What follows belongs to an exercise in optimizing a design on an open flow for small area; a production flow would make more cautious choices.
RTL that was checked went through simulation tests only; none was proved equivalent to the original.
Not every run is shown, and edits may drop behaviour that the tests do not exercise.
Function not checked in run 4: the RTL went through the layout flow alone.

--- flow/config.mk ---
export PLATFORM = sky130hd
export DESIGN_NAME = kianv_harris_mc_edition
export DESIGN_NICKNAME = kianv_harris_mc_edition
export VERILOG_FILES = /design/flow/design.v
export SDC_FILE = /design/flow/constraint.sdc
export NUM_CORES = 8
export LEC_CHECK = 0
export CAP_MARGIN = 40
export CORE_MARGIN = 2
export CORE_UTILIZATION = 40
export PLACE_DENSITY = 0.6
export SLEW_MARGIN = 40
--- flow/constraint.sdc ---
create_clock -name core_clock -period 25.0 [get_ports {clk}]
set_input_delay 5.0000 -clock core_clock [delete_from_list [all_inputs] [get_ports {clk}]]
set_output_delay 5.0000 -clock core_clock [all_outputs]
set_load 0.01 [all_outputs]
--- flow/design.v ---
`default_nettype none
/*verilator lint_off MULTITOP*/
module mux2 #(
    parameter int WIDTH = 32
) (
    input  logic [WIDTH-1:0] d0,
    input  logic [WIDTH-1:0] d1,
    input  logic             sel,
    output logic [WIDTH-1:0] y
);
  assign y = sel ? d1 : d0;
endmodule
module mux3 #(
    parameter int WIDTH = 32
) (
    input  logic [WIDTH-1:0] d0,
    input  logic [WIDTH-1:0] d1,
    input  logic [WIDTH-1:0] d2,
    input  logic [1:0]       sel,
    output logic [WIDTH-1:0] y
);
  assign y = sel[1] ? d2 : (sel[0] ? d1 : d0);
endmodule
module mux4 #(
    parameter int WIDTH = 32
) (
    input  logic [WIDTH-1:0] d0,
    input  logic [WIDTH-1:0] d1,
    input  logic [WIDTH-1:0] d2,
    input  logic [WIDTH-1:0] d3,
    input  logic [1:0]       sel,
    output logic [WIDTH-1:0] y
);
  logic [WIDTH-1:0] low, high;
  mux2 #(.WIDTH(WIDTH)) lowmux (
      .d0(d0),
      .d1(d1),
      .sel (sel[0]),
      .y (low)
  );
  mux2 #(.WIDTH(WIDTH)) highmux (
      .d0(d2),
      .d1(d3),
      .sel (sel[0]),
      .y (high)
  );
  mux2 #(.WIDTH(WIDTH)) finalmux (
      .d0(low),
      .d1(high),
      .sel (sel[1]),
      .y (y)
  );
endmodule
module mux5 #(
    parameter int WIDTH = 32
) (
    input  logic [WIDTH-1:0] d0,
    input  logic [WIDTH-1:0] d1,
    input  logic [WIDTH-1:0] d2,
    input  logic [WIDTH-1:0] d3,
    input  logic [WIDTH-1:0] d4,
    input  logic [2:0]       sel,
    output logic [WIDTH-1:0] y
);
  assign y = (sel == 3'd0) ? d0 :
             (sel == 3'd1) ? d1 :
             (sel == 3'd2) ? d2 :
             (sel == 3'd3) ? d3 : d4;
endmodule
module mux6 #(
    parameter int WIDTH = 32
) (
    input  logic [WIDTH-1:0] d0,
    input  logic [WIDTH-1:0] d1,
    input  logic [WIDTH-1:0] d2,
    input  logic [WIDTH-1:0] d3,
    input  logic [WIDTH-1:0] d4,
    input  logic [WIDTH-1:0] d5,
    input  logic [2:0]       sel,
    output logic [WIDTH-1:0] y
);
  assign y = (sel == 3'd0) ? d0 :
             (sel == 3'd1) ? d1 :
             (sel == 3'd2) ? d2 :
             (sel == 3'd3) ? d3 :
             (sel == 3'd4) ? d4 : d5;
endmodule
module dlatch_kianV #(
    parameter int WIDTH = 32
) (
    input  logic              clk,
    input  logic [WIDTH-1:0]  d,
    output logic [WIDTH-1:0]  q
);
  always_ff @(posedge clk) begin
      q <= d;
  end
endmodule
module dff_kianV #(
    parameter int WIDTH  = 32,
    parameter int PRESET = 0
) (
    input  logic             resetn,
    input  logic             clk,
    input  logic             en,
    input  logic [WIDTH-1:0] d,
    output logic [WIDTH-1:0] q
);
  always_ff @(posedge clk) begin
    if (!resetn)
      q <= PRESET;
    else if (en)
      q <= d;
  end
endmodule
module counter #(
    parameter int WIDTH = 32
) (
    input  logic             resetn,
    input  logic             clk,
    input  logic             inc,
    output logic [WIDTH-1:0] q
);
  always_ff @(posedge clk) begin
    if (!resetn)
      q <= 0;
    else if (inc)
      q <= q + 1;
  end
endmodule
`default_nettype none
module alu (
    input wire [31:0] a,
    input wire [31:0] b,
    input wire [$clog2(22)-1:0] alucontrol,
    output logic [31:0] result,
    output logic zero
);
  logic signed [31:0] signed_a, signed_b;
  assign signed_a = $signed(a);
  assign signed_b = $signed(b);
  always_comb begin
    case (alucontrol)
      9, 0: result = a + b;
      1:                       result = a - b;
      2:                  result = a ^ b;
      3:                    result = a | b;
      4:                  result = a & b;
      5:                  result = a << b[4:0];
      6:                  result = a >> b[4:0];
      7:                  result = signed_a >>> b[4:0];
      8:                  result = {31'b0, signed_a < signed_b};
      11:                result = {31'b0, a < b};
      18:                       result = (signed_a < signed_b) ? a : b;
      19:                       result = (signed_a >= signed_b) ? a : b;
      20:                      result = (a < b) ? a : b;
      21:                      result = (a >= b) ? a : b;
      10:                       result = b;
      12:                       result = {31'b0, a == b};
      13:                       result = {31'b0, a != b};
      15:                       result = {31'b0, signed_a >= signed_b};
      17:                      result = {31'b0, a >= b};
      14:                       result = {31'b0, signed_a < signed_b};
      16:                      result = {31'b0, a < b};
      default:                             result = 32'b0;
    endcase
  end
  assign zero = (result == 32'b0);
endmodule
`default_nettype none
module alu_decoder (
    input wire                         imm_bit10,
    input wire                         op_bit5,
    input wire [2:0]                   funct3,
    input wire                         funct7b5,
    input wire [$clog2(7)-1:0]     ALUOp,
    input wire [$clog2(11)-1:0]     AMOop,
    output logic [$clog2(22)-1:0] ALUControl
);
  logic is_rtype_sub;
  logic is_srl_srli;
  assign is_rtype_sub = op_bit5 & funct7b5;
  assign is_srl_srli  = (op_bit5 && !funct7b5) || (!op_bit5 && !imm_bit10);
  always_comb begin
    case (ALUOp)
      0:                             ALUControl = 0;
      1:                             ALUControl = 1;
      4:                           ALUControl = 9;
      3:                             ALUControl = 10;
      5: begin
        case (funct3)
          3'b000: ALUControl = 12;
          3'b001: ALUControl = 13;
          3'b100: ALUControl = 14;
          3'b101: ALUControl = 15;
          3'b110: ALUControl = 16;
          3'b111: ALUControl = 17;
          default: ALUControl = '0;  
        endcase
      end
      6: begin
        case (AMOop)
          0:  ALUControl = 0;
          1: ALUControl = 0;  
          2:   ALUControl = 0;
          3:   ALUControl = 0;  
          4:  ALUControl = 2;
          5:  ALUControl = 4;
          6:   ALUControl = 3;
          7:  ALUControl = 18;
          8:  ALUControl = 19;  
          9: ALUControl = 20;
          10: ALUControl = 21;
          default: ALUControl = '0;  
        endcase
      end
      2: begin
        case (funct3)
          3'b000: ALUControl = is_rtype_sub ? 1 : 0;
          3'b100: ALUControl = 2;
          3'b110: ALUControl = 3;
          3'b111: ALUControl = 4;
          3'b010: ALUControl = 8;
          3'b001: ALUControl = 5;
          3'b011: ALUControl = 11;
          3'b101: ALUControl = is_srl_srli ? 6 : 7;
          default: ALUControl = '0;  
        endcase
      end
      default: ALUControl = '0;  
    endcase
  end
endmodule
`default_nettype none
module extend (
    input wire [31:7] instr,    
    input wire [2:0]  immsrc,   
    output logic [31:0] immext    
);
    always_comb begin
        case (immsrc)
            3'b000: immext = {{20{instr[31]}}, instr[31:20]};                     
            3'b001: immext = {{20{instr[31]}}, instr[31:25], instr[11:7]};        
            3'b010: immext = {{20{instr[31]}}, instr[7], instr[30:25], instr[11:8], 1'b0};  
            3'b011: immext = {{12{instr[31]}}, instr[19:12], instr[20], instr[30:21], 1'b0};  
            3'b100: immext = {instr[31:12], 12'b0};                              
            default:       immext = 32'b0;                                              
        endcase
    end
endmodule
`default_nettype none
module register_file (
    input wire        clk,             
    input wire        we,              
    input wire [4:0]  A1,              
    input wire [4:0]  A2,              
    input wire [4:0]  A3,              
    input wire [31:0] wd,              
    output logic [31:0] rd1,             
    output logic [31:0] rd2              
);
    logic [31:0] bank0 [31:0];           
    always_ff @(posedge clk) begin
        if (we && (A3 != 0)) begin
            bank0[A3] <= wd;
        end
    end
    assign rd1 = (A1 != 0) ? bank0[A1] : 32'b0;
    assign rd2 = (A2 != 0) ? bank0[A2] : 32'b0;
endmodule
`default_nettype none
module load_alignment (
    input wire [1:0]               addr,      
    input wire [$clog2(5)-1:0] LOADop,   
    input wire [31:0]              data,      
    output logic [31:0]              result     
);
    logic is_lb, is_lbu, is_lh, is_lhu, is_lw;
    assign is_lb  = (LOADop == 0);    
    assign is_lbu = (LOADop == 1);   
    assign is_lh  = (LOADop == 2);    
    assign is_lhu = (LOADop == 3);   
    assign is_lw  = (LOADop == 4);    
    always_comb begin
        result = 32'b0;  
        if (is_lb || is_lbu) begin
            case (addr[1:0])
                2'b00: result[7:0] = data[7:0];     
                2'b01: result[7:0] = data[15:8];    
                2'b10: result[7:0] = data[23:16];   
                2'b11: result[7:0] = data[31:24];   
                default: result[7:0] = 8'h0;
            endcase
            result = is_lbu ? {24'b0, result[7:0]} : {{24{result[7]}}, result[7:0]};
        end
        if (is_lh || is_lhu) begin
            case (addr[1])
                1'b0: result[15:0] = data[15:0];    
                1'b1: result[15:0] = data[31:16];   
                default: result[15:0] = 16'h0;
            endcase
            result = is_lhu ? {16'b0, result[15:0]} : {{16{result[15]}}, result[15:0]};
        end
        if (is_lw) begin
            result = data;   
        end
    end
endmodule
`default_nettype none
module store_alignment (
    input wire [1:0]                   addr,      
    input wire [$clog2(3)-1:0]   STOREop,   
    input wire [31:0]                  data,      
    output logic [31:0]                  result,    
    output logic [3:0]                   wmask      
);
    always_comb begin
        wmask  = 4'b0000;
        result = 32'b0;
        case (STOREop)
            0: begin
                result = 32'b0;   
                case (addr[1:0])
                    2'b00: begin
                        result[7:0]  = data[7:0];
                        wmask        = 4'b0001;
                    end
                    2'b01: begin
                        result[15:8] = data[7:0];
                        wmask        = 4'b0010;
                    end
                    2'b10: begin
                        result[23:16] = data[7:0];
                        wmask         = 4'b0100;
                    end
                    2'b11: begin
                        result[31:24] = data[7:0];
                        wmask         = 4'b1000;
                    end
                endcase
            end
            1: begin
                result = 32'b0;   
                if (!addr[1]) begin
                    result[15:0] = data[15:0];
                    wmask        = 4'b0011;
                end else begin
                    result[31:16] = data[15:0];
                    wmask         = 4'b1100;
                end
            end
            2: begin
                result = data;
                wmask  = 4'b1111;
            end
            default: begin
                result = '0;
                wmask  = 4'b0000;
            end
        endcase
    end
endmodule
`default_nettype none
module load_decoder (
    input  wire  [2:0]                   funct3,           
    input  wire                          amo_data_load,    
    output logic [$clog2(5)-1:0]    LOADop,           
    input  wire  [1:0]                   addr_align_bits,  
    output logic                         is_load_unaligned  
);
    logic is_lb, is_lh, is_lw, is_lbu, is_lhu;
    assign is_lb  = (funct3 == 3'b000);  
    assign is_lh  = (funct3 == 3'b001);  
    assign is_lw  = (funct3 == 3'b010);  
    assign is_lbu = (funct3 == 3'b100);  
    assign is_lhu = (funct3 == 3'b101);  
    always_comb begin
        is_load_unaligned = 1'b0;  
        if (!amo_data_load) begin
            case (1'b1)
                is_lb:  LOADop = 0;    
                is_lbu: LOADop = 1;   
                is_lhu: LOADop = 3;   
                is_lh: begin
                    LOADop = 2;       
                    is_load_unaligned = addr_align_bits[0];  
                end
                is_lw: begin
                    LOADop = 4;       
                    is_load_unaligned = |addr_align_bits;  
                end
                default: LOADop = 0;  
            endcase
        end else begin
            LOADop = 4;
            is_load_unaligned = |addr_align_bits;  
        end
    end
endmodule
`default_nettype none
module store_decoder (
    input wire  [2:0]                  funct3,                
    input wire                         amo_operation_store,   
    output logic [$clog2(3)-1:0] STOREop,               
    input wire  [1:0]                  addr_align_bits,       
    output logic                       is_store_unaligned     
);
    logic is_sb, is_sh, is_sw;
    assign is_sb = (funct3[1:0] == 2'b00);
    assign is_sh = (funct3[1:0] == 2'b01);
    assign is_sw = (funct3[1:0] == 2'b10);
    always_comb begin
        STOREop            = 0;
        is_store_unaligned = 1'b0;
        if (!amo_operation_store) begin
            case (1'b1)
                is_sb: STOREop = 0;
                is_sh: begin
                    STOREop            = 1;
                    is_store_unaligned = addr_align_bits[0];   
                end
                is_sw: begin
                    STOREop            = 2;
                    is_store_unaligned = |addr_align_bits;     
                end
                default: STOREop = 0;  
            endcase
        end else begin
            STOREop            = 2;
            is_store_unaligned = |addr_align_bits;
        end
    end
endmodule
`default_nettype none
module multiplier (
    input wire                      clk,               
    input wire                      resetn,            
    input wire [31:0]               factor1,           
    input wire [31:0]               factor2,           
    input wire [$clog2(4)-1:0]  MULop,             
    output logic [31:0]               product,           
    input wire                      valid,             
    output logic                      ready              
);
    logic is_mulh, is_mulsu, is_mulu;
    logic factor1_is_signed, factor2_is_signed;
    assign is_mulh  = (MULop == 1);
    assign is_mulsu = (MULop == 2);
    assign is_mulu  = (MULop == 3);
    assign factor1_is_signed = is_mulh | is_mulsu;
    assign factor2_is_signed = is_mulh;
    logic [63:0] rslt;                  
    logic [31:0] factor1_abs;           
    logic [31:0] factor2_abs;           
    logic [4:0]  bit_idx;               
    typedef enum logic [2:0] {
        IDLE  = 3'b001,                 
        CALC  = 3'b010,                 
        READY = 3'b100                  
    } state_t;
    state_t state;
    logic [31:0] rslt_upper_low;
    assign rslt_upper_low = (is_mulh | is_mulsu | is_mulu) ? rslt[63:32] : rslt[31:0];
    assign product        = rslt_upper_low;
    always_ff @(posedge clk or negedge resetn) begin
        if (!resetn) begin
            state   <= IDLE;
            ready   <= 1'b0;
            bit_idx <= 0;
        end else begin
            case (state)
                IDLE: begin
                    ready <= 1'b0;
                    if (valid && !ready) begin   
                        factor1_abs <= (factor1_is_signed & factor1[31]) ? ~factor1 + 1 : factor1;
                        factor2_abs <= (factor2_is_signed & factor2[31]) ? ~factor2 + 1 : factor2;
                        bit_idx     <= 0;
                        rslt        <= 64'd0;
                        state       <= CALC;
                    end
                end
                CALC: begin
                    rslt  <= factor1_abs * factor2_abs;
                    state <= READY;
                end
                READY: begin
                    if ((factor1[31] & factor1_is_signed) ^ (factor2[31] & factor2_is_signed)) begin
                        rslt <= ~rslt + 1;   
                    end
                    ready <= 1'b1;
                    state <= IDLE;
                end
                default: state <= IDLE;
            endcase
        end
    end
endmodule
`default_nettype none
module multiplier_decoder (
    input  wire [2:0]                   funct3,          
    output logic [$clog2(4)-1:0]    MULop,           
    input  wire                         mul_ext_valid,   
    output logic                        mul_valid        
);
    logic is_mul;      
    logic is_mulh;     
    logic is_mulsu;    
    logic is_mulu;     
    logic valid;
    assign is_mul   = (funct3 == 3'b000);
    assign is_mulh  = (funct3 == 3'b001);
    assign is_mulsu = (funct3 == 3'b010);
    assign is_mulu  = (funct3 == 3'b011);
    assign mul_valid = valid & mul_ext_valid;
    always_comb begin
        valid = 1'b1;   
        case (1'b1)
            is_mul:   MULop = 0;     
            is_mulh:  MULop = 1;    
            is_mulsu: MULop = 2;   
            is_mulu:  MULop = 3;    
            default: begin
                MULop = '0;   
                valid = 1'b0;   
            end
        endcase
    end
endmodule
`default_nettype none
module multiplier_extension_decoder (
    input  wire [2:0]                  funct3,          
    output logic [$clog2(4)-1:0]   MULop,           
    output logic [$clog2(4)-1:0]   DIVop,           
    input  wire                        mul_ext_valid,   
    output logic                       mul_valid,       
    output logic                       div_valid        
);
    multiplier_decoder multiplier_I (
        .funct3          (funct3),
        .MULop           (MULop),
        .mul_ext_valid   (mul_ext_valid),
        .mul_valid       (mul_valid)
    );
    divider_decoder divider_I (
        .funct3          (funct3),
        .DIVop           (DIVop),
        .mul_ext_valid   (mul_ext_valid),
        .div_valid       (div_valid)
    );
endmodule
`default_nettype none
module divider (
    input wire                     clk,             
    input wire                     resetn,          
    input wire [31:0]              divident,        
    input wire [31:0]              divisor,         
    input wire [$clog2(4)-1:0] DIVop,           
    output logic [31:0]              divOrRemRslt,    
    input wire                     valid,           
    output logic                     ready,           
    output logic                     div_by_zero_err  
);
    localparam logic [2:0] IDLE  = 3'b001;
    localparam logic [2:0] CALC  = 3'b010;
    localparam logic [2:0] READY = 3'b100;
    logic [2:0] div_state;  
    logic [31:0] rem_rslt;     
    logic [31:0] div_rslt;     
    logic [4:0]  bit_idx;      
    logic is_div, is_divu, is_rem, is_remu;
    logic is_signed;
    assign is_div  = (DIVop == 0);    
    assign is_divu = (DIVop == 1);   
    assign is_rem  = (DIVop == 2);    
    assign is_remu = (DIVop == 3);   
    assign is_signed = is_div | is_rem;
    logic [31:0] divident_abs, divisor_abs;
    assign divident_abs = (is_signed && divident[31]) ? ~divident + 1 : divident;
    assign divisor_abs  = (is_signed && divisor[31])  ? ~divisor + 1  : divisor;
    assign div_by_zero_err = (divisor_abs == 32'b0);
    logic [31:0] div_rslt_next;
    logic [31:0] rem_rslt_next;
    logic [32:0] rem_rslt_sub_divident;
    assign div_rslt_next = div_rslt << 1;
    assign rem_rslt_next = {rem_rslt[30:0], div_rslt[31]};
    assign rem_rslt_sub_divident = rem_rslt_next - divisor_abs;
    always_ff @(posedge clk or negedge resetn) begin
        if (!resetn) begin
            div_rslt  <= 32'b0;
            rem_rslt  <= 32'b0;
            div_state <= IDLE;
            ready     <= 1'b0;
            bit_idx   <= 5'd0;
        end else begin
            case (1'b1)
                div_state[0]: begin
                    ready <= 1'b0;
                    if (valid && !ready) begin   
                        div_rslt  <= divident_abs;
                        rem_rslt  <= 32'b0;
                        bit_idx   <= 5'd0;
                        div_state <= CALC;
                    end
                end
                div_state[1]: begin
                    bit_idx <= bit_idx + 1'b1;
                    if (rem_rslt_sub_divident[32]) begin
                        rem_rslt <= rem_rslt_next;
                        div_rslt <= div_rslt_next | 1'b0;
                    end else begin
                        rem_rslt <= rem_rslt_sub_divident[31:0];
                        div_rslt <= div_rslt_next | 1'b1;
                    end
                    if (&bit_idx) begin
                        div_state <= READY;
                    end
                end
                div_state[2]: begin
                    if (is_signed && (divident[31] ^ divisor[31]) && |divisor) begin
                        div_rslt <= ~div_rslt + 1;
                    end
                    if (is_signed && divident[31]) begin
                        rem_rslt <= ~rem_rslt + 1;
                    end
                    ready     <= 1'b1;
                    div_state <= IDLE;
                end
            endcase
        end
    end
    assign divOrRemRslt = (is_div | is_divu) ? div_rslt : rem_rslt;
endmodule
`default_nettype none
module divider_decoder (
    input  wire [2:0]                  funct3,         
    output logic [$clog2(4)-1:0]   DIVop,          
    input  wire                        mul_ext_valid,  
    output logic                       div_valid       
);
    logic is_div;
    logic is_divu;
    logic is_rem;
    logic is_remu;
    logic valid;
    assign is_div  = (funct3 == 3'b100);  
    assign is_divu = (funct3 == 3'b101);  
    assign is_rem  = (funct3 == 3'b110);  
    assign is_remu = (funct3 == 3'b111);  
    assign div_valid = valid & mul_ext_valid;
    always_comb begin
        valid = 1'b1;  
        case (1'b1)
            is_div:  DIVop = 0;    
            is_divu: DIVop = 1;   
            is_rem:  DIVop = 2;    
            is_remu: DIVop = 3;   
            default: begin
                /*verilator lint_off WIDTH*/
                DIVop = '0;  
                /*verilator lint_on WIDTH*/
                valid = 1'b0;  
            end
        endcase
    end
endmodule
`default_nettype none
module csr_decoder (
    input wire  [2:0]                  funct3,
    input wire  [4:0]                  Rs1Uimm,
    input wire  [4:0]                  Rd,
    input wire                         valid,
    output logic                       CSRwe,
    output logic                       CSRre,
    output logic [$clog2(7)-1:0]   CSRop
);
  logic is_csrrw, is_csrrs, is_csrrc;
  logic is_csrrwi, is_csrrsi, is_csrrci;
  assign is_csrrw  = (funct3 == 3'b001);
  assign is_csrrs  = (funct3 == 3'b010);
  assign is_csrrc  = (funct3 == 3'b011);
  assign is_csrrwi = (funct3 == 3'b101);
  assign is_csrrsi = (funct3 == 3'b110);
  assign is_csrrci = (funct3 == 3'b111);
  logic we;
  logic re;
  assign CSRwe = we && valid;
  assign CSRre = re && valid;
  always_comb begin
    we = 1'b0;
    re = 1'b0;
    case (1'b1)
      is_csrrw: begin
        we = 1'b1;
        re = |Rd;
        CSRop = 0;
      end
      is_csrrs: begin
        we = |Rs1Uimm;
        re = 1'b1;
        CSRop = 1;
      end
      is_csrrc: begin
        we = |Rs1Uimm;
        re = 1'b1;
        CSRop = 2;
      end
      is_csrrwi: begin
        we = 1'b1;
        re = |Rd;
        CSRop = 3;
      end
      is_csrrsi: begin
        we = |Rs1Uimm;
        re = 1'b1;
        CSRop = 4;
      end
      is_csrrci: begin
        we = |Rs1Uimm;
        re = 1'b1;
        CSRop = 5;
      end
      default: begin
        we = 1'b0;
        re = 1'b0;
        CSRop = 6;
      end
    endcase
  end
endmodule
`default_nettype none
module csr_exception_handler #(
    parameter SYSTEM_CLK = 50_000_00
) (
    input  wire                      clk,
    input  wire                      resetn,
    input  wire                      incr_inst_retired,
    input  wire [11:0]               CSRAddr,
    input  wire [$clog2(7) -1:0] CSRop,
    input  wire                      we,
    input  wire                      re,
    input  wire [31:0]               Rd1,
    input  wire [4:0]                uimm,
    input  wire                      exception_event,
    input  wire                      mret,
    input  wire                      sret,
    input  wire                      wfi_event,
    input  wire [31:0]               cause,
    input  wire [31:0]               pc,
    input  wire [31:0]               badaddr,
    output logic [31:0]              rdata,
    output logic [31:0]              exception_next_pc,
    output logic                     exception_select,
    output logic [1:0]               privilege_mode,
    output wire                      csr_access_fault,
    output logic [31:0]              mstatus,
    output wire [63:0]              timer_counter,
    output logic [31:0]              satp,
    output logic                     tlb_flush,
    input  wire                      IRQ3,
    input  wire                      IRQ7,
    input  wire                      IRQ9,
    input  wire                      IRQ11,
    output logic                     IRQ_TO_CPU_CTRL1,
    output logic                     IRQ_TO_CPU_CTRL3,
    output logic                     IRQ_TO_CPU_CTRL5,
    output logic                     IRQ_TO_CPU_CTRL7,
    output logic                     IRQ_TO_CPU_CTRL9,
    output logic                     IRQ_TO_CPU_CTRL11
);
  wire is_reg_operand;
  assign is_reg_operand = (CSRop == 0) ||
                          (CSRop == 1) ||
                          (CSRop == 2);
  logic csr_not_exist;
  wire [1:0] csr_privilege_level;
  assign csr_privilege_level = CSRAddr[9:8];
  wire csr_read_only;
  assign csr_read_only = (CSRAddr[11:10] == 2'b11);
  assign csr_access_fault = (privilege_mode < csr_privilege_level) ||
                            (we & csr_read_only) ||
                            csr_not_exist;
  wire csr_write_valid;
  assign csr_write_valid = we && !csr_access_fault;
  wire [31:0] extended_uimm;
  assign extended_uimm = {{27{1'b0}}, uimm};
  wire [31:0] wdata;
  assign wdata = is_reg_operand ? Rd1 : extended_uimm;
  wire [63:0] instr_counter;
  wire increase_instruction;
  assign increase_instruction = incr_inst_retired;
  counter #(64) instr_cnt_I (
      resetn,
      clk,
      incr_inst_retired,
      instr_counter
  );
  logic [17:0] tick_cnt;
  /*verilator lint_off WIDTHTRUNC*/
  wire [15:0] div = (SYSTEM_CLK / 1_000_000);
  /*verilator lint_on WIDTHTRUNC*/
  wire tick = (tick_cnt == ({2'b0, div} - 1));
  always_ff @(posedge clk) begin
    if (!resetn || tick) begin
      tick_cnt <= 0;
    end else begin
      tick_cnt <= tick_cnt + 1;
    end
  end
  counter #(64) timer_cnt_I (
      resetn,
      clk,
      tick,
      timer_counter
  );
  wire [63:0] cycle_counter;
  counter #(64) cycle_counter_I (
      resetn,
      clk,
      1'b1,
      cycle_counter
  );
  logic [1:0] privilege_mode_nxt;
  logic [31:0] mtimecmp;
  logic [31:0] mtimecmph;
  logic [31:0] mscratch;
  logic [31:0] mtvec;
  logic [31:0] mepc;
  logic [31:0] mcause;
  logic [31:0] mtval;
  logic [31:0] medeleg;
  logic [31:0] mideleg;
  logic [31:0] mie;
  logic [31:0] mip;
  logic [31:0] menvcfg;
  logic [31:0] menvcfgh;
  logic [31:0] mcounteren;
  logic [31:0] mcountinhibit;
  logic [31:0] mtimecmp_nxt;
  logic [31:0] mtimecmph_nxt;
  logic [31:0] mscratch_nxt;
  logic [31:0] mtvec_nxt;
  logic [31:0] mepc_nxt;
  logic [31:0] mtval_nxt;
  logic [31:0] mcause_nxt;
  logic [31:0] mstatus_nxt;
  logic [31:0] mie_nxt;
  logic [31:0] mip_nxt;
  logic [31:0] medeleg_nxt;
  logic [31:0] mideleg_nxt;
  logic [31:0] menvcfg_nxt;
  logic [31:0] menvcfgh_nxt;
  logic [31:0] mcounteren_nxt;
  logic [31:0] mcountinhibit_nxt;
  logic [31:0] sscratch;
  logic [31:0] stvec;
  logic [31:0] sepc;
  logic [31:0] scause;
  logic [31:0] stval;
  logic [31:0] stimecmp;
  logic [31:0] stimecmph;
  logic [31:0] scounteren;
  logic [31:0] sscratch_nxt;
  logic [31:0] stvec_nxt;
  logic [31:0] sepc_nxt;
  logic [31:0] scause_nxt;
  logic [31:0] stval_nxt;
  logic [31:0] satp_nxt;
  logic [31:0] stimecmp_nxt;
  logic [31:0] stimecmph_nxt;
  logic [31:0] scounteren_nxt;
  logic [31:0] exception_next_pc_nxt;
  logic         exception_select_nxt;
  wire is_csrrw, is_csrrs, is_csrrc;
  wire is_csrrwi, is_csrrsi, is_csrrci;
  assign is_csrrw  = (CSRop == 0);
  assign is_csrrs  = (CSRop == 1);
  assign is_csrrc  = (CSRop == 2);
  assign is_csrrwi = (CSRop == 3);
  assign is_csrrsi = (CSRop == 4);
  assign is_csrrci = (CSRop == 5);
  wire is_csr_set;
  assign is_csr_set = is_csrrs || is_csrrsi;
  wire is_csr_clear;
  assign is_csr_clear = is_csrrc || is_csrrci;
  always_ff @(posedge clk) begin
    if (!resetn) begin
      privilege_mode <= 3;
      /*verilator lint_off WIDTHEXPAND*/
      mstatus <= 0;   
      /*verilator lint_on WIDTHEXPAND*/
      mtimecmp <= 0;
      mtimecmph <= 0;
      mscratch <= 0;
      mtvec <= 0;
      mepc <= 0;
      mcause <= 0;
      mtval <= 0;
      mie <= 0;
      mip <= 0;
      menvcfg <= 0;
      menvcfgh <= 0;
      mcounteren <= 0;
      mcountinhibit <= 0;
      medeleg <= 0;
      mideleg <= 0;
      sscratch <= 0;
      stvec <= 0;
      sepc <= 0;
      scause <= 0;
      stval <= 0;
      satp <= 0;
      stimecmp <= 0;
      stimecmph <= 0;
      scounteren <= 0;
      exception_next_pc <= 0;
      exception_select <= 1'b0;
    end else begin
      privilege_mode <= privilege_mode_nxt;
      mtimecmp <= mtimecmp_nxt;
      mtimecmph <= mtimecmph_nxt;
      mscratch <= mscratch_nxt;
      mtvec <= mtvec_nxt;
      mepc <= mepc_nxt;
      mcause <= mcause_nxt;
      mtval <= mtval_nxt;
      mie <= mie_nxt;
      mip <= mip_nxt;
      menvcfg <= menvcfg_nxt;
      menvcfgh <= menvcfgh_nxt;
      mcounteren <= mcounteren_nxt;
      mcountinhibit <= mcountinhibit_nxt;
      medeleg <= medeleg_nxt;
      mideleg <= mideleg_nxt;
      sscratch <= sscratch_nxt;
      stvec <= stvec_nxt;
      sepc <= sepc_nxt;
      scause <= scause_nxt;
      stval <= stval_nxt;
      satp <= satp_nxt;
      stimecmp <= stimecmp_nxt;
      stimecmph <= stimecmph_nxt;
      scounteren <= scounteren_nxt;
      exception_next_pc <= exception_next_pc_nxt;
      exception_select <= exception_select_nxt;
      mstatus <= mstatus_nxt;   
    end
  end
  always_comb begin
    csr_not_exist = 1'b0;
    rdata = 32'b0;
    case (CSRAddr)
      12'h301:
        rdata = 
          /*verilator lint_off WIDTHEXPAND*/
          ((2'b01) << 30) |
          (1 << 5'd0) |
          (1 << 5'd8) |
          (1 << 5'd12) |
          (1 << 5'd18) |
          (1 << 5'd20);
          /*verilator lint_on WIDTHEXPAND*/
      12'hC02:    rdata = instr_counter[31:0];
      12'hC82:   rdata = instr_counter[63:32];
      12'hC00:      rdata = cycle_counter[31:0];
      12'hC80:     rdata = cycle_counter[63:32];
      12'hC01:       rdata = timer_counter[31:0];
      12'hC81:      rdata = timer_counter[63:32];
      12'hf14:    rdata = 32'b0;
      12'hf11:  rdata = 32'h0;
      12'hf12:    rdata = 32'h2b;  
      12'hf13:     rdata = 0;
      12'h300:    rdata = mstatus;
      12'h340:   rdata = mscratch;
      12'h304:        rdata = mie;
      12'h344:        rdata = mip;
      12'h305:      rdata = mtvec;
      12'h341:       rdata = mepc;
      12'h342:     rdata = mcause;
      12'h343:      rdata = mtval;
      12'h30a:        rdata = menvcfg;
      12'h31a:       rdata = menvcfgh;
      12'h306:     rdata = mcounteren;
      12'h320:  rdata = mcountinhibit;
      /*verilator lint_off WIDTHEXPAND*/
      12'h302:   rdata = medeleg & ('h0001 | 'h0002 | 
                      'h0004 | 'h0008 | 
                      'h0010 | 'h0020 | 
                      'h0040 | 'h0080 | 
                      'h0100 | 'h0200 | 
                      'h1000 | 'h2000 | 
                      'h8000);
      12'h303:   rdata = mideleg & ('h002 | 'h020 | 
                      'h200);
      /*verilator lint_on WIDTHEXPAND*/
      12'h7c0:   rdata = mtimecmp;
      12'h7c1:  rdata = mtimecmph;
      12'h100:      rdata = mstatus & ((1 << 1) | (1 << 5) | (1 << 6) | 
                      (1 << 8) | (3 << 9) | (3 << 13) | (3 << 15) | (1 << 18) | 
                      (1 << 19) | (1 << 31));
      12'h140:     rdata = sscratch;
      12'h104:          rdata = mie & ((1 << 1) | (1 << 9) | (1 << 5));
      12'h144:          rdata = mip & ((1 << 1) | (1 << 9) | (1 << 5));
      12'h105:        rdata = stvec;
      12'h141:         rdata = sepc;
      12'h142:       rdata = scause;
      12'h143:        rdata = stval;
      12'h180:         rdata = satp;
      12'h14d:     rdata = stimecmp;
      12'h15d:    rdata = stimecmph;
      12'h106:   rdata = scounteren;
      default: begin
        csr_not_exist = 1'b1;
      end
    endcase
  end
  function automatic [31:0] calculate_exception_pc (
      input [1:0] mode,
      input [31:0] base_addr,
      input [31:0] cause_
  );
    begin
      case (mode)
        2'b00:   
          calculate_exception_pc = base_addr;
        2'b01:   
          calculate_exception_pc = base_addr | (cause_ << 2);
        default:  
          calculate_exception_pc = base_addr;
      endcase
    end
  endfunction
  logic [31:0] deleg;
  logic [31:0] mask;
  logic [31:0] pending_irqs;
  logic [31:0] temp_mip;
  logic [31:0] temp_restricted;
  logic [31:0] temp_xstatus;
  logic [31:0] wdata_nxt;
  logic m_enabled;
  logic s_enabled;
  logic [31:0] m_interrupts;
  logic [31:0] s_interrupts;
  logic [31:0] interrupts;
  /*verilator lint_off WIDTHEXPAND*/
  /*verilator lint_off WIDTHTRUNC*/
  wire [2 -1:0] y;
  assign y = (((mstatus) >> 11) & 2'b11);
  /*verilator lint_on WIDTHTRUNC*/
  /*verilator lint_on WIDTHEXPAND*/
  always_comb begin
    mstatus_nxt       = mstatus;
    mscratch_nxt      = mscratch;
    mie_nxt           = mie;
    mip_nxt           = mip;
    mtvec_nxt         = mtvec;
    mepc_nxt          = mepc;
    mcause_nxt        = mcause;
    mtval_nxt         = mtval;
    menvcfg_nxt       = menvcfg;
    menvcfgh_nxt      = menvcfgh;
    mcounteren_nxt    = mcounteren;
    mcountinhibit_nxt = mcountinhibit;
    medeleg_nxt       = medeleg;
    mideleg_nxt       = mideleg;
    mtimecmp_nxt      = mtimecmp;
    mtimecmph_nxt     = mtimecmph;
    temp_restricted   = 0;
    sscratch_nxt      = sscratch;
    stvec_nxt         = stvec;
    sepc_nxt          = sepc;
    scause_nxt        = scause;
    stval_nxt         = stval;
    satp_nxt          = satp;
    stimecmp_nxt      = stimecmp;
    stimecmph_nxt     = stimecmph;
    scounteren_nxt    = scounteren;
    deleg             = 0;
    mask              = 0;
    exception_next_pc_nxt = exception_next_pc;
    exception_select_nxt  = 1'b0;
    privilege_mode_nxt     = privilege_mode;
    temp_xstatus      = 0;
    wdata_nxt = is_csr_clear ? (rdata & ~wdata) : (is_csr_set ? (rdata | wdata) : wdata);
    temp_mip = 0;
    tlb_flush = 1'b0;
    if (exception_event) begin
      mask  = 1 << ((cause) & 32'h7FFFFFFF);
      deleg = (((cause) & 32'h80000000) >> 31) ? mideleg : medeleg;
      if (((privilege_mode == 0) || (privilege_mode == 1)) && (|(deleg & mask))) begin
        temp_xstatus = (mstatus & ~((1 << 1) | (1 << 5) | (1 << 8)));
        mstatus_nxt = temp_xstatus |
                      (((((mstatus) >> 1) & 1'b1)) << 5) |
                      ((1'b0) << 1) |
                      (((privilege_mode == 1)) << 8);
        privilege_mode_nxt = 1;
        sepc_nxt = pc;
        scause_nxt = cause;
        exception_next_pc_nxt = calculate_exception_pc(stvec[1:0], {stvec[31:2], 2'b0}, cause);
        stval_nxt = badaddr;
        exception_select_nxt = 1'b1;
      end else begin
        temp_xstatus = (mstatus & ~((1 << 3) | (1 << 7) | (((1 << 2) - 1) << 11)));
        mstatus_nxt = temp_xstatus |
                      (((((mstatus) >> 3) & 1'b1)) << 7) |
                      ((1'b0) << 3) |
                      (((privilege_mode) & 2'b11) << 11);
        privilege_mode_nxt = 3;
        mepc_nxt = pc;
        mcause_nxt = cause;
        exception_next_pc_nxt = calculate_exception_pc(mtvec[1:0], {mtvec[31:2], 2'b0}, cause);
        mtval_nxt = badaddr;
        exception_select_nxt = 1'b1;
      end
    end else if (mret) begin
      temp_xstatus = (mstatus & ~((1 << 3) | (1 << 7) | (((1 << 2) - 1) << 11) | ((!(y == 3)) << 17)));
      mstatus_nxt = temp_xstatus |
                    (((((mstatus) >> 7) & 1'b1)) << 3) |
                    ((1'b1) << 7) |
                    (((0) & 2'b11) << 11);
      privilege_mode_nxt = y;
      exception_next_pc_nxt = mepc;
      exception_select_nxt = 1'b1;
    end else if (sret) begin
      temp_xstatus = (mstatus & ~((1 << 1) | (1 << 5) | (1 << 8) | ((!(y == 3)) << 17)));
      mstatus_nxt = temp_xstatus |
                    (((((mstatus) >> 5) & 1'b1)) << 1) |
                    ((1'b1) << 5) |
                    ((1'b0) << 8);
      privilege_mode_nxt = (((mstatus) >> 8) & 1'b1);
      exception_next_pc_nxt = sepc;
      exception_select_nxt = 1'b1;
    end else if (csr_write_valid) begin
      case (CSRAddr)
        12'h300:        mstatus_nxt = wdata_nxt;
        12'h340:       mscratch_nxt = wdata_nxt;
        12'h304:            mie_nxt = wdata_nxt;
        12'h344:            mip_nxt = wdata_nxt;
        12'h305:          mtvec_nxt = wdata_nxt;
        12'h341:           mepc_nxt = wdata_nxt;
        12'h342:         mcause_nxt = wdata_nxt;
        12'h343:          mtval_nxt = wdata_nxt;
        12'h30a:        menvcfg_nxt = wdata_nxt;
        12'h31a:       menvcfgh_nxt = wdata_nxt;
        12'h306:     mcounteren_nxt = wdata_nxt;
        12'h320:  mcountinhibit_nxt = wdata_nxt;
        12'h302:        medeleg_nxt = wdata_nxt & ('h0001 | 'h0002 | 
                      'h0004 | 'h0008 | 
                      'h0010 | 'h0020 | 
                      'h0040 | 'h0080 | 
                      'h0100 | 'h0200 | 
                      'h1000 | 'h2000 | 
                      'h8000);
        12'h303:        mideleg_nxt = wdata_nxt & ('h002 | 'h020 | 
                      'h200);
        12'h7c0:       mtimecmp_nxt = wdata_nxt;
        12'h7c1:      mtimecmph_nxt = wdata_nxt;
        12'h100: begin
          temp_restricted = mstatus & ~(((1 << 1) | (1 << 5) | (1 << 6) | 
                      (1 << 8) | (3 << 9) | (3 << 13) | (3 << 15) | (1 << 18) | 
                      (1 << 19) | (1 << 31)));
          mstatus_nxt = temp_restricted | (wdata_nxt & ((1 << 1) | (1 << 5) | (1 << 6) | 
                      (1 << 8) | (3 << 9) | (3 << 13) | (3 << 15) | (1 << 18) | 
                      (1 << 19) | (1 << 31)));
        end
        12'h140:       sscratch_nxt = wdata_nxt;
        12'h104: begin
          temp_restricted = mie & ~(((1 << 1) | (1 << 9) | (1 << 5)));
          mie_nxt = temp_restricted | (wdata_nxt & ((1 << 1) | (1 << 9) | (1 << 5)));
        end
        12'h144: begin
          temp_restricted = mip & ~(((1 << 1) | (1 << 9) | (1 << 5)));
          mip_nxt = temp_restricted | (wdata_nxt & ((1 << 1) | (1 << 9) | (1 << 5)));
        end
        12'h105:          stvec_nxt = wdata_nxt;
        12'h141:           sepc_nxt = wdata_nxt;
        12'h142:         scause_nxt = wdata_nxt;
        12'h143:          stval_nxt = wdata_nxt;
        12'h180: begin
          tlb_flush = 1'b1;
          satp_nxt  = wdata_nxt;
        end
        12'h14d:       stimecmp_nxt = wdata_nxt;
        12'h15d:      stimecmph_nxt = wdata_nxt;
        12'h106:     scounteren_nxt = wdata_nxt;
        default: ;
      endcase
    end else begin
      temp_mip = mip & ~((1 << 7) | (1 << 11) | (1 << 9) |
                   (
    (((menvcfgh >> 31) & 1) && ((mcounteren >> 1) & 1)) << 5));
      mip_nxt = temp_mip |
                ((IRQ3) << 3) |
                ((
    (timer_counter >= {stimecmph, stimecmp} && 
    (((menvcfgh >> 31) & 1) && ((mcounteren >> 1) & 1)))) << 5) |
                ((IRQ7) << 7) |
                ((IRQ11) << 11) |
                ((IRQ9) << 9);
    end
    pending_irqs = mip & mie;
    m_enabled = (!(privilege_mode == 3)) || ((privilege_mode == 3) && (((mstatus) >> 3) & 1'b1));
    s_enabled = (privilege_mode == 0) || ((privilege_mode == 1) && (((mstatus) >> 1) & 1'b1));
    m_interrupts = pending_irqs & (~mideleg) & {32{m_enabled}};
    s_interrupts = pending_irqs & (mideleg)  & {32{s_enabled}};
    interrupts  = (|m_interrupts ? m_interrupts : s_interrupts);
    IRQ_TO_CPU_CTRL1 = (((interrupts) >> 1) & 1'b1);
    IRQ_TO_CPU_CTRL3 = (((interrupts) >> 3) & 1'b1);
    IRQ_TO_CPU_CTRL5 = (((interrupts) >> 5) & 1'b1);
    IRQ_TO_CPU_CTRL7 = (((interrupts) >> 7) & 1'b1);
    IRQ_TO_CPU_CTRL9 = (((interrupts) >> 9) & 1'b1);
    IRQ_TO_CPU_CTRL11 = (((interrupts) >> 11) & 1'b1);
  end
endmodule
`default_nettype none
module main_fsm (
    input  logic                        clk,
    input  logic                        resetn,
    input  logic [6:0]                  op,
    input  logic [6:0]                  funct7,
    input  logic [2:0]                  funct3,
    input  logic [4:0]                  Rs1,
    input  logic [4:0]                  Rs2,
    input  logic [4:0]                  Rd,
    input  logic                        Zero,
    output logic                        AdrSrc,
    output logic                        store_instr,
    output logic                        incr_inst_retired,
    output logic  [$clog2(5)     -1:0] ALUSrcA,
    output logic  [$clog2(4)     -1:0] ALUSrcB,
    output logic  [$clog2(7)   -1:0] ALUOp,
    output logic  [$clog2(11)   -1:0] AMOop,
    output logic  [$clog2(6)   -1:0] ResultSrc,
    output logic  [2:0]                ImmSrc,
    output logic                        CSRvalid,
    output logic                        PCUpdate,
    output logic                        Branch,
    output logic                        RegWrite,
    output logic                        MemWrite,
    input  logic [31:0]                 fault_address,
    input  logic [31:0]                 cpu_mem_addr,
    input  logic                        is_instruction_unaligned,
    input  logic                        is_load_unaligned,
    input  logic                        is_store_unaligned,
    input  logic                        access_fault,
    input  logic                        page_fault,
    output logic                        ALUOutWrite,
    output logic                        mem_valid,
    output logic                        amo_temp_write_operation,
    output logic                        amo_data_load,
    output logic                        amo_operation_store,
    output logic                        muxed_Aluout_or_amo_rd_wr,
    output logic                        amo_set_reserved_state_load,
    output logic                        amo_buffered_data,
    output logic                        amo_buffered_address,
    output logic                        select_ALUResult,
    output logic                        select_amo_temp,
    input  logic                        amo_reserved_state_load,
    output logic                        exception_event,
    output logic [31:0]                 cause,
    output logic [31:0]                 badaddr,
    output logic                        mret,
    output logic                        sret,
    output logic                        wfi_event,
    output logic                        selectPC,
    output logic                        tlb_flush,
    input  logic [1:0]                  privilege_mode,
    input  logic                        csr_access_fault,
    input  logic                        IRQ_TO_CPU_CTRL1,   
    input  logic                        IRQ_TO_CPU_CTRL3,   
    input  logic                        IRQ_TO_CPU_CTRL5,   
    input  logic                        IRQ_TO_CPU_CTRL7,   
    input  logic                        IRQ_TO_CPU_CTRL9,   
    input  logic                        IRQ_TO_CPU_CTRL11,  
    output logic                        mul_ext_valid,
    input  logic                        mul_ext_ready,
    output logic                        is_instruction,
    input  logic                        stall,
    input  logic                        mem_ready
);
  wire funct7b5 = funct7[5];   
  wire funct7b0 = funct7[0];   
  wire [4:0] funct5 = funct7[6:2];
  localparam S0 = 0, S1 = 1, S2 = 2, S3 = 3, S4 = 4, S5 = 5, S6 = 6, S7 = 7, S8 = 8, S9 = 9,
             S10 = 10, S11 = 11, S12 = 12, S13 = 13, S14 = 14, S15 = 15, S16 = 16, S17 = 17, S18 = 18, S19 = 19,
             S20 = 20, S21 = 21, S22 = 22, S23 = 23, S24 = 24, S25 = 25, S26 = 26, S27 = 27, S28 = 28, S29 = 29,
             S30 = 30, S31 = 31, S32 = 32, S33 = 33, S34 = 34, S35 = 35, S36 = 36, S37 = 37, S38 = 38, S39 = 39,
             S40 = 40, S41 = 41, S42 = 42, S43 = 43, S44 = 44, S45 = 45, S46 = 46, S47 = 47, S48 = 48, S49 = 49,
             S50 = 50, S51 = 51, S52 = 52, S53 = 53, S54 = 54, S55 = 55, S56 = 56, S57 = 57, S58 = 58, S59 = 59,
             S60 = 60, S61 = 61, S62 = 62, S_LAST = 63;
  logic [$clog2(S_LAST)-1:0] state, state_nxt;
  localparam load    = 7'b000_0011,
             store   = 7'b010_0011,
             rtype   = 7'b011_0011,
             itype   = 7'b001_0011,
             jal     = 7'b110_1111,   
             jalr    = 7'b110_0111,   
             branch  = 7'b110_0011,
             lui     = 7'b011_0111,   
             aupic   = 7'b001_0111,   
             amo     = 7'b010_1111;
  wire is_csr = (op == 7'b1110011) && (funct3 == 3'b001    ||
                                          funct3 == 3'b010 || funct3 == 3'b011   ||
                                          funct3 == 3'b101 || funct3 == 3'b110 ||
                                          funct3 == 3'b111  );
  wire is_load   = (op == load);
  wire is_store  = (op == store);
  wire is_rtype  = (op == rtype);
  wire is_itype  = (op == itype);
  wire is_jal    = (op == jal);
  wire is_jalr   = (op == jalr);
  wire is_branch = (op == branch);
  wire is_lui    = (op == lui);
  wire is_aupic  = (op == aupic);
  wire is_amo    = 
    ((op == 7'h2F) && (funct3 == 3'h2));
  wire is_amoadd_w  = (funct5 == 5'h00);
  wire is_amoswap_w = (funct5 == 5'h01);
  wire is_amo_lr_w  = (funct5 == 5'h02);
  wire is_amo_sc_w  = (funct5 == 5'h03);
  wire is_amoxor_w  = (funct5 == 5'h04);
  wire is_amoand_w  = (funct5 == 5'h0C);
  wire is_amoor_w   = (funct5 == 5'h08);
  wire is_amomin_w  = (funct5 == 5'h10);
  wire is_amomax_w  = (funct5 == 5'h14);
  wire is_amominu_w = (funct5 == 5'h18);
  wire is_amomaxu_w = (funct5 == 5'h1C);
  wire is_fence     = 
    ((op == 7'b0001111) && (funct3 == 3'b000));
  wire is_sfence_vma= 
    ((op == 7'b1110011) && (funct3 == 3'b000) && (funct7 == 7'b0001001));
  wire is_fence_i   = 
    ((op == 7'b0001111) && (funct3 == 3'b001));
  wire is_ebreak    = ({funct7, Rs2, Rs1, funct3, Rd, op} == 32'h00100073);
  wire is_ecall     = ({funct7, Rs2, Rs1, funct3, Rd, op} == 32'h00000073);
  wire is_mret      = ({funct7, Rs2, Rs1, funct3, Rd, op} == 32'h30200073);
  wire is_sret      = ({funct7, Rs2, Rs1, funct3, Rd, op} == 32'h10200073);
  wire is_wfi       = ({funct7, Rs2, Rs1, funct3, Rd, op} == 32'h10500073);
  always_comb begin
    amo_data_load = is_amo & is_amo_lr_w;
    amo_operation_store = is_amo & is_amo_sc_w;
  end
  always_comb begin
    case (1'b1)
      is_amoadd_w  : begin
        /*verilator lint_off WIDTH*/
        AMOop = 0;
        /*verilator lint_on WIDTH*/
      end
      is_amoswap_w : AMOop = 1;
      is_amo_lr_w  : AMOop = 2;
      is_amo_sc_w  : AMOop = 3;
      is_amoxor_w  : AMOop = 4;
      is_amoand_w  : AMOop = 5;
      is_amoor_w   : AMOop = 6;
      is_amomin_w  : AMOop = 7;
      is_amomax_w  : AMOop = 8;
      is_amominu_w : AMOop = 9;
      is_amomaxu_w : AMOop = 10;
      default: begin
        /*verilator lint_off WIDTH*/
        AMOop = '0;
        /*verilator lint_on WIDTH*/
      end
    endcase
  end
  assign ALUOutWrite = !mem_valid;
  always_comb begin
    case (1'b1)
      is_rtype:                              ImmSrc = 3'b000;
      is_itype | is_jalr | is_load | is_csr: ImmSrc = 3'b000;
      is_store:                              ImmSrc = 3'b001;
      is_branch:                             ImmSrc = 3'b010;
      is_lui | is_aupic:                     ImmSrc = 3'b100;
      is_jal:                                ImmSrc = 3'b011;
      default:                               ImmSrc = 3'b000;
    endcase
  end
  always_ff @(posedge clk) begin
    if (!resetn) begin
      state <= S0;
    end else begin
      state <= (!stall ? state_nxt : state);
    end
  end
  logic [31:0] trap_addr, trap_addr_nxt;
  always_ff @(posedge clk) begin
    if (!resetn) begin
      trap_addr <= 0;
    end else begin
      trap_addr <= trap_addr_nxt;
    end
  end
  always_comb begin
    state_nxt = S0;
    is_instruction = 1'b0;
    trap_addr_nxt = trap_addr;
    case (state)
      S0: begin
        trap_addr_nxt  = cpu_mem_addr;
        is_instruction = 1'b1;
        case (1'b1)
          is_instruction_unaligned: state_nxt = S58;
          page_fault: state_nxt = S52;
          mem_ready: state_nxt = access_fault ? S60 : S1;
          default: state_nxt = S0;
        endcase
      end
      S1: begin
        case (1'b1)
          (IRQ_TO_CPU_CTRL1 || IRQ_TO_CPU_CTRL3 || IRQ_TO_CPU_CTRL5 || IRQ_TO_CPU_CTRL7 || IRQ_TO_CPU_CTRL9 || IRQ_TO_CPU_CTRL11):
            state_nxt = S36;
          (is_load || is_store): state_nxt = S2;
          (is_rtype && !funct7b0): state_nxt = S6;
          (is_rtype && funct7b0): state_nxt = S14;
          is_itype: state_nxt = S8;
          is_jal: state_nxt = S9;
          is_jalr: state_nxt = S11;
          is_branch: state_nxt = S10;
          is_lui: state_nxt = S12;
          is_aupic: state_nxt = S13;
          is_csr: state_nxt = S16;
          is_amo: state_nxt = S18;
          is_sfence_vma: state_nxt = S0;
          is_fence: state_nxt = S0;
          is_fence_i: state_nxt = S0;
          is_wfi: state_nxt = S0;
          is_mret: state_nxt = S30;
          is_sret: state_nxt = S50;
          is_ecall: state_nxt = S34;
          is_ebreak: state_nxt = S39;
          default: state_nxt = S40;   
        endcase
      end
      S2: begin
        case (1'b1)
          is_load:  state_nxt = S3;
          is_store: state_nxt = S5;
          default:  state_nxt = S2;
        endcase
      end
      S3: begin
        trap_addr_nxt = cpu_mem_addr;
        case (1'b1)
          is_load_unaligned: state_nxt = S42;
          page_fault: state_nxt = S54;
          mem_ready: state_nxt = access_fault ? S46 : S4;
          default: state_nxt = S3;
        endcase
      end
      S4: begin
        is_instruction = 1'b1;
        state_nxt = S0;
      end
      S5: begin
        trap_addr_nxt = cpu_mem_addr;
        case (1'b1)
          is_store_unaligned: state_nxt = S44;
          page_fault: state_nxt = S56;
          mem_ready: state_nxt = access_fault ? S48 : S0;
          default: state_nxt = S5;
        endcase
      end
      S6:  state_nxt = S7;
      S7: begin
        is_instruction = 1'b1;
        state_nxt = S0;
      end
      S8:  state_nxt = S7;
      S9:  state_nxt = S7;
      S10: begin
        is_instruction = 1'b1;   
        state_nxt = S0;
      end
      S11: state_nxt = S9;
      S12: state_nxt = S7;
      S13: state_nxt = S7;
      S14: state_nxt = mul_ext_ready ? S15 : S14;
      S15: begin
        is_instruction = 1'b1;
        state_nxt = S0;
      end
      S16: state_nxt = csr_access_fault ? S32 : S17;
      S17: begin
        is_instruction = 1'b1;
        state_nxt = S0;
      end
      S18: begin
        case (1'b1)
          is_amo_lr_w: state_nxt = S19;
          is_amo_sc_w: state_nxt = (amo_reserved_state_load ? S21 : S23);
          (is_amoadd_w | is_amoswap_w | is_amoxor_w | is_amoand_w
                     |  is_amoor_w | is_amomin_w | is_amomax_w | is_amominu_w | is_amomaxu_w):
            state_nxt = S24;
          default: state_nxt = S18;
        endcase
      end
      S19: begin
        trap_addr_nxt = cpu_mem_addr;
        case (1'b1)
          is_load_unaligned: state_nxt = S42;
          page_fault: state_nxt = S54;
          mem_ready: state_nxt = access_fault ? S46 : S20;
          default: state_nxt = S19;
        endcase
      end
      S20: begin
        is_instruction = 1'b1;
        state_nxt = S0;
      end
      S21: begin
        trap_addr_nxt = cpu_mem_addr;
        case (1'b1)
          is_store_unaligned: state_nxt = S44;
          page_fault: state_nxt = S56;
          mem_ready: state_nxt = access_fault ? S48 : S22;
          default: state_nxt = S21;
        endcase
      end
      S22: begin
        is_instruction = 1'b1;
        state_nxt = S0;
      end
      S23: begin
        is_instruction = 1'b1;
        state_nxt = S0;
      end
      S24: begin
        trap_addr_nxt = cpu_mem_addr;
        case (1'b1)
          is_load_unaligned: state_nxt = S42;
          page_fault: state_nxt = S54;
          mem_ready: state_nxt = access_fault ? S46 : S25;
          default: state_nxt = S24;
        endcase
      end
      S25: state_nxt = S26;
      S26: state_nxt = S27;
      S27: state_nxt = S28;
      S28: begin
        trap_addr_nxt = cpu_mem_addr;
        case (1'b1)
          is_store_unaligned: state_nxt = S44;
          page_fault: state_nxt = S56;
          mem_ready: state_nxt = access_fault ? S48 : S0;
          default: state_nxt = S28;
        endcase
      end
      S29: begin
        is_instruction = 1'b1;
        state_nxt = S0;
      end
      S30: state_nxt = S31;
      S31: state_nxt = S0;
      S32: state_nxt = S33;
      S33: state_nxt = S0;
      S34: state_nxt = S35;
      S35: state_nxt = S0;
      S36: state_nxt = S37;
      S37: state_nxt = S0;
      S38: state_nxt = S0;
      S39: state_nxt = S62;
      S40: state_nxt = S41;
      S41: state_nxt = S0;
      S42: state_nxt = S43;
      S43: state_nxt = S0;
      S44: state_nxt = S45;
      S45: state_nxt = S0;
      S46: state_nxt = S47;
      S47: state_nxt = S0;
      S48: state_nxt = S49;
      S49: state_nxt = S0;
      S50: state_nxt = S51;
      S51: state_nxt = S0;
      S52: state_nxt = S53;
      S53: state_nxt = S0;
      S54: state_nxt = S55;
      S55: state_nxt = S0;
      S56: state_nxt = S57;
      S57: state_nxt = S0;
      S58: state_nxt = S59;
      S59: state_nxt = S0;
      S60: state_nxt = S61;
      S61: state_nxt = S0;
      S62: state_nxt = S0;
      default: state_nxt = S0;
    endcase
  end
  logic [31:0] tmp_cause;
  always_comb begin
    incr_inst_retired           = 1'b0;
    AdrSrc                      = 0;
    store_instr                 = 1'b0;
    ALUSrcA                     = 0;
    ALUSrcB                     = 0;
    ALUOp                       = 0;
    ResultSrc                   = 0;
    PCUpdate                    = 1'b0;
    Branch                      = 1'b0;
    RegWrite                    = 1'b0;
    MemWrite                    = 1'b0;
    CSRvalid                    = 1'b0;
    select_ALUResult            = 1'b0;
    amo_temp_write_operation    = 1'b0;
    amo_set_reserved_state_load = 1'b0;
    amo_buffered_data           = 1'b0;
    amo_buffered_address        = 1'b0;
    select_amo_temp             = 1'b0;
    muxed_Aluout_or_amo_rd_wr   = 1'b0;
    mem_valid                   = 1'b0;
    mul_ext_valid               = 1'b0;
    exception_event             = 1'b0;
    cause                       = 32'b0;
    tmp_cause                   = 32'b0;
    badaddr                     = 32'b0;
    mret                        = 1'b0;
    sret                        = 1'b0;
    wfi_event                   = 1'b0;
    selectPC                    = 1'b0;
    tlb_flush                   = 1'b0;
    case (state)
      S0: begin
        mem_valid   = 1'b1;
        AdrSrc      = 0;
        store_instr = mem_ready;
        ALUSrcA     = 0;
        ALUSrcB     = 2;
        ALUOp       = 0;
        ResultSrc   = 2;
        PCUpdate    = mem_ready;
      end
      S1: begin
        ALUSrcA = 1;
        ALUSrcB = 1;
        ALUOp   = 0;
        tlb_flush = is_sfence_vma;
      end
      S2: begin
        ALUSrcA = 2;
        ALUSrcB = 1;
        ALUOp   = 0;
      end
      S3: begin
        mem_valid = !is_load_unaligned;
        ResultSrc = 0;
        AdrSrc    = 1;
      end
      S4: begin
        mem_valid = 1'b1;
        ResultSrc = 1;
        RegWrite = 1'b1;
        incr_inst_retired = 1'b1;
      end
      S5: begin
        mem_valid = !is_store_unaligned;
        ResultSrc = 0;
        AdrSrc    = 1;
        MemWrite  = 1'b1;
        incr_inst_retired = mem_ready || is_store_unaligned;
      end
      S6: begin
        ALUSrcA = 2;
        ALUSrcB = 0;
        ALUOp   = 2;
      end
      S7: begin
        mem_valid = 1'b1;
        ResultSrc = 0;
        RegWrite = 1'b1;
        incr_inst_retired = 1'b1;
      end
      S8: begin
        ALUSrcA = 2;
        ALUSrcB = 1;
        ALUOp   = 2;
      end
      S9: begin
        ALUSrcA   = 1;
        ALUSrcB   = 2;
        ALUOp     = 0;
        ResultSrc = 0;
        PCUpdate  = 1'b1;
      end
      S10: begin
        ALUSrcA           = 2;
        ALUSrcB           = 0;
        ALUOp             = 5;
        ResultSrc         = 0;
        Branch            = 1'b1;
        mem_valid         = Zero;
        incr_inst_retired = 1'b1;
      end
      S11: begin
        ALUSrcA = 2;
        ALUSrcB = 1;
        ALUOp   = 0;
      end
      S12: begin
        ALUSrcB = 1;
        ALUOp   = 3;
      end
      S13: begin
        ALUSrcA = 1;
        ALUSrcB = 1;
        ALUOp   = 4;
      end
      S14: begin
        ALUSrcA       = 2;
        ALUSrcB       = 0;
        mul_ext_valid = 1'b1;
      end
      S15: begin
        mem_valid = 1'b1;
        ResultSrc = 3;
        RegWrite = 1'b1;
        incr_inst_retired = 1'b1;
      end
      S16: begin
        ALUSrcA  = 2;
        ALUSrcB  = 1;
        CSRvalid = 1'b1;
      end
      S17: begin
        mem_valid = 1'b1;
        ResultSrc = 4;
        RegWrite = 1'b1;
        incr_inst_retired = 1'b1;
      end
      S18: begin
        ALUSrcA = 2;
        ALUSrcB = 3;
        ALUOp   = 0;
        amo_buffered_address = 1'b1;
      end
      S19: begin
        amo_set_reserved_state_load = !is_load_unaligned;
        amo_buffered_data = 1'b1;
        mem_valid = !is_load_unaligned;
        ResultSrc = 0;
        AdrSrc = 1;
      end
      S20: begin
        mem_valid = 1'b1;
        ResultSrc = 1;
        RegWrite = 1'b1;
        incr_inst_retired = 1'b1;
      end
      S21: begin
        amo_set_reserved_state_load = 1'b1;
        amo_buffered_data = 1'b0;
        mem_valid = !is_store_unaligned;
        ResultSrc = 5;
        AdrSrc    = 1;
        MemWrite  = 1'b1;
      end
      S22: begin
        amo_buffered_data = 1'b0;
        muxed_Aluout_or_amo_rd_wr = 1'b1;
        ResultSrc = 0;
        RegWrite = 1'b1;
        mem_valid = 1'b1;
        incr_inst_retired = 1'b1;
      end
      S23: begin
        amo_buffered_data = 1'b1;
        muxed_Aluout_or_amo_rd_wr = 1'b1;
        ResultSrc = 0;
        RegWrite = 1'b1;
        mem_valid = 1'b1;
        incr_inst_retired = 1'b1;
      end
      S24: begin
        mem_valid = !is_load_unaligned;
        AdrSrc = 1;
        ResultSrc = 0;
        amo_temp_write_operation = !is_load_unaligned;
      end
      S25: begin
        ALUOp = 0;
        ALUSrcA = 3;
        ALUSrcB = 3;
        ResultSrc = 1;
        RegWrite = 1'b1;
      end
      S26: begin
        ALUOp = 6;
        ALUSrcA = is_amoswap_w ? 4 : 3;
        ALUSrcB = 0;
        ResultSrc = 2;
        select_ALUResult = 1'b1;
        amo_temp_write_operation = 1'b1;
      end
      S27: begin
        ALUSrcA = 2;
        ALUSrcB = 3;
        ALUOp   = 0;
      end
      S28: begin
        MemWrite = 1'b1;
        select_amo_temp = 1'b1;
        ResultSrc = 5;
        AdrSrc    = 1;
        mem_valid = !is_store_unaligned;
        incr_inst_retired = mem_ready || is_store_unaligned;
      end
      S29: begin
        mem_valid = 1'b1;
        incr_inst_retired = 1'b1;
      end
      S30: begin
        mret = 1'b1;
      end
      S31: begin
        PCUpdate = 1'b1;
        incr_inst_retired = 1'b1;
      end
      S32: begin
        cause = 32'h00000002;
        badaddr = {25'b0, op};
        exception_event = 1'b1;
      end
      S33: begin
        PCUpdate = 1'b1;
        incr_inst_retired = 1'b1;
      end
      S34: begin
        tmp_cause = 32'h00000008;
        cause = {tmp_cause[31:2], privilege_mode};
        badaddr = 32'b0;
        exception_event = 1'b1;
      end
      S35: begin
        PCUpdate = 1'b1;
        incr_inst_retired = 1'b1;
      end
      S36: begin
        case (1'b1)
          IRQ_TO_CPU_CTRL1: cause = 32'h80000001;
          IRQ_TO_CPU_CTRL3: cause = 32'h80000003;
          IRQ_TO_CPU_CTRL5: cause = 32'h80000005;
          IRQ_TO_CPU_CTRL7: cause = 32'h80000007;
          IRQ_TO_CPU_CTRL9: cause = 32'h80000009;
          IRQ_TO_CPU_CTRL11: cause = 32'h8000000B;
          default: cause = 32'b0;
        endcase
        badaddr = 32'b0;
        exception_event = 1'b1;
      end
      S37: begin
        PCUpdate = 1'b1;
      end
      S38: begin
        wfi_event = 1'b1;
        incr_inst_retired = 1'b1;
      end
      S39: begin
        cause = 32'h00000003;
        badaddr = 32'b0;
        exception_event = 1'b1;
      end
      S40: begin
        cause = 32'h00000002;
        badaddr = {25'b0, op};
        exception_event = 1'b1;
      end
      S41: begin
        PCUpdate = 1'b1;
        incr_inst_retired = 1'b1;
      end
      S42: begin
        cause           = 32'h00000004;
        badaddr         = trap_addr;
        exception_event = 1'b1;
      end
      S43: begin
        PCUpdate          = 1'b1;
        incr_inst_retired = 1'b1;
      end
      S44: begin
        cause           = 32'h00000006;
        badaddr         = trap_addr;
        exception_event = 1'b1;
      end
      S45: begin
        PCUpdate          = 1'b1;
        incr_inst_retired = 1'b1;
      end
      S46: begin
        cause           = 32'h00000005;
        badaddr         = trap_addr;
        exception_event = 1'b1;
      end
      S47: begin
        PCUpdate          = 1'b1;
        incr_inst_retired = 1'b1;
      end
      S48: begin
        cause           = 32'h00000007;
        badaddr         = trap_addr;
        exception_event = 1'b1;
      end
      S49: begin
        PCUpdate          = 1'b1;
        incr_inst_retired = 1'b1;
      end
      S50: begin
        sret = 1'b1;
      end
      S51: begin
        PCUpdate = 1'b1;
        incr_inst_retired = 1'b1;
      end
      S52: begin
        cause           = 32'h0000000C;
        badaddr         = fault_address;
        exception_event = 1'b1;
        selectPC        = 1'b1;
      end
      S53: begin
        PCUpdate          = 1'b1;
        incr_inst_retired = 1'b1;
        selectPC          = 1'b1;
      end
      S54: begin
        cause           = 32'h0000000D;
        badaddr         = fault_address;
        exception_event = 1'b1;
      end
      S55: begin
        PCUpdate          = 1'b1;
        incr_inst_retired = 1'b1;
      end
      S56: begin
        cause           = 32'h0000000F;
        badaddr         = fault_address;
        exception_event = 1'b1;
      end
      S57: begin
        PCUpdate          = 1'b1;
        incr_inst_retired = 1'b1;
      end
      S58: begin
        cause           = 32'h00000000;
        badaddr         = trap_addr;
        exception_event = 1'b1;
      end
      S59: begin
        PCUpdate          = 1'b1;
        incr_inst_retired = 1'b1;
      end
      S60: begin
        cause           = 32'h00000001;
        badaddr         = trap_addr;
        exception_event = 1'b1;
      end
      S61: begin
        PCUpdate          = 1'b1;
        incr_inst_retired = 1'b1;
      end
      S62: begin
        PCUpdate          = 1'b1;
        incr_inst_retired = 1'b1;
      end
      default: begin
        /*verilator lint_off WIDTH*/
        AdrSrc    = 'b0;
        ALUSrcA   = 'b0;
        ALUSrcB   = 'b0;
        ALUOp     = 'b0;
        PCUpdate  = 'b0;
        Branch    = 'b0;
        ResultSrc = 0;
        RegWrite  = 'b0;
        MemWrite  = 'b0;
        /*verilator lint_on WIDTH*/
      end
    endcase
  end
endmodule
`default_nettype none
module control_unit (
    input  wire                       clk,
    input  wire                       resetn,
    input  wire [6:0]                 op,
    input  wire [2:0]                 funct3,
    input  wire [6:0]                 funct7,
    input  wire                       immb10,
    input  wire                       Zero,
    input  wire [4:0]                 Rs1,
    input  wire [4:0]                 Rs2,
    input  wire [4:0]                 Rd,
    output logic [$clog2(6)-1:0]   ResultSrc,
    output logic [$clog2(22)-1:0] ALUControl,
    output logic [$clog2(5)-1:0]     ALUSrcA,
    output logic [$clog2(4)-1:0]     ALUSrcB,
    output logic [2:0]                 ImmSrc,
    output logic [$clog2(3)-1:0] STOREop,
    output logic [$clog2(5)-1:0]  LOADop,
    output logic [$clog2(4)-1:0]   MULop,
    output logic [$clog2(4)-1:0]   DIVop,
    output logic [$clog2(7)-1:0]   CSRop,
    output logic                       CSRwe,
    output logic                       CSRre,
    output logic                       RegWrite,
    output logic                       PCWrite,
    output logic                       AdrSrc,
    output logic                       MemWrite,
    input  wire                       access_fault,
    input  wire                       page_fault,
    output logic                       store_instr,
    output logic                       incr_inst_retired,
    output logic                       ALUOutWrite,
    output logic                       amo_temp_write_operation,
    output logic                       muxed_Aluout_or_amo_rd_wr,
    output logic                       amo_set_reserved_state_load,
    output logic                       amo_buffered_data,
    output logic                       amo_buffered_address,
    input  wire                       amo_reserved_state_load,
    output logic                       select_ALUResult,
    output logic                       select_amo_temp,
    output logic                       exception_event,
    output logic [31:0]                cause,
    output logic [31:0]                badaddr,
    output logic                       mret,
    output logic                       sret,
    output logic                       wfi_event,
    input  wire [1:0]                 privilege_mode,
    input  wire                       csr_access_fault,
    input  wire [31:0]                fault_address,
    output logic                       selectPC,
    output logic                       tlb_flush,
    input  wire                       IRQ_TO_CPU_CTRL1,   
    input  wire                       IRQ_TO_CPU_CTRL3,   
    input  wire                       IRQ_TO_CPU_CTRL5,   
    input  wire                       IRQ_TO_CPU_CTRL7,   
    input  wire                       IRQ_TO_CPU_CTRL9,   
    input  wire                       IRQ_TO_CPU_CTRL11,  
    output logic                       is_instruction,
    input  wire                       stall,
    output logic                       mem_valid,
    input  wire                       mem_ready,
    input  wire [31:0]                cpu_mem_addr,
    output logic                       mul_valid,
    input  wire                       mul_ready,
    output logic                       div_valid,
    input  wire                       div_ready
);
  logic [$clog2(7)-1:0] ALUOp;
  logic [$clog2(11)-1:0] AMOop;
  logic PCUpdate;
  logic Branch;
  logic mul_ext_ready;
  logic mul_ext_valid;
  logic taken_branch;
  assign taken_branch = !Zero;
  assign PCWrite = Branch & taken_branch | PCUpdate;
  assign mul_ext_ready = mul_ready | div_ready;
  logic amo_data_load;
  logic amo_operation_store;
  logic is_load_unaligned;
  logic is_store_unaligned;
  logic is_instruction_unaligned;
  assign is_instruction_unaligned = |cpu_mem_addr[1:0];
  logic CSRvalid;
  main_fsm main_fsm_I (
      .clk              (clk),
      .resetn           (resetn),
      .op               (op),
      .funct7           (funct7),
      .funct3           (funct3),
      .Rs1              (Rs1),
      .Rs2              (Rs2),
      .Rd               (Rd),
      .Zero             (Zero),
      .AdrSrc           (AdrSrc),
      .is_instruction   (is_instruction),
      .stall            (stall),
      .store_instr      (store_instr),
      .incr_inst_retired(incr_inst_retired),
      .ALUSrcA          (ALUSrcA),
      .ALUSrcB          (ALUSrcB),
      .ALUOp            (ALUOp),
      .AMOop            (AMOop),
      .ResultSrc        (ResultSrc),
      .ImmSrc           (ImmSrc),
      .CSRvalid         (CSRvalid),
      .PCUpdate         (PCUpdate),
      .Branch           (Branch),
      .RegWrite         (RegWrite),
      .ALUOutWrite      (ALUOutWrite),
      .fault_address    (fault_address),
      .cpu_mem_addr     (cpu_mem_addr),
      .amo_temp_write_operation   (amo_temp_write_operation),
      .amo_data_load              (amo_data_load),
      .amo_operation_store        (amo_operation_store),
      .muxed_Aluout_or_amo_rd_wr  (muxed_Aluout_or_amo_rd_wr),
      .amo_set_reserved_state_load(amo_set_reserved_state_load),
      .amo_buffered_data          (amo_buffered_data),
      .amo_buffered_address       (amo_buffered_address),
      .amo_reserved_state_load    (amo_reserved_state_load),
      .select_ALUResult           (select_ALUResult),
      .select_amo_temp            (select_amo_temp),
      .MemWrite                   (MemWrite),
      .is_instruction_unaligned   (is_instruction_unaligned),
      .is_load_unaligned          (is_load_unaligned),
      .is_store_unaligned         (is_store_unaligned),
      .access_fault               (access_fault),
      .page_fault                 (page_fault),
      .selectPC                   (selectPC),
      .tlb_flush                  (tlb_flush),
      .exception_event            (exception_event),
      .cause                      (cause),
      .badaddr                    (badaddr),
      .mret                       (mret),
      .sret                       (sret),
      .wfi_event                  (wfi_event),
      .privilege_mode             (privilege_mode),
      .csr_access_fault           (csr_access_fault),
      .IRQ_TO_CPU_CTRL1           (IRQ_TO_CPU_CTRL1),
      .IRQ_TO_CPU_CTRL3           (IRQ_TO_CPU_CTRL3),
      .IRQ_TO_CPU_CTRL5           (IRQ_TO_CPU_CTRL5),
      .IRQ_TO_CPU_CTRL7           (IRQ_TO_CPU_CTRL7),
      .IRQ_TO_CPU_CTRL9           (IRQ_TO_CPU_CTRL9),
      .IRQ_TO_CPU_CTRL11          (IRQ_TO_CPU_CTRL11),
      .mem_valid                  (mem_valid),
      .mem_ready                  (mem_ready),
      .mul_ext_valid              (mul_ext_valid),
      .mul_ext_ready              (mul_ext_ready)
  );
  load_decoder load_decoder_I (
      .funct3           (funct3),
      .amo_data_load    (amo_data_load),
      .LOADop           (LOADop),
      .addr_align_bits  (cpu_mem_addr[1:0]),
      .is_load_unaligned(is_load_unaligned)
  );
  store_decoder store_decoder_I (
      .funct3             (funct3),
      .amo_operation_store(amo_operation_store),
      .STOREop            (STOREop),
      .addr_align_bits    (cpu_mem_addr[1:0]),
      .is_store_unaligned (is_store_unaligned)
  );
  csr_decoder csr_decoder_I (
      .funct3(funct3),
      .Rs1Uimm(Rs1),
      .Rd(Rd),
      .valid(CSRvalid),
      .CSRwe(CSRwe),
      .CSRre(CSRre),
      .CSRop(CSRop)
  );
  alu_decoder alu_decoder_I (
      .imm_bit10 (immb10),
      .op_bit5   (op[5]),
      .funct3    (funct3),
      .funct7b5  (funct7[5]),
      .ALUOp     (ALUOp),
      .AMOop     (AMOop),
      .ALUControl(ALUControl)
  );
  multiplier_extension_decoder multiplier_extension_decoder_I (
      .funct3       (funct3),
      .MULop        (MULop),
      .DIVop        (DIVop),
      .mul_ext_valid(mul_ext_valid),
      .mul_valid    (mul_valid),
      .div_valid    (div_valid)
  );
endmodule
`default_nettype none
module datapath_unit #(
    parameter RESET_ADDR = 0,
    parameter SYSTEM_CLK = 50_000_000
) (
    input  logic                         clk,
    input  logic                         resetn,
    input  logic [$clog2(6)   -1:0]   ResultSrc,
    input  logic [$clog2(22) -1:0]   ALUControl,
    input  logic [$clog2(5)     -1:0]   ALUSrcA,
    input  logic [$clog2(4)     -1:0]   ALUSrcB,
    input  logic [2:0]                   ImmSrc,
    input  logic [$clog2(3) -1:0]   STOREop,
    input  logic [$clog2(5)  -1:0]   LOADop,
    input  logic [$clog2(4)   -1:0]   MULop,
    input  logic [$clog2(4)   -1:0]   DIVop,
    input  logic [$clog2(7)   -1:0]   CSRop,
    input  logic                         CSRwe,
    input  logic                         CSRre,
    output logic                         Zero,
    output logic                         immb10,
    input  logic                         RegWrite,
    input  logic                         PCWrite,
    input  logic                         AdrSrc,
    input  logic                         MemWrite,
    input  logic                         incr_inst_retired,
    input  logic                         store_instr,
    input  logic                         ALUOutWrite,
    input  logic                         amo_temp_write_operation,
    input  logic                         amo_set_reserved_state_load,
    input  logic                         amo_buffered_data,
    input  logic                         amo_buffered_address,
    output logic                         amo_reserved_state_load,
    input  logic                         muxed_Aluout_or_amo_rd_wr,
    input  logic                         select_ALUResult,
    input  logic                         select_amo_temp,
    output logic [31:0]                  Instr,
    output logic [3:0]                   mem_wstrb,
    output logic [31:0]                  mem_addr,
    output logic [31:0]                  mem_wdata,
    input  logic [31:0]                  mem_rdata,
    input  logic                         mul_valid,
    output logic                         mul_ready,
    input  logic                         div_valid,
    output logic                         div_ready,
    output logic [31:0]                  ProgCounter,
    input  logic                         exception_event,
    input  logic [31:0]                  cause,
    input  logic [31:0]                  badaddr,
    input  logic                         mret,
    input  logic                         sret,
    input  logic                         wfi_event,
    output logic                         csr_access_fault,
    output logic [1:0]                   privilege_mode,
    output logic [31:0]                  satp,
    output logic                         tlb_flush,
    output logic [31:0]                  mstatus,
    output logic [63:0]                  timer_counter,
    input  logic                         page_fault,
    input  logic                         selectPC,
    input  logic                         IRQ3,
    input  logic                         IRQ7,
    input  logic                         IRQ9,
    input  logic                         IRQ11,
    output logic                         IRQ_TO_CPU_CTRL1,
    output logic                         IRQ_TO_CPU_CTRL3,
    output logic                         IRQ_TO_CPU_CTRL5,
    output logic                         IRQ_TO_CPU_CTRL7,
    output logic                         IRQ_TO_CPU_CTRL9,
    output logic                         IRQ_TO_CPU_CTRL11
);
  logic [31:0] Rd1;
  logic [31:0] Rd2;
  wire [4:0] Rs1 = Instr[19:15];
  wire [4:0] Rs2 = Instr[24:20];
  wire [4:0] Rd  = Instr[11:7];
  logic [31:0] WD3;
  register_file register_file_I (
      .clk(clk),
      .we(RegWrite),
      .A1(Rs1),
      .A2(Rs2),
      .A3(Rd),
      .rd1(Rd1),
      .rd2(Rd2),
      .wd(WD3)
  );
  logic [31:0] ImmExt;
  logic [31:0] PC, OldPC;
  logic [31:0] PCNext;
  logic [31:0] A1, A2;
  logic [31:0] SrcA, SrcB;
  logic [31:0] ALUResult;
  logic [31:0] MULResult;
  logic [31:0] DIVResult;
  logic [31:0] MULExtResult;
  logic [31:0] MULExtResultOut;
  logic [31:0] ALUOut;
  logic [31:0] Result;
  logic [3:0]  wmask;
  logic [31:0] Data;
  logic [31:0] DataLatched;
  logic [31:0] CSRData;
  logic [1:0]  mem_addr_align_latch;
  logic [31:0] CSRDataOut;
  logic        div_by_zero_err;
  assign immb10      = ImmExt[10];
  assign ProgCounter = OldPC;
  assign mem_wstrb   = wmask & {4{MemWrite}};
  assign WD3         = Result;
  assign PCNext      = Result;
  logic [31:0] amo_temporary_data;
  logic [31:0] alu_out_or_amo_scw;
  logic [31:0] DataLatched_or_AMOtempData;
  logic [31:0] muxed_A2_data;
  logic [31:0] muxed_Data_ALUResult;
  logic [11:0] CSRAddr;
  assign CSRAddr = ImmExt[11:0];
  logic [31:0] exception_next_pc;
  mux2 #(32) Addr_I (
      .d0(PC),
      .d1(Result),
      .sel(AdrSrc),
      .y(mem_addr)
  );
  mux2 #(32) DataLatched_or_AMOtempData_i (
      .d0(DataLatched),
      .d1(amo_temporary_data),
      .sel(select_amo_temp),
      .y(DataLatched_or_AMOtempData)
  );
  logic [31:0] amo_buffer_addr_value;
  mux6 #(32) Result_I (
      .d0(alu_out_or_amo_scw),
      .d1(DataLatched_or_AMOtempData),
      .d2(ALUResult),
      .d3(MULExtResultOut),
      .d4(CSRDataOut),
      .d5(amo_buffer_addr_value),
      .sel(ResultSrc),
      .y(Result)
  );
  logic [31:0] pc_or_exception_next;
  logic        exception_select;
  mux2 #(32) pc_next_or_exception_mux_I (
      .d0(PCNext),
      .d1(exception_next_pc),
      .sel(exception_select),
      .y(pc_or_exception_next)
  );
  dff_kianV #(32, RESET_ADDR) PC_I (
      .resetn(resetn),
      .clk(clk),
      .en(PCWrite),
      .d(pc_or_exception_next),
      .q(PC)
  );
  dff_kianV #(32, 32'h0000_0013) Instr_I (
      .resetn(resetn),
      .clk(clk),
      .en(store_instr),
      .d(mem_rdata),
      .q(Instr)
  );
  dff_kianV #(32) amo_buffered_addr_I (
      .resetn(resetn),
      .clk(clk),
      .d(ALUResult),
      .en(amo_buffered_address),
      .q(amo_buffer_addr_value)
  );
  dff_kianV #(1) amo_reserved_state_load_I (
      .resetn(resetn),
      .clk(clk),
      .d(amo_buffered_data),
      .en(amo_set_reserved_state_load),
      .q(amo_reserved_state_load)
  );
  dff_kianV #(32, RESET_ADDR) OldPC_I (
      .resetn(resetn),
      .clk(clk),
      .en(store_instr),
      .d(PC),
      .q(OldPC)
  );
  dff_kianV #(32) ALUOut_I (
      .resetn(resetn),
      .clk(clk),
      .en(ALUOutWrite),
      .d(ALUResult),
      .q(ALUOut)
  );
  mux2 #(32) Aluout_or_atomic_scw_I (
      .d0(ALUOut),
      .d1({{31{1'b0}}, amo_buffered_data}),
      .sel(muxed_Aluout_or_amo_rd_wr),
      .y(alu_out_or_amo_scw)
  );
  dlatch_kianV #(2) ADDR_I (
      .clk(clk),
      .d(mem_addr[1:0]),
      .q(mem_addr_align_latch)
  );
  dlatch_kianV #(32) A1_I (
      .clk(clk),
      .d(Rd1),
      .q(A1)
  );
  dlatch_kianV #(32) A2_I (
      .clk(clk),
      .d(Rd2),
      .q(A2)
  );
  dlatch_kianV #(32) Data_I (
      .clk(clk),
      .d(Data),
      .q(DataLatched)
  );
  dlatch_kianV #(32) CSROut_I (
      .clk(clk),
      .d(CSRData),
      .q(CSRDataOut)
  );
  dlatch_kianV #(32) MULExtResultOut_I (
      .clk(clk),
      .d(MULExtResult),
      .q(MULExtResultOut)
  );
  extend extend_I (
      .instr(Instr[31:7]),
      .immsrc(ImmSrc),
      .immext(ImmExt)
  );
  mux2 #(32) muxed_A2_data_I (
      .d0(A2),
      .d1(amo_temporary_data),
      .sel(select_amo_temp),
      .y(muxed_A2_data)
  );
  store_alignment store_alignment_I (
      .addr(mem_addr[1:0]),
      .STOREop(STOREop),
      .data(muxed_A2_data),
      .result(mem_wdata),
      .wmask(wmask)
  );
  load_alignment load_alignment_I (
      .addr(mem_addr_align_latch),
      .LOADop(LOADop),
      .data(mem_rdata),
      .result(Data)
  );
  mux2 #(32) muxed_Data_ALUResult_I (
      .d0(Data),
      .d1(ALUResult),
      .sel(select_ALUResult),
      .y(muxed_Data_ALUResult)
  );
  dff_kianV #(32) AMOTmpData_I (
      .resetn(resetn),
      .clk(clk),
      .en(amo_temp_write_operation),
      .d(muxed_Data_ALUResult),
      .q(amo_temporary_data)
  );
  mux5 #(32) SrcA_I (
      .d0(PC),
      .d1(OldPC),
      .d2(A1),   
      .d3(amo_temporary_data),
      .d4(32'd0),
      .sel(ALUSrcA),
      .y(SrcA)
  );
  mux4 #(32) SrcB_I (
      .d0(A2),   
      .d1(ImmExt),
      .d2(32'd4),
      .d3(32'd0),
      .sel(ALUSrcB),
      .y(SrcB)
  );
  alu alu_I (
      .a(SrcA),
      .b(SrcB),
      .alucontrol(ALUControl),
      .result(ALUResult),
      .zero(Zero)
  );
  mux2 #(32) mul_ext_I (
      .d0(MULResult),
      .d1(DIVResult),
      .sel(!mul_valid),
      .y(MULExtResult)
  );
  multiplier mul_I (
      .clk(clk),
      .resetn(resetn),
      .factor1(SrcA),
      .factor2(SrcB),
      .MULop(MULop),
      .product(MULResult),
      .valid(mul_valid),
      .ready(mul_ready)
  );
  divider div_I (
      .clk(clk),
      .resetn(resetn),
      .divident(SrcA),                
      .divisor(SrcB),                 
      .DIVop(DIVop),
      .divOrRemRslt(DIVResult),       
      .valid(div_valid),
      .ready(div_ready),
      .div_by_zero_err(div_by_zero_err)   
  );
  logic [31:0] pc_on_exception;
  mux2 #(32) mux_select_pc_on_exception_I (
      .d0(OldPC),
      .d1(PC),
      .sel(selectPC),
      .y(pc_on_exception)
  );
  csr_exception_handler #(
      .SYSTEM_CLK(SYSTEM_CLK)
  ) csr_exception_handler_I (
      .clk              (clk),
      .resetn           (resetn),
      .incr_inst_retired(incr_inst_retired),
      .CSRAddr          (CSRAddr),
      .CSRop            (CSRop),
      .Rd1              (SrcA),
      .uimm             (Rs1),
      .we               (CSRwe),
      .re               (CSRre),
      .exception_event  (exception_event),
      .mret             (mret),
      .sret             (sret),
      .wfi_event        (wfi_event),
      .cause            (cause),
      .pc               (pc_on_exception),
      .badaddr          (badaddr),
      .privilege_mode   (privilege_mode),
      .rdata            (CSRData),
      .exception_next_pc(exception_next_pc),
      .exception_select (exception_select),
      .csr_access_fault (csr_access_fault),
      .satp             (satp),
      .tlb_flush        (tlb_flush),
      .mstatus          (mstatus),
      .timer_counter    (timer_counter),
      .IRQ3             (IRQ3),
      .IRQ7             (IRQ7),
      .IRQ9             (IRQ9),
      .IRQ11            (IRQ11),
      .IRQ_TO_CPU_CTRL1 (IRQ_TO_CPU_CTRL1),    
      .IRQ_TO_CPU_CTRL3 (IRQ_TO_CPU_CTRL3),    
      .IRQ_TO_CPU_CTRL5 (IRQ_TO_CPU_CTRL5),    
      .IRQ_TO_CPU_CTRL7 (IRQ_TO_CPU_CTRL7),    
      .IRQ_TO_CPU_CTRL9 (IRQ_TO_CPU_CTRL9),    
      .IRQ_TO_CPU_CTRL11(IRQ_TO_CPU_CTRL11)    
  );
endmodule
`default_nettype none
module tag_ram #(
    parameter int unsigned TAG_RAM_ADDR_WIDTH = 6,
    parameter int unsigned TAG_WIDTH          = 20,
    parameter int unsigned PAYLOAD_WIDTH      = 32
)(
    input wire                            clk,
    input wire                            resetn,
    input wire [TAG_RAM_ADDR_WIDTH-1:0]   idx,         
    input wire [TAG_WIDTH-1:0]            tag,         
    input wire [PAYLOAD_WIDTH-1:0]        payload_i,   
    input wire                            we,          
    input wire                            valid_i,     
    output logic                          hit_o,       
    output logic [PAYLOAD_WIDTH-1:0]      payload_o    
);
    localparam int unsigned LINES = 2 ** TAG_RAM_ADDR_WIDTH;
    logic [TAG_WIDTH-1:0]          tags     [0:LINES-1];
    logic [PAYLOAD_WIDTH-1:0]      payloads [0:LINES-1];
    logic [LINES-1:0]              valid;
    always_comb begin
        hit_o      = (tags[idx] == tag) && valid[idx];
        payload_o  = hit_o ? payloads[idx] : '0;   
    end
    always_ff @(posedge clk or negedge resetn) begin
        if (!resetn) begin
            valid <= '0;   
        end else if (valid_i && we) begin
            tags[idx]     <= tag;         
            payloads[idx] <= payload_i;   
            valid[idx]    <= 1'b1;        
        end
    end
endmodule
`default_nettype none
module sv32_table_walk #(
    parameter NUM_ENTRIES_ITLB = 64,
    parameter NUM_ENTRIES_DTLB = 64
) (
    input  wire        clk,
    input  wire        resetn,
    input  wire [31:0] address,
    input  wire [31:0] satp,
    output logic [31:0] pte,
    input  wire        is_instruction,   
    input  wire        tlb_flush,
    input  wire        valid,
    output logic       ready,
    output logic       walk_mem_valid,
    input  wire        walk_mem_ready,
    output logic [31:0] walk_mem_addr,
    input  wire [31:0] walk_mem_rdata
);
  localparam ITLB_ENTRY_COUNT_WIDTH = $clog2(NUM_ENTRIES_ITLB);
  localparam DTLB_ENTRY_COUNT_WIDTH = $clog2(NUM_ENTRIES_DTLB);
  typedef enum logic [1:0] {
    S0 = 2'd0,
    S1 = 2'd1,
    S2 = 2'd2
  } state_e;
  state_e state, next_state;
  logic [31:0] base, base_nxt;
  logic [3:0]  vpn_shift;
  logic [9:0]  idx;
  logic [31:0] ppn;
  logic [9:0]  pte_flags;
  logic [20:0] vpn;
  logic [31:0] pte_nxt;
  logic        ready_nxt;
  logic [1:0]  level, level_nxt;
  logic [19:0] tag;
  logic [ITLB_ENTRY_COUNT_WIDTH-1:0] itlb_idx;
  logic [DTLB_ENTRY_COUNT_WIDTH-1:0] dtlb_idx;
  logic                              tlb_we;
  logic                              tlb_valid [1:0];
  logic                              tlb_hit   [1:0];
  logic [31:0]                       tlb_pte_i;
  logic [31:0]                       tlb_pte_o [1:0];
  tag_ram #(
      .TAG_RAM_ADDR_WIDTH(ITLB_ENTRY_COUNT_WIDTH),
      .TAG_WIDTH(20),
      .PAYLOAD_WIDTH(32)
  ) itlb_I (
      .clk      (clk),
      .resetn   (resetn && !tlb_flush),
      .idx      (itlb_idx),
      .tag      (tag),
      .we       (tlb_we),
      .valid_i  (tlb_valid[0]),
      .hit_o    (tlb_hit[0]),
      .payload_i(tlb_pte_i),
      .payload_o(tlb_pte_o[0])
  );
  tag_ram #(
      .TAG_RAM_ADDR_WIDTH(DTLB_ENTRY_COUNT_WIDTH),
      .TAG_WIDTH(20),
      .PAYLOAD_WIDTH(32)
  ) dtlb_I (
      .clk      (clk),
      .resetn   (resetn && !tlb_flush),
      .idx      (dtlb_idx),
      .tag      (tag),
      .we       (tlb_we),
      .valid_i  (tlb_valid[1]),
      .hit_o    (tlb_hit[1]),
      .payload_i(tlb_pte_i),
      .payload_o(tlb_pte_o[1])
  );
  wire is_itlb = !is_instruction;
  always_ff @(posedge clk or negedge resetn) begin
    if (!resetn)
      state <= S0;
    else
      state <= next_state;
  end
  always_ff @(posedge clk or negedge resetn) begin
    if (!resetn) begin
      pte   <= 32'b0;
      ready <= 1'b0;
      level <= 2'd1;
      base  <= 32'b0;
    end else begin
      pte   <= pte_nxt;
      ready <= ready_nxt;
      level <= level_nxt;
      base  <= base_nxt;
    end
  end
  wire mmu_translate_enable;
  assign mmu_translate_enable = (((satp) & 32'h80000000) >> 31);
  always_comb begin
    next_state = state;
    case (state)
      S0: next_state = mmu_translate_enable && valid && !ready ? S1 : S0;
      S1: next_state = tlb_hit[is_itlb] ? S0 : ((!(&level)) ? S2 : S0);
      S2: next_state = !walk_mem_ready ? S2 : ((!ready_nxt) ? S1 : S0);
      default: next_state = S0;
    endcase
  end
  integer j;
  always_comb begin
    pte_nxt        = pte;
    base_nxt       = base;
    vpn_shift      = 4'b0;
    vpn            = 21'b0;
    pte_flags      = 10'b0;
    ready_nxt      = ready;
    walk_mem_valid = 1'b0;
    walk_mem_addr  = 32'b0;
    level_nxt      = level;
    ppn            = 32'b0;
    tlb_we         = 1'b0;
    for (j = 0; j < 2; j = j + 1) begin
      tlb_valid[j] = 1'b0;
    end
    tlb_pte_i = 32'b0;
    tag      = address >> (12);
    itlb_idx = tag & (NUM_ENTRIES_ITLB - 1);
    dtlb_idx = tag & (NUM_ENTRIES_DTLB - 1);
    vpn_shift   = level ? 10 : 0;
    idx         = (tag >> vpn_shift) & ((1 << 10) - 1);
    walk_mem_addr = base + (idx << 2);   
    case (state)
      S0: begin
        base_nxt = (((satp) & 32'h003FFFFF) >> 0) << 12;
        if (!(((satp) & 32'h80000000) >> 31) && valid && !ready) begin
          pte_nxt   = (32'h1 << 0) | (32'h1 << 1) | (32'h1 << 2) | (32'h1 << 3) |
                      ((address >> 12) << 12);
          ready_nxt = 1'b1;
        end else begin
          ready_nxt = 1'b0;
          level_nxt = 2'd1;
        end
      end
      S1: begin
        tlb_valid[is_itlb] = 1'b1;
        if (tlb_hit[is_itlb]) begin
          pte_nxt   = tlb_pte_o[is_itlb];
          ready_nxt = 1'b1;
        end else begin
          walk_mem_valid = 1'b1;
        end
      end
      S2: begin
        walk_mem_valid = 1'b1;
        pte_nxt = walk_mem_rdata;
        ppn     = pte_nxt >> 10;
        if (walk_mem_ready) begin
          if (!(((pte_nxt) & (32'h1 << 0)) >> 0)) begin
            pte_nxt   = 32'b0;
            ready_nxt = 1'b1;
          end else begin
            if ((!(((pte_nxt) & (32'h1 << 1)) >> 1)) &&
                (!(((pte_nxt) & (32'h1 << 2)) >> 2)) &&
                (!(((pte_nxt) & (32'h1 << 3)) >> 3))) begin
              if (level == 2'd0) begin
                pte_nxt   = 32'b0;
                ready_nxt = 1'b1;
                level_nxt = 2'd1;
              end else begin
                ready_nxt = 1'b0;
                level_nxt = level - 1;
                base_nxt  = ppn << 12;
              end
            end else begin
              pte_flags = pte_nxt & 32'h3FF;
              vpn = address >> 12;
              pte_nxt = ((level ? (ppn | (vpn & ((1 << 10) - 1))) : ppn) 
                        << 12) | pte_flags;
              level_nxt = 2'd1;
              ready_nxt = 1'b1;
              tlb_valid[is_itlb] = 1'b1;
              tlb_we = 1'b1;
              tlb_pte_i = pte_nxt;
            end
          end
        end
      end
      default: begin
        level_nxt = 2'd1;
        ready_nxt = 1'b0;
      end
    endcase
  end
endmodule
`default_nettype none
module sv32_translate_instruction_to_physical (
    input wire          clk,
    input wire          resetn,
    input wire [31:0]   address,             
    output logic [33:0] physical_address,    
    output logic        page_fault,          
    input wire [1:0]    privilege_mode,      
    input wire [31:0]   satp,                
    input wire          valid,               
    output logic        ready,               
    output logic        walk_valid,          
    input wire          walk_ready,          
    input wire [31:0]   pte                  
);
    typedef enum logic [1:0] {
        S0,   
        S1    
    } state_t;
    state_t state, next_state;
    logic [1:0]  priv;
    logic        page_fault_nxt, ready_nxt;
    logic [33:0] physical_address_nxt;
    logic [11:0] page_offset;
    logic [31:0] pagebase_addr;
    always_ff @(posedge clk or negedge resetn) begin
        if (!resetn) begin
            state            <= S0;
            page_fault       <= 1'b0;
            physical_address <= 34'b0;
            ready            <= 1'b0;
        end else begin
            state            <= next_state;
            page_fault       <= page_fault_nxt;
            physical_address <= physical_address_nxt;
            ready            <= ready_nxt;
        end
    end
    always_comb begin
        next_state = state;
        case (state)
            S0: if (valid && !ready) next_state = walk_ready ? S1 : S0;
            S1: next_state = S0;
            default: next_state = S0;
        endcase
    end
    always_comb begin
        physical_address_nxt = physical_address;
        page_fault_nxt       = 1'b0;
        ready_nxt            = 1'b0;
        walk_valid           = 1'b0;
        priv          = privilege_mode;
        page_offset   = 12'b0;
        pagebase_addr = 32'b0;
        case (state)
            S0: begin
                if (valid && !ready) begin
                    if ((priv == 3)) begin
                        physical_address_nxt = {2'b00, address};
                        ready_nxt            = 1'b1;
                    end else begin
                        walk_valid = 1'b1;   
                    end
                end
            end
            S1: begin
                walk_valid = 1'b0;
                if ((!(((pte) & (32'h1 << 3)) >> 3) && (((pte) & (32'h1 << 2)) >> 2) && !(((pte) & (32'h1 << 1)) >> 1)) ||
                    ((((pte) & (32'h1 << 3)) >> 3) && (((pte) & (32'h1 << 2)) >> 2) && !(((pte) & (32'h1 << 1)) >> 1))) begin
                    page_fault_nxt = 1'b1;
                end else if ((priv == 1)) begin
                    if ((((pte) & (32'h1 << 4)) >> 4) || !(((pte) & (32'h1 << 3)) >> 3)) begin
                        page_fault_nxt = 1'b1;
                    end
                end else begin
                    if (!( (((pte) & (32'h1 << 3)) >> 3) && (((pte) & (32'h1 << 4)) >> 4) )) begin
                        page_fault_nxt = 1'b1;
                    end
                end
                page_offset       = address & (4096 - 1);
                pagebase_addr     = (pte >> 12) << 12;
                physical_address_nxt = page_fault_nxt ? 34'h3FFF_FFFF : {2'b00, pagebase_addr | page_offset};
                ready_nxt         = 1'b1;
            end
        endcase
    end
endmodule
`default_nettype none
module sv32_translate_data_to_physical (
    input wire        clk,
    input wire        resetn,
    input wire [31:0] address,            
    output logic [33:0] physical_address,   
    input wire        is_write,           
    output logic        page_fault,         
    input wire [1:0]  privilege_mode,     
    input wire [31:0] satp,               
    input wire [31:0] mstatus,            
    input wire        valid,              
    output logic        ready,              
    output logic        walk_valid,         
    input wire        walk_ready,         
    input wire [31:0] pte_                
);
    typedef enum logic [1:0] { S0, S1 } state_t;
    state_t state, next_state;
    logic [31:0] pte, pagebase_addr;
    logic [11:0] page_offset;
    logic [1:0]  priv;
    logic        page_fault_nxt, ready_nxt;
    logic [33:0] physical_address_nxt;
    always_ff @(posedge clk or negedge resetn) begin
        if (!resetn) begin
            state            <= S0;
            page_fault       <= 1'b0;
            physical_address <= 34'b0;
            ready            <= 1'b0;
        end else begin
            state            <= next_state;
            page_fault       <= page_fault_nxt;
            physical_address <= physical_address_nxt;
            ready            <= ready_nxt;
        end
    end
    always_comb begin
        next_state = state;
        case (state)
            S0: if (valid && !ready) next_state = walk_ready ? S1 : S0;
            S1: next_state = S0;
            default: next_state = S0;
        endcase
    end
    always_comb begin
        physical_address_nxt = physical_address;
        page_fault_nxt       = 1'b0;
        ready_nxt            = 1'b0;
        walk_valid           = 1'b0;
        priv = privilege_mode;
        pte  = 32'b0;
        page_offset    = 12'b0;
        pagebase_addr  = 32'b0;
        case (state)
            S0: begin
                if (valid && !ready) begin
                    if (((mstatus >> 17) & 1'b1))
                        priv = (((mstatus) >> 11) & 2'b11);
                    if ((priv == 3)) begin
                        physical_address_nxt = {2'b00, address};
                        ready_nxt            = 1'b1;
                    end else begin
                        walk_valid = 1'b1;   
                    end
                end
            end
            S1: begin
                walk_valid = 1'b0;
                pte = pte_ | (((((mstatus) >> 19) & 1'b1) && (((pte_) & (32'h1 << 3)) >> 3)) ? (32'h1 << 1) : 1'b0);
                if ((!(((pte) & (32'h1 << 3)) >> 3) && (((pte) & (32'h1 << 2)) >> 2) && !(((pte) & (32'h1 << 1)) >> 1)) ||
                    ((((pte) & (32'h1 << 3)) >> 3) && (((pte) & (32'h1 << 2)) >> 2) && !(((pte) & (32'h1 << 1)) >> 1))) begin
                    page_fault_nxt = 1'b1;
                end else if ((priv == 1)) begin
                    if ((((pte) & (32'h1 << 4)) >> 4) && !(((mstatus) >> 18) & 1'b1)) begin
                        page_fault_nxt = 1'b1;
                    end else if ((is_write && !(((pte) & (32'h1 << 2)) >> 2)) || (!is_write && !(((pte) & (32'h1 << 1)) >> 1))) begin
                        page_fault_nxt = 1'b1;
                    end
                end else begin
                    if ((is_write && !( (((pte) & (32'h1 << 2)) >> 2) && (((pte) & (32'h1 << 4)) >> 4))) ||
                        (!is_write && !( (((pte) & (32'h1 << 1)) >> 1) && (((pte) & (32'h1 << 4)) >> 4)))) begin
                        page_fault_nxt = 1'b1;
                    end
                end
                page_offset       = address & (4096 - 1);
                pagebase_addr     = (pte >> 12) << 12;
                physical_address_nxt = page_fault_nxt ? 34'h3FFFF_FFFF : {2'b00, pagebase_addr | page_offset};
                ready_nxt         = 1'b1;
            end
        endcase
    end
endmodule
`default_nettype none
module sv32 #(
    parameter NUM_ENTRIES_ITLB = 64,
    parameter NUM_ENTRIES_DTLB = 64
)(
    input wire        clk,
    input wire        resetn,
    input wire        cpu_valid,
    output logic        cpu_ready,
    input wire [ 3:0] cpu_wstrb,
    input wire [31:0] cpu_addr,
    input wire [31:0] cpu_wdata,
    output logic [31:0] cpu_rdata,
    output logic        mem_valid,
    input wire        mem_ready,
    output logic [ 3:0] mem_wstrb,
    output logic [33:0] mem_addr,
    output logic [31:0] mem_wdata,
    input wire [31:0] mem_rdata,
    input wire        is_instruction,
    input wire        tlb_flush,
    output logic        stall,
    input wire [31:0] satp,
    input wire [31:0] mstatus,
    input wire [ 1:0] privilege_mode,
    output logic [31:0] fault_address,
    output logic        page_fault
);
    typedef enum logic [1:0] {
        S0, S1, S2
    } state_t;
    state_t state, next_state;
    logic [33:0] physical_instruction_address, physical_data_address;
    logic        translate_instr_valid, translate_instr_ready;
    logic        translate_data_valid, translate_data_ready;
    logic        page_fault_instruction, page_fault_data;
    logic        walk_mem_valid, walk_mem_ready;
    logic [31:0] walk_mem_addr, walk_mem_rdata;
    logic        walk_valid, walk_ready;
    logic        trans_instr_to_phy_walk_valid, trans_instr_to_phy_walk_ready;
    logic        trans_data_to_phy_walk_valid, trans_data_to_phy_walk_ready;
    logic [31:0] pte;
    logic        mmu_enable;
    logic        translation_complete;
    assign mmu_enable = (((satp) & 32'h80000000) >> 31);
    assign translation_complete = translate_instr_ready || translate_data_ready;
    always_ff @(posedge clk or negedge resetn) begin
        if (!resetn)
            state <= S0;
        else
            state <= next_state;
    end
    always_comb begin
        next_state = state;
        case (state)
            S0: if (cpu_valid && mmu_enable) next_state = S1;
            S1: if (translation_complete || page_fault) next_state = S2;
            S2: if (mem_ready || page_fault || !cpu_valid) next_state = S0;
        endcase
    end
    always_comb begin
        stall            = 1'b0;
        mem_valid        = 1'b0;
        cpu_ready        = mem_ready;
        mem_wstrb        = 4'b0;
        mem_wdata        = 32'b0;
        mem_addr         = 34'b0;
        cpu_rdata        = 32'b0;
        walk_mem_rdata   = mem_rdata;
        walk_mem_ready   = mem_ready;
        translate_instr_valid = 1'b0;
        translate_data_valid  = 1'b0;
        case (state)
            S0: begin
                if (cpu_valid && mmu_enable) begin
                    translate_instr_valid = is_instruction;
                    translate_data_valid  = !is_instruction;
                    cpu_ready             = 1'b0;
                end else begin
                    mem_valid = cpu_valid;
                    mem_addr  = {2'b00, cpu_addr};
                    mem_wstrb = cpu_wstrb;
                    mem_wdata = cpu_wdata;
                    cpu_rdata = mem_rdata;
                end
            end
            S1: begin
                stall = 1'b1;
                cpu_ready = 1'b0;
                translate_instr_valid = is_instruction;
                translate_data_valid  = !is_instruction;
                mem_addr  = {2'b00, walk_mem_addr};
                mem_valid = walk_mem_valid;
            end
            S2: begin
                mem_valid = cpu_valid && !page_fault;
                mem_addr  = is_instruction ? physical_instruction_address : physical_data_address;
                mem_wstrb = cpu_wstrb;
                mem_wdata = cpu_wdata;
                cpu_rdata = mem_rdata;
            end
        endcase
    end
    always_ff @(posedge clk or negedge resetn) begin
        if (!resetn) begin
            page_fault    <= 1'b0;
            fault_address <= 32'b0;
        end else if (page_fault_instruction || page_fault_data) begin
            page_fault    <= 1'b1;
            fault_address <= cpu_addr;
        end else begin
            page_fault <= 1'b0;
        end
    end
    assign walk_valid = trans_instr_to_phy_walk_valid || trans_data_to_phy_walk_valid;
    assign trans_instr_to_phy_walk_ready = walk_ready;
    assign trans_data_to_phy_walk_ready  = walk_ready;
    sv32_table_walk #(
        .NUM_ENTRIES_ITLB(NUM_ENTRIES_ITLB),
        .NUM_ENTRIES_DTLB(NUM_ENTRIES_DTLB)
    ) table_walk_inst (
        .clk             (clk),
        .resetn          (resetn),
        .address         (cpu_addr),
        .satp            (satp),
        .pte             (pte),
        .is_instruction  (is_instruction),
        .tlb_flush       (tlb_flush),
        .valid           (walk_valid),
        .ready           (walk_ready),
        .walk_mem_valid  (walk_mem_valid),
        .walk_mem_ready  (walk_mem_ready),
        .walk_mem_addr   (walk_mem_addr),
        .walk_mem_rdata  (walk_mem_rdata)
    );
    sv32_translate_instruction_to_physical instr_translate_inst (
        .clk             (clk),
        .resetn          (resetn),
        .address         (cpu_addr),
        .physical_address(physical_instruction_address),
        .page_fault      (page_fault_instruction),
        .privilege_mode  (privilege_mode),
        .satp            (satp),
        .valid           (translate_instr_valid),
        .ready           (translate_instr_ready),
        .walk_valid      (trans_instr_to_phy_walk_valid),
        .walk_ready      (trans_instr_to_phy_walk_ready),
        .pte             (pte)
    );
    sv32_translate_data_to_physical data_translate_inst (
        .clk             (clk),
        .resetn          (resetn),
        .address         (cpu_addr),
        .physical_address(physical_data_address),
        .is_write        (|cpu_wstrb),
        .page_fault      (page_fault_data),
        .privilege_mode  (privilege_mode),
        .satp            (satp),
        .mstatus         (mstatus),
        .valid           (translate_data_valid),
        .ready           (translate_data_ready),
        .walk_valid      (trans_data_to_phy_walk_valid),
        .walk_ready      (trans_data_to_phy_walk_ready),
        .pte_            (pte)
    );
endmodule
`default_nettype none
module kianv_harris_mc_edition #(
    parameter int RESET_ADDR        = 0,
    parameter int SYSTEM_CLK        = 50_000_000,
    parameter int NUM_ENTRIES_ITLB  = 16,
    parameter int NUM_ENTRIES_DTLB  = 16
) (
    input  logic         clk,
    input  logic         resetn,
    output logic         mem_valid,
    input  logic         mem_ready,
    output logic [3:0]   mem_wstrb,
    output logic [33:0]  mem_addr,
    output logic [31:0]  mem_wdata,
    input  logic [31:0]  mem_rdata,
    output logic [31:0]  PC,
    input  logic         access_fault,
    input  logic         IRQ3,
    input  logic         IRQ7,
    input  logic         IRQ9,
    input  logic         IRQ11,
    output logic [63:0]  timer_counter,
    output logic         is_instruction
);
  logic [31:0] Instr;
  logic [6:0]  op;
  logic [2:0]  funct3;
  logic [6:0]  funct7;
  logic        immb10;  
  logic        Zero;
  logic [$clog2(6)-1:0] ResultSrc;
  logic [$clog2(22)-1:0] ALUControl;
  logic [$clog2(5)-1:0] ALUSrcA;
  logic [$clog2(4)-1:0] ALUSrcB;
  logic [2:0]  ImmSrc;
  logic [$clog2(3)-1:0] STOREop;
  logic [$clog2(5)-1:0] LOADop;
  logic [$clog2(4)-1:0] MULop;
  logic [$clog2(4)-1:0] DIVop;
  logic [$clog2(7)-1:0] CSRop;
  logic        CSRwe;
  logic        CSRre;
  logic [4:0]  Rs1;
  logic [4:0]  Rs2;
  logic [4:0]  Rd;
  logic        RegWrite;
  logic        PCWrite;
  logic        AdrSrc;
  logic        MemWrite;
  logic        store_instr;
  logic        incr_inst_retired;
  logic        ALUOutWrite;
  logic        mul_valid;
  logic        mul_ready;
  logic        div_valid;
  logic        div_ready;
  assign op     = Instr[6:0];
  assign funct3 = Instr[14:12];
  assign funct7 = Instr[31:25];
  assign Rs1    = Instr[19:15];
  assign Rs2    = Instr[24:20];
  assign Rd     = Instr[11:7];
  logic amo_temp_write_operation;
  logic amo_set_reserved_state_load;
  logic amo_buffered_data;
  logic amo_buffered_address;
  logic amo_reserved_state_load;
  logic muxed_Aluout_or_amo_rd_wr;
  logic select_ALUResult;
  logic select_amo_temp;
  logic        exception_event;
  logic [31:0] cause;
  logic [31:0] badaddr;
  logic        mret;
  logic        sret;
  logic        wfi_event;
  logic        csr_access_fault;
  logic [31:0] mstatus;
  logic IRQ_TO_CPU_CTRL1;  
  logic IRQ_TO_CPU_CTRL3;  
  logic IRQ_TO_CPU_CTRL5;  
  logic IRQ_TO_CPU_CTRL7;  
  logic IRQ_TO_CPU_CTRL9;  
  logic IRQ_TO_CPU_CTRL11;  
  logic        page_fault;
  logic        selectPC;
  logic        tlb_flush;
  logic        tlb_flush_csr;
  logic [31:0] satp;
  logic [1:0]  privilege_mode;
  logic        cpu_mem_ready;
  logic        cpu_mem_valid;
  logic [3:0]  cpu_mem_wstrb;
  logic [31:0] cpu_mem_addr;
  logic [31:0] cpu_mem_wdata;
  logic [31:0] cpu_mem_rdata;
  logic [31:0] sv32_fault_address;
  logic [1:0]  addr_align_bits;
  logic        stall;
  control_unit control_unit_I (
      .clk              (clk),
      .resetn           (resetn),
      .op               (op),
      .funct3           (funct3),
      .funct7           (funct7),
      .immb10           (immb10),
      .Zero             (Zero),
      .Rs1              (Rs1),
      .Rs2              (Rs2),
      .Rd               (Rd),
      .ResultSrc        (ResultSrc),
      .ALUControl       (ALUControl),
      .ALUSrcA          (ALUSrcA),
      .ALUSrcB          (ALUSrcB),
      .ImmSrc           (ImmSrc),
      .STOREop          (STOREop),
      .LOADop           (LOADop),
      .CSRop            (CSRop),
      .CSRwe            (CSRwe),
      .CSRre            (CSRre),
      .RegWrite         (RegWrite),
      .PCWrite          (PCWrite),
      .AdrSrc           (AdrSrc),
      .fault_address    (sv32_fault_address),
      .MemWrite         (MemWrite),
      .store_instr      (store_instr),
      .is_instruction   (is_instruction),
      .stall            (stall),
      .incr_inst_retired(incr_inst_retired),
      .ALUOutWrite      (ALUOutWrite),
      .mem_valid        (cpu_mem_valid),
      .mem_ready        (cpu_mem_ready),
      .cpu_mem_addr     (cpu_mem_addr),
      .MULop            (MULop),
      .access_fault     (access_fault),
      .page_fault       (page_fault),
      .selectPC         (selectPC),
      .tlb_flush        (tlb_flush),
      .mul_valid        (mul_valid),
      .mul_ready        (mul_ready),
      .DIVop            (DIVop),
      .div_valid        (div_valid),
      .div_ready        (div_ready),
      .amo_temp_write_operation   (amo_temp_write_operation),
      .amo_set_reserved_state_load(amo_set_reserved_state_load),
      .amo_buffered_data          (amo_buffered_data),
      .amo_buffered_address       (amo_buffered_address),
      .amo_reserved_state_load    (amo_reserved_state_load),
      .muxed_Aluout_or_amo_rd_wr  (muxed_Aluout_or_amo_rd_wr),
      .select_ALUResult           (select_ALUResult),
      .select_amo_temp            (select_amo_temp),
      .exception_event (exception_event),
      .cause           (cause),
      .badaddr         (badaddr),
      .mret            (mret),
      .sret            (sret),
      .wfi_event       (wfi_event),
      .privilege_mode  (privilege_mode),
      .csr_access_fault(csr_access_fault),
      .IRQ_TO_CPU_CTRL1(IRQ_TO_CPU_CTRL1),   
      .IRQ_TO_CPU_CTRL3(IRQ_TO_CPU_CTRL3),   
      .IRQ_TO_CPU_CTRL5(IRQ_TO_CPU_CTRL5),   
      .IRQ_TO_CPU_CTRL7(IRQ_TO_CPU_CTRL7),   
      .IRQ_TO_CPU_CTRL9(IRQ_TO_CPU_CTRL9),   
      .IRQ_TO_CPU_CTRL11(IRQ_TO_CPU_CTRL11)  
  );
  datapath_unit #(
      .RESET_ADDR(RESET_ADDR),
      .SYSTEM_CLK(SYSTEM_CLK)
  ) datapath_unit_I (
      .clk            (clk),
      .resetn         (resetn),
      .ResultSrc      (ResultSrc),
      .ALUControl     (ALUControl),
      .ALUSrcA        (ALUSrcA),
      .ALUSrcB        (ALUSrcB),
      .ImmSrc         (ImmSrc),
      .STOREop        (STOREop),
      .LOADop         (LOADop),
      .CSRop          (CSRop),
      .CSRwe          (CSRwe),
      .CSRre          (CSRre),
      .Zero           (Zero),
      .immb10         (immb10),
      .RegWrite       (RegWrite),
      .PCWrite        (PCWrite),
      .AdrSrc         (AdrSrc),
      .MemWrite       (MemWrite),
      .incr_inst_retired(incr_inst_retired),
      .store_instr    (store_instr),
      .ALUOutWrite    (ALUOutWrite),
      .Instr          (Instr),
      .mem_wstrb      (cpu_mem_wstrb),
      .mem_addr       (cpu_mem_addr),
      .mem_wdata      (cpu_mem_wdata),
      .mem_rdata      (cpu_mem_rdata),
      .MULop          (MULop),
      .mul_valid      (mul_valid),
      .mul_ready      (mul_ready),
      .DIVop          (DIVop),
      .div_valid      (div_valid),
      .div_ready      (div_ready),
      .ProgCounter    (PC),
      .amo_temp_write_operation   (amo_temp_write_operation),
      .amo_set_reserved_state_load(amo_set_reserved_state_load),
      .amo_buffered_data          (amo_buffered_data),
      .amo_buffered_address       (amo_buffered_address),
      .amo_reserved_state_load    (amo_reserved_state_load),
      .muxed_Aluout_or_amo_rd_wr  (muxed_Aluout_or_amo_rd_wr),
      .select_ALUResult           (select_ALUResult),
      .select_amo_temp            (select_amo_temp),
      .exception_event (exception_event),
      .cause           (cause),
      .badaddr         (badaddr),
      .mret            (mret),
      .sret            (sret),
      .wfi_event       (wfi_event),
      .privilege_mode  (privilege_mode),
      .csr_access_fault(csr_access_fault),
      .mstatus         (mstatus),
      .satp            (satp),
      .tlb_flush       (tlb_flush_csr),
      .timer_counter   (timer_counter),
      .page_fault      (page_fault),
      .selectPC        (selectPC),
      .IRQ3            (IRQ3),
      .IRQ7            (IRQ7),
      .IRQ9            (IRQ9),
      .IRQ11           (IRQ11),
      .IRQ_TO_CPU_CTRL1(IRQ_TO_CPU_CTRL1),   
      .IRQ_TO_CPU_CTRL3(IRQ_TO_CPU_CTRL3),   
      .IRQ_TO_CPU_CTRL5(IRQ_TO_CPU_CTRL5),   
      .IRQ_TO_CPU_CTRL7(IRQ_TO_CPU_CTRL7),   
      .IRQ_TO_CPU_CTRL9(IRQ_TO_CPU_CTRL9),   
      .IRQ_TO_CPU_CTRL11(IRQ_TO_CPU_CTRL11)  
  );
  sv32 #(
      .NUM_ENTRIES_ITLB(NUM_ENTRIES_ITLB),
      .NUM_ENTRIES_DTLB(NUM_ENTRIES_DTLB)
  ) mmu_I (
      .clk          (clk),
      .resetn       (resetn),
      .cpu_valid    (cpu_mem_valid),
      .cpu_ready    (cpu_mem_ready),
      .cpu_wstrb    (cpu_mem_wstrb),
      .cpu_addr     (cpu_mem_addr),
      .cpu_wdata    (cpu_mem_wdata),
      .cpu_rdata    (cpu_mem_rdata),
      .mem_valid    (mem_valid),
      .mem_ready    (mem_ready),
      .mem_wstrb    (mem_wstrb),
      .mem_addr     (mem_addr),
      .mem_wdata    (mem_wdata),
      .mem_rdata    (mem_rdata),
      .fault_address(sv32_fault_address),
      .privilege_mode(privilege_mode),
      .is_instruction(is_instruction),
      .tlb_flush    (tlb_flush | tlb_flush_csr),
      .stall        (stall),
      .satp         (satp),
      .mstatus      (mstatus),
      .page_fault   (page_fault)
  );
endmodule
--- flow/run.sh ---
#!/bin/bash
# synth_recipe.tcl (not shown) runs the flow's synth.tcl, then flattens the netlist and writes it again
# the make line also repeats each setting of config.mk as NAME=value (left out here)
make -C /OpenROAD-flow-scripts/flow DESIGN_CONFIG=/design/flow/config.mk WORK_HOME=/design/flow/orfs CLKGATE_MAP_FILE= SYNTH_SCRIPT=/design/flow/synth_recipe.tcl finish
==> run summary, run 1 <==
- The most numerous cell on the critical path is sky130_fd_sc_hd__buf_4.
- The non-clock inverters instantiated in the layout total 1,233.
- Counting instances, the worst hold path has a depth of 2.
- The flow inserted 7,755 tap cells.
- The most critical setup path has its endpoint at mem_wdata[2].
- The total via count in the routed design is 192,300.
- The first detailed-routing pass ran for 9 iterations.
- The async set-or-reset flop fraction in the synthesized netlist is 6.265%.
- The total grt overflow is 0.
- The dominant delay contributor by cell family on the critical path is simple AND/OR/NAND/NOR gates.
- By area, multi-input gates come first.
- The chip height is 768.9 um.
- Ranked by instance count, the synthesized netlist is headed by 2,560 x sky130_fd_sc_hd__edfxtp_1, 2,001 x sky130_fd_sc_hd__nor2_1, 1,864 x sky130_fd_sc_hd__nand2_1.
- The max-slew violation count is 0.
- The average vias per placed instance is 6.477.
- The growth of design area from synthesis to finish is 13.16%.
- In this run, the number of DRC markers left after iteration 0 of detailed routing was 28,640.
- Hold is met by 0.4530 ns.
- The number of hold violations in the final report is 0.
- The run finished with no timing, DRC or antenna violations.
- Timing would allow up to 0.05301 GHz.
- The synthesized netlist devotes 13.48% of its cell area to simple gates.
- The number of buffer cells added on primary ports is 207.
- The area share of buffers outside the clock network is 3.676%.
- The startpoint of the worst-slack reg-to-reg timing path is control_unit_I.main_fsm_I.state[4]$_SDFFE_PN0N_.
- The critical path is of the flip-flop to output pin type.
- The register area is 111,400 um^2.
- The highest-utilization routing layer at the global route stage is met2.
- There are 4,214 flip-flops and latches.
- The global-route wire length before repair is 1609 mm.
- The number of buffers created by CTS is 444.
- The number of antenna violations at the first check in global routing is 186.
- The end-of-flow core utilization is 45.48%.
- The sequential fraction of total cell area is 42.06%.
- The average instance in the mapped netlist occupies 10.93 um^2.
- The number of diodes is 133.
- The number of setup buffers added after CTS is 0.
- The final instance count without filler cells is 29,680.
- The latest clock arrival within the worst-skew pair is 1.14 ns.
- Multi-input logic gates represent a cell area share of 43.17%.
- The count of plain and timing-repair buffers in the layout is 1,123.
- Global routing used 57.89% of the available met2 tracks.
- Max-cap violations in this run came to 0.
- Setup slack on the worst reg-to-reg path comes out at 11.84 ns.
- The number of sinks on the clock net is 4,214.
- The number of gates resized after cts is 0.
- The via count of the first global-routing pass was 182,300.
- The count of nets left with antenna violations once routing finished came out at 0.
- The worst reg2reg path depth is 33.
- The HPWL reported at the end of detailed placement is 856.4 mm.
- The number of remaining DRC errors is 0.
- The top fanout value on the critical path is 32.
- The sort of element at the end of the critical path is an output pin.
- The synthesized netlist devotes 10.30% of its cell area to adder and majority cells.
- The worst-case setup slack after placement is 7.828 ns.
- Clock tree buffers and inverters occupy 5.553% of the routed design's cell area.
- The final weighted congestion in routability-driven placement is 1.055.
- In this run the critical register-to-register path is captured at datapath_unit_I.PC_I.q[23]$_SDFFE_PN0P_.
- The H-tree level count is 5.
- After Yosys synthesis, XOR and XNOR cells account for 1.770% of the synthesized area.
- sky130_fd_sc_hd__edfxtp_1 takes more of the synthesized area than any other cell.
- The post-detailed-placement cell area is 249,400 um^2.
- The worst path in the final design needs a cycle of 18.87 ns, including I/O delays and setup.
- The flip-flop count of the largest register, all copies and words added is 1,024.
- TritonCTS built the clock tree.
- The netlist area before placement is 234,000 um^2.
- The dominant combinational cell family by area after synthesis is compound AO/OA/AOI/OAI gates.
- By area the synthesized netlist is led by sky130_fd_sc_hd__edfxtp_1 33%, sky130_fd_sc_hd__dfxtp_1 12%, sky130_fd_sc_hd__fa_1 7.7%.
- The cell sitting at the root of the clock tree is a sky130_fd_sc_hd__clkbuf_16.
- The number of endpoints failing setup at the final stage is 0.
- The routed length on met2 is 509.3 mm.
- The number of synthesized register bits is 4,214.
- The maximum number of buffers from clock root to sink is 4.
- For this design the top-level I/O count stands at 208.
- The number of enable-type register cells in the synthesized netlist is 2,560.
- The type of element launching the critical path is a flip-flop.
- The setup slack of the critical path after layout is 6.134 ns.
- The sequential fraction of the synthesis area is 47.57%.
- In the final layout, the registers with the most flip-flops are datapath_unit_I.register_file_I.bank0 x1024, mmu_I.table_walk_inst.dtlb_I.payloads x384, mmu_I.table_walk_inst.itlb_I.payloads x384.
- The setup clock skew after layout is 0.1288 ns.
- The number of different library cells used by synthesis comes to 132.
- In this run the number of cells on the critical path is 33.
- The wire length the detailed router placed on met1 is 456.5 mm.
- The critical path arrival is 13.87 ns.
- The number of multi-input combinational cells is 14,400.
- The worst-margin pin slew is 1.072 ns.
- Summing all multi-input logic gate instances after layout gives 114,300 um^2.
- Entering global routing, the biggest net connects 176 pins.
- Setup repair after global routing left no endpoint under its margin.
- The standard cell with the maximum stage delay on the critical path is sky130_fd_sc_hd__or4_1.
- In the layout the commonest cells are 2,560 x sky130_fd_sc_hd__edfxtp_1, 1,865 x sky130_fd_sc_hd__nor2_1, 1,852 x sky130_fd_sc_hd__nand2_1.
- Buffers inserted to repair hold after CTS numbered 0.
- The finished cells cover 264,800 um^2.
- The register bank with the most flops is datapath_unit_I.register_file_I.bank0.
- The placed instance count is 28,710.
- In the post-synthesis netlist, the cell with the most instances is sky130_fd_sc_hd__edfxtp_1.
- The row count is 280.
- The synthesized design devotes to its leading area cell type 32.85% of total area.
- The clock-pin slew reported for the worst setup and hold paths after clock tree synthesis is 0.07 ns.
- After layout, the clock buffer instance count stands at 614.
- The most common cell after layout, fill and taps aside is sky130_fd_sc_hd__edfxtp_1.
- The required time of the critical path is 20.00 ns.
- Headroom to the max-slew limit came out at 28.19%.
- The top flip-flop cell by instance count after synthesis is sky130_fd_sc_hd__edfxtp_1.
- The end of the worst hold path is control_unit_I.main_fsm_I.trap_addr[18]$_SDFFE_PN0P_.
- The multiplexer area fraction after synthesis is 7.890%.
- The sum of met3 wire segment lengths after detailed routing is 138.1 mm.
- In this run the worst setup path begins at control_unit_I.main_fsm_I.state[4]$_SDFFE_PN0N_.
- Setup total negative slack on the finished layout was measured at 0 ns.
- In this run the top signal layer used is met5.
- The ratio of final minimum period to clock period is 75.46%.
- The initial utilization of the core area, before any placement, comes to 40.19%.
- The synthesized netlist devotes 14.31% of its cell area to compound gates.
- The core box area is 582,300 um^2.
- Together, buffers and inverters on the worst path number 7.
- The total routed wirelength is 1198 mm.
- The layout has 54,220 filler cells.
- The x dimension of the die is 768.9 um.
- The post-route netlist has 13.47% of its cells at a drive strength greater than 1.
- For this run, the number of Yosys warnings is 33.
- The final layout net count is 22,840.
- The delay of the slowest cell on the worst path is 0.82 ns.
- The cell count after synthesis is 21,410.
- The startpoint of the lowest-slack hold path is control_unit_I.main_fsm_I.trap_addr[18]$_SDFFE_PN0P_.
- The worst hold path belongs to the class flip-flop to flip-flop.
- The met3 track demand over resource is 11.55%.
- The die covers 591,200 um^2.
**Run 1: the metal 2 layer**

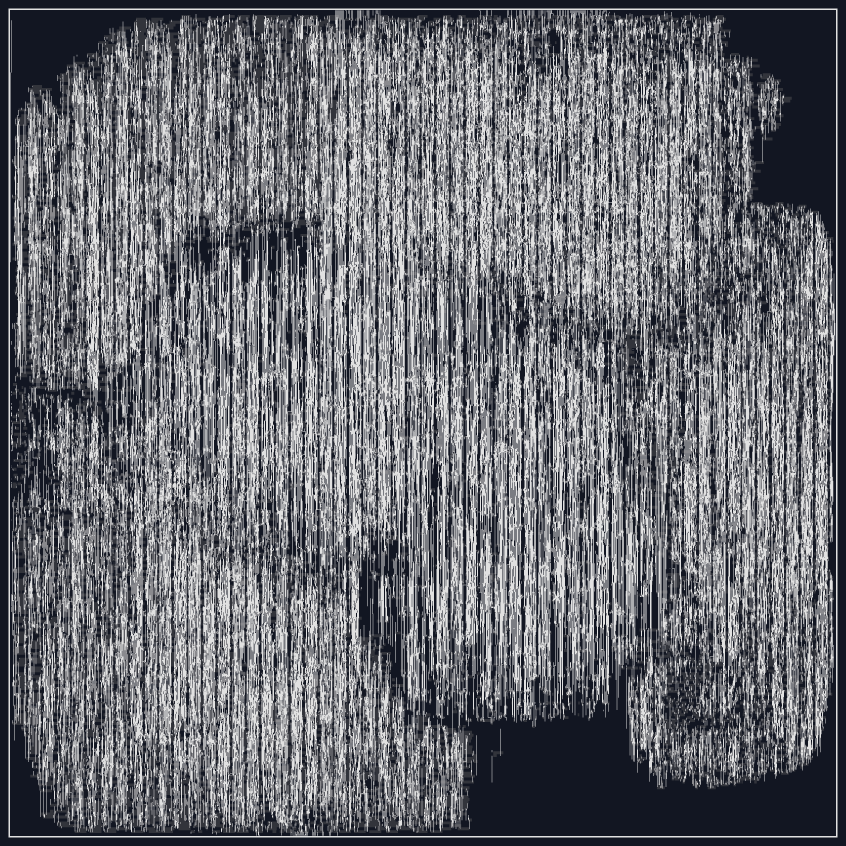
main direction: vertical
longest straight run: 265 um
nets with wire on the layer: 18,913
wire length on this layer: 509 mm
share of all routed wire: 43%

**Run 1: signal wires on met3**

Bar = 200 um.
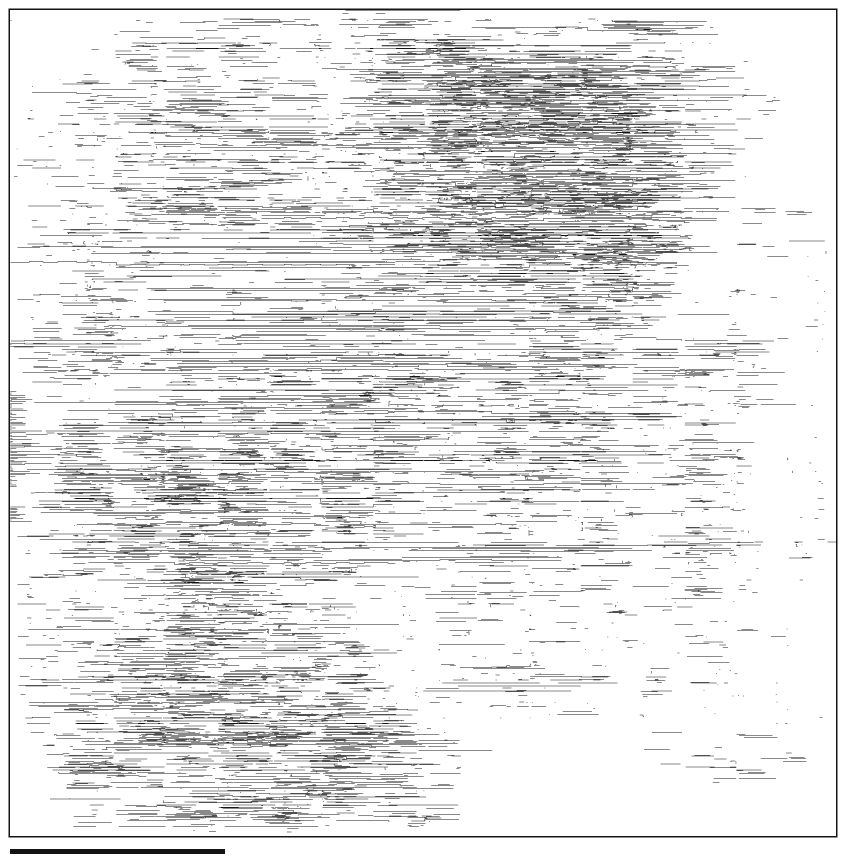
wire length on this layer: 138 mm
nets with wire on the layer: 2,766
share of all routed wire: 12%

**Run 1: floorplan with the power grid**

Bar = 200 um. Pins as bars on the die edge. Tap cells in grey.
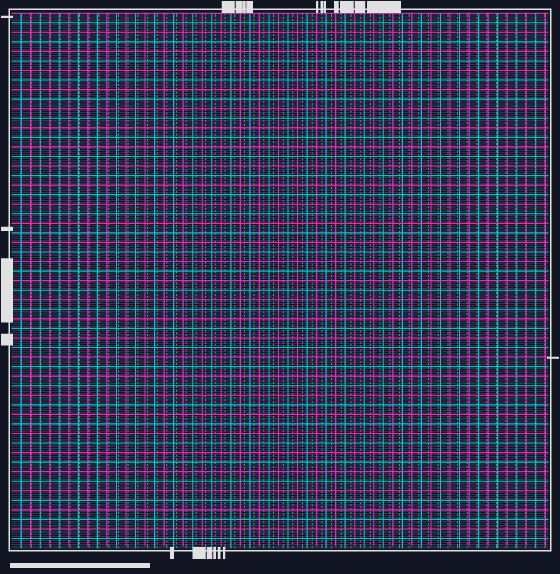
[cyan] VSS
[magenta] VDD
rows: 280
met4 straps: 56

**Run 1: congestion heat map**

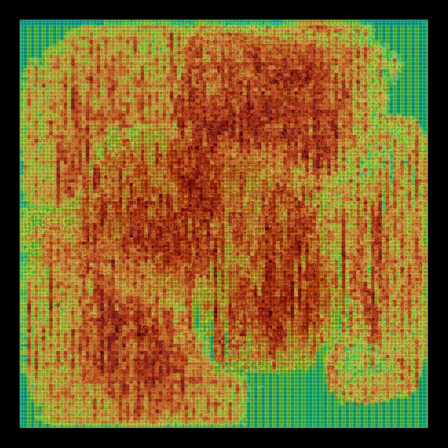
met1 usage: 51.06%
routed len/inst: 40.36 um
Global Route Usage Sum: 39.46%

==> run 2: too many edits to list; what changed since run 1 <==
flow/design.v: 3367 -> 4351 lines; modules unchanged: 18
  alu: edited, 38 -> 60 lines
  register_file: edited, 19 -> 16 lines
  muldiv: new, 104 lines
  mul_step: new, 1315 lines
  csr_exception_handler: edited, 483 -> 310 lines
  ripple_inc: new, 17 lines
  ripple_ge: new, 17 lines
  main_fsm: edited, 764 -> 686 lines
  control_unit: edited, 190 -> 200 lines
  datapath_unit: edited, 362 -> 266 lines
  tag_ram: edited, 33 -> 40 lines
  sv32_table_walk: edited, 190 -> 168 lines
  sv32_translate_instruction_to_physical: edited, 86 -> 80 lines
  sv32_translate_data_to_physical: edited, 92 -> 87 lines
  sv32: edited, 165 -> 170 lines
  kianv_harris_mc_edition: edited, 263 -> 278 lines
  removed: multiplier, divider
==> module ripple_ge as of run 2 <==
module ripple_ge #(
    parameter int W = 32
) (
    input  wire [W-1:0] a,
    input  wire [W-1:0] b,
    output wire         ge
);
  wire [W:0] c;
  assign c[0] = 1'b1;
  genvar i;
  generate
    for (i = 0; i < W; i = i + 1) begin : g
      assign c[i + 1] = (a[i] & ~b[i]) | (a[i] & c[i]) | (~b[i] & c[i]);
    end
  endgenerate
  assign ge = c[W];
endmodule
==> module sv32_translate_data_to_physical as of run 2 <==
module sv32_translate_data_to_physical (
    input wire        clk,
    input wire        resetn,
    input wire [31:0] address,            
    output logic        pa_we,              
    output logic [19:0] pa_page,            
    input wire        is_write,           
    output logic        page_fault,         
    input wire [1:0]  privilege_mode,     
    input wire [31:0] satp,               
    input wire [31:0] mstatus,            
    input wire        valid,              
    output logic        ready,              
    output logic        walk_valid,         
    input wire        walk_ready,         
    input wire [31:0] pte_                
);
    typedef enum logic [1:0] { S0, S1 } state_t;
    state_t state, next_state;
    logic [31:0] pte;
    logic [1:0]  priv;
    logic        page_fault_nxt, ready_nxt;
    always_ff @(posedge clk or negedge resetn) begin
        if (!resetn) begin
            state            <= S0;
            page_fault       <= 1'b0;
            ready            <= 1'b0;
        end else begin
            state            <= next_state;
            page_fault       <= page_fault_nxt;
            ready            <= ready_nxt;
        end
    end
    always_comb begin
        next_state = state;
        case (state)
            S0: if (valid && !ready) next_state = walk_ready ? S1 : S0;
            S1: next_state = S0;
            default: next_state = S0;
        endcase
    end
    always_comb begin
        pa_we                = 1'b0;
        pa_page              = pte_[31:12];
        page_fault_nxt       = 1'b0;
        ready_nxt            = 1'b0;
        walk_valid           = 1'b0;
        priv = privilege_mode;
        pte  = 32'b0;
        case (state)
            S0: begin
                if (valid && !ready) begin
                    if (((mstatus >> 17) & 1'b1))
                        priv = (((mstatus) >> 11) & 2'b11);
                    if ((priv == 3)) begin
                        pa_we                = 1'b1;
                        pa_page              = address[31:12];
                        ready_nxt            = 1'b1;
                    end else begin
                        walk_valid = 1'b1;   
                    end
                end
            end
            S1: begin
                walk_valid = 1'b0;
                pte = pte_ | (((((mstatus) >> 19) & 1'b1) && (((pte_) & (32'h1 << 3)) >> 3)) ? (32'h1 << 1) : 1'b0);
                if ((!(((pte) & (32'h1 << 3)) >> 3) && (((pte) & (32'h1 << 2)) >> 2) && !(((pte) & (32'h1 << 1)) >> 1)) ||
                    ((((pte) & (32'h1 << 3)) >> 3) && (((pte) & (32'h1 << 2)) >> 2) && !(((pte) & (32'h1 << 1)) >> 1))) begin
                    page_fault_nxt = 1'b1;
                end else if ((priv == 1)) begin
                    if ((((pte) & (32'h1 << 4)) >> 4) && !(((mstatus) >> 18) & 1'b1)) begin
                        page_fault_nxt = 1'b1;
                    end else if ((is_write && !(((pte) & (32'h1 << 2)) >> 2)) || (!is_write && !(((pte) & (32'h1 << 1)) >> 1))) begin
                        page_fault_nxt = 1'b1;
                    end
                end else begin
                    if ((is_write && !( (((pte) & (32'h1 << 2)) >> 2) && (((pte) & (32'h1 << 4)) >> 4))) ||
                        (!is_write && !( (((pte) & (32'h1 << 1)) >> 1) && (((pte) & (32'h1 << 4)) >> 4)))) begin
                        page_fault_nxt = 1'b1;
                    end
                end
                pa_we             = 1'b1;
                ready_nxt         = 1'b1;
            end
        endcase
    end
endmodule
==> module alu as of run 2 <==
module alu (
    input wire [31:0] a,
    input wire [31:0] b,
    input wire [$clog2(22)-1:0] alucontrol,
    output logic [31:0] result,
    output logic zero
);
  wire [4:0] c = alucontrol;
  wire is_add = (c == 0) || (c == 9);
  wire        sub = !is_add;
  wire [31:0] bx  = b ^ {32{sub}};
  wire [32:0] cy;
  wire [31:0] s;
  assign cy[0] = sub;
  genvar gi;
  generate
    for (gi = 0; gi < 32; gi = gi + 1) begin : g_add
      assign s[gi]      = a[gi] ^ bx[gi] ^ cy[gi];
      assign cy[gi + 1] = (a[gi] & bx[gi]) | (a[gi] & cy[gi]) | (bx[gi] & cy[gi]);
    end
  endgenerate
  wire ltu = !cy[32];                               
  wire lt  = (a[31] ^ b[31]) ? a[31] : s[31];       
  wire eq  = (a == b);
  wire is_sll = (c == 5);
  wire is_sra = (c == 7);
  logic [31:0] a_rev, sh_in, sh_out, sh_rev;
  always_comb begin
    for (int i = 0; i < 32; i++) a_rev[i] = a[31 - i];
    sh_in  = is_sll ? a_rev : a;
    sh_out = $signed({is_sra & a[31], sh_in}) >>> b[4:0];
    for (int i = 0; i < 32; i++) sh_rev[i] = sh_out[31 - i];
  end
  always_comb begin
    case (c)
      9, 0, 1: result = s;
      2:   result = a ^ b;
      3:     result = a | b;
      4:   result = a & b;
      5:   result = sh_rev;
      6,
      7:   result = sh_out;
      8,
      14:        result = {31'b0, lt};
      11,
      16:       result = {31'b0, ltu};
      18:        result = lt ? a : b;
      19:        result = lt ? b : a;
      20:       result = ltu ? a : b;
      21:       result = ltu ? b : a;
      10:        result = b;
      12:        result = {31'b0, eq};
      13:        result = {31'b0, !eq};
      15:        result = {31'b0, !lt};
      17:       result = {31'b0, !ltu};
      default:              result = 32'b0;
    endcase
  end
  assign zero = (result == 32'b0);
endmodule
==> module register_file as of run 2 <==
module register_file (
    input wire        clk,             
    input wire        we,              
    input wire [4:0]  A1,              
    input wire [4:0]  A3,              
    input wire [31:0] wd,              
    output logic [31:0] rd1            
);
    logic [31:0] bank0 [31:1];
    always_ff @(posedge clk) begin
        if (we && (A3 != 0)) begin
            bank0[A3] <= wd;
        end
    end
    assign rd1 = (A1 != 0) ? bank0[A1] : 32'b0;
endmodule
==> module sv32 as of run 2 <==
module sv32 #(
    parameter NUM_ENTRIES_ITLB = 64,
    parameter NUM_ENTRIES_DTLB = 64
)(
    input wire        clk,
    input wire        resetn,
    input wire        cpu_valid,
    output logic        cpu_ready,
    input wire [ 3:0] cpu_wstrb,
    input wire [31:0] cpu_addr,
    input wire [31:0] cpu_wdata,
    output logic [31:0] cpu_rdata,
    output logic        mem_valid,
    input wire        mem_ready,
    output logic [ 3:0] mem_wstrb,
    output logic [33:0] mem_addr,
    output logic [31:0] mem_wdata,
    input wire [31:0] mem_rdata,
    input wire        is_instruction,
    input wire        tlb_flush,
    output logic        stall,
    input wire [31:0] satp,
    input wire [31:0] mstatus,
    input wire [ 1:0] privilege_mode,
    output logic [31:0] fault_address,
    output logic        page_fault
);
    typedef enum logic [1:0] {
        S0, S1, S2
    } state_t;
    state_t state, next_state;
    logic        pa_we_i, pa_we_d;
    logic [19:0] pa_page_i, pa_page_d;
    logic [19:0] pa_page;    
    logic        translate_instr_valid, translate_instr_ready;
    logic        translate_data_valid, translate_data_ready;
    logic        page_fault_instruction, page_fault_data;
    logic        walk_mem_valid, walk_mem_ready;
    logic [31:0] walk_mem_addr, walk_mem_rdata;
    logic        walk_valid, walk_ready;
    logic        trans_instr_to_phy_walk_valid, trans_instr_to_phy_walk_ready;
    logic        trans_data_to_phy_walk_valid, trans_data_to_phy_walk_ready;
    logic [31:0] pte;
    logic        mmu_enable;
    logic        translation_complete;
    assign mmu_enable = (((satp) & 32'h80000000) >> 31);
    assign translation_complete = translate_instr_ready || translate_data_ready;
    always_ff @(posedge clk or negedge resetn) begin
        if (!resetn)
            state <= S0;
        else
            state <= next_state;
    end
    always_comb begin
        next_state = state;
        case (state)
            S0: if (cpu_valid && mmu_enable) next_state = S1;
            S1: if (translation_complete || page_fault) next_state = S2;
            S2: if (mem_ready || page_fault || !cpu_valid) next_state = S0;
        endcase
    end
    always_comb begin
        stall            = 1'b0;
        mem_valid        = 1'b0;
        cpu_ready        = mem_ready;
        mem_wstrb        = 4'b0;
        mem_wdata        = 32'b0;
        mem_addr         = 34'b0;
        cpu_rdata        = 32'b0;
        walk_mem_rdata   = mem_rdata;
        walk_mem_ready   = mem_ready;
        translate_instr_valid = 1'b0;
        translate_data_valid  = 1'b0;
        case (state)
            S0: begin
                if (cpu_valid && mmu_enable) begin
                    translate_instr_valid = is_instruction;
                    translate_data_valid  = !is_instruction;
                    cpu_ready             = 1'b0;
                end else begin
                    mem_valid = cpu_valid;
                    mem_addr  = {2'b00, cpu_addr};
                    mem_wstrb = cpu_wstrb;
                    mem_wdata = cpu_wdata;
                    cpu_rdata = mem_rdata;
                end
            end
            S1: begin
                stall = 1'b1;
                cpu_ready = 1'b0;
                translate_instr_valid = is_instruction;
                translate_data_valid  = !is_instruction;
                mem_addr  = {2'b00, walk_mem_addr};
                mem_valid = walk_mem_valid;
            end
            S2: begin
                mem_valid = cpu_valid && !page_fault;
                mem_addr  = {2'b00, pa_page, cpu_addr[11:0]};
                mem_wstrb = cpu_wstrb;
                mem_wdata = cpu_wdata;
                cpu_rdata = mem_rdata;
            end
        endcase
    end
    always_ff @(posedge clk) begin
        if (!resetn) begin
            page_fault    <= 1'b0;
        end else begin
            page_fault    <= page_fault_instruction || page_fault_data;
        end
    end
    assign fault_address = 32'b0;   
    always_ff @(posedge clk) begin
        if (pa_we_i)      pa_page <= pa_page_i;
        else if (pa_we_d) pa_page <= pa_page_d;
    end
    assign walk_valid = trans_instr_to_phy_walk_valid || trans_data_to_phy_walk_valid;
    assign trans_instr_to_phy_walk_ready = walk_ready;
    assign trans_data_to_phy_walk_ready  = walk_ready;
    sv32_table_walk #(
        .NUM_ENTRIES_ITLB(NUM_ENTRIES_ITLB),
        .NUM_ENTRIES_DTLB(NUM_ENTRIES_DTLB)
    ) table_walk_inst (
        .clk             (clk),
        .resetn          (resetn),
        .address         (cpu_addr),
        .satp            (satp),
        .pte             (pte),
        .is_instruction  (is_instruction),
        .tlb_flush       (tlb_flush),
        .valid           (walk_valid),
        .ready           (walk_ready),
        .walk_mem_valid  (walk_mem_valid),
        .walk_mem_ready  (walk_mem_ready),
        .walk_mem_addr   (walk_mem_addr),
        .walk_mem_rdata  (walk_mem_rdata)
    );
    sv32_translate_instruction_to_physical instr_translate_inst (
        .clk             (clk),
        .resetn          (resetn),
        .address         (cpu_addr),
        .pa_we           (pa_we_i),
        .pa_page         (pa_page_i),
        .page_fault      (page_fault_instruction),
        .privilege_mode  (privilege_mode),
        .satp            (satp),
        .valid           (translate_instr_valid),
        .ready           (translate_instr_ready),
        .walk_valid      (trans_instr_to_phy_walk_valid),
        .walk_ready      (trans_instr_to_phy_walk_ready),
        .pte             (pte)
    );
    sv32_translate_data_to_physical data_translate_inst (
        .clk             (clk),
        .resetn          (resetn),
        .address         (cpu_addr),
        .pa_we           (pa_we_d),
        .pa_page         (pa_page_d),
        .is_write        (|cpu_wstrb),
        .page_fault      (page_fault_data),
        .privilege_mode  (privilege_mode),
        .satp            (satp),
        .mstatus         (mstatus),
        .valid           (translate_data_valid),
        .ready           (translate_data_ready),
        .walk_valid      (trans_data_to_phy_walk_valid),
        .walk_ready      (trans_data_to_phy_walk_ready),
        .pte_            (pte)
    );
endmodule
==> module ripple_inc as of run 2 <==
module ripple_inc #(
    parameter int W = 32
) (
    input  wire [W-1:0] a,
    input  wire         ci,
    output wire [W-1:0] y
);
  wire [W:0] c;
  assign c[0] = ci;
  genvar i;
  generate
    for (i = 0; i < W; i = i + 1) begin : g
      assign y[i]     = a[i] ^ c[i];
      assign c[i + 1] = a[i] & c[i];
    end
  endgenerate
endmodule
==> module muldiv as of run 2 <==
module muldiv (
    input  wire        clk,
    input  wire        resetn,
    input  wire [31:0] a,
    input  wire [31:0] b,
    input  wire [2:0]  funct3,
    input  wire        valid,
    output logic [31:0] result,
    output logic        ready
);
  localparam logic [1:0] IDLE = 2'd0, BUSY = 2'd1, FIN = 2'd2;
  logic [1:0]  state;
  logic [4:0]  cnt;
  logic [63:0] R;
  wire is_div   = funct3[2];
  wire is_rem   = funct3[1];             
  wire d_signed = ~funct3[0];            
  wire m_sa     = (funct3[1:0] == 2'b01) | (funct3[1:0] == 2'b10);
  wire m_sb     = (funct3[1:0] == 2'b01);
  wire start = (state == IDLE) & valid & ~ready;
  logic [7:0]  m_d;
  logic        m_d8;
  logic [33:0] m_h;
  always_comb begin
    case (state)
      BUSY:    m_d = b[15:8];
      FIN:     m_d = b[23:16];
      default: m_d = ready ? b[31:24] : b[7:0];
    endcase
    m_d8 = ready & m_sb & b[31];
    m_h  = (state == IDLE && !ready) ? 34'd0 : R[57:24];
  end
  wire [41:0] m_y;
  mul_step mul_step_I (
      .a (a),
      .s (m_sa & a[31]),
      .d (m_d),
      .d8(m_d8),
      .h (m_h),
      .y (m_y)
  );
  wire        d_neg   = d_signed & b[31];
  wire [31:0] rem_nxt = {R[62:32], R[31]};
  wire [31:0] d_op    = b ^ {32{~d_neg}};
  wire [31:0] d_s;
  wire q;
  assign {q, d_s} = {1'b0, rem_nxt} + {1'b0, d_op} + {32'b0, ~d_neg};    
  wire [31:0] neg_in  = (state == IDLE) ? a : (is_rem ? R[63:32] : R[31:0]);
  wire [31:0] neg_out = ~neg_in + 32'd1;
  wire neg_fix = d_signed & (is_rem ? a[31] : ((a[31] ^ b[31]) & (|b)));
  always_ff @(posedge clk) begin
    if (!resetn) begin
      state <= IDLE;
      ready <= 1'b0;
      cnt   <= 5'd0;
    end else begin
      case (state)
        IDLE: begin
          ready <= 1'b0;
          if (start) begin
            state <= BUSY;
            cnt   <= 5'd0;
          end
        end
        BUSY: begin
          cnt <= cnt + 5'd1;
          if (!is_div || (&cnt)) state <= FIN;
        end
        FIN: begin
          ready <= 1'b1;
          state <= IDLE;
        end
        default: state <= IDLE;
      endcase
    end
  end
  always_ff @(posedge clk) begin
    if (is_div) begin
      if (start) begin
        R[31:0]  <= (d_signed & a[31]) ? neg_out : a;
        R[63:32] <= 32'd0;
      end else if (state == BUSY) begin
        R[31:0]  <= {R[30:0], q};
        R[63:32] <= q ? d_s : rem_nxt;
      end else if (state == FIN && neg_fix) begin
        if (is_rem) R[63:32] <= neg_out;
        else        R[31:0]  <= neg_out;
      end
    end else begin
      if (start || state == BUSY || state == FIN) begin
        R[57:24] <= m_y[41:8];
        R[23:0]  <= {m_y[7:0], R[23:8]};
      end
    end
  end
  always_comb begin
    if (is_div)
      result = is_rem ? R[63:32] : R[31:0];
    else if (funct3[1:0] == 2'b00)
      result = {m_y[7:0], R[23:0]};
    else
      result = m_y[39:8];
  end
endmodule
==> module tag_ram as of run 2 <==
module tag_ram #(
    parameter int unsigned IDX_W = 4,
    parameter int unsigned TAG_W = 16,
    parameter int unsigned FW    = 4
) (
    input  wire              clk,
    input  wire              resetn,
    input  wire              flush,
    input  wire [IDX_W-1:0]  idx,
    input  wire [TAG_W-1:0]  tag,
    input  wire              we,
    input  wire [19:0]       ppn_i,
    input  wire [FW-1:0]     flags_i,
    output logic             hit_o,
    output logic [19:0]      ppn_o,
    output logic [FW-1:0]    flags_o
);
  localparam int unsigned LINES = 2 ** IDX_W;
  logic [TAG_W-1:0] tags  [0:LINES-1];
  logic [19:0]      ppns  [0:LINES-1];
  logic [FW-1:0]    flags [0:LINES-1];
  logic [LINES-1:0] valid;
  assign hit_o   = (tags[idx] == tag) && valid[idx];
  assign ppn_o   = ppns[idx];
  assign flags_o = flags[idx];
  always_ff @(posedge clk) begin
    if (!resetn || flush) begin
      valid <= '0;
    end else if (we) begin
      valid[idx] <= 1'b1;
    end
  end
  always_ff @(posedge clk) begin
    if (we) begin
      tags[idx]  <= tag;
      ppns[idx]  <= ppn_i;
      flags[idx] <= flags_i;
    end
  end
endmodule
--- a/flow/config.mk
+++ b/flow/config.mk
@@ -8,5 +8,7 @@
 export CAP_MARGIN = 40
 export CORE_MARGIN = 2
-export CORE_UTILIZATION = 40
-export PLACE_DENSITY = 0.6
+export CORE_UTILIZATION = 50
+export CTS_CLUSTER_DIAMETER = 70
+export CTS_CLUSTER_SIZE = 25
+export PLACE_DENSITY = 0.65
 export SLEW_MARGIN = 40
**Run 2: the metal 2 layer**

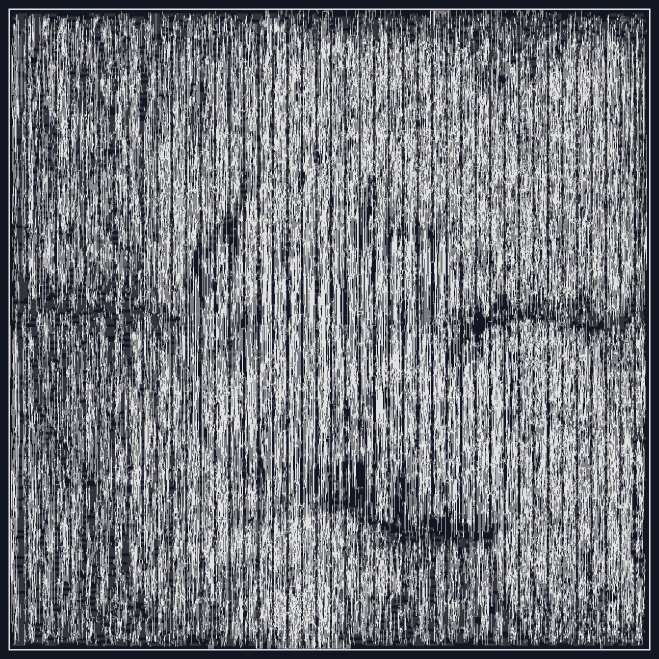
share of all routed wire: 41%
main direction: vertical
wire length on this layer: 351 mm
fraction of met2 tracks used by global routing: 65.75%
total wirelength of the detailed-routed design: 857.1 mm
number of vias after detailed routing: 145,100

**Run 2: floorplan with the power grid**

Bar = 200 um. Pins as bars on the die edge. Tap cells in grey.
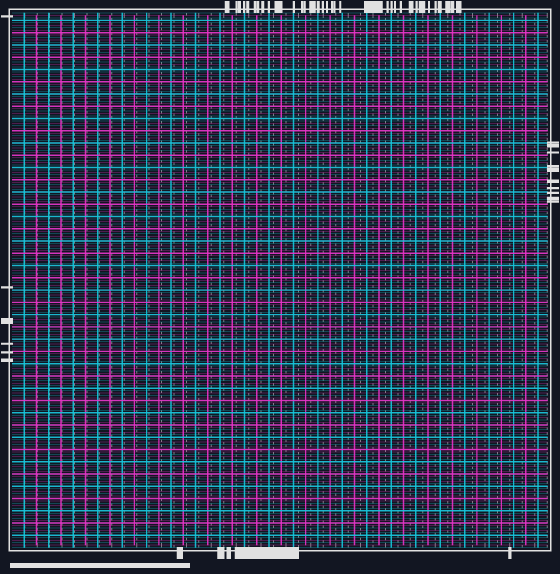
[magenta] VDD
[cyan] VSS
rows: 218
signal pins: 208
met1 rails: 219
met4 straps: 43
horizontal extent of the die: 599.1 um
vertical die dimension: 599.1 um
core footprint: 352,400 um^2

**Run 2: congestion heat map**

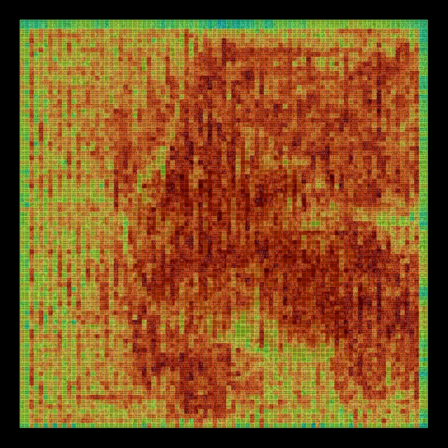
routed len/inst: 41.29 um
met1 usage: 60.47%
Global Route Usage Sum: 46.80%
most congested layer reported by global routing: met2
GR Layer Usage met3: 15.51%

==> run summary, run 2 <==
- Run status: finished with violations (was no timing/DRC/antenna violations).
- The layout checks failed on negative setup slack.
- The average vias per placed instance is 6.991 (was 6.477).
- The dominant delay contributor by cell family on the critical path was adder cells (was simple AND/OR/NAND/NOR gates).
- The multiplexer area fraction after synthesis was 2.726% (was 7.890%).
- The number of sinks on the clock net is 3,610 (was 4,214).
- The number of enable-type register cells in the synthesized netlist is 3,217 (was 2,560).
- The area share of buffers outside the clock network is 5.093% (was 3.676%).
- The count of inverters other than clock inverters in the layout is 565 (was 1,233).
- Leading post-synthesis cells by cell area: sky130_fd_sc_hd__edfxtp_1 55%, sky130_fd_sc_hd__nand2_1 4.8%, sky130_fd_sc_hd__dfxtp_1 4.4% (was sky130_fd_sc_hd__edfxtp_1 33%, sky130_fd_sc_hd__dfxtp_1 12%, sky130_fd_sc_hd__fa_1 7.7%).
- The clock network area share is 3.556% (was 5.553%).
- The layout filler cell count is 29,460 (was 54,220).
- The multi-input gate share of the layout cell area is 34.98% (was 43.17%).
- The clock-pin slew reported for the worst setup and hold paths after clock tree synthesis is 0.10 ns (was 0.07 ns).
- The pin count of the biggest net entering global routing was 155 (was 176).
- The top flip-flop cell by instance count after synthesis is sky130_fd_sc_hd__edfxtp_1 (unchanged).
- The HPWL reported at the end of detailed placement is 590.5 mm (was 856.4 mm).
- The final critical delay including setup and external delays came to 27.72 ns (was 18.87 ns).
- The max-slew violation count is 0 (unchanged).
- The post-route worst hold slack was 0.4446 ns (was 0.4530 ns).
- The final weighted congestion in routability-driven placement was 1.168 (was 1.055).
- The number of diodes came to 55 (was 133).
- The standard cell with the maximum stage delay on the critical path is sky130_fd_sc_hd__nor4_1 (was sky130_fd_sc_hd__or4_1).
- The dominant combinational cell family by area after synthesis was compound AO/OA/AOI/OAI gates (unchanged).
- The proportion of netlist area held by the largest area contributor is 54.56% (was 32.85%).
- The flip-flop count of the largest register, all copies and words added is 992 (was 1,024).
- The wire length the detailed router placed on met1 is 310.8 mm (was 456.5 mm).
- The most numerous cell on the critical path is sky130_fd_sc_hd__ha_4 (was sky130_fd_sc_hd__buf_4).
- The area fraction in compound gates after synthesis is 14.14% (was 14.31%).
- The count of buffers added by post-CTS timing repair for setup is 12 (was 0).
- The latest clock arrival within the worst-skew pair is 1.05 ns (was 1.14 ns).
- The share of synthesized cell area in and, or, nand and nor gates came to 13.42% (was 13.48%).
- The final setup TNS is -27.26 ns (was 0 ns).
- The count of boundary I/O pins is 208 (unchanged).
- The logic depth of the worst path, buffers included is 128 (was 33).
- The finished layout cell area is 200,000 um^2 (was 264,800 um^2).
- The count of buffering cells on the critical path with inverters included is 9 (was 7).
- The sequential fraction of the synthesis area is 59.03% (was 47.57%).
- Most used standard cells in the synthesized netlist: 3,217 x sky130_fd_sc_hd__edfxtp_1, 2,275 x sky130_fd_sc_hd__nand2_1, 1,190 x sky130_fd_sc_hd__nor2_1 (was 2,560 x sky130_fd_sc_hd__edfxtp_1, 2,001 x sky130_fd_sc_hd__nor2_1, 1,864 x sky130_fd_sc_hd__nand2_1).
- The cell taking the most area after synthesis is sky130_fd_sc_hd__edfxtp_1 (unchanged).
- The setup slack of the critical path after layout is -2.715 ns (was 6.134 ns).
- The number of antenna violations at the first check in global routing is 96 (was 186).
- The max-capacitance violation count is 0 (unchanged).
- The uppermost layer routed is met5 (unchanged).
- Setup repair after global routing missed its margin: yes (was no).
- The largest contributor to cell area by class is registers (was multi-input gates).
- The register area came to 104,500 um^2 (was 111,400 um^2).
- The number of gates resized after cts is 45 (was 0).
- The number of endpoints failing setup at the final stage is 19 (was 0).
- The type of element launching the critical path is a flip-flop (unchanged).
- The placed instance count was 20,290 (was 28,710).
- The length of the first detailed-routing pass in iterations was 13 (was 9).
- The starting density of the core was 50.24% (was 40.19%).
- The cell at the root of the clock tree is sky130_fd_sc_hd__clkbuf_16 (unchanged).
- The netlist area before placement came to 177,000 um^2 (was 234,000 um^2).
- The number of multi-input combinational cells came to 10,210 (was 14,400).
- The layout cell share with drive strength beyond 1 was 13.15% (was 13.47%).
- The growth of design area from synthesis to finish is 12.95% (was 13.16%).
- The worst reg2reg path depth is 128 (was 33).
- Top flop regs: datapath_unit_I.register_file_I.bank0 x992, mmu_I.table_walk_inst.dtlb_I.ppns x320, mmu_I.table_walk_inst.itlb_I.ppns x320 (was datapath_unit_I.register_file_I.bank0 x1024, mmu_I.table_walk_inst.dtlb_I.payloads x384, mmu_I.table_walk_inst.itlb_I.payloads x384).
- The number of remaining DRC errors is 0 (unchanged).
- The via count of the first global-routing pass is 131,800 (was 182,300).
- The row count is 218 (was 280).
- The top fanout value on the critical path is 5 (was 32).
- The routed length on met2 is 351.3 mm (was 509.3 mm).
- The sum of met3 wire segment lengths after detailed routing was 116.9 mm (was 138.1 mm).
- The number of distinct library cells after synthesis is 113 (was 132).
- The setup clock skew after layout was 0.1223 ns (was 0.1288 ns).
- The CTS tree is built (unchanged).
- The sequential fraction of total cell area is 52.27% (was 42.06%).
- The number of hold violations in the final report is 0 (unchanged).
- The floorplan die area was 358,900 um^2 (was 591,200 um^2).
- The cell count after synthesis came to 15,500 (was 21,410).
- The end-of-flow core utilization was 56.75% (was 45.48%).
- The required time of the critical path is 25.87 ns (was 20.00 ns).
- The count of plain and timing-repair buffers in the layout is 1,229 (was 1,123).
- The count of hold buffers inserted by post-cts repair is 0 (unchanged).
- The startpoint of the worst-slack reg-to-reg timing path is datapath_unit_I.Instr[30]$_DFFE_PP_ (was control_unit_I.main_fsm_I.state[4]$_SDFFE_PN0N_).
- The critical path arrival is 28.58 ns (was 13.87 ns).
- The remaining antenna violation count is 0 (unchanged).
- The max-slew headroom at the worst pin was 24.08% (was 28.19%).
- The layout clock buffer count is 251 (was 614).
- The worst-case setup slack after placement came to -3.099 ns (was 7.828 ns).
- The most common cell after layout, fill and taps aside is sky130_fd_sc_hd__edfxtp_1 (unchanged).
- The area share of fa/ha/maj cells after synthesis came to 6.148% (was 10.30%).
- The register-to-register setup slack was -2.72 ns (was 11.84 ns).
- The number of DRC markers after the initial detailed-route iteration was 25,260 (was 28,640).
- The sequential cell count of the final layout was 3,610 (was 4,214).
- The number of cells on the worst hold path is 1 (was 2).
- The maximum number of buffers from clock root to sink was 4 (unchanged).
- The post-detailed-placement cell area is 191,900 um^2 (was 249,400 um^2).
- The worst-margin pin slew was 1.110 ns (was 1.072 ns).
- The ratio of final minimum period to clock period is 110.9% (was 75.46%).
- The class of the worst hold path is flip-flop to flip-flop (unchanged).
- The global-route wire length before repair is 1145 mm (was 1609 mm).
- The startpoint-to-endpoint class of the critical path was flip-flop to flip-flop (was flip-flop to output pin).
- The per-instance average area after synthesis came to 11.42 um^2 (was 10.93 um^2).
- The final instance count without filler cells is 20,760 (was 29,680).
- The count of inserted tapcells is 4,730 (was 7,755).
- The final layout net count is 16,520 (was 22,840).
- The register bank with the most flops is datapath_unit_I.register_file_I.bank0 (unchanged).
- The maximum clock rate is 0.03608 GHz (was 0.05301 GHz).
- The total grt overflow is 0 (unchanged).
- The number of buffer cells added on primary ports is 205 (was 207).
- Most used cells in the layout excluding fill and tap cells: 3,217 x sky130_fd_sc_hd__edfxtp_1, 2,261 x sky130_fd_sc_hd__nand2_1, 1,067 x sky130_fd_sc_hd__nor2_1 (was 2,560 x sky130_fd_sc_hd__edfxtp_1, 1,865 x sky130_fd_sc_hd__nor2_1, 1,852 x sky130_fd_sc_hd__nand2_1).
- The number of warnings printed during yosys synthesis is 21 (was 33).
- The number of synthesized register bits is 3,610 (was 4,214).
- The delay of the slowest cell on the worst path is 0.76 ns (was 0.82 ns).
- The footprint of the multi-input gates is 69,960 um^2 (was 114,300 um^2).
- The library cell with the highest instance count after synthesis was sky130_fd_sc_hd__edfxtp_1 (unchanged).
- The startpoint of the worst setup timing path is datapath_unit_I.Instr[30]$_DFFE_PP_ (was control_unit_I.main_fsm_I.state[4]$_SDFFE_PN0N_).
- The async set-or-reset flop fraction in the synthesized netlist is 0.2216% (was 6.265%).
- The area share of xor/xnor cells in the synthesized design came to 0.8551% (was 1.770%).
- The sort of element at the end of the critical path is a flip-flop (was output pin).
- The number of buffers created by CTS came to 211 (was 444).
- The H-tree level count is 4 (was 5).
==> run 3: changes to the inputs <==
--- a/flow/config.mk
+++ b/flow/config.mk
@@ -9,6 +9,6 @@
 export CORE_MARGIN = 2
-export CORE_UTILIZATION = 50
-export CTS_CLUSTER_DIAMETER = 70
-export CTS_CLUSTER_SIZE = 25
-export PLACE_DENSITY = 0.65
+export CORE_UTILIZATION = 40
+export CTS_CLUSTER_DIAMETER = 100
+export CTS_CLUSTER_SIZE = 20
+export PLACE_DENSITY = 0.6
 export SLEW_MARGIN = 40
**Run 3: congestion heat map**

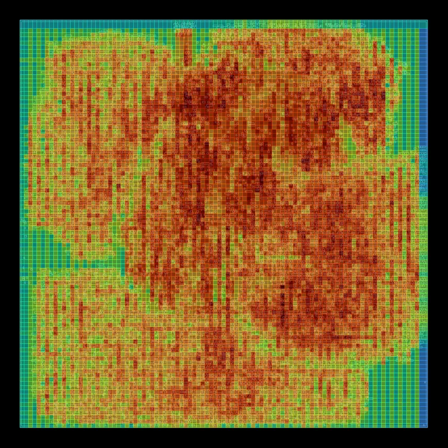
Global Route Usage Sum: 38.29%
Post-Route Utilization: 45.54%

**Run 3: the metal 2 layer**

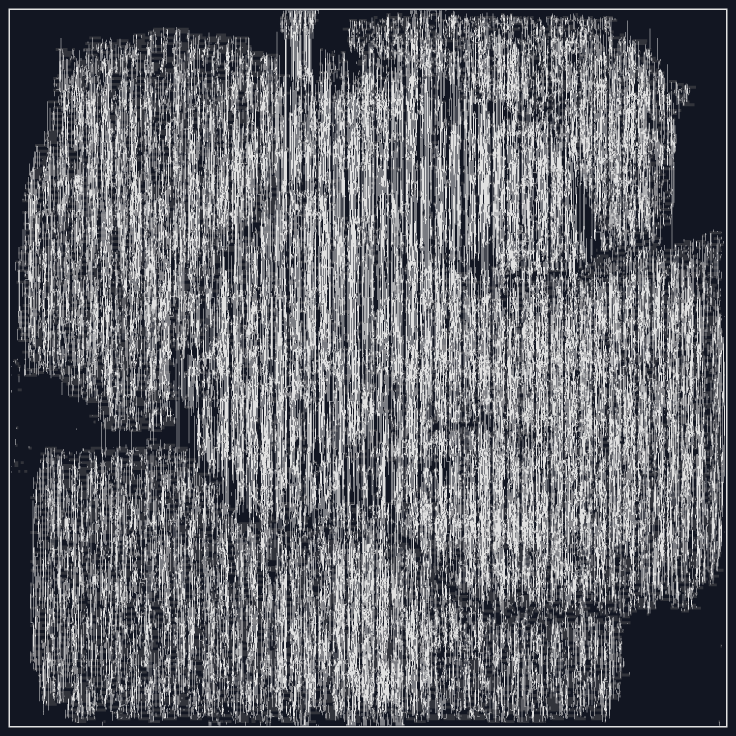
share of all routed wire: 42%
longest straight run: 248 um
main direction: vertical

==> run summary, run 3 <==
- The max-slew headroom at the worst pin is 31.08% (was 24.08%).
- The async set-or-reset flop fraction in the synthesized netlist is 0.2216% (unchanged).
- The met2 layer usage reported by global route was 54.54% (was 65.75%).
- The sequential cell count of the final layout is 3,610 (unchanged).
- The layout clock buffer count was 302 (was 251).
- The number of DRC markers after the initial detailed-route iteration came to 25,090 (was 25,260).
- The number of warnings printed during yosys synthesis is 21 (unchanged).
- The number of diodes is 59 (was 55).
- The netlist area before placement is 177,000 um^2 (unchanged).
- The cell count after synthesis was 15,500 (unchanged).
- The length of the first detailed-routing pass in iterations was 15 (was 13).
- The count of buffering cells on the critical path with inverters included is 9 (unchanged).
- The final layout net count is 16,570 (was 16,520).
- The number of antenna violations at the first check in global routing is 98 (was 96).
- The ratio of final minimum period to clock period is 111.7% (was 110.9%).
- The cell taking the most area after synthesis is sky130_fd_sc_hd__edfxtp_1 (unchanged).
- The per-instance average area after synthesis was 11.42 um^2 (unchanged).
- The number of cells on the worst hold path is 2 (was 1).
- The worst-case setup slack after placement is -3.268 ns (was -3.099 ns).
- The type of element launching the critical path was a flip-flop (unchanged).
- The chip height is 669.3 um (was 599.1 um).
- Leading post-synthesis cells by cell area: sky130_fd_sc_hd__edfxtp_1 55%, sky130_fd_sc_hd__nand2_1 4.8%, sky130_fd_sc_hd__dfxtp_1 4.4% (unchanged).
- The count of plain and timing-repair buffers in the layout was 1,270 (was 1,229).
- Top flop regs: datapath_unit_I.register_file_I.bank0 x992, mmu_I.table_walk_inst.dtlb_I.ppns x320, mmu_I.table_walk_inst.itlb_I.ppns x320 (unchanged).
- The flip-flop count of the largest register, all copies and words added is 992 (unchanged).
- The top fanout value on the critical path is 5 (unchanged).
- The class of the worst hold path is flip-flop to flip-flop (unchanged).
- The area share of buffers outside the clock network came to 5.276% (was 5.093%).
- Most used cells in the layout excluding fill and tap cells: 3,217 x sky130_fd_sc_hd__edfxtp_1, 2,261 x sky130_fd_sc_hd__nand2_1, 1,069 x sky130_fd_sc_hd__nor2_1 (was 3,217 x sky130_fd_sc_hd__edfxtp_1, 2,261 x sky130_fd_sc_hd__nand2_1, 1,067 x sky130_fd_sc_hd__nor2_1).
- The latest clock arrival within the worst-skew pair is 1.09 ns (was 1.05 ns).
- The number of synthesized register bits was 3,610 (unchanged).
- The area share of fa/ha/maj cells after synthesis is 6.148% (unchanged).
- The remaining antenna violation count is 0 (unchanged).
- The routed length on met2 was 365.9 mm (was 351.3 mm).
- The growth of design area from synthesis to finish is 13.46% (was 12.95%).
- The final instance count without filler cells is 21,950 (was 20,760).
- The final weighted congestion in routability-driven placement came to 1.082 (was 1.168).
- The share of synthesized cell area in and, or, nand and nor gates is 13.42% (unchanged).
- The x dimension of the die came to 669.3 um (was 599.1 um).
- The startpoint of the worst-slack reg-to-reg timing path is datapath_unit_I.Instr[31]$_DFFE_PP_ (was datapath_unit_I.Instr[30]$_DFFE_PP_).
- The total routed wirelength is 880.3 mm (was 857.1 mm).
- The number of endpoints failing setup at the final stage was 19 (unchanged).
- The cell at the root of the clock tree was sky130_fd_sc_hd__clkbuf_16 (unchanged).
- The final setup TNS was -29.97 ns (was -27.26 ns).
- The total via count in the routed design was 144,300 (was 145,100).
- The standard cell with the maximum stage delay on the critical path is sky130_fd_sc_hd__fa_1 (was sky130_fd_sc_hd__nor4_1).
- The final critical delay including setup and external delays was 27.92 ns (was 27.72 ns).
- The area share of xor/xnor cells in the synthesized design is 0.8551% (unchanged).
- The setup clock skew after layout is 0.1501 ns (was 0.1223 ns).
- Setup repair after global routing missed its margin: yes (unchanged).
- The sequential fraction of total cell area was 52.03% (was 52.27%).
- The sum of met3 wire segment lengths after detailed routing is 109.0 mm (was 116.9 mm).
- The multi-input gate share of the layout cell area was 34.68% (was 34.98%).
- The pin count of the biggest net entering global routing came to 150 (was 155).
- The footprint of the multi-input gates was 69,670 um^2 (was 69,960 um^2).
- The multiplexer area fraction after synthesis is 2.726% (unchanged).
- The wire length per cell was 40.10 um (was 41.29 um).
- The worst reg2reg path depth came to 130 (was 128).
- The most common cell after layout, fill and taps aside is sky130_fd_sc_hd__edfxtp_1 (unchanged).
- The number of gates resized after cts is 54 (was 45).
- The worst hold path begins at mmu_I.instr_translate_inst.page_fault$_DFF_PN0_.
- The met1 layer usage reported by global route was 51.95% (was 60.47%).
- The sort of element at the end of the critical path was a flip-flop (unchanged).
- Checks that blocked a clean result: negative setup slack (unchanged).
- The number of buffers created by CTS came to 217 (was 211).
- The CTS tree is built (unchanged).
- The logic depth of the worst path, buffers included was 130 (was 128).
- The register area is 104,500 um^2 (about the same).
- The clock network area share is 3.191% (was 3.556%).
- The number of multi-input combinational cells was 10,210 (unchanged).
- The starting density of the core was 40.13% (was 50.24%).
- The placed instance count is 21,520 (was 20,290).
- The register bank with the most flops is datapath_unit_I.register_file_I.bank0 (unchanged).
- The top flip-flop cell by instance count after synthesis is sky130_fd_sc_hd__edfxtp_1 (unchanged).
- The delay of the slowest cell on the worst path is 0.55 ns (was 0.76 ns).
- The core box area is 441,100 um^2 (was 352,400 um^2).
- The post-detailed-placement cell area is 193,500 um^2 (was 191,900 um^2).
- The count of inserted tapcells is 5,904 (was 4,730).
- The setup slack of the critical path after layout is -2.916 ns (was -2.715 ns).
- The startpoint of the worst setup timing path is datapath_unit_I.Instr[31]$_DFFE_PP_ (was datapath_unit_I.Instr[30]$_DFFE_PP_).
- The startpoint-to-endpoint class of the critical path is flip-flop to flip-flop (unchanged).
- The count of buffers added by post-CTS timing repair for setup was 15 (was 12).
- The total grt overflow is 0 (unchanged).
- The count of inverters other than clock inverters in the layout came to 565 (unchanged).
- The highest-utilization routing layer at the global route stage is met2 (unchanged).
- The critical path arrival is 28.76 ns (was 28.58 ns).
- The number of hold violations in the final report is 0 (unchanged).
- The worst hold path terminates at mmu_I.page_fault$_SDFF_PN0_.
- The uppermost layer routed is met5 (unchanged).
- The library cell with the highest instance count after synthesis is sky130_fd_sc_hd__edfxtp_1 (unchanged).
- The register-to-register setup slack is -2.92 ns (was -2.72 ns).
- The area fraction in compound gates after synthesis is 14.14% (unchanged).
- The finished layout cell area is 200,900 um^2 (was 200,000 um^2).
- The floorplan die area is 448,000 um^2 (was 358,900 um^2).
- The number of buffer cells added on primary ports is 205 (unchanged).
- The max-slew violation count was 0 (unchanged).
- The count of hold buffers inserted by post-cts repair came to 0 (unchanged).
- The largest contributor to cell area by class is registers (unchanged).
- Run status: finished with violations (unchanged).
- The max-capacitance violation count is 0 (unchanged).
- The worst-margin pin slew is 1.028 ns (was 1.110 ns).
- The proportion of netlist area held by the largest area contributor is 54.56% (unchanged).
- The dominant combinational cell family by area after synthesis was compound AO/OA/AOI/OAI gates (unchanged).
**Run 3: floorplan with the power grid**

Bar = 200 um. Pins as bars on the die edge. Tap cells in grey.
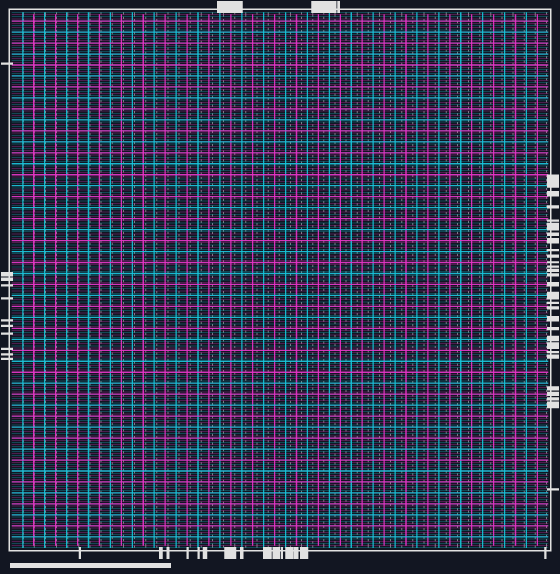
[cyan] VSS
[magenta] VDD
met4 straps: 48
signal pins: 208
rows: 244
tap cells: 5,904
met1 rails: 245

==> run 4: changes to the inputs <==
--- a/flow/design.v
+++ b/flow/design.v
@@ -497,5 +497,13 @@
   wire [31:0] d_op    = b ^ {32{~d_neg}};
+  wire [32:0] d_c;
   wire [31:0] d_s;
-  wire q;
-  assign {q, d_s} = {1'b0, rem_nxt} + {1'b0, d_op} + {32'b0, ~d_neg};    
+  assign d_c[0] = ~d_neg;
+  genvar gi;
+  generate
+    for (gi = 0; gi < 32; gi = gi + 1) begin : g_sub
+      assign d_s[gi]     = rem_nxt[gi] ^ d_op[gi] ^ d_c[gi];
+      assign d_c[gi + 1] = (rem_nxt[gi] & d_op[gi]) | (rem_nxt[gi] & d_c[gi]) | (d_op[gi] & d_c[gi]);
+    end
+  endgenerate
+  wire q = d_c[32];    
   wire [31:0] neg_in  = (state == IDLE) ? a : (is_rem ? R[63:32] : R[31:0]);
@@ -2434,5 +2442,3 @@
     output logic                        lr_we,         
-    output logic [1:0]                  lr_src,        
-    output logic                        bad_alu,       
-    output logic                        bad_fetch      
+    output logic [1:0]                  lr_src         
 );
@@ -2524,8 +2530,3 @@
   end
-  assign ALUOutWrite = !mem_valid && !(state == S25 || state == S26 || state == S27 ||
-                                       state == S3 || state == S5 || state == S19 ||
-                                       state == S21 || state == S24 || state == S28);
-  assign bad_alu   = (state == S42) || (state == S44) || (state == S46) || (state == S48) ||
-                     (state == S54) || (state == S56);
-  assign bad_fetch = (state == S52) || (state == S58) || (state == S60);
+  assign ALUOutWrite = !mem_valid && !(state == S25 || state == S26 || state == S27);
   always_comb begin
@@ -2560,2 +2561,10 @@
   end
+  logic [31:0] trap_addr, trap_addr_nxt;
+  always_ff @(posedge clk) begin
+    if (!resetn) begin
+      trap_addr <= 0;
+    end else begin
+      trap_addr <= trap_addr_nxt;
+    end
+  end
   always_comb begin
@@ -2563,4 +2572,6 @@
     is_instruction = 1'b0;
+    trap_addr_nxt = trap_addr;
     case (state)
       S0: begin
+        trap_addr_nxt  = cpu_mem_addr;
         is_instruction = 1'b1;
@@ -2607,2 +2618,3 @@
       S3: begin
+        trap_addr_nxt = cpu_mem_addr;
         case (1'b1)
@@ -2619,2 +2631,3 @@
       S5: begin
+        trap_addr_nxt = cpu_mem_addr;
         case (1'b1)
@@ -2661,2 +2674,3 @@
       S19: begin
+        trap_addr_nxt = cpu_mem_addr;
         case (1'b1)
@@ -2673,2 +2687,3 @@
       S21: begin
+        trap_addr_nxt = cpu_mem_addr;
         case (1'b1)
@@ -2689,2 +2704,3 @@
       S24: begin
+        trap_addr_nxt = cpu_mem_addr;
         case (1'b1)
@@ -2700,2 +2716,3 @@
       S28: begin
+        trap_addr_nxt = cpu_mem_addr;
         case (1'b1)
@@ -2707,20 +2724,39 @@
       end
+      S29: begin
+        is_instruction = 1'b1;
+        state_nxt = S0;
+      end
       S30: state_nxt = S31;
       S31: state_nxt = S0;
-      S32: state_nxt = S31;
-      S34: state_nxt = S31;
+      S32: state_nxt = S33;
+      S33: state_nxt = S0;
+      S34: state_nxt = S35;
+      S35: state_nxt = S0;
       S36: state_nxt = S37;
       S37: state_nxt = S0;
-      S39: state_nxt = S31;
-      S40: state_nxt = S31;
-      S42: state_nxt = S31;
-      S44: state_nxt = S31;
-      S46: state_nxt = S31;
-      S48: state_nxt = S31;
-      S50: state_nxt = S31;
-      S52: state_nxt = S31;
-      S54: state_nxt = S31;
-      S56: state_nxt = S31;
-      S58: state_nxt = S31;
-      S60: state_nxt = S31;
+      S38: state_nxt = S0;
+      S39: state_nxt = S62;
+      S40: state_nxt = S41;
+      S41: state_nxt = S0;
+      S42: state_nxt = S43;
+      S43: state_nxt = S0;
+      S44: state_nxt = S45;
+      S45: state_nxt = S0;
+      S46: state_nxt = S47;
+      S47: state_nxt = S0;
+      S48: state_nxt = S49;
+      S49: state_nxt = S0;
+      S50: state_nxt = S51;
+      S51: state_nxt = S0;
+      S52: state_nxt = S53;
+      S53: state_nxt = S0;
+      S54: state_nxt = S55;
+      S55: state_nxt = S0;
+      S56: state_nxt = S57;
+      S57: state_nxt = S0;
+      S58: state_nxt = S59;
+      S59: state_nxt = S0;
+      S60: state_nxt = S61;
+      S61: state_nxt = S0;
+      S62: state_nxt = S0;
       default: state_nxt = S0;
@@ -2945,2 +2981,6 @@
       end
+      S29: begin
+        mem_valid = 1'b1;
+        incr_inst_retired = 1'b1;
+      end
       S30: begin
@@ -2957,2 +2997,6 @@
       end
+      S33: begin
+        PCUpdate = 1'b1;
+        incr_inst_retired = 1'b1;
+      end
       S34: begin
@@ -2963,2 +3007,6 @@
       end
+      S35: begin
+        PCUpdate = 1'b1;
+        incr_inst_retired = 1'b1;
+      end
       S36: begin
@@ -2979,2 +3027,6 @@
       end
+      S38: begin
+        wfi_event = 1'b1;
+        incr_inst_retired = 1'b1;
+      end
       S39: begin
@@ -2989,22 +3041,42 @@
       end
+      S41: begin
+        PCUpdate = 1'b1;
+        incr_inst_retired = 1'b1;
+      end
       S42: begin
         cause           = 32'h00000004;
-        badaddr         = 32'b0;
+        badaddr         = trap_addr;
         exception_event = 1'b1;
       end
+      S43: begin
+        PCUpdate          = 1'b1;
+        incr_inst_retired = 1'b1;
+      end
       S44: begin
         cause           = 32'h00000006;
-        badaddr         = 32'b0;
+        badaddr         = trap_addr;
         exception_event = 1'b1;
       end
+      S45: begin
+        PCUpdate          = 1'b1;
+        incr_inst_retired = 1'b1;
+      end
       S46: begin
         cause           = 32'h00000005;
-        badaddr         = 32'b0;
+        badaddr         = trap_addr;
         exception_event = 1'b1;
       end
+      S47: begin
+        PCUpdate          = 1'b1;
+        incr_inst_retired = 1'b1;
+      end
       S48: begin
         cause           = 32'h00000007;
-        badaddr         = 32'b0;
+        badaddr         = trap_addr;
         exception_event = 1'b1;
       end
+      S49: begin
+        PCUpdate          = 1'b1;
+        incr_inst_retired = 1'b1;
+      end
       S50: begin
@@ -3012,5 +3084,9 @@
       end
+      S51: begin
+        PCUpdate = 1'b1;
+        incr_inst_retired = 1'b1;
+      end
       S52: begin
         cause           = 32'h0000000C;
-        badaddr         = 32'b0;
+        badaddr         = trap_addr;
         exception_event = 1'b1;
@@ -3018,22 +3094,47 @@
       end
+      S53: begin
+        PCUpdate          = 1'b1;
+        incr_inst_retired = 1'b1;
+        selectPC          = 1'b1;
+      end
       S54: begin
         cause           = 32'h0000000D;
-        badaddr         = 32'b0;
+        badaddr         = trap_addr;
         exception_event = 1'b1;
       end
+      S55: begin
+        PCUpdate          = 1'b1;
+        incr_inst_retired = 1'b1;
+      end
       S56: begin
         cause           = 32'h0000000F;
-        badaddr         = 32'b0;
+        badaddr         = trap_addr;
         exception_event = 1'b1;
       end
+      S57: begin
+        PCUpdate          = 1'b1;
+        incr_inst_retired = 1'b1;
+      end
       S58: begin
         cause           = 32'h00000000;
-        badaddr         = 32'b0;
+        badaddr         = trap_addr;
         exception_event = 1'b1;
       end
+      S59: begin
+        PCUpdate          = 1'b1;
+        incr_inst_retired = 1'b1;
+      end
       S60: begin
         cause           = 32'h00000001;
-        badaddr         = 32'b0;
+        badaddr         = trap_addr;
         exception_event = 1'b1;
       end
+      S61: begin
+        PCUpdate          = 1'b1;
+        incr_inst_retired = 1'b1;
+      end
+      S62: begin
+        PCUpdate          = 1'b1;
+        incr_inst_retired = 1'b1;
+      end
       default: begin
@@ -3123,5 +3224,3 @@
     output logic                       lr_we,
-    output logic [1:0]                 lr_src,
-    output logic                       bad_alu,
-    output logic                       bad_fetch
+    output logic [1:0]                 lr_src
 );
@@ -3210,5 +3309,3 @@
       .lr_we                      (lr_we),
-      .lr_src                     (lr_src),
-      .bad_alu                    (bad_alu),
-      .bad_fetch                  (bad_fetch)
+      .lr_src                     (lr_src)
   );
@@ -3327,5 +3424,3 @@
     input  logic                         lr_we,
-    input  logic [1:0]                   lr_src,
-    input  logic                         bad_alu,
-    input  logic                         bad_fetch
+    input  logic [1:0]                   lr_src
 );
@@ -3365,3 +3460,3 @@
   logic        exception_select;
-  assign mem_addr = AdrSrc ? ALUOut : PC;
+  assign mem_addr = AdrSrc ? Result : PC;
   always_comb begin
@@ -3402,10 +3497,2 @@
   end
-  logic fetch_hs;
-  always_ff @(posedge clk) begin
-    if (in_fetch) fetch_hs <= store_instr;
-  end
-  wire [31:0] trap_value = ({32{bad_alu}} & ALUOut) |
-                           ({32{bad_fetch & fetch_hs}} & OldPC) |
-                           ({32{bad_fetch & ~fetch_hs}} & PC) |
-                           badaddr;    
   always_ff @(posedge clk) begin
@@ -3500,3 +3587,3 @@
       .pc               (pc_on_exception),
-      .badaddr          (trap_value),
+      .badaddr          (badaddr),
       .privilege_mode   (privilege_mode),
@@ -4174,4 +4261,2 @@
   logic [1:0]  lr_src;
-  logic        bad_alu;
-  logic        bad_fetch;
   control_unit control_unit_I (
@@ -4244,5 +4329,3 @@
       .lr_we           (lr_we),
-      .lr_src          (lr_src),
-      .bad_alu         (bad_alu),
-      .bad_fetch       (bad_fetch)
+      .lr_src          (lr_src)
   );
@@ -4319,5 +4402,3 @@
       .lr_we           (lr_we),
-      .lr_src          (lr_src),
-      .bad_alu         (bad_alu),
-      .bad_fetch       (bad_fetch)
+      .lr_src          (lr_src)
   );
--- a/flow/config.mk
+++ b/flow/config.mk
@@ -9,6 +9,4 @@
 export CORE_MARGIN = 2
-export CORE_UTILIZATION = 40
-export CTS_CLUSTER_DIAMETER = 100
-export CTS_CLUSTER_SIZE = 20
-export PLACE_DENSITY = 0.6
+export CORE_UTILIZATION = 65
+export PLACE_DENSITY = 0.75
 export SLEW_MARGIN = 40
==> run summary, run 4 <==
- The number of synthesized register bits is 3,641 (was 3,610).
- The area share of fa/ha/maj cells after synthesis is 6.211% (was 6.148%).
- The HPWL reported at the end of detailed placement is 576.1 mm (was 609.2 mm).
- Run status: stopped before the end (was finished with violations).
- The number of distinct library cells after synthesis is 116 (was 113).
- The count of hold buffers inserted by post-cts repair is 0 (unchanged).
- Most used standard cells in the synthesized netlist: 3,216 x sky130_fd_sc_hd__edfxtp_1, 2,021 x sky130_fd_sc_hd__nand2_1, 1,038 x sky130_fd_sc_hd__nor2_1 (was 3,217 x sky130_fd_sc_hd__edfxtp_1, 2,275 x sky130_fd_sc_hd__nand2_1, 1,190 x sky130_fd_sc_hd__nor2_1).
- The number of enable-type register cells in the synthesized netlist is 3,216 (was 3,217).
- The number of buffers created by CTS was 357 (was 217).
- The number of buffer cells added on primary ports came to 205 (unchanged).
- The top flip-flop cell by instance count after synthesis is sky130_fd_sc_hd__edfxtp_1 (unchanged).
- The row count is 191 (was 244).
- The area fraction in compound gates after synthesis is 11.37% (was 14.14%).
- The dominant combinational cell family by area after synthesis was simple AND/OR/NAND/NOR gates (was compound AO/OA/AOI/OAI gates).
- The worst endpoint type is a register input.
- The maximum number of buffers from clock root to sink is 4 (unchanged).
- The async set-or-reset flop fraction in the synthesized netlist came to 0.2197% (was 0.2216%).
- The worst-case setup slack after placement is -2.992 ns (was -3.268 ns).
- The number of warnings printed during yosys synthesis is 21 (unchanged).
- The post-detailed-placement cell area is 190,000 um^2 (was 193,500 um^2).
- The stage where the flow stopped is 5_1_grt.
- The H-tree level count is 5 (was 4).
- The first error in the log reads "[ERROR GRT-0232] Routing congestion too high. Check the congestion heatmap in the GUI".
- The number of sinks on the clock net is 3,641 (was 3,610).
- The multiplexer area fraction after synthesis came to 7.152% (was 2.726%).
- The netlist area before placement is 177,700 um^2 (was 177,000 um^2).
- The count of buffers added by post-CTS timing repair for setup is 13 (was 15).
- The chip height is 526.9 um (was 669.3 um).
- The x dimension of the die is 526.9 um (was 669.3 um).
- The starting density of the core is 65.47% (was 40.13%).
- The cell at the root of the clock tree is sky130_fd_sc_hd__clkbuf_16 (unchanged).
- The global-route repair_timing pass left the worst setup endpoint at datapath_unit_I.csr_exception_handler_I.instr_counter[63]$_DFF_P_/D.
- The count of boundary I/O pins is 208 (unchanged).
- The number of gates resized after cts was 45 (was 54).
- The sequential fraction of the synthesis area is 59.15% (was 59.03%).
- The final weighted congestion in routability-driven placement is 1.150 (was 1.082).
- The cell count after synthesis is 14,360 (was 15,500).
- The cell taking the most area after synthesis is sky130_fd_sc_hd__edfxtp_1 (unchanged).
- The per-instance average area after synthesis came to 12.38 um^2 (was 11.42 um^2).
- The library cell with the highest instance count after synthesis is sky130_fd_sc_hd__edfxtp_1 (unchanged).
- The proportion of netlist area held by the largest area contributor is 54.34% (was 54.56%).
- Leading post-synthesis cells by cell area: sky130_fd_sc_hd__edfxtp_1 54%, sky130_fd_sc_hd__dfxtp_1 4.7%, sky130_fd_sc_hd__mux4_2 4.6% (was sky130_fd_sc_hd__edfxtp_1 55%, sky130_fd_sc_hd__nand2_1 4.8%, sky130_fd_sc_hd__dfxtp_1 4.4%).
- The share of synthesized cell area in and, or, nand and nor gates is 12.09% (was 13.42%).
- The placed instance count is 17,970 (was 21,520).
- The pin count of the biggest net entering global routing is 152.
- The area share of xor/xnor cells in the synthesized design is 0.6899% (was 0.8551%).
## Run 5: large edit since run 4, in outline
flow/design.v: 4432 -> 4487 lines; modules unchanged: 25
  alu: edited, 60 -> 71 lines
  muldiv: edited, 112 -> 104 lines
  mul_step: edited, 1315 -> 1447 lines
  csr_exception_handler: edited, 310 -> 310 lines
  ripple_and: new, 14 lines
  main_fsm: edited, 779 -> 686 lines
  control_unit: edited, 196 -> 200 lines
  datapath_unit: edited, 256 -> 265 lines
  sv32: edited, 170 -> 150 lines
  kianv_harris_mc_edition: edited, 272 -> 278 lines
==> module datapath_unit as of run 5 <==
module datapath_unit #(
    parameter RESET_ADDR = 0,
    parameter SYSTEM_CLK = 50_000_000
) (
    input  logic                         clk,
    input  logic                         resetn,
    input  logic [$clog2(6)   -1:0]   ResultSrc,
    input  logic [$clog2(22) -1:0]   ALUControl,
    input  logic [$clog2(5)     -1:0]   ALUSrcA,
    input  logic [$clog2(4)     -1:0]   ALUSrcB,
    input  logic [2:0]                   ImmSrc,
    input  logic [$clog2(3) -1:0]   STOREop,
    input  logic [$clog2(5)  -1:0]   LOADop,
    input  logic [$clog2(4)   -1:0]   MULop,
    input  logic [$clog2(4)   -1:0]   DIVop,
    input  logic [$clog2(7)   -1:0]   CSRop,
    input  logic                         CSRwe,
    input  logic                         CSRre,
    output logic                         Zero,
    output logic                         immb10,
    input  logic                         RegWrite,
    input  logic                         PCWrite,
    input  logic                         AdrSrc,
    input  logic                         MemWrite,
    input  logic                         incr_inst_retired,
    input  logic                         store_instr,
    input  logic                         ALUOutWrite,
    input  logic                         amo_temp_write_operation,
    input  logic                         amo_set_reserved_state_load,
    input  logic                         amo_buffered_data,
    input  logic                         amo_buffered_address,
    output logic                         amo_reserved_state_load,
    input  logic                         muxed_Aluout_or_amo_rd_wr,
    input  logic                         select_ALUResult,
    input  logic                         select_amo_temp,
    output logic [31:0]                  Instr,
    output logic [3:0]                   mem_wstrb,
    output logic [31:0]                  mem_addr,
    output logic [31:0]                  mem_wdata,
    input  logic [31:0]                  mem_rdata,
    input  logic                         mul_valid,
    output logic                         mul_ready,
    input  logic                         div_valid,
    output logic                         div_ready,
    output logic [31:0]                  ProgCounter,
    input  logic                         exception_event,
    input  logic [31:0]                  cause,
    input  logic [31:0]                  badaddr,
    input  logic                         mret,
    input  logic                         sret,
    input  logic                         wfi_event,
    output logic                         csr_access_fault,
    output logic [1:0]                   privilege_mode,
    output logic [31:0]                  satp,
    output logic                         tlb_flush,
    output logic [31:0]                  mstatus,
    output logic [63:0]                  timer_counter,
    input  logic                         page_fault,
    input  logic                         selectPC,
    input  logic                         IRQ3,
    input  logic                         IRQ7,
    input  logic                         IRQ9,
    input  logic                         IRQ11,
    output logic                         IRQ_TO_CPU_CTRL1,
    output logic                         IRQ_TO_CPU_CTRL3,
    output logic                         IRQ_TO_CPU_CTRL5,
    output logic                         IRQ_TO_CPU_CTRL7,
    output logic                         IRQ_TO_CPU_CTRL9,
    output logic                         IRQ_TO_CPU_CTRL11,
    input  logic                         in_fetch,
    input  logic                         lr_we,
    input  logic [1:0]                   lr_src,
    input  logic                         bad_alu,
    input  logic                         bad_fetch
);
  wire [4:0] Rs1 = Instr[19:15];
  wire [4:0] Rs2 = Instr[24:20];
  wire [4:0] Rd  = Instr[11:7];
  logic [31:0] RdData;
  logic [31:0] WD3;
  register_file register_file_I (
      .clk(clk),
      .we (RegWrite),
      .A1 (in_fetch ? mem_rdata[24:20] : Rs1),
      .A3 (Rd),
      .wd (WD3),
      .rd1(RdData)
  );
  logic [31:0] ImmExt;
  logic [31:0] PC, OldPC;
  logic [31:0] A2;
  logic [31:0] SrcA, SrcB;
  logic [31:0] ALUResult;
  logic [31:0] MULExtResult;
  logic [31:0] ALUOut;
  logic [31:0] Result;
  logic [3:0]  wmask;
  logic [31:0] Data;
  logic [31:0] LR;           
  logic [31:0] CSRData;
  logic [1:0]  mem_addr_align_latch;
  assign immb10      = ImmExt[10];
  assign ProgCounter = OldPC;
  assign mem_wstrb   = wmask & {4{MemWrite}};
  assign WD3         = Result;
  logic [11:0] CSRAddr;
  assign CSRAddr = Instr[31:20];
  logic [31:0] exception_next_pc;
  logic        exception_select;
  assign mem_addr = AdrSrc ? ALUOut : PC;
  always_comb begin
    case (ResultSrc)
      1, 3, 4: Result = LR;
      2: Result = ALUResult;
      0: Result = muxed_Aluout_or_amo_rd_wr ? {31'b0, amo_buffered_data} : ALUOut;
      default: Result = ALUOut;
    endcase
  end
  always_ff @(posedge clk) begin
    if (!resetn)
      PC <= RESET_ADDR;
    else if (PCWrite)
      PC <= exception_select ? exception_next_pc : Result;
  end
  always_ff @(posedge clk) begin
    if (store_instr) Instr <= mem_rdata;
    if (!resetn)
      OldPC <= RESET_ADDR;
    else if (store_instr)
      OldPC <= PC;
  end
  always_ff @(posedge clk) begin
    if (!resetn)
      amo_reserved_state_load <= 1'b0;
    else if (amo_set_reserved_state_load)
      amo_reserved_state_load <= amo_buffered_data;
  end
  always_ff @(posedge clk) begin
    if (ALUOutWrite)
      ALUOut <= ALUResult;
  end
  always_ff @(posedge clk) begin
    mem_addr_align_latch <= mem_addr[1:0];
    if (store_instr) A2 <= RdData;
  end
  logic fetch_hs;
  always_ff @(posedge clk) begin
    if (in_fetch) fetch_hs <= store_instr;
  end
  wire [31:0] trap_value = ({32{bad_alu}} & ALUOut) |
                           ({32{bad_fetch & fetch_hs}} & OldPC) |
                           ({32{bad_fetch & ~fetch_hs}} & PC) |
                           badaddr;    
  always_ff @(posedge clk) begin
    if (lr_we) begin
      case (lr_src)
        2'd0:    LR <= Data;
        2'd1:    LR <= MULExtResult;
        2'd2:    LR <= CSRData;
        default: LR <= ALUResult;
      endcase
    end
  end
  extend extend_I (
      .instr(Instr[31:7]),
      .immsrc(ImmSrc),
      .immext(ImmExt)
  );
  store_alignment store_alignment_I (
      .addr(mem_addr[1:0]),
      .STOREop(STOREop),
      .data(select_amo_temp ? LR : A2),
      .result(mem_wdata),
      .wmask(wmask)
  );
  load_alignment load_alignment_I (
      .addr(mem_addr_align_latch),
      .LOADop(LOADop),
      .data(mem_rdata),
      .result(Data)
  );
  always_comb begin
    case (ALUSrcA)
      0:            SrcA = PC;
      1:        SrcA = OldPC;
      2:       SrcA = RdData;    
      3: SrcA = LR;
      default:             SrcA = 32'd0;
    endcase
  end
  always_comb begin
    case (ALUSrcB)
      0: SrcB = A2;
      1: SrcB = ImmExt;
      2: SrcB = 32'd4;
      default:       SrcB = 32'd0;
    endcase
  end
  alu alu_I (
      .a(SrcA),
      .b(SrcB),
      .alucontrol(ALUControl),
      .result(ALUResult),
      .zero(Zero)
  );
  logic muldiv_ready;
  muldiv muldiv_I (
      .clk   (clk),
      .resetn(resetn),
      .a     (SrcA),
      .b     (SrcB),
      .funct3(Instr[14:12]),
      .valid (mul_valid | div_valid),
      .result(MULExtResult),
      .ready (muldiv_ready)
  );
  assign mul_ready = muldiv_ready;
  assign div_ready = 1'b0;
  logic [31:0] pc_on_exception;
  mux2 #(32) mux_select_pc_on_exception_I (
      .d0(OldPC),
      .d1(PC),
      .sel(selectPC),
      .y(pc_on_exception)
  );
  csr_exception_handler #(
      .SYSTEM_CLK(SYSTEM_CLK)
  ) csr_exception_handler_I (
      .clk              (clk),
      .resetn           (resetn),
      .incr_inst_retired(incr_inst_retired),
      .CSRAddr          (CSRAddr),
      .CSRop            (CSRop),
      .Rd1              (SrcA),
      .uimm             (Rs1),
      .we               (CSRwe),
      .re               (CSRre),
      .exception_event  (exception_event),
      .mret             (mret),
      .sret             (sret),
      .wfi_event        (wfi_event),
      .cause            (cause),
      .pc               (pc_on_exception),
      .badaddr          (trap_value),
      .privilege_mode   (privilege_mode),
      .rdata            (CSRData),
      .exception_next_pc(exception_next_pc),
      .exception_select (exception_select),
      .csr_access_fault (csr_access_fault),
      .satp             (satp),
      .tlb_flush        (tlb_flush),
      .mstatus          (mstatus),
      .timer_counter    (timer_counter),
      .IRQ3             (IRQ3),
      .IRQ7             (IRQ7),
      .IRQ9             (IRQ9),
      .IRQ11            (IRQ11),
      .IRQ_TO_CPU_CTRL1 (IRQ_TO_CPU_CTRL1),    
      .IRQ_TO_CPU_CTRL3 (IRQ_TO_CPU_CTRL3),    
      .IRQ_TO_CPU_CTRL5 (IRQ_TO_CPU_CTRL5),    
      .IRQ_TO_CPU_CTRL7 (IRQ_TO_CPU_CTRL7),    
      .IRQ_TO_CPU_CTRL9 (IRQ_TO_CPU_CTRL9),    
      .IRQ_TO_CPU_CTRL11(IRQ_TO_CPU_CTRL11)    
  );
endmodule
==> module sv32 as of run 5 <==
module sv32 #(
    parameter NUM_ENTRIES_ITLB = 64,
    parameter NUM_ENTRIES_DTLB = 64
)(
    input wire        clk,
    input wire        resetn,
    input wire        cpu_valid,
    output logic        cpu_ready,
    input wire [ 3:0] cpu_wstrb,
    input wire [31:0] cpu_addr,
    input wire [31:0] cpu_wdata,
    output logic [31:0] cpu_rdata,
    output logic        mem_valid,
    input wire        mem_ready,
    output logic [ 3:0] mem_wstrb,
    output logic [33:0] mem_addr,
    output logic [31:0] mem_wdata,
    input wire [31:0] mem_rdata,
    input wire        is_instruction,
    input wire        tlb_flush,
    output logic        stall,
    input wire [31:0] satp,
    input wire [31:0] mstatus,
    input wire [ 1:0] privilege_mode,
    output logic [31:0] fault_address,
    output logic        page_fault
);
    typedef enum logic [1:0] {
        S0, S1, S2
    } state_t;
    state_t state, next_state;
    logic        pa_we_i, pa_we_d;
    logic [19:0] pa_page_i, pa_page_d;
    logic [19:0] pa_page;    
    logic        translate_instr_valid, translate_instr_ready;
    logic        translate_data_valid, translate_data_ready;
    logic        page_fault_instruction, page_fault_data;
    logic        walk_mem_valid, walk_mem_ready;
    logic [31:0] walk_mem_addr, walk_mem_rdata;
    logic        walk_valid, walk_ready;
    logic        trans_instr_to_phy_walk_valid, trans_instr_to_phy_walk_ready;
    logic        trans_data_to_phy_walk_valid, trans_data_to_phy_walk_ready;
    logic [31:0] pte;
    logic        mmu_enable;
    logic        translation_complete;
    assign mmu_enable = (((satp) & 32'h80000000) >> 31);
    assign translation_complete = translate_instr_ready || translate_data_ready;
    always_ff @(posedge clk or negedge resetn) begin
        if (!resetn)
            state <= S0;
        else
            state <= next_state;
    end
    always_comb begin
        next_state = state;
        case (state)
            S0: if (cpu_valid && mmu_enable) next_state = S1;
            S1: if (translation_complete || page_fault) next_state = S2;
            S2: if (mem_ready || page_fault || !cpu_valid) next_state = S0;
        endcase
    end
    wire in_s1 = (state == S1);
    wire in_s2 = (state == S2);
    wire s0_translate = (state == S0) && cpu_valid && mmu_enable;
    always_comb begin
        stall            = in_s1;
        walk_mem_rdata   = mem_rdata;
        walk_mem_ready   = mem_ready;
        cpu_rdata        = mem_rdata;
        mem_wdata        = cpu_wdata;
        mem_wstrb        = in_s1 ? 4'b0 : cpu_wstrb;
        cpu_ready        = (in_s1 || s0_translate) ? 1'b0 : mem_ready;
        translate_instr_valid = (in_s1 || s0_translate) && is_instruction;
        translate_data_valid  = (in_s1 || s0_translate) && !is_instruction;
        case (state)
            S0:      mem_valid = cpu_valid && !mmu_enable;
            S1:      mem_valid = walk_mem_valid;
            S2:      mem_valid = cpu_valid && !page_fault;
            default: mem_valid = 1'b0;
        endcase
        mem_addr[33:32] = 2'b00;
        mem_addr[31:12] = in_s1 ? walk_mem_addr[31:12] : (in_s2 ? pa_page : cpu_addr[31:12]);
        mem_addr[11:0]  = in_s1 ? walk_mem_addr[11:0] : cpu_addr[11:0];
    end
    always_ff @(posedge clk) begin
        if (!resetn) begin
            page_fault    <= 1'b0;
        end else begin
            page_fault    <= page_fault_instruction || page_fault_data;
        end
    end
    assign fault_address = 32'b0;   
    always_ff @(posedge clk) begin
        if (pa_we_i)      pa_page <= pa_page_i;
        else if (pa_we_d) pa_page <= pa_page_d;
    end
    assign walk_valid = trans_instr_to_phy_walk_valid || trans_data_to_phy_walk_valid;
    assign trans_instr_to_phy_walk_ready = walk_ready;
    assign trans_data_to_phy_walk_ready  = walk_ready;
    sv32_table_walk #(
        .NUM_ENTRIES_ITLB(NUM_ENTRIES_ITLB),
        .NUM_ENTRIES_DTLB(NUM_ENTRIES_DTLB)
    ) table_walk_inst (
        .clk             (clk),
        .resetn          (resetn),
        .address         (cpu_addr),
        .satp            (satp),
        .pte             (pte),
        .is_instruction  (is_instruction),
        .tlb_flush       (tlb_flush),
        .valid           (walk_valid),
        .ready           (walk_ready),
        .walk_mem_valid  (walk_mem_valid),
        .walk_mem_ready  (walk_mem_ready),
        .walk_mem_addr   (walk_mem_addr),
        .walk_mem_rdata  (walk_mem_rdata)
    );
    sv32_translate_instruction_to_physical instr_translate_inst (
        .clk             (clk),
        .resetn          (resetn),
        .address         (cpu_addr),
        .pa_we           (pa_we_i),
        .pa_page         (pa_page_i),
        .page_fault      (page_fault_instruction),
        .privilege_mode  (privilege_mode),
        .satp            (satp),
        .valid           (translate_instr_valid),
        .ready           (translate_instr_ready),
        .walk_valid      (trans_instr_to_phy_walk_valid),
        .walk_ready      (trans_instr_to_phy_walk_ready),
        .pte             (pte)
    );
    sv32_translate_data_to_physical data_translate_inst (
        .clk             (clk),
        .resetn          (resetn),
        .address         (cpu_addr),
        .pa_we           (pa_we_d),
        .pa_page         (pa_page_d),
        .is_write        (|cpu_wstrb),
        .page_fault      (page_fault_data),
        .privilege_mode  (privilege_mode),
        .satp            (satp),
        .mstatus         (mstatus),
        .valid           (translate_data_valid),
        .ready           (translate_data_ready),
        .walk_valid      (trans_data_to_phy_walk_valid),
        .walk_ready      (trans_data_to_phy_walk_ready),
        .pte_            (pte)
    );
endmodule
==> module alu as of run 5 <==
module alu (
    input wire [31:0] a,
    input wire [31:0] b,
    input wire [$clog2(22)-1:0] alucontrol,
    output logic [31:0] result,
    output logic zero
);
  wire [4:0] c = alucontrol;
  wire is_add = (c == 0) || (c == 9);
  wire        sub = !is_add;
  wire [31:0] bx  = b ^ {32{sub}};
  wire [16:0] cl;
  wire [16:0] ch0, ch1;
  wire [31:0] s;
  wire [15:0] sh0, sh1;
  assign cl[0]  = sub;
  assign ch0[0] = 1'b0;
  assign ch1[0] = 1'b1;
  genvar gi;
  generate
    for (gi = 0; gi < 16; gi = gi + 1) begin : g_add
      assign s[gi]       = a[gi] ^ bx[gi] ^ cl[gi];
      assign cl[gi + 1]  = (a[gi] & bx[gi]) | (a[gi] & cl[gi]) | (bx[gi] & cl[gi]);
      assign sh0[gi]     = a[gi+16] ^ bx[gi+16] ^ ch0[gi];
      assign ch0[gi + 1] = (a[gi+16] & bx[gi+16]) | (a[gi+16] & ch0[gi]) | (bx[gi+16] & ch0[gi]);
      assign sh1[gi]     = a[gi+16] ^ bx[gi+16] ^ ch1[gi];
      assign ch1[gi + 1] = (a[gi+16] & bx[gi+16]) | (a[gi+16] & ch1[gi]) | (bx[gi+16] & ch1[gi]);
    end
  endgenerate
  assign s[31:16] = cl[16] ? sh1 : sh0;
  wire [32:0] cy;
  assign cy[32] = cl[16] ? ch1[16] : ch0[16];
  wire ltu = !cy[32];                               
  wire lt  = (a[31] ^ b[31]) ? a[31] : s[31];       
  wire eq  = (a == b);
  wire is_sll = (c == 5);
  wire is_sra = (c == 7);
  logic [31:0] a_rev, sh_in, sh_out, sh_rev;
  always_comb begin
    for (int i = 0; i < 32; i++) a_rev[i] = a[31 - i];
    sh_in  = is_sll ? a_rev : a;
    sh_out = $signed({is_sra & a[31], sh_in}) >>> b[4:0];
    for (int i = 0; i < 32; i++) sh_rev[i] = sh_out[31 - i];
  end
  always_comb begin
    case (c)
      9, 0, 1: result = s;
      2:   result = a ^ b;
      3:     result = a | b;
      4:   result = a & b;
      5:   result = sh_rev;
      6,
      7:   result = sh_out;
      8,
      14:        result = {31'b0, lt};
      11,
      16:       result = {31'b0, ltu};
      18:        result = lt ? a : b;
      19:        result = lt ? b : a;
      20:       result = ltu ? a : b;
      21:       result = ltu ? b : a;
      10:        result = b;
      12:        result = {31'b0, eq};
      13:        result = {31'b0, !eq};
      15:        result = {31'b0, !lt};
      17:       result = {31'b0, !ltu};
      default:              result = 32'b0;
    endcase
  end
  assign zero = (result == 32'b0);
endmodule
==> module ripple_and as of run 5 <==
module ripple_and #(
    parameter int W = 32
) (
    input  wire [W-1:0] a,
    output wire [W-1:0] p
);
  assign p[0] = 1'b1;
  genvar i;
  generate
    for (i = 1; i < W; i = i + 1) begin : g
      assign p[i] = p[i - 1] & a[i - 1];
    end
  endgenerate
endmodule
--- a/flow/config.mk
+++ b/flow/config.mk
@@ -6,7 +6,10 @@
 export NUM_CORES = 8
 export LEC_CHECK = 0
-export CAP_MARGIN = 40
+export ABC_AREA = 1
+export CAP_MARGIN = 20
 export CORE_MARGIN = 2
-export CORE_UTILIZATION = 65
-export PLACE_DENSITY = 0.75
-export SLEW_MARGIN = 40
+export CORE_UTILIZATION = 40
+export CTS_CLUSTER_DIAMETER = 100
+export CTS_CLUSTER_SIZE = 24
+export PLACE_DENSITY = 0.6
+export SLEW_MARGIN = 20
**Run 5: floorplan with the power grid**

Bar = 200 um. Pins as bars on the die edge. Tap cells in grey.
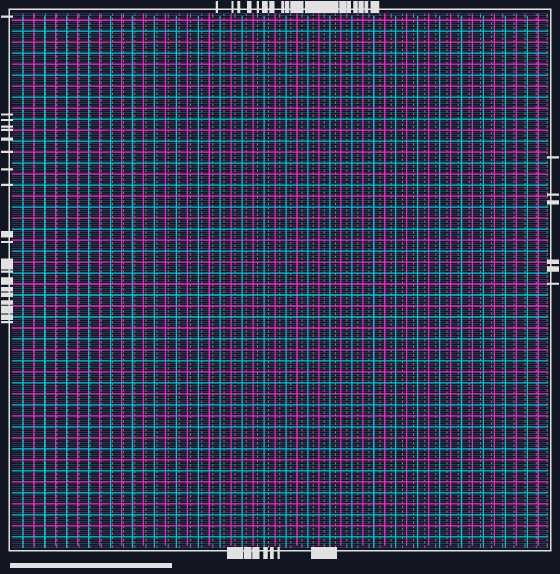
[cyan] VSS
[magenta] VDD
met5 straps: 48
met4 straps: 48
rows: 243
met1 rails: 244

**Run 5: signal wires on met3**

Bar = 200 um.
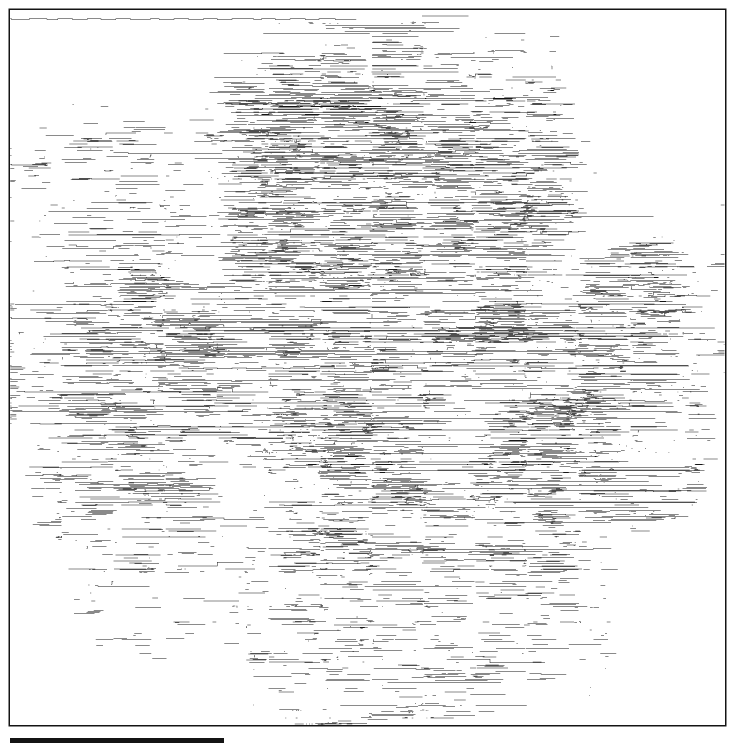
main direction: horizontal
nets with wire on the layer: 2,147

==> run summary, run 5 <==
- The clock network area share is 2.900%.
- The area share of xor/xnor cells in the synthesized design came to 1.092% (was 0.6899%).
- The worst-case setup slack after placement came to 1.161 ns (was -2.992 ns).
- In the detailed route, the total length drawn on met3 is 86.71 mm.
- Most used standard cells in the synthesized netlist: 3,870 x sky130_fd_sc_hd__nand2_1, 3,185 x sky130_fd_sc_hd__edfxtp_1, 1,615 x sky130_fd_sc_hd__inv_1 (was 3,216 x sky130_fd_sc_hd__edfxtp_1, 2,021 x sky130_fd_sc_hd__nand2_1, 1,038 x sky130_fd_sc_hd__nor2_1).
- The H-tree level count was 4 (was 5).
- The proportion of netlist area held by the largest area contributor came to 54.20% (was 54.34%).
- The detail route stage leaves a number of antenna-violating nets equal to 0.
- The startpoint of the lowest-slack hold path is mmu_I.table_walk_inst.itlb_I.valid[10]$_SDFFE_PP0P_.
- For this run, the post-layout net count is 18,150.
- The wire length the detailed router placed on met1 is 298.2 mm.
- The sequential fraction of total cell area is 53.77%.
- The number of gates resized after cts is 0 (was 45).
- In this run the critical register-to-register path is captured at datapath_unit_I.LR[31]$_DFFE_PP_.
- The count of boundary I/O pins is 208 (unchanged).
- The final setup TNS is 0 ns.
- Derived from the worst setup path, the maximum achievable clock frequency is 0.04149 GHz.
- The growth of design area from synthesis to finish is 9.138%.
- The number of DRC markers after the initial detailed-route iteration is 22,750.
- The standard cell with the maximum stage delay on the critical path is sky130_fd_sc_hd__fa_1.
- The row count is 243 (was 191).
- The clock-pin slew reported for the worst setup and hold paths after clock tree synthesis is 0.10 ns.
- For this run, the detailed router's first-pass iteration total came to 7.
- The number of antenna violations at the first check in global routing was 64.
- The number of warnings printed during yosys synthesis was 21 (unchanged).
- Counting cells, the worst reg-to-reg path comes to 77.
- The setup clock skew after layout is 0.1021 ns.
- The final weighted congestion in routability-driven placement came to 1.065 (was 1.150).
- The endpoint of the most critical setup path is mem_valid.
- datapath_unit_I.register_file_I.bank0 holds more flip-flops than any other register.
- The routed design could run at a clock period as short as 24.10 ns.
- The max-slew headroom at the worst pin is 10.61%.
- Of all nets on the critical path, the largest fanout is 70.
- The highest-utilization routing layer at the global route stage is met2.
- The dominant delay contributor by cell family on the critical path is adder cells.
- The per-instance average area after synthesis is 10.05 um^2 (was 12.38 um^2).
- The count of cells in the finished layout, fillers not included, comes to 23,520.
- The area share of fa/ha/maj cells after synthesis is 5.453% (was 6.211%).
- The multiplexer area fraction after synthesis is 0.09644% (was 7.152%).
- The library cell with the highest instance count after synthesis was sky130_fd_sc_hd__nand2_1 (was sky130_fd_sc_hd__edfxtp_1).
- The filler cells instantiated in the layout total 42,080.
- The chip height is 668.2 um (was 526.9 um).
- Hold is met by 0.4503 ns.
- The latest clock arrival within the worst-skew pair is 1.03 ns.
- The netlist area before placement is 176,500 um^2 (was 177,700 um^2).
- The area fraction in compound gates after synthesis is 11.41% (was 11.37%).
- For this run, the slowest stage of the critical path takes 0.64 ns.
- The most common cell after layout, fill and taps aside is sky130_fd_sc_hd__nand2_1.
- The placed instance count is 23,200 (was 17,970).
- The sequential cell count of the final layout is 3,578.
- The number of buffers created by CTS is 186 (was 357).
- After detailed routing, no signal wire sits above met5.
- The starting density of the core is 40.22% (was 65.47%).
- The met2 layer usage reported by global route is 50.39%.
- After routing the design area is 192,600 um^2.
- The count of inverters other than clock inverters in the layout is 1,697.
- The number of distinct library cells after synthesis was 79 (was 116).
- The critical path in this run is classified as primary input to output pin.
- The number of sinks on the clock net is 3,578 (was 3,641).
- The number of remaining DRC errors is 0.
- The path with the worst hold slack has its endpoint at mmu_I.table_walk_inst.itlb_I.valid[10]$_SDFFE_PP0P_.
- Setup repair after global routing left no endpoint under its margin.
- Dividing the detail-routed via count by the number of cells gives 6.103.
- The global-route wire length before repair is 1078 mm.
- The cell count after synthesis is 17,560 (was 14,360).
- The worst register-to-register path has a setup slack of 5.84 ns.
- The count of buffering cells on the critical path with inverters included is 9.
- The startpoint of the worst setup timing path is mem_rdata[20].
- Setup slack on the critical path of the routed design comes to 0.8985 ns.
- The worst register-to-register path begins at control_unit_I.main_fsm_I.state[5]$_SDFFE_PN0N_.
- The cell taking the most area after synthesis is sky130_fd_sc_hd__edfxtp_1 (unchanged).
- At the worst endpoint, the required time is 20.00 ns.
- Across the run, the number of max-cap violations was 0.
- The CTS tree is built.
- The routed length on met2 is 334.2 mm.
- The worst setup path is launched from a primary input.
- The layout has 742 buffers outside the clock class.
- The core box area is 438,700 um^2.
- The layout has 246 clock buffers.
- The maximum number of buffers from clock root to sink is 4 (unchanged).
- Run status: no timing/DRC/antenna violations (was stopped before the end).
- The largest contributor to cell area by class is registers.
- The number of cells on the worst hold path is 2.
- Leading post-synthesis cells by cell area: sky130_fd_sc_hd__edfxtp_1 54%, sky130_fd_sc_hd__nand2_1 8.2%, sky130_fd_sc_hd__dfxtp_1 4.4% (was sky130_fd_sc_hd__edfxtp_1 54%, sky130_fd_sc_hd__dfxtp_1 4.7%, sky130_fd_sc_hd__mux4_2 4.6%).
- The flip-flop count of the largest register, all copies and words added is 992.
**Run 5: congestion heat map**

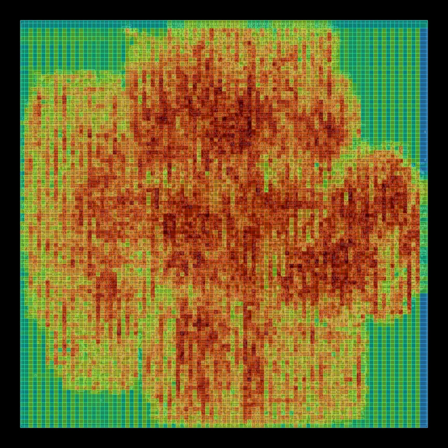
Post-Route Utilization: 43.89%
met1 usage: 45.25%
routed len/inst: 33.57 um
Global Route Usage Sum: 34.39%
GR Layer Usage met3: 7.078%

==> run 6: changes to the inputs <==
--- a/flow/config.mk
+++ b/flow/config.mk
@@ -8,3 +8,3 @@
 export ABC_AREA = 1
-export CAP_MARGIN = 20
+export CAP_MARGIN = 40
 export CORE_MARGIN = 2
@@ -12,4 +12,4 @@
 export CTS_CLUSTER_DIAMETER = 100
-export CTS_CLUSTER_SIZE = 24
+export CTS_CLUSTER_SIZE = 20
 export PLACE_DENSITY = 0.6
-export SLEW_MARGIN = 20
+export SLEW_MARGIN = 40
**Run 6: the metal 2 layer**

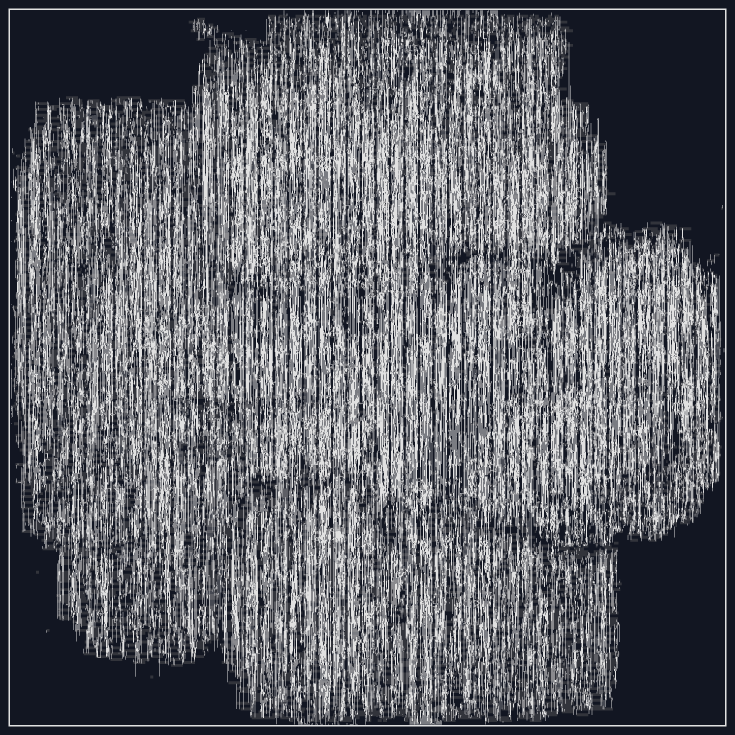
wire length on this layer: 336 mm
share of all routed wire: 42%
longest straight run: 223 um
main direction: vertical
nets with wire on the layer: 14,005
total wirelength of the detailed-routed design: 791.2 mm
number of vias after detailed routing: 144,200
fraction of met2 tracks used by global routing: 50.59%

**Run 6: congestion heat map**

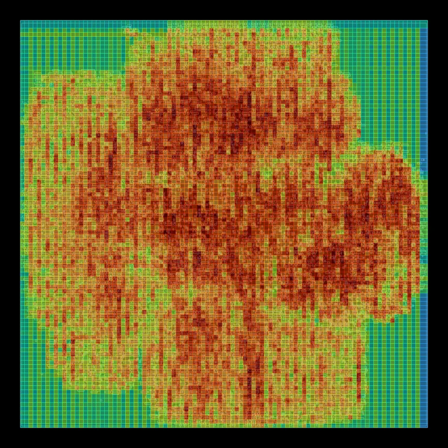
Global Route Usage Sum: 34.49%
routed len/inst: 33.59 um

**Run 6: signal wires on met3**

Bar = 200 um.
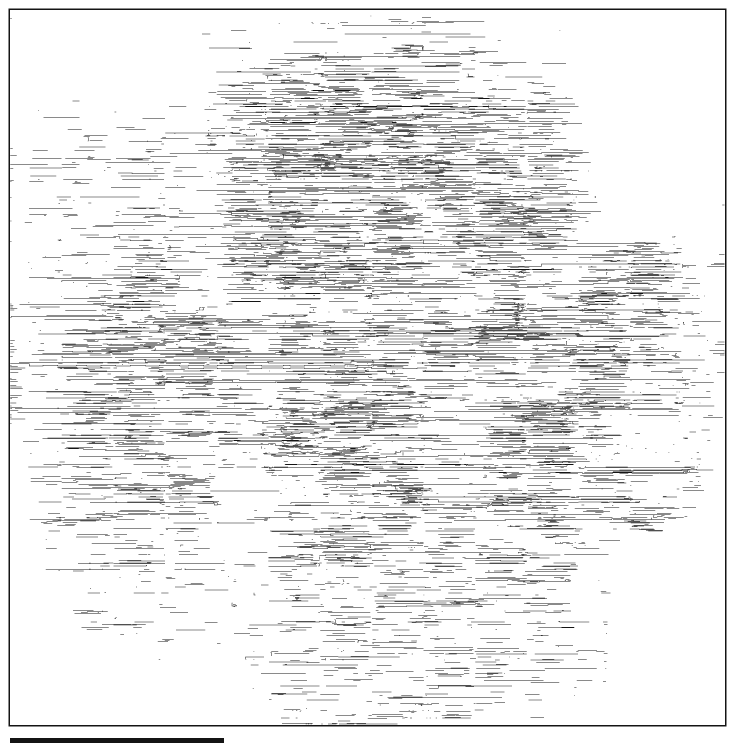
wire length on this layer: 86.4 mm
nets with wire on the layer: 2,139
GR Layer Usage met3: 7.094%

==> run summary, run 6 <==
- The cell taking the most area after synthesis is sky130_fd_sc_hd__edfxtp_1 (unchanged).
- The cell at the root of the clock tree is sky130_fd_sc_hd__clkbuf_16 (unchanged).
- The flip-flop count of the largest register, all copies and words added is 992 (unchanged).
- The sum of met3 wire segment lengths after detailed routing is 86.42 mm (was 86.71 mm).
- The layout clock buffer count is 278 (was 246).
- The max-slew headroom at the worst pin came to 26.55% (was 10.61%).
- The endpoint of the most critical setup path was mem_valid (unchanged).
- The proportion of netlist area held by the largest area contributor is 54.20% (unchanged).
- Leading post-synthesis cells by cell area: sky130_fd_sc_hd__edfxtp_1 54%, sky130_fd_sc_hd__nand2_1 8.2%, sky130_fd_sc_hd__dfxtp_1 4.4% (unchanged).
- The endpoint of the worst-slack reg-to-reg timing path was datapath_unit_I.LR[31]$_DFFE_PP_ (unchanged).
- The uppermost layer routed was met5 (unchanged).
- The most common cell after layout, fill and taps aside is sky130_fd_sc_hd__nand2_1 (unchanged).
- The startpoint of the lowest-slack hold path is mmu_I.table_walk_inst.itlb_I.valid[10]$_SDFFE_PP0P_ (unchanged).
- Run status: no timing/DRC/antenna violations (unchanged).
- The setup slack of the critical path after layout came to 0.8609 ns (was 0.8985 ns).
- Most used standard cells in the synthesized netlist: 3,870 x sky130_fd_sc_hd__nand2_1, 3,185 x sky130_fd_sc_hd__edfxtp_1, 1,615 x sky130_fd_sc_hd__inv_1 (unchanged).
- Top flop regs: datapath_unit_I.register_file_I.bank0 x992, mmu_I.table_walk_inst.dtlb_I.ppns x320, mmu_I.table_walk_inst.itlb_I.ppns x320 (unchanged).
- The area fraction in compound gates after synthesis is 11.41% (unchanged).
- The type of element launching the critical path is a primary input (unchanged).
- The layout cell share with drive strength beyond 1 is 7.579% (was 6.957%).
- The wire length the detailed router placed on met1 is 299.3 mm (was 298.2 mm).
- The pin count of the biggest net entering global routing came to 184 (unchanged).
- The final setup TNS is 0 ns (unchanged).
- The count of boundary I/O pins was 208 (unchanged).
- The final instance count without filler cells is 23,550 (was 23,520).
- The growth of design area from synthesis to finish is 9.788% (was 9.138%).
- The startpoint of the worst-slack reg-to-reg timing path is control_unit_I.main_fsm_I.state[5]$_SDFFE_PN0N_ (unchanged).
- The number of sinks on the clock net is 3,578 (unchanged).
- The logic depth of the worst path, buffers included came to 68 (unchanged).
- The clock network area share came to 3.116% (was 2.900%).
- The final layout net count is 18,190 (was 18,150).
- The finished layout cell area is 193,700 um^2 (was 192,600 um^2).
- Most used cells in the layout excluding fill and tap cells: 3,864 x sky130_fd_sc_hd__nand2_1, 3,185 x sky130_fd_sc_hd__edfxtp_1, 1,593 x sky130_fd_sc_hd__inv_1 (was 3,865 x sky130_fd_sc_hd__nand2_1, 3,185 x sky130_fd_sc_hd__edfxtp_1, 1,605 x sky130_fd_sc_hd__inv_1).
- The remaining antenna violation count is 0 (unchanged).
- The library cell with the highest instance count after synthesis is sky130_fd_sc_hd__nand2_1 (unchanged).
- The netlist area before placement is 176,500 um^2 (unchanged).
- The starting density of the core is 40.22% (unchanged).
- The footprint of the multi-input gates came to 63,830 um^2 (was 63,440 um^2).
- The met1 layer usage reported by global route came to 45.28% (was 45.25%).
- The length of the first detailed-routing pass in iterations is 9 (was 7).
- The sequential cell count of the final layout is 3,578 (unchanged).
- The dominant delay contributor by cell family on the critical path is adder cells (unchanged).
- The via count of the first global-routing pass is 133,200 (was 132,400).
- The final weighted congestion in routability-driven placement was 1.065 (unchanged).
- The area share of buffers outside the clock network came to 3.340% (was 3.213%).
- The most numerous cell on the critical path is sky130_fd_sc_hd__fa_1.
- The end of the worst hold path is mmu_I.table_walk_inst.itlb_I.valid[10]$_SDFFE_PP0P_ (unchanged).
- The x dimension of the die is 668.2 um (unchanged).
- The number of DRC markers after the initial detailed-route iteration is 22,800 (was 22,750).
- The top flip-flop cell by instance count after synthesis is sky130_fd_sc_hd__edfxtp_1 (unchanged).
- The count of plain and timing-repair buffers in the layout came to 755 (was 742).
- The required time of the critical path was 20.00 ns (about the same).
- The per-instance average area after synthesis is 10.05 um^2 (unchanged).
- The routed length on met2 is 335.9 mm (was 334.2 mm).
- The count of buffering cells on the critical path with inverters included was 10 (was 9).
- The largest contributor to cell area by class is registers (unchanged).
- The number of endpoints failing setup at the final stage was 0 (unchanged).
- The worst-case setup slack after placement is 1.180 ns (was 1.161 ns).
- The post-detailed-placement cell area is 187,400 um^2 (was 186,900 um^2).
- The async set-or-reset flop fraction in the synthesized netlist is 0.2236% (unchanged).
- The global-route wire length before repair is 1080 mm (was 1078 mm).
- The final critical delay including setup and external delays was 24.14 ns (was 24.10 ns).
- The dominant combinational cell family by area after synthesis is simple AND/OR/NAND/NOR gates (unchanged).
- The ratio of final minimum period to clock period is 96.56% (was 96.41%).
- The count of inserted tapcells is 5,880 (unchanged).
- The sort of element at the end of the critical path is an output pin (unchanged).
- The HPWL reported at the end of detailed placement is 541.5 mm (was 540.6 mm).
- The register area was 103,600 um^2 (about the same).
- The area share of fa/ha/maj cells after synthesis was 5.453% (unchanged).
- Setup repair after global routing missed its margin: no (unchanged).
- The cell count after synthesis came to 17,560 (unchanged).
- The end-of-flow core utilization is 44.16% (was 43.89%).
- The maximum number of buffers from clock root to sink is 4 (unchanged).
- The share of synthesized cell area in and, or, nand and nor gates was 17.14% (unchanged).
- The sequential fraction of the synthesis area is 58.68% (unchanged).
- The number of hold violations in the final report came to 0 (unchanged).
- The worst reg2reg path depth came to 73 (was 77).
- The clock-pin slew reported for the worst setup and hold paths after clock tree synthesis came to 0.09 ns (was 0.10 ns).
- The core box area is 438,700 um^2 (unchanged).
- The number of remaining DRC errors is 0 (unchanged).
- The worst-margin pin slew is 1.090 ns (was 1.341 ns).
- The maximum clock rate is 0.04143 GHz (was 0.04149 GHz).
- The number of gates resized after cts came to 0 (unchanged).
- The average vias per placed instance is 6.123 (was 6.103).
- The class of the worst hold path was flip-flop to flip-flop (unchanged).
- The number of diodes is 32 (was 26).
- The number of synthesized register bits was 3,578 (unchanged).
- The number of buffer cells added on primary ports is 205 (unchanged).
- The count of hold buffers inserted by post-cts repair is 0 (unchanged).
- The layout filler cell count is 42,000 (was 42,080).
- The number of antenna violations at the first check in global routing is 70 (was 64).
- The count of inverters other than clock inverters in the layout is 1,697 (unchanged).
- The post-route worst hold slack is 0.4480 ns (was 0.4503 ns).
- The startpoint-to-endpoint class of the critical path is primary input to output pin (unchanged).
- The max-capacitance violation count is 0 (unchanged).
- The top fanout value on the critical path came to 70 (unchanged).
- The highest-utilization routing layer at the global route stage is met2 (unchanged).
- The critical path arrival is 19.14 ns (was 19.10 ns).
- The standard cell with the maximum stage delay on the critical path is sky130_fd_sc_hd__fa_1 (unchanged).
- The row count is 243 (unchanged).
- The floorplan die area is 446,500 um^2 (unchanged).
- The delay of the slowest cell on the worst path is 0.63 ns (was 0.64 ns).
- The CTS tree was built (unchanged).
- The multiplexer area fraction after synthesis is 0.09644% (unchanged).
==> run 7: changes to the inputs <==
--- a/flow/design.v
+++ b/flow/design.v
@@ -471,3 +471,5 @@
     input  wire        valid,
-    output logic [31:0] result,
+    input  wire        ext_we,        
+    input  wire [31:0] ext_d,
+    output logic [31:0] result,       
     output logic        ready
@@ -540,4 +542,17 @@
   end
+  logic [31:0] fin_result;
+  always_comb begin
+    if (is_div)
+      fin_result = is_rem ? R[63:32] : R[31:0];
+    else if (funct3[1:0] == 2'b00)
+      fin_result = {m_y[7:0], R[23:0]};
+    else
+      fin_result = m_y[39:8];
+  end
   always_ff @(posedge clk) begin
-    if (is_div) begin
+    if (ready) begin
+      R[31:0] <= fin_result;
+    end else if (ext_we) begin
+      R[31:0] <= ext_d;
+    end else if (is_div) begin
       if (start) begin
@@ -559,10 +574,3 @@
   end
-  always_comb begin
-    if (is_div)
-      result = is_rem ? R[63:32] : R[31:0];
-    else if (funct3[1:0] == 2'b00)
-      result = {m_y[7:0], R[23:0]};
-    else
-      result = m_y[39:8];
-  end
+  assign result = R[31:0];
 endmodule
@@ -3566,11 +3574,9 @@
                            badaddr;    
-  always_ff @(posedge clk) begin
-    if (lr_we) begin
-      case (lr_src)
-        2'd0:    LR <= Data;
-        2'd1:    LR <= MULExtResult;
-        2'd2:    LR <= CSRData;
-        default: LR <= ALUResult;
-      endcase
-    end
+  logic [31:0] lr_d;
+  always_comb begin
+    case (lr_src)
+      2'd0:    lr_d = Data;
+      2'd2:    lr_d = CSRData;
+      default: lr_d = ALUResult;
+    endcase
   end
@@ -3626,3 +3632,5 @@
       .valid (mul_valid | div_valid),
-      .result(MULExtResult),
+      .ext_we(lr_we && lr_src != 2'd1),
+      .ext_d (lr_d),
+      .result(LR),
       .ready (muldiv_ready)
@@ -3701,3 +3709,3 @@
   logic [LINES-1:0] valid;
-  assign hit_o   = (tags[idx] == tag) && valid[idx];
+  assign hit_o   = (tags[idx] == tag) && valid[idx] && !flush;
   assign ppn_o   = ppns[idx];
--- a/flow/config.mk
+++ b/flow/config.mk
@@ -8,8 +8,8 @@
 export ABC_AREA = 1
-export CAP_MARGIN = 40
+export CAP_MARGIN = 10
 export CORE_MARGIN = 2
 export CORE_UTILIZATION = 40
-export CTS_CLUSTER_DIAMETER = 100
-export CTS_CLUSTER_SIZE = 20
+export CTS_CLUSTER_DIAMETER = 80
+export CTS_CLUSTER_SIZE = 26
 export PLACE_DENSITY = 0.6
-export SLEW_MARGIN = 40
+export SLEW_MARGIN = 10
**Run 7: congestion heat map**

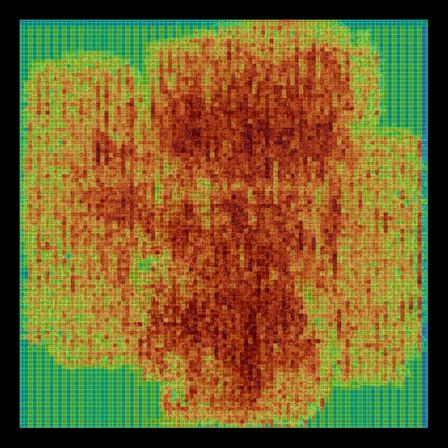
met1 usage: 47.84%
Post-Route Utilization: 44.21%
Global Route Usage Sum: 36.79%
routed len/inst: 35.94 um

**Run 7: signal wires on met3**

Bar = 200 um.
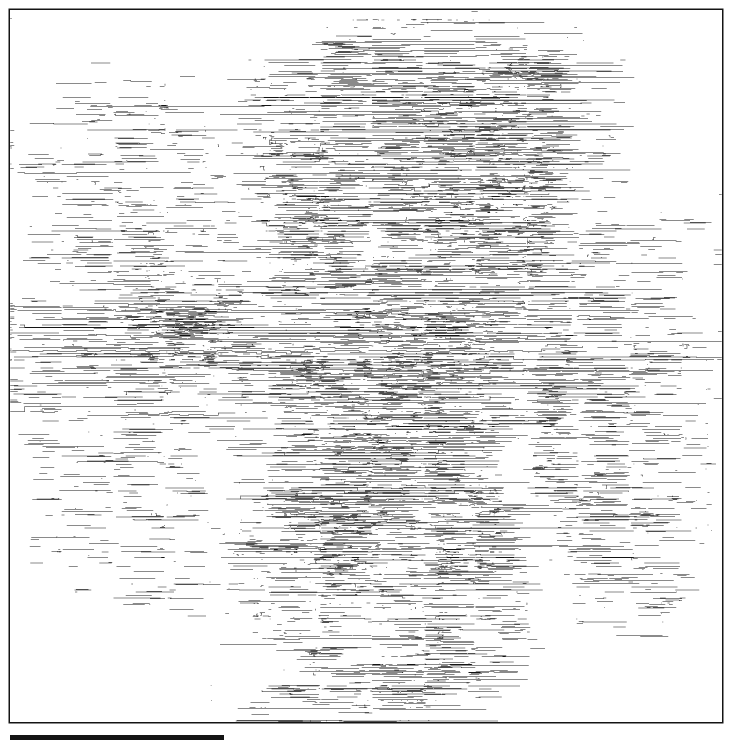
wire length on this layer: 101 mm
longest straight run: 274 um
nets with wire on the layer: 2,271
main direction: horizontal
share of all routed wire: 12%

==> run summary, run 7 <==
- The count of inverters other than clock inverters in the layout was 1,603 (was 1,697).
- The number of remaining DRC errors came to 0 (unchanged).
- The top fanout value on the critical path was 41 (was 70).
- Run status: finished with violations (was no timing/DRC/antenna violations).
- The ratio of final minimum period to clock period is 97.43% (was 96.56%).
- The layout clock buffer count is 234 (was 278).
- The final setup TNS came to 0 ns (unchanged).
- Most used standard cells in the synthesized netlist: 3,847 x sky130_fd_sc_hd__nand2_1, 3,153 x sky130_fd_sc_hd__edfxtp_1, 1,515 x sky130_fd_sc_hd__inv_1 (was 3,870 x sky130_fd_sc_hd__nand2_1, 3,185 x sky130_fd_sc_hd__edfxtp_1, 1,615 x sky130_fd_sc_hd__inv_1).
- The finished layout cell area is 192,200 um^2 (was 193,700 um^2).
- The per-instance average area after synthesis was 10.03 um^2 (was 10.05 um^2).
- The library cell with the highest instance count after synthesis was sky130_fd_sc_hd__nand2_1 (unchanged).
- The worst-case setup slack after placement is 1.099 ns (was 1.180 ns).
- The number of buffer cells added on primary ports is 205 (unchanged).
- The x dimension of the die was 665.2 um (was 668.2 um).
- The logic depth of the worst path, buffers included is 57 (was 68).
- The sequential cell count of the final layout is 3,546 (was 3,578).
- The count of inserted tapcells was 5,734 (was 5,880).
- The count of buffering cells on the critical path with inverters included is 6 (was 10).
- The clock network area share is 3.289% (was 3.116%).
- The number of multi-input combinational cells is 11,310 (about the same).
- The share of synthesized cell area in and, or, nand and nor gates is 16.96% (was 17.14%).
- The row count is 242 (was 243).
- The area share of buffers outside the clock network came to 3.430% (was 3.340%).
- The global-route wire length before repair is 1130 mm (was 1080 mm).
- The multi-input gate share of the layout cell area is 32.98% (was 32.95%).
- The number of distinct library cells after synthesis came to 83 (was 79).
- The dominant delay contributor by cell family on the critical path is adder cells (unchanged).
- The netlist area before placement was 174,900 um^2 (was 176,500 um^2).
- The via count of the first global-routing pass came to 132,400 (was 133,200).
- The final layout net count is 18,080 (was 18,190).
- The startpoint-to-endpoint class of the critical path is primary input to output pin (unchanged).
- The maximum clock rate is 0.04106 GHz (was 0.04143 GHz).
- The startpoint of the worst setup timing path is mem_rdata[20] (unchanged).
- The standard cell with the maximum stage delay on the critical path is sky130_fd_sc_hd__clkdlybuf4s50_1 (was sky130_fd_sc_hd__fa_1).
- Leading post-synthesis cells by cell area: sky130_fd_sc_hd__edfxtp_1 54%, sky130_fd_sc_hd__nand2_1 8.3%, sky130_fd_sc_hd__dfxtp_1 4.4% (was sky130_fd_sc_hd__edfxtp_1 54%, sky130_fd_sc_hd__nand2_1 8.2%, sky130_fd_sc_hd__dfxtp_1 4.4%).
- The routed length on met2 is 349.0 mm (was 335.9 mm).
- The async set-or-reset flop fraction in the synthesized netlist was 0.2256% (was 0.2236%).
- In this run the layout check failures are max-slew violations.
- The end of the worst hold path is mmu_I.table_walk_inst.dtlb_I.valid[2]$_SDFFE_PP0P_ (was mmu_I.table_walk_inst.itlb_I.valid[10]$_SDFFE_PP0P_).
- The cell count after synthesis was 17,440 (was 17,560).
- The count of boundary I/O pins came to 208 (unchanged).
- The length of the first detailed-routing pass in iterations is 7 (was 9).
- The uppermost layer routed is met5 (unchanged).
- The cell at the root of the clock tree was sky130_fd_sc_hd__clkbuf_16 (unchanged).
- The register bank with the most flops was datapath_unit_I.register_file_I.bank0 (unchanged).
- The layout filler cell count came to 41,650 (was 42,000).
- The latest clock arrival within the worst-skew pair is 1.04 ns (about the same).
- The setup slack of the critical path after layout came to 0.6433 ns (was 0.8609 ns).
- The max-capacitance violation count is 0 (unchanged).
- Most used cells in the layout excluding fill and tap cells: 3,840 x sky130_fd_sc_hd__nand2_1, 3,153 x sky130_fd_sc_hd__edfxtp_1, 1,501 x sky130_fd_sc_hd__inv_1 (was 3,864 x sky130_fd_sc_hd__nand2_1, 3,185 x sky130_fd_sc_hd__edfxtp_1, 1,593 x sky130_fd_sc_hd__inv_1).
- The number of DRC markers after the initial detailed-route iteration is 23,370 (was 22,800).
- The core box area is 434,800 um^2 (was 438,700 um^2).
- The sequential fraction of total cell area came to 53.37% (was 53.46%).
- The flip-flop count of the largest register, all copies and words added is 992 (unchanged).
- The register area is 102,600 um^2 (was 103,600 um^2).
- The worst-margin pin slew is 1.508 ns (was 1.090 ns).
- The HPWL reported at the end of detailed placement came to 580.6 mm (was 541.5 mm).
- The most numerous cell on the critical path is sky130_fd_sc_hd__fa_1 (unchanged).
- The max-slew violation count was 1 (was 0).
- The final critical delay including setup and external delays is 24.36 ns (was 24.14 ns).
- The type of element launching the critical path is a primary input (unchanged).
- The setup clock skew after layout is 0.09330 ns (was 0.1139 ns).
- The chip height is 665.2 um (was 668.2 um).
- The layout cell share with drive strength beyond 1 is 7.527% (was 7.579%).
- The number of gates resized after cts was 0 (unchanged).
- The max-slew headroom at the worst pin is -0.5037% (was 26.55%).
- The number of diodes was 45 (was 32).
- The number of warnings printed during yosys synthesis is 21 (unchanged).
**Run 7: floorplan with the power grid**

Bar = 200 um. Pins as bars on the die edge. Tap cells in grey.
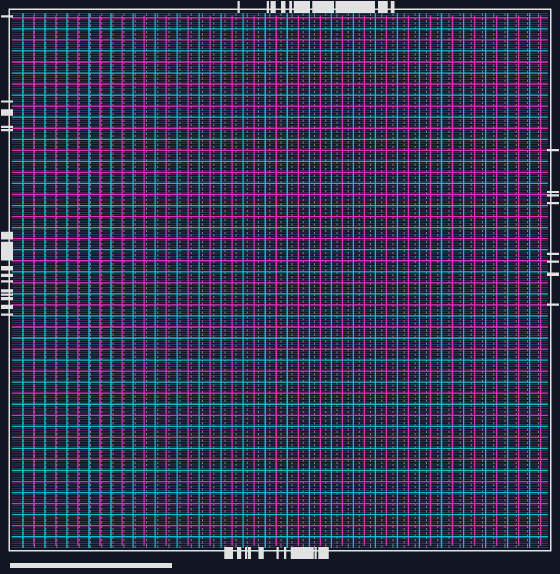
[cyan] VSS
[magenta] VDD
tap cells: 5,734
met4 straps: 48
met5 straps: 48
met1 rails: 243
rows: 242

==> run 8: changes to the inputs <==
--- a/flow/config.mk
+++ b/flow/config.mk
@@ -8,8 +8,8 @@
 export ABC_AREA = 1
-export CAP_MARGIN = 10
+export CAP_MARGIN = 20
 export CORE_MARGIN = 2
 export CORE_UTILIZATION = 40
-export CTS_CLUSTER_DIAMETER = 80
-export CTS_CLUSTER_SIZE = 26
-export PLACE_DENSITY = 0.6
-export SLEW_MARGIN = 10
+export CTS_CLUSTER_DIAMETER = 100
+export CTS_CLUSTER_SIZE = 24
+export PLACE_DENSITY = 0.7
+export SLEW_MARGIN = 20
==> run summary, run 8 <==
- The sequential cell count of the final layout is 3,546 (unchanged).
- The wire length the detailed router placed on met1 was 275.2 mm (was 313.5 mm).
- The finished layout cell area is 191,500 um^2 (was 192,200 um^2).
- The total track usage is 34.96% (was 36.79%).
- The row count came to 242 (unchanged).
- The sequential fraction of total cell area is 53.59% (was 53.37%).
- The setup clock skew after layout is 0.1243 ns (was 0.09330 ns).
- The routed length on met2 was 325.6 mm (was 349.0 mm).
- The largest contributor to cell area by class was registers (unchanged).
- The end-of-flow core utilization came to 44.03% (was 44.21%).
- The number of enable-type register cells in the synthesized netlist is 3,153 (unchanged).
- The average vias per placed instance is 6.294 (was 6.237).
- The number of distinct library cells after synthesis was 83 (unchanged).
- The cell count after synthesis is 17,440 (unchanged).
- The H-tree level count is 4 (unchanged).
- The met3 track demand over resource is 12.36% (was 10.03%).
- The startpoint of the worst setup timing path is mem_rdata[20] (unchanged).
- The sum of met3 wire segment lengths after detailed routing was 114.3 mm (was 101.4 mm).
- The end of the worst hold path is mmu_I.table_walk_inst.itlb_I.valid[5]$_SDFFE_PP0P_ (was mmu_I.table_walk_inst.dtlb_I.valid[2]$_SDFFE_PP0P_).
- The total grt overflow is 0 (unchanged).
- The logic depth of the worst path, buffers included is 59 (was 57).
- The area share of xor/xnor cells in the synthesized design is 0.9717% (unchanged).
- The critical path arrival came to 19.53 ns (was 19.36 ns).
- The count of buffering cells on the critical path with inverters included is 6 (unchanged).
- The final setup TNS is 0 ns (unchanged).
- The required time of the critical path is 20.00 ns (about the same).
- The length of the first detailed-routing pass in iterations is 10 (was 7).
- The area fraction in compound gates after synthesis was 11.89% (unchanged).
- The startpoint of the worst-slack reg-to-reg timing path was control_unit_I.main_fsm_I.state[5]$_SDFFE_PN0N_ (unchanged).
- Leading post-synthesis cells by cell area: sky130_fd_sc_hd__edfxtp_1 54%, sky130_fd_sc_hd__nand2_1 8.3%, sky130_fd_sc_hd__dfxtp_1 4.4% (unchanged).
- The number of hold violations in the final report came to 0 (unchanged).
- The uppermost layer routed is met5 (unchanged).
- The area share of fa/ha/maj cells after synthesis is 5.502% (unchanged).
- The standard cell with the maximum stage delay on the critical path is sky130_fd_sc_hd__dlymetal6s2s_1 (was sky130_fd_sc_hd__clkdlybuf4s50_1).
- The final weighted congestion in routability-driven placement is 1.166 (was 1.119).
- The clock network area share is 2.725% (was 3.289%).
- The startpoint-to-endpoint class of the critical path is primary input to output pin (unchanged).
- The cell at the root of the clock tree was sky130_fd_sc_hd__clkbuf_16 (unchanged).
- The dominant combinational cell family by area after synthesis was simple AND/OR/NAND/NOR gates (unchanged).
- The flip-flop count of the largest register, all copies and words added was 992 (unchanged).
- The proportion of netlist area held by the largest area contributor is 54.14% (unchanged).
- The final layout net count is 18,080 (about the same).
- The growth of design area from synthesis to finish came to 9.482% (was 9.934%).
- The pin count of the biggest net entering global routing came to 220 (was 209).
- The dominant delay contributor by cell family on the critical path was adder cells (unchanged).
- The floorplan die area is 442,500 um^2 (unchanged).
- The delay of the slowest cell on the worst path is 0.77 ns (was 0.84 ns).
- The number of sinks on the clock net came to 3,546 (unchanged).
- The register bank with the most flops is datapath_unit_I.register_file_I.bank0 (unchanged).
- The register area is 102,600 um^2 (unchanged).
- The max-slew headroom at the worst pin is 3.428% (was -0.5037%).
- Run status: no timing/DRC/antenna violations (was finished with violations).
- The number of cells on the worst hold path is 2 (unchanged).
- The starting density of the core is 40.22% (unchanged).
- The x dimension of the die is 665.2 um (unchanged).
- The via count of the first global-routing pass came to 133,800 (was 132,400).
- The library cell with the highest instance count after synthesis is sky130_fd_sc_hd__nand2_1 (unchanged).
- The latest clock arrival within the worst-skew pair is 1.03 ns (was 1.04 ns).
- Most used standard cells in the synthesized netlist: 3,847 x sky130_fd_sc_hd__nand2_1, 3,153 x sky130_fd_sc_hd__edfxtp_1, 1,515 x sky130_fd_sc_hd__inv_1 (unchanged).
- The final critical delay including setup and external delays is 24.53 ns (was 24.36 ns).
- The max-capacitance violation count was 0 (unchanged).
- Setup repair after global routing missed its margin: no (unchanged).
- The count of plain and timing-repair buffers in the layout came to 801 (was 792).
- The register-to-register setup slack came to 7.20 ns (was 6.90 ns).
- The number of endpoints failing setup at the final stage is 0 (unchanged).
- The number of diodes is 80 (was 45).
- The maximum clock rate is 0.04077 GHz (was 0.04106 GHz).
- The most numerous cell on the critical path is sky130_fd_sc_hd__fa_1 (unchanged).
- The class of the worst hold path is flip-flop to flip-flop (unchanged).
- The cell taking the most area after synthesis is sky130_fd_sc_hd__edfxtp_1 (unchanged).
- The layout filler cell count is 41,010 (was 41,650).
- Top flop regs: datapath_unit_I.register_file_I.bank0 x992, mmu_I.table_walk_inst.dtlb_I.ppns x320, mmu_I.table_walk_inst.itlb_I.ppns x320 (unchanged).
- The number of buffers created by CTS is 179 (was 190).
- The global-route wire length before repair is 1085 mm (was 1130 mm).
- The met1 layer usage reported by global route is 42.90% (was 47.84%).
- The sort of element at the end of the critical path is an output pin (unchanged).
- The async set-or-reset flop fraction in the synthesized netlist is 0.2256% (unchanged).
- The footprint of the multi-input gates is 63,480 um^2 (was 63,400 um^2).
- The top flip-flop cell by instance count after synthesis is sky130_fd_sc_hd__edfxtp_1 (unchanged).
- The CTS tree is built (unchanged).
- The count of buffers added by post-CTS timing repair for setup is 0 (unchanged).
- The count of inverters other than clock inverters in the layout was 1,603 (unchanged).
- The maximum number of buffers from clock root to sink was 4 (unchanged).
- The final instance count without filler cells is 23,350 (was 23,340).
- The wire length per cell is 34.15 um (was 35.94 um).
- The endpoint of the worst-slack reg-to-reg timing path is datapath_unit_I.muldiv_I.R[57]$_DFFE_PP_ (was datapath_unit_I.muldiv_I.R[31]$_DFFE_PP_).
- The setup slack of the critical path after layout is 0.4708 ns (was 0.6433 ns).
- The number of buffer cells added on primary ports was 205 (unchanged).
- The worst-margin pin slew is 1.433 ns (was 1.508 ns).
- The chip height came to 665.2 um (unchanged).
- The top fanout value on the critical path is 54 (was 41).
- The post-detailed-placement cell area is 185,600 um^2 (was 185,700 um^2).
- The number of multi-input combinational cells is 11,310 (unchanged).
- The number of remaining DRC errors is 0 (unchanged).
- Most used cells in the layout excluding fill and tap cells: 3,843 x sky130_fd_sc_hd__nand2_1, 3,153 x sky130_fd_sc_hd__edfxtp_1, 1,502 x sky130_fd_sc_hd__inv_1 (was 3,840 x sky130_fd_sc_hd__nand2_1, 3,153 x sky130_fd_sc_hd__edfxtp_1, 1,501 x sky130_fd_sc_hd__inv_1).
- The share of synthesized cell area in and, or, nand and nor gates was 16.96% (unchanged).
- The number of DRC markers after the initial detailed-route iteration came to 26,090 (was 23,370).
- The number of gates resized after cts is 0 (unchanged).
- The max-slew violation count is 0 (was 1).
- The number of warnings printed during yosys synthesis came to 21 (unchanged).
- The sequential fraction of the synthesis area is 58.67% (unchanged).
- The layout clock buffer count is 246 (was 234).
- The remaining antenna violation count is 0 (unchanged).
- The multiplexer area fraction after synthesis is 0.09158% (unchanged).
- The multi-input gate share of the layout cell area came to 33.16% (was 32.98%).
- The HPWL reported at the end of detailed placement came to 546.6 mm (was 580.6 mm).
- The highest-utilization routing layer at the global route stage is met2 (unchanged).
- The number of antenna violations at the first check in global routing is 113 (was 106).
- The layout cell share with drive strength beyond 1 is 7.289% (was 7.527%).
- The per-instance average area after synthesis was 10.03 um^2 (unchanged).
- The core box area is 434,800 um^2 (unchanged).
- The worst-case setup slack after placement is 0.4538 ns (was 1.099 ns).
- The clock-pin slew reported for the worst setup and hold paths after clock tree synthesis was 0.10 ns (about the same).
- The post-route worst hold slack came to 0.4488 ns (was 0.4565 ns).
- The number of synthesized register bits is 3,546 (unchanged).
- The ratio of final minimum period to clock period came to 98.12% (was 97.43%).
- The area share of buffers outside the clock network is 3.525% (was 3.430%).
- The most common cell after layout, fill and taps aside was sky130_fd_sc_hd__nand2_1 (unchanged).
- The startpoint of the lowest-slack hold path is mmu_I.table_walk_inst.itlb_I.valid[5]$_SDFFE_PP0P_ (was mmu_I.table_walk_inst.dtlb_I.valid[2]$_SDFFE_PP0P_).
- The count of inserted tapcells came to 5,734 (unchanged).
- The type of element launching the critical path is a primary input (unchanged).
- The netlist area before placement was 174,900 um^2 (unchanged).
- The count of hold buffers inserted by post-cts repair is 0 (unchanged).
**Run 8: floorplan with the power grid**

Bar = 200 um. Pins as bars on the die edge. Tap cells in grey.
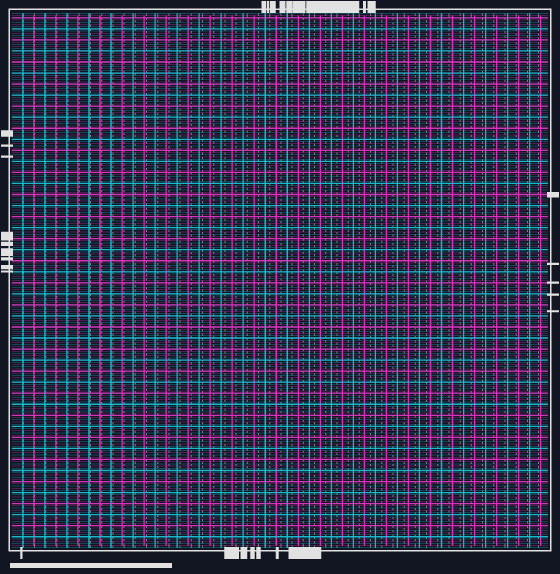
[cyan] VSS
[magenta] VDD
rows: 242
tap cells: 5,734
met5 straps: 48
met4 straps: 48

**Run 8: the metal 2 layer**

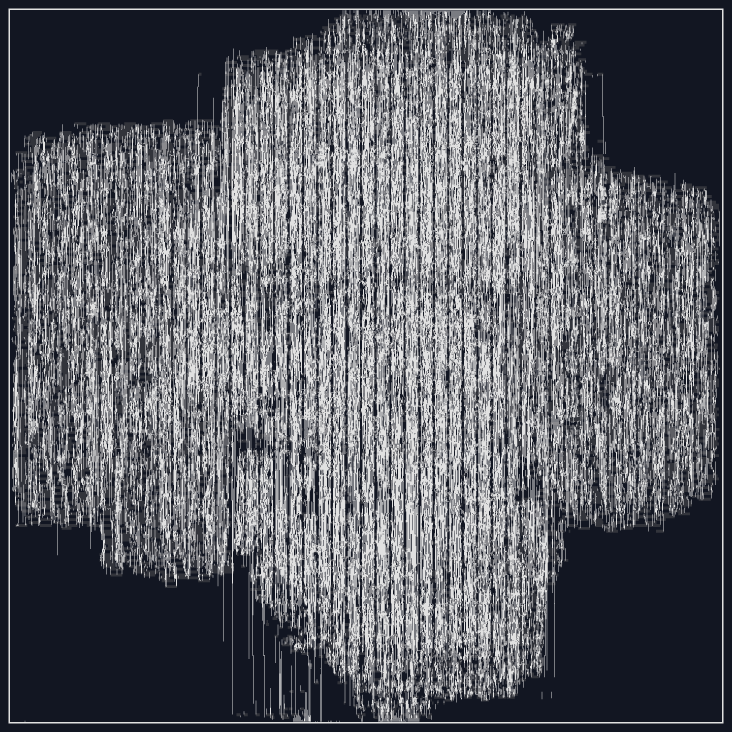
nets with wire on the layer: 14,062
wire length on this layer: 326 mm
share of all routed wire: 41%
main direction: vertical
number of vias after detailed routing: 147,000
fraction of met2 tracks used by global routing: 49.40%
total wirelength of the detailed-routed design: 797.4 mm

**Run 8: signal wires on met3**

Bar = 200 um.
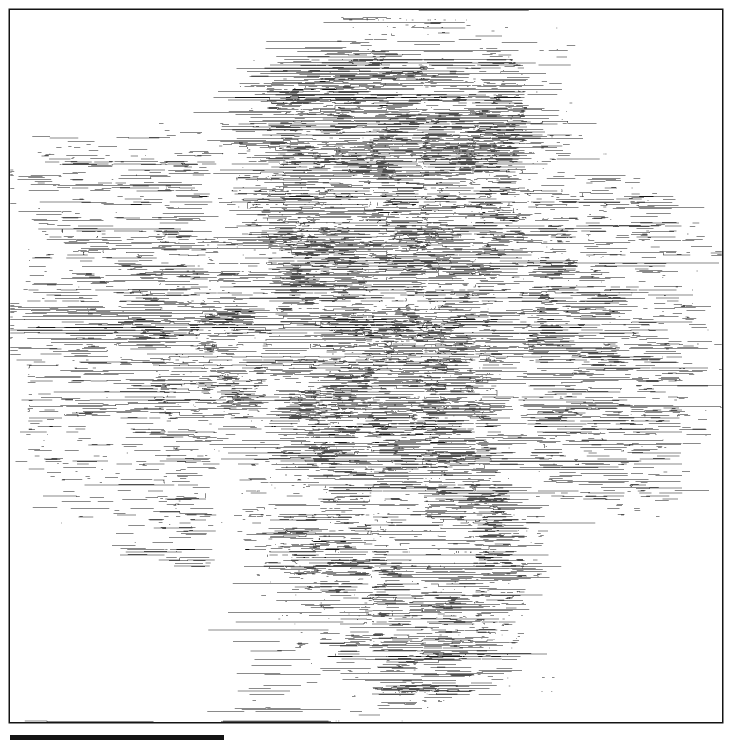
wire length on this layer: 114 mm
longest straight run: 200 um
share of all routed wire: 14%

==> run 9: changes to the inputs <==
--- a/flow/config.mk
+++ b/flow/config.mk
@@ -13,3 +13,3 @@
 export CTS_CLUSTER_SIZE = 24
-export PLACE_DENSITY = 0.7
+export PLACE_DENSITY = 0.6
 export SLEW_MARGIN = 20
**Run 9: the metal 2 layer**

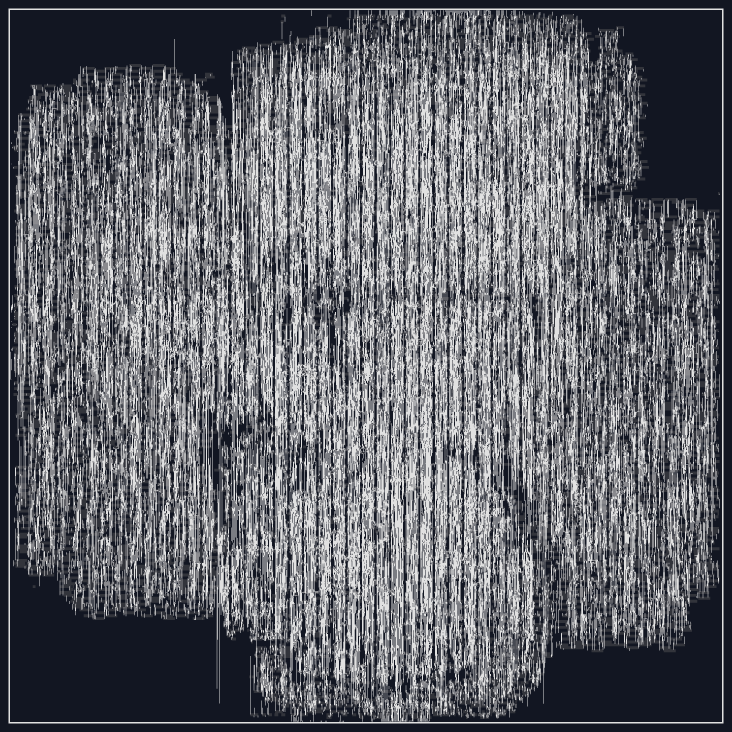
nets with wire on the layer: 13,736
main direction: vertical
fraction of met2 tracks used by global routing: 53.06%
number of vias after detailed routing: 146,000
total wirelength of the detailed-routed design: 839.1 mm

**Run 9: congestion heat map**

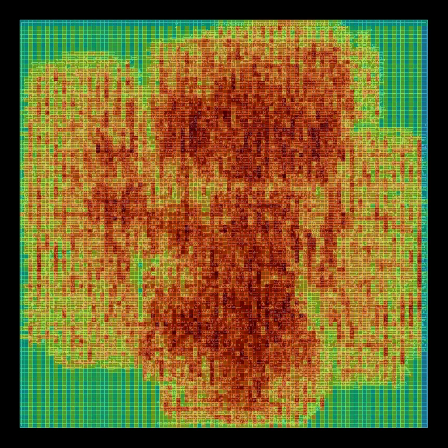
met1 usage: 48.02%
Global Route Usage Sum: 36.77%
routed len/inst: 35.98 um
GR Layer Usage met3: 9.566%

**Run 9: signal wires on met3**

Bar = 200 um.
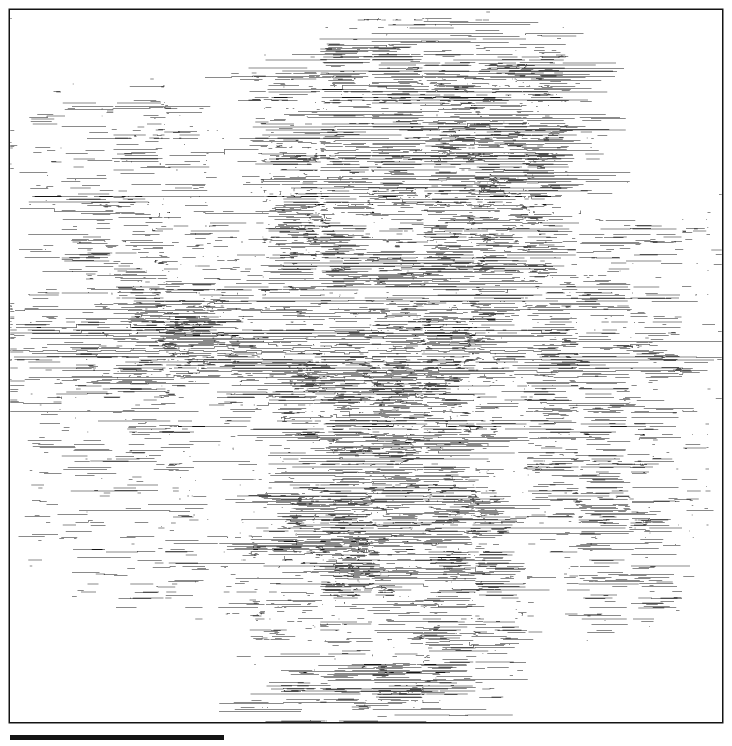
wire length on this layer: 100 mm
main direction: horizontal

==> run summary, run 9 <==
- Run status: no timing/DRC/antenna violations (unchanged).
- The post-route worst hold slack was 0.4534 ns (was 0.4488 ns).
- The uppermost layer routed was met5 (unchanged).
- The register-to-register setup slack is 6.72 ns (was 7.20 ns).
- The number of buffer cells added on primary ports is 205 (unchanged).
- The cell at the root of the clock tree is sky130_fd_sc_hd__clkbuf_16 (unchanged).
- The ratio of final minimum period to clock period is 96.92% (was 98.12%).
- The sort of element at the end of the critical path is an output pin (unchanged).
- The finished layout cell area is 191,600 um^2 (was 191,500 um^2).
- The sequential fraction of total cell area is 53.54% (was 53.59%).
- The HPWL reported at the end of detailed placement is 580.8 mm (was 546.6 mm).
- The placed instance count was 22,990 (was 22,970).
- The number of sinks on the clock net was 3,546 (unchanged).
- The routed length on met2 was 349.7 mm (was 325.6 mm).
- The count of plain and timing-repair buffers in the layout is 801 (unchanged).
- The area share of buffers outside the clock network came to 3.495% (was 3.525%).
- The clock network area share came to 2.882% (was 2.725%).
- The endpoint of the worst-slack reg-to-reg timing path is datapath_unit_I.muldiv_I.R[31]$_DFFE_PP_ (was datapath_unit_I.muldiv_I.R[57]$_DFFE_PP_).
- The share of synthesized cell area in and, or, nand and nor gates is 16.96% (unchanged).
- The setup slack of the critical path after layout was 0.7691 ns (was 0.4708 ns).
- The area share of xor/xnor cells in the synthesized design is 0.9717% (unchanged).
- The pin count of the biggest net entering global routing is 209 (was 220).
- The register bank with the most flops is datapath_unit_I.register_file_I.bank0 (unchanged).
- The highest-utilization routing layer at the global route stage is met2 (unchanged).
- The worst-case setup slack after placement was 1.039 ns (was 0.4538 ns).
- The dominant delay contributor by cell family on the critical path is adder cells (unchanged).
- The sequential cell count of the final layout is 3,546 (unchanged).
- The clock-pin slew reported for the worst setup and hold paths after clock tree synthesis is 0.10 ns (about the same).
- The number of enable-type register cells in the synthesized netlist came to 3,153 (unchanged).
- The CTS tree was built (unchanged).
- The layout filler cell count is 41,710 (was 41,010).
- The top flip-flop cell by instance count after synthesis was sky130_fd_sc_hd__edfxtp_1 (unchanged).
- Most used cells in the layout excluding fill and tap cells: 3,840 x sky130_fd_sc_hd__nand2_1, 3,153 x sky130_fd_sc_hd__edfxtp_1, 1,500 x sky130_fd_sc_hd__inv_1 (was 3,843 x sky130_fd_sc_hd__nand2_1, 3,153 x sky130_fd_sc_hd__edfxtp_1, 1,502 x sky130_fd_sc_hd__inv_1).
- The final weighted congestion in routability-driven placement is 1.119 (was 1.166).
- The area share of fa/ha/maj cells after synthesis is 5.502% (unchanged).
- The global-route wire length before repair is 1129 mm (was 1085 mm).
- The final critical delay including setup and external delays is 24.23 ns (was 24.53 ns).
- The multi-input gate share of the layout cell area is 33.12% (was 33.16%).
- The total grt overflow is 0 (unchanged).
- The cell taking the most area after synthesis is sky130_fd_sc_hd__edfxtp_1 (unchanged).
- The max-capacitance violation count is 0 (unchanged).
- The post-detailed-placement cell area is 185,800 um^2 (was 185,600 um^2).
- The maximum number of buffers from clock root to sink is 4 (unchanged).
- The proportion of netlist area held by the largest area contributor is 54.14% (unchanged).
- The logic depth of the worst path, buffers included is 57 (was 59).
- The sequential fraction of the synthesis area is 58.67% (unchanged).
- The number of endpoints failing setup at the final stage is 0 (unchanged).
- The count of inverters other than clock inverters in the layout was 1,603 (unchanged).
- The required time of the critical path is 20.00 ns (about the same).
- The end of the worst hold path is mmu_I.table_walk_inst.itlb_I.valid[6]$_SDFFE_PP0P_ (was mmu_I.table_walk_inst.itlb_I.valid[5]$_SDFFE_PP0P_).
- The maximum clock rate is 0.04127 GHz (was 0.04077 GHz).
- The register area is 102,600 um^2 (unchanged).
- The delay of the slowest cell on the worst path is 0.80 ns (was 0.77 ns).
- Leading post-synthesis cells by cell area: sky130_fd_sc_hd__edfxtp_1 54%, sky130_fd_sc_hd__nand2_1 8.3%, sky130_fd_sc_hd__dfxtp_1 4.4% (unchanged).
- The latest clock arrival within the worst-skew pair is 1.02 ns (was 1.03 ns).
- The startpoint of the worst-slack reg-to-reg timing path is control_unit_I.main_fsm_I.state[5]$_SDFFE_PN0N_ (unchanged).
- The growth of design area from synthesis to finish is 9.577% (was 9.482%).
- The end-of-flow core utilization is 44.07% (was 44.03%).
- The startpoint of the lowest-slack hold path is mmu_I.table_walk_inst.itlb_I.valid[6]$_SDFFE_PP0P_ (was mmu_I.table_walk_inst.itlb_I.valid[5]$_SDFFE_PP0P_).
- The worst reg2reg path depth is 66 (was 67).
- The number of buffers created by CTS is 184 (was 179).
- The final instance count without filler cells came to 23,320 (was 23,350).
- The number of diodes was 49 (was 80).
- The average vias per placed instance came to 6.261 (was 6.294).
- The cell count after synthesis is 17,440 (unchanged).
- The dominant combinational cell family by area after synthesis is simple AND/OR/NAND/NOR gates (unchanged).
- The floorplan die area is 442,500 um^2 (unchanged).
- The via count of the first global-routing pass is 132,500 (was 133,800).
- The number of synthesized register bits came to 3,546 (unchanged).
- The chip height is 665.2 um (unchanged).
- The library cell with the highest instance count after synthesis is sky130_fd_sc_hd__nand2_1 (unchanged).
- The number of multi-input combinational cells is 11,310 (unchanged).
- The startpoint-to-endpoint class of the critical path is primary input to output pin (unchanged).
- Most used standard cells in the synthesized netlist: 3,847 x sky130_fd_sc_hd__nand2_1, 3,153 x sky130_fd_sc_hd__edfxtp_1, 1,515 x sky130_fd_sc_hd__inv_1 (unchanged).
- The most common cell after layout, fill and taps aside is sky130_fd_sc_hd__nand2_1 (unchanged).
- The number of DRC markers after the initial detailed-route iteration is 23,740 (was 26,090).
- The max-slew violation count is 0 (unchanged).
- The layout cell share with drive strength beyond 1 is 7.332% (was 7.289%).
- The number of gates resized after cts is 0 (unchanged).
- The per-instance average area after synthesis is 10.03 um^2 (unchanged).
- The wire length the detailed router placed on met1 is 313.9 mm (was 275.2 mm).
- Setup repair after global routing missed its margin: no (unchanged).
- The max-slew headroom at the worst pin is 7.412% (was 3.428%).
- The H-tree level count came to 4 (unchanged).
- The count of inserted tapcells came to 5,734 (unchanged).
- The number of hold violations in the final report is 0 (unchanged).
- The largest contributor to cell area by class was registers (unchanged).
- The top fanout value on the critical path came to 41 (was 54).
- The number of remaining DRC errors was 0 (unchanged).
- The count of buffering cells on the critical path with inverters included is 6 (unchanged).
- The starting density of the core came to 40.22% (unchanged).
- The worst-margin pin slew is 1.389 ns (was 1.433 ns).
- The row count is 242 (unchanged).
- The most numerous cell on the critical path is sky130_fd_sc_hd__fa_1 (unchanged).
- The area fraction in compound gates after synthesis is 11.89% (unchanged).
==> run 10: changes to the inputs <==
==> flow/flow/run.sh (new file) <==
#!/bin/bash
# Layout flow: the standard layout (standard.sh, unchanged synthesis,
# floorplan, power grid and placement) with two changes to how the layout
# is made:
#   - clock tree synthesis without dummy loads (the clustering of
#     config.mk's CTS_CLUSTER_SIZE / CTS_CLUSTER_DIAMETER)
#   - the input/output port buffers use sky130_fd_sc_hd__buf_2
# Every tool's output goes to a log file in this folder (make's output to
# flow_make.log; ORFS keeps each step's log under orfs/logs/).
set -euo pipefail
export CTS_ARGS="-sink_clustering_enable -repair_clock_nets -sink_clustering_size 30 -sink_clustering_max_diameter 60 -dont_use_dummy_load"
export BUFFER_PORTS_ARGS="-buffer_cell sky130_fd_sc_hd__buf_2"
bash standard.sh finish > flow_make.log 2>&1
==> flow/standard.sh (new file) <==
#!/bin/bash
# synth_recipe.tcl (not shown) runs the flow's synth.tcl, then flattens the netlist and writes it again
# the make line also repeats each setting of config.mk as NAME=value (left out here)
make -C /OpenROAD-flow-scripts/flow DESIGN_CONFIG=/design/flow/config.mk WORK_HOME=/design/flow/orfs CLKGATE_MAP_FILE= SYNTH_SCRIPT=/design/flow/synth_recipe.tcl "${@:-finish}"
--- a/flow/config.mk
+++ b/flow/config.mk
@@ -11,5 +11,5 @@
 export CORE_UTILIZATION = 40
-export CTS_CLUSTER_DIAMETER = 100
-export CTS_CLUSTER_SIZE = 24
+export CTS_CLUSTER_DIAMETER = 60
+export CTS_CLUSTER_SIZE = 30
 export PLACE_DENSITY = 0.6
-export SLEW_MARGIN = 20
+export SLEW_MARGIN = 30
removed: flow/run.sh
**Run 10: signal wires on met3**

Bar = 200 um.
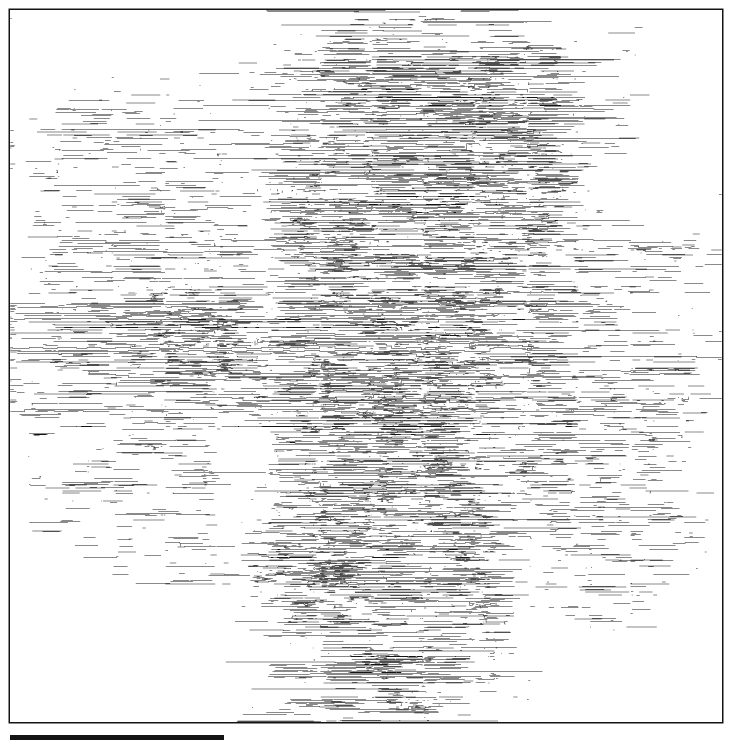
nets with wire on the layer: 2,387
main direction: horizontal
wire length on this layer: 106 mm

**Run 10: congestion heat map**

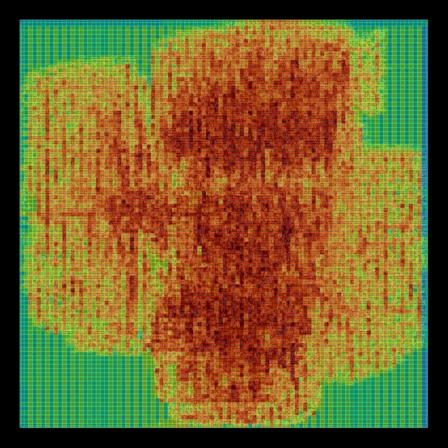
routed len/inst: 35.32 um
fraction of met2 tracks used by global routing: 51.29%
Global Route Usage Sum: 36.22%
met1 usage: 46.64%

**Run 10: the metal 2 layer**

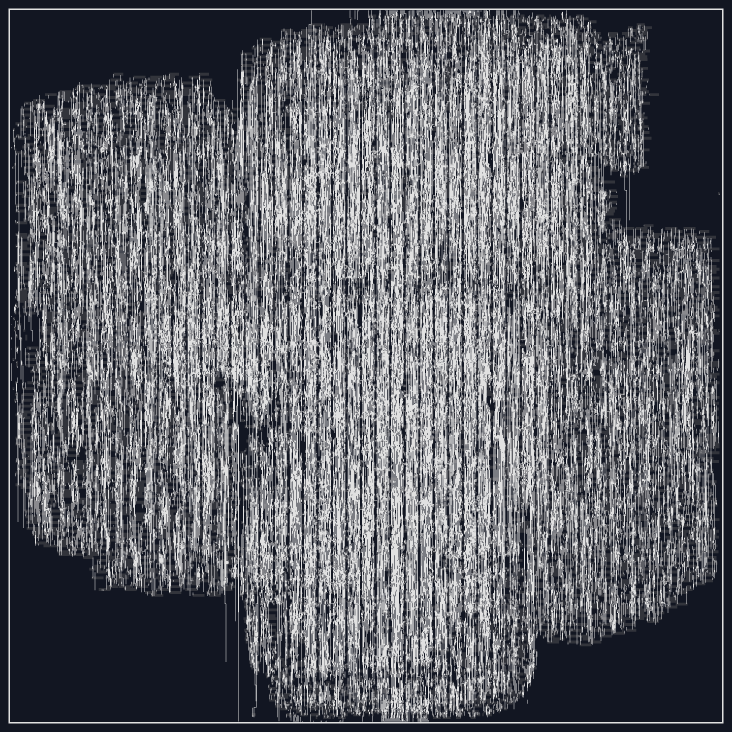
share of all routed wire: 41%
main direction: vertical
wire length on this layer: 339 mm
nets with wire on the layer: 13,927
longest straight run: 277 um

==> run summary, run 10 <==
- The worst reg2reg path depth came to 66 (unchanged).
- The finished layout cell area is 193,100 um^2 (was 191,600 um^2).
- The number of antenna violations at the first check in global routing is 110 (was 102).
- The number of gates resized after cts was 0 (unchanged).
- The layout cell share with drive strength beyond 1 came to 8.975% (was 7.332%).
- The register-to-register setup slack came to 7.11 ns (was 6.72 ns).
- The highest-utilization routing layer at the global route stage is met2 (unchanged).
- The number of diodes was 87 (was 49).
- The final weighted congestion in routability-driven placement is 1.130 (was 1.119).
- The async set-or-reset flop fraction in the synthesized netlist came to 0.2256% (unchanged).
- The row count was 242 (unchanged).
- The max-slew headroom at the worst pin is 13.91% (was 7.412%).
- The flip-flop count of the largest register, all copies and words added is 992 (unchanged).
- The count of boundary I/O pins is 208 (unchanged).
- The startpoint of the worst setup timing path was mem_rdata[20] (unchanged).
- The end of the worst hold path is mmu_I.table_walk_inst.itlb_I.valid[6]$_SDFFE_PP0P_ (unchanged).
- The wire length the detailed router placed on met1 is 302.7 mm (was 313.9 mm).
- The clock network area share was 4.122% (was 2.882%).
- The required time of the critical path came to 20.00 ns (about the same).
- The area share of fa/ha/maj cells after synthesis is 5.502% (unchanged).
- The number of distinct library cells after synthesis is 83 (unchanged).
- The placed instance count came to 22,950 (was 22,990).
- The total routed wirelength is 825.3 mm (was 839.1 mm).
- Run status: no timing/DRC/antenna violations (unchanged).
- The post-detailed-placement cell area is 184,700 um^2 (was 185,800 um^2).
- The setup clock skew after layout came to 0.1344 ns (was 0.07371 ns).
- The number of buffers created by CTS came to 318 (was 184).
- The core box area came to 434,800 um^2 (unchanged).
- The footprint of the multi-input gates is 63,610 um^2 (was 63,470 um^2).
- The layout filler cell count came to 41,330 (was 41,710).
- The share of synthesized cell area in and, or, nand and nor gates is 16.96% (unchanged).
- The largest contributor to cell area by class is registers (unchanged).
- The CTS tree is built (unchanged).
- The sort of element at the end of the critical path is an output pin (unchanged).
- The cell at the root of the clock tree was sky130_fd_sc_hd__clkbuf_16 (unchanged).

[what the ideal ports hide]
How much do the figures lean on ideal ports? The routed layouts below were timed once more, with nothing changed but the port constraints. Step 1 assumes that a clkbuf_16 drives the clock port and a buf_2 every other input. Step 2 moves the port delays by t, midway between the first and last clock arrival at a register: inputs arrive t later, outputs are due t later. That takes back most of the time a late clock gives input paths. Slacks: ideal ports / drivers / drivers and shift; pairs: ideal ports / drivers.
run	t (ns)	setup WS [ns]	hold slack, ns
run 1	1.187	6.134 / 6.021 / 7.207	0.453 / 0.453 / 0.453
run 2	1.107	-2.715 / -2.715 / -2.715	0.445 / 0.445 / 0.445
run 3	1.155	-2.916 / -2.916 / -2.916	0.385 / 0.385 / 0.385
run 5	1.098	0.899 / 0.872 / 0.872	0.450 / 0.450 / 0.450
run 6	1.099	0.861 / 0.835 / 0.835	0.448 / 0.448 / 0.448
run 7	1.116	0.643 / 0.620 / 0.620	0.456 / 0.456 / 0.456
run 8	1.095	0.471 / 0.452 / 0.452	0.449 / 0.449 / 0.449
run 9	1.104	0.769 / 0.748 / 0.748	0.453 / 0.453 / 0.453
run 10	1.079	1.819 / 1.799 / 1.799	0.445 / 0.445 / 0.445
The setup slack of run 5, which loses most, moves by -0.027 ns with the drivers and by -0.027 ns with both steps.
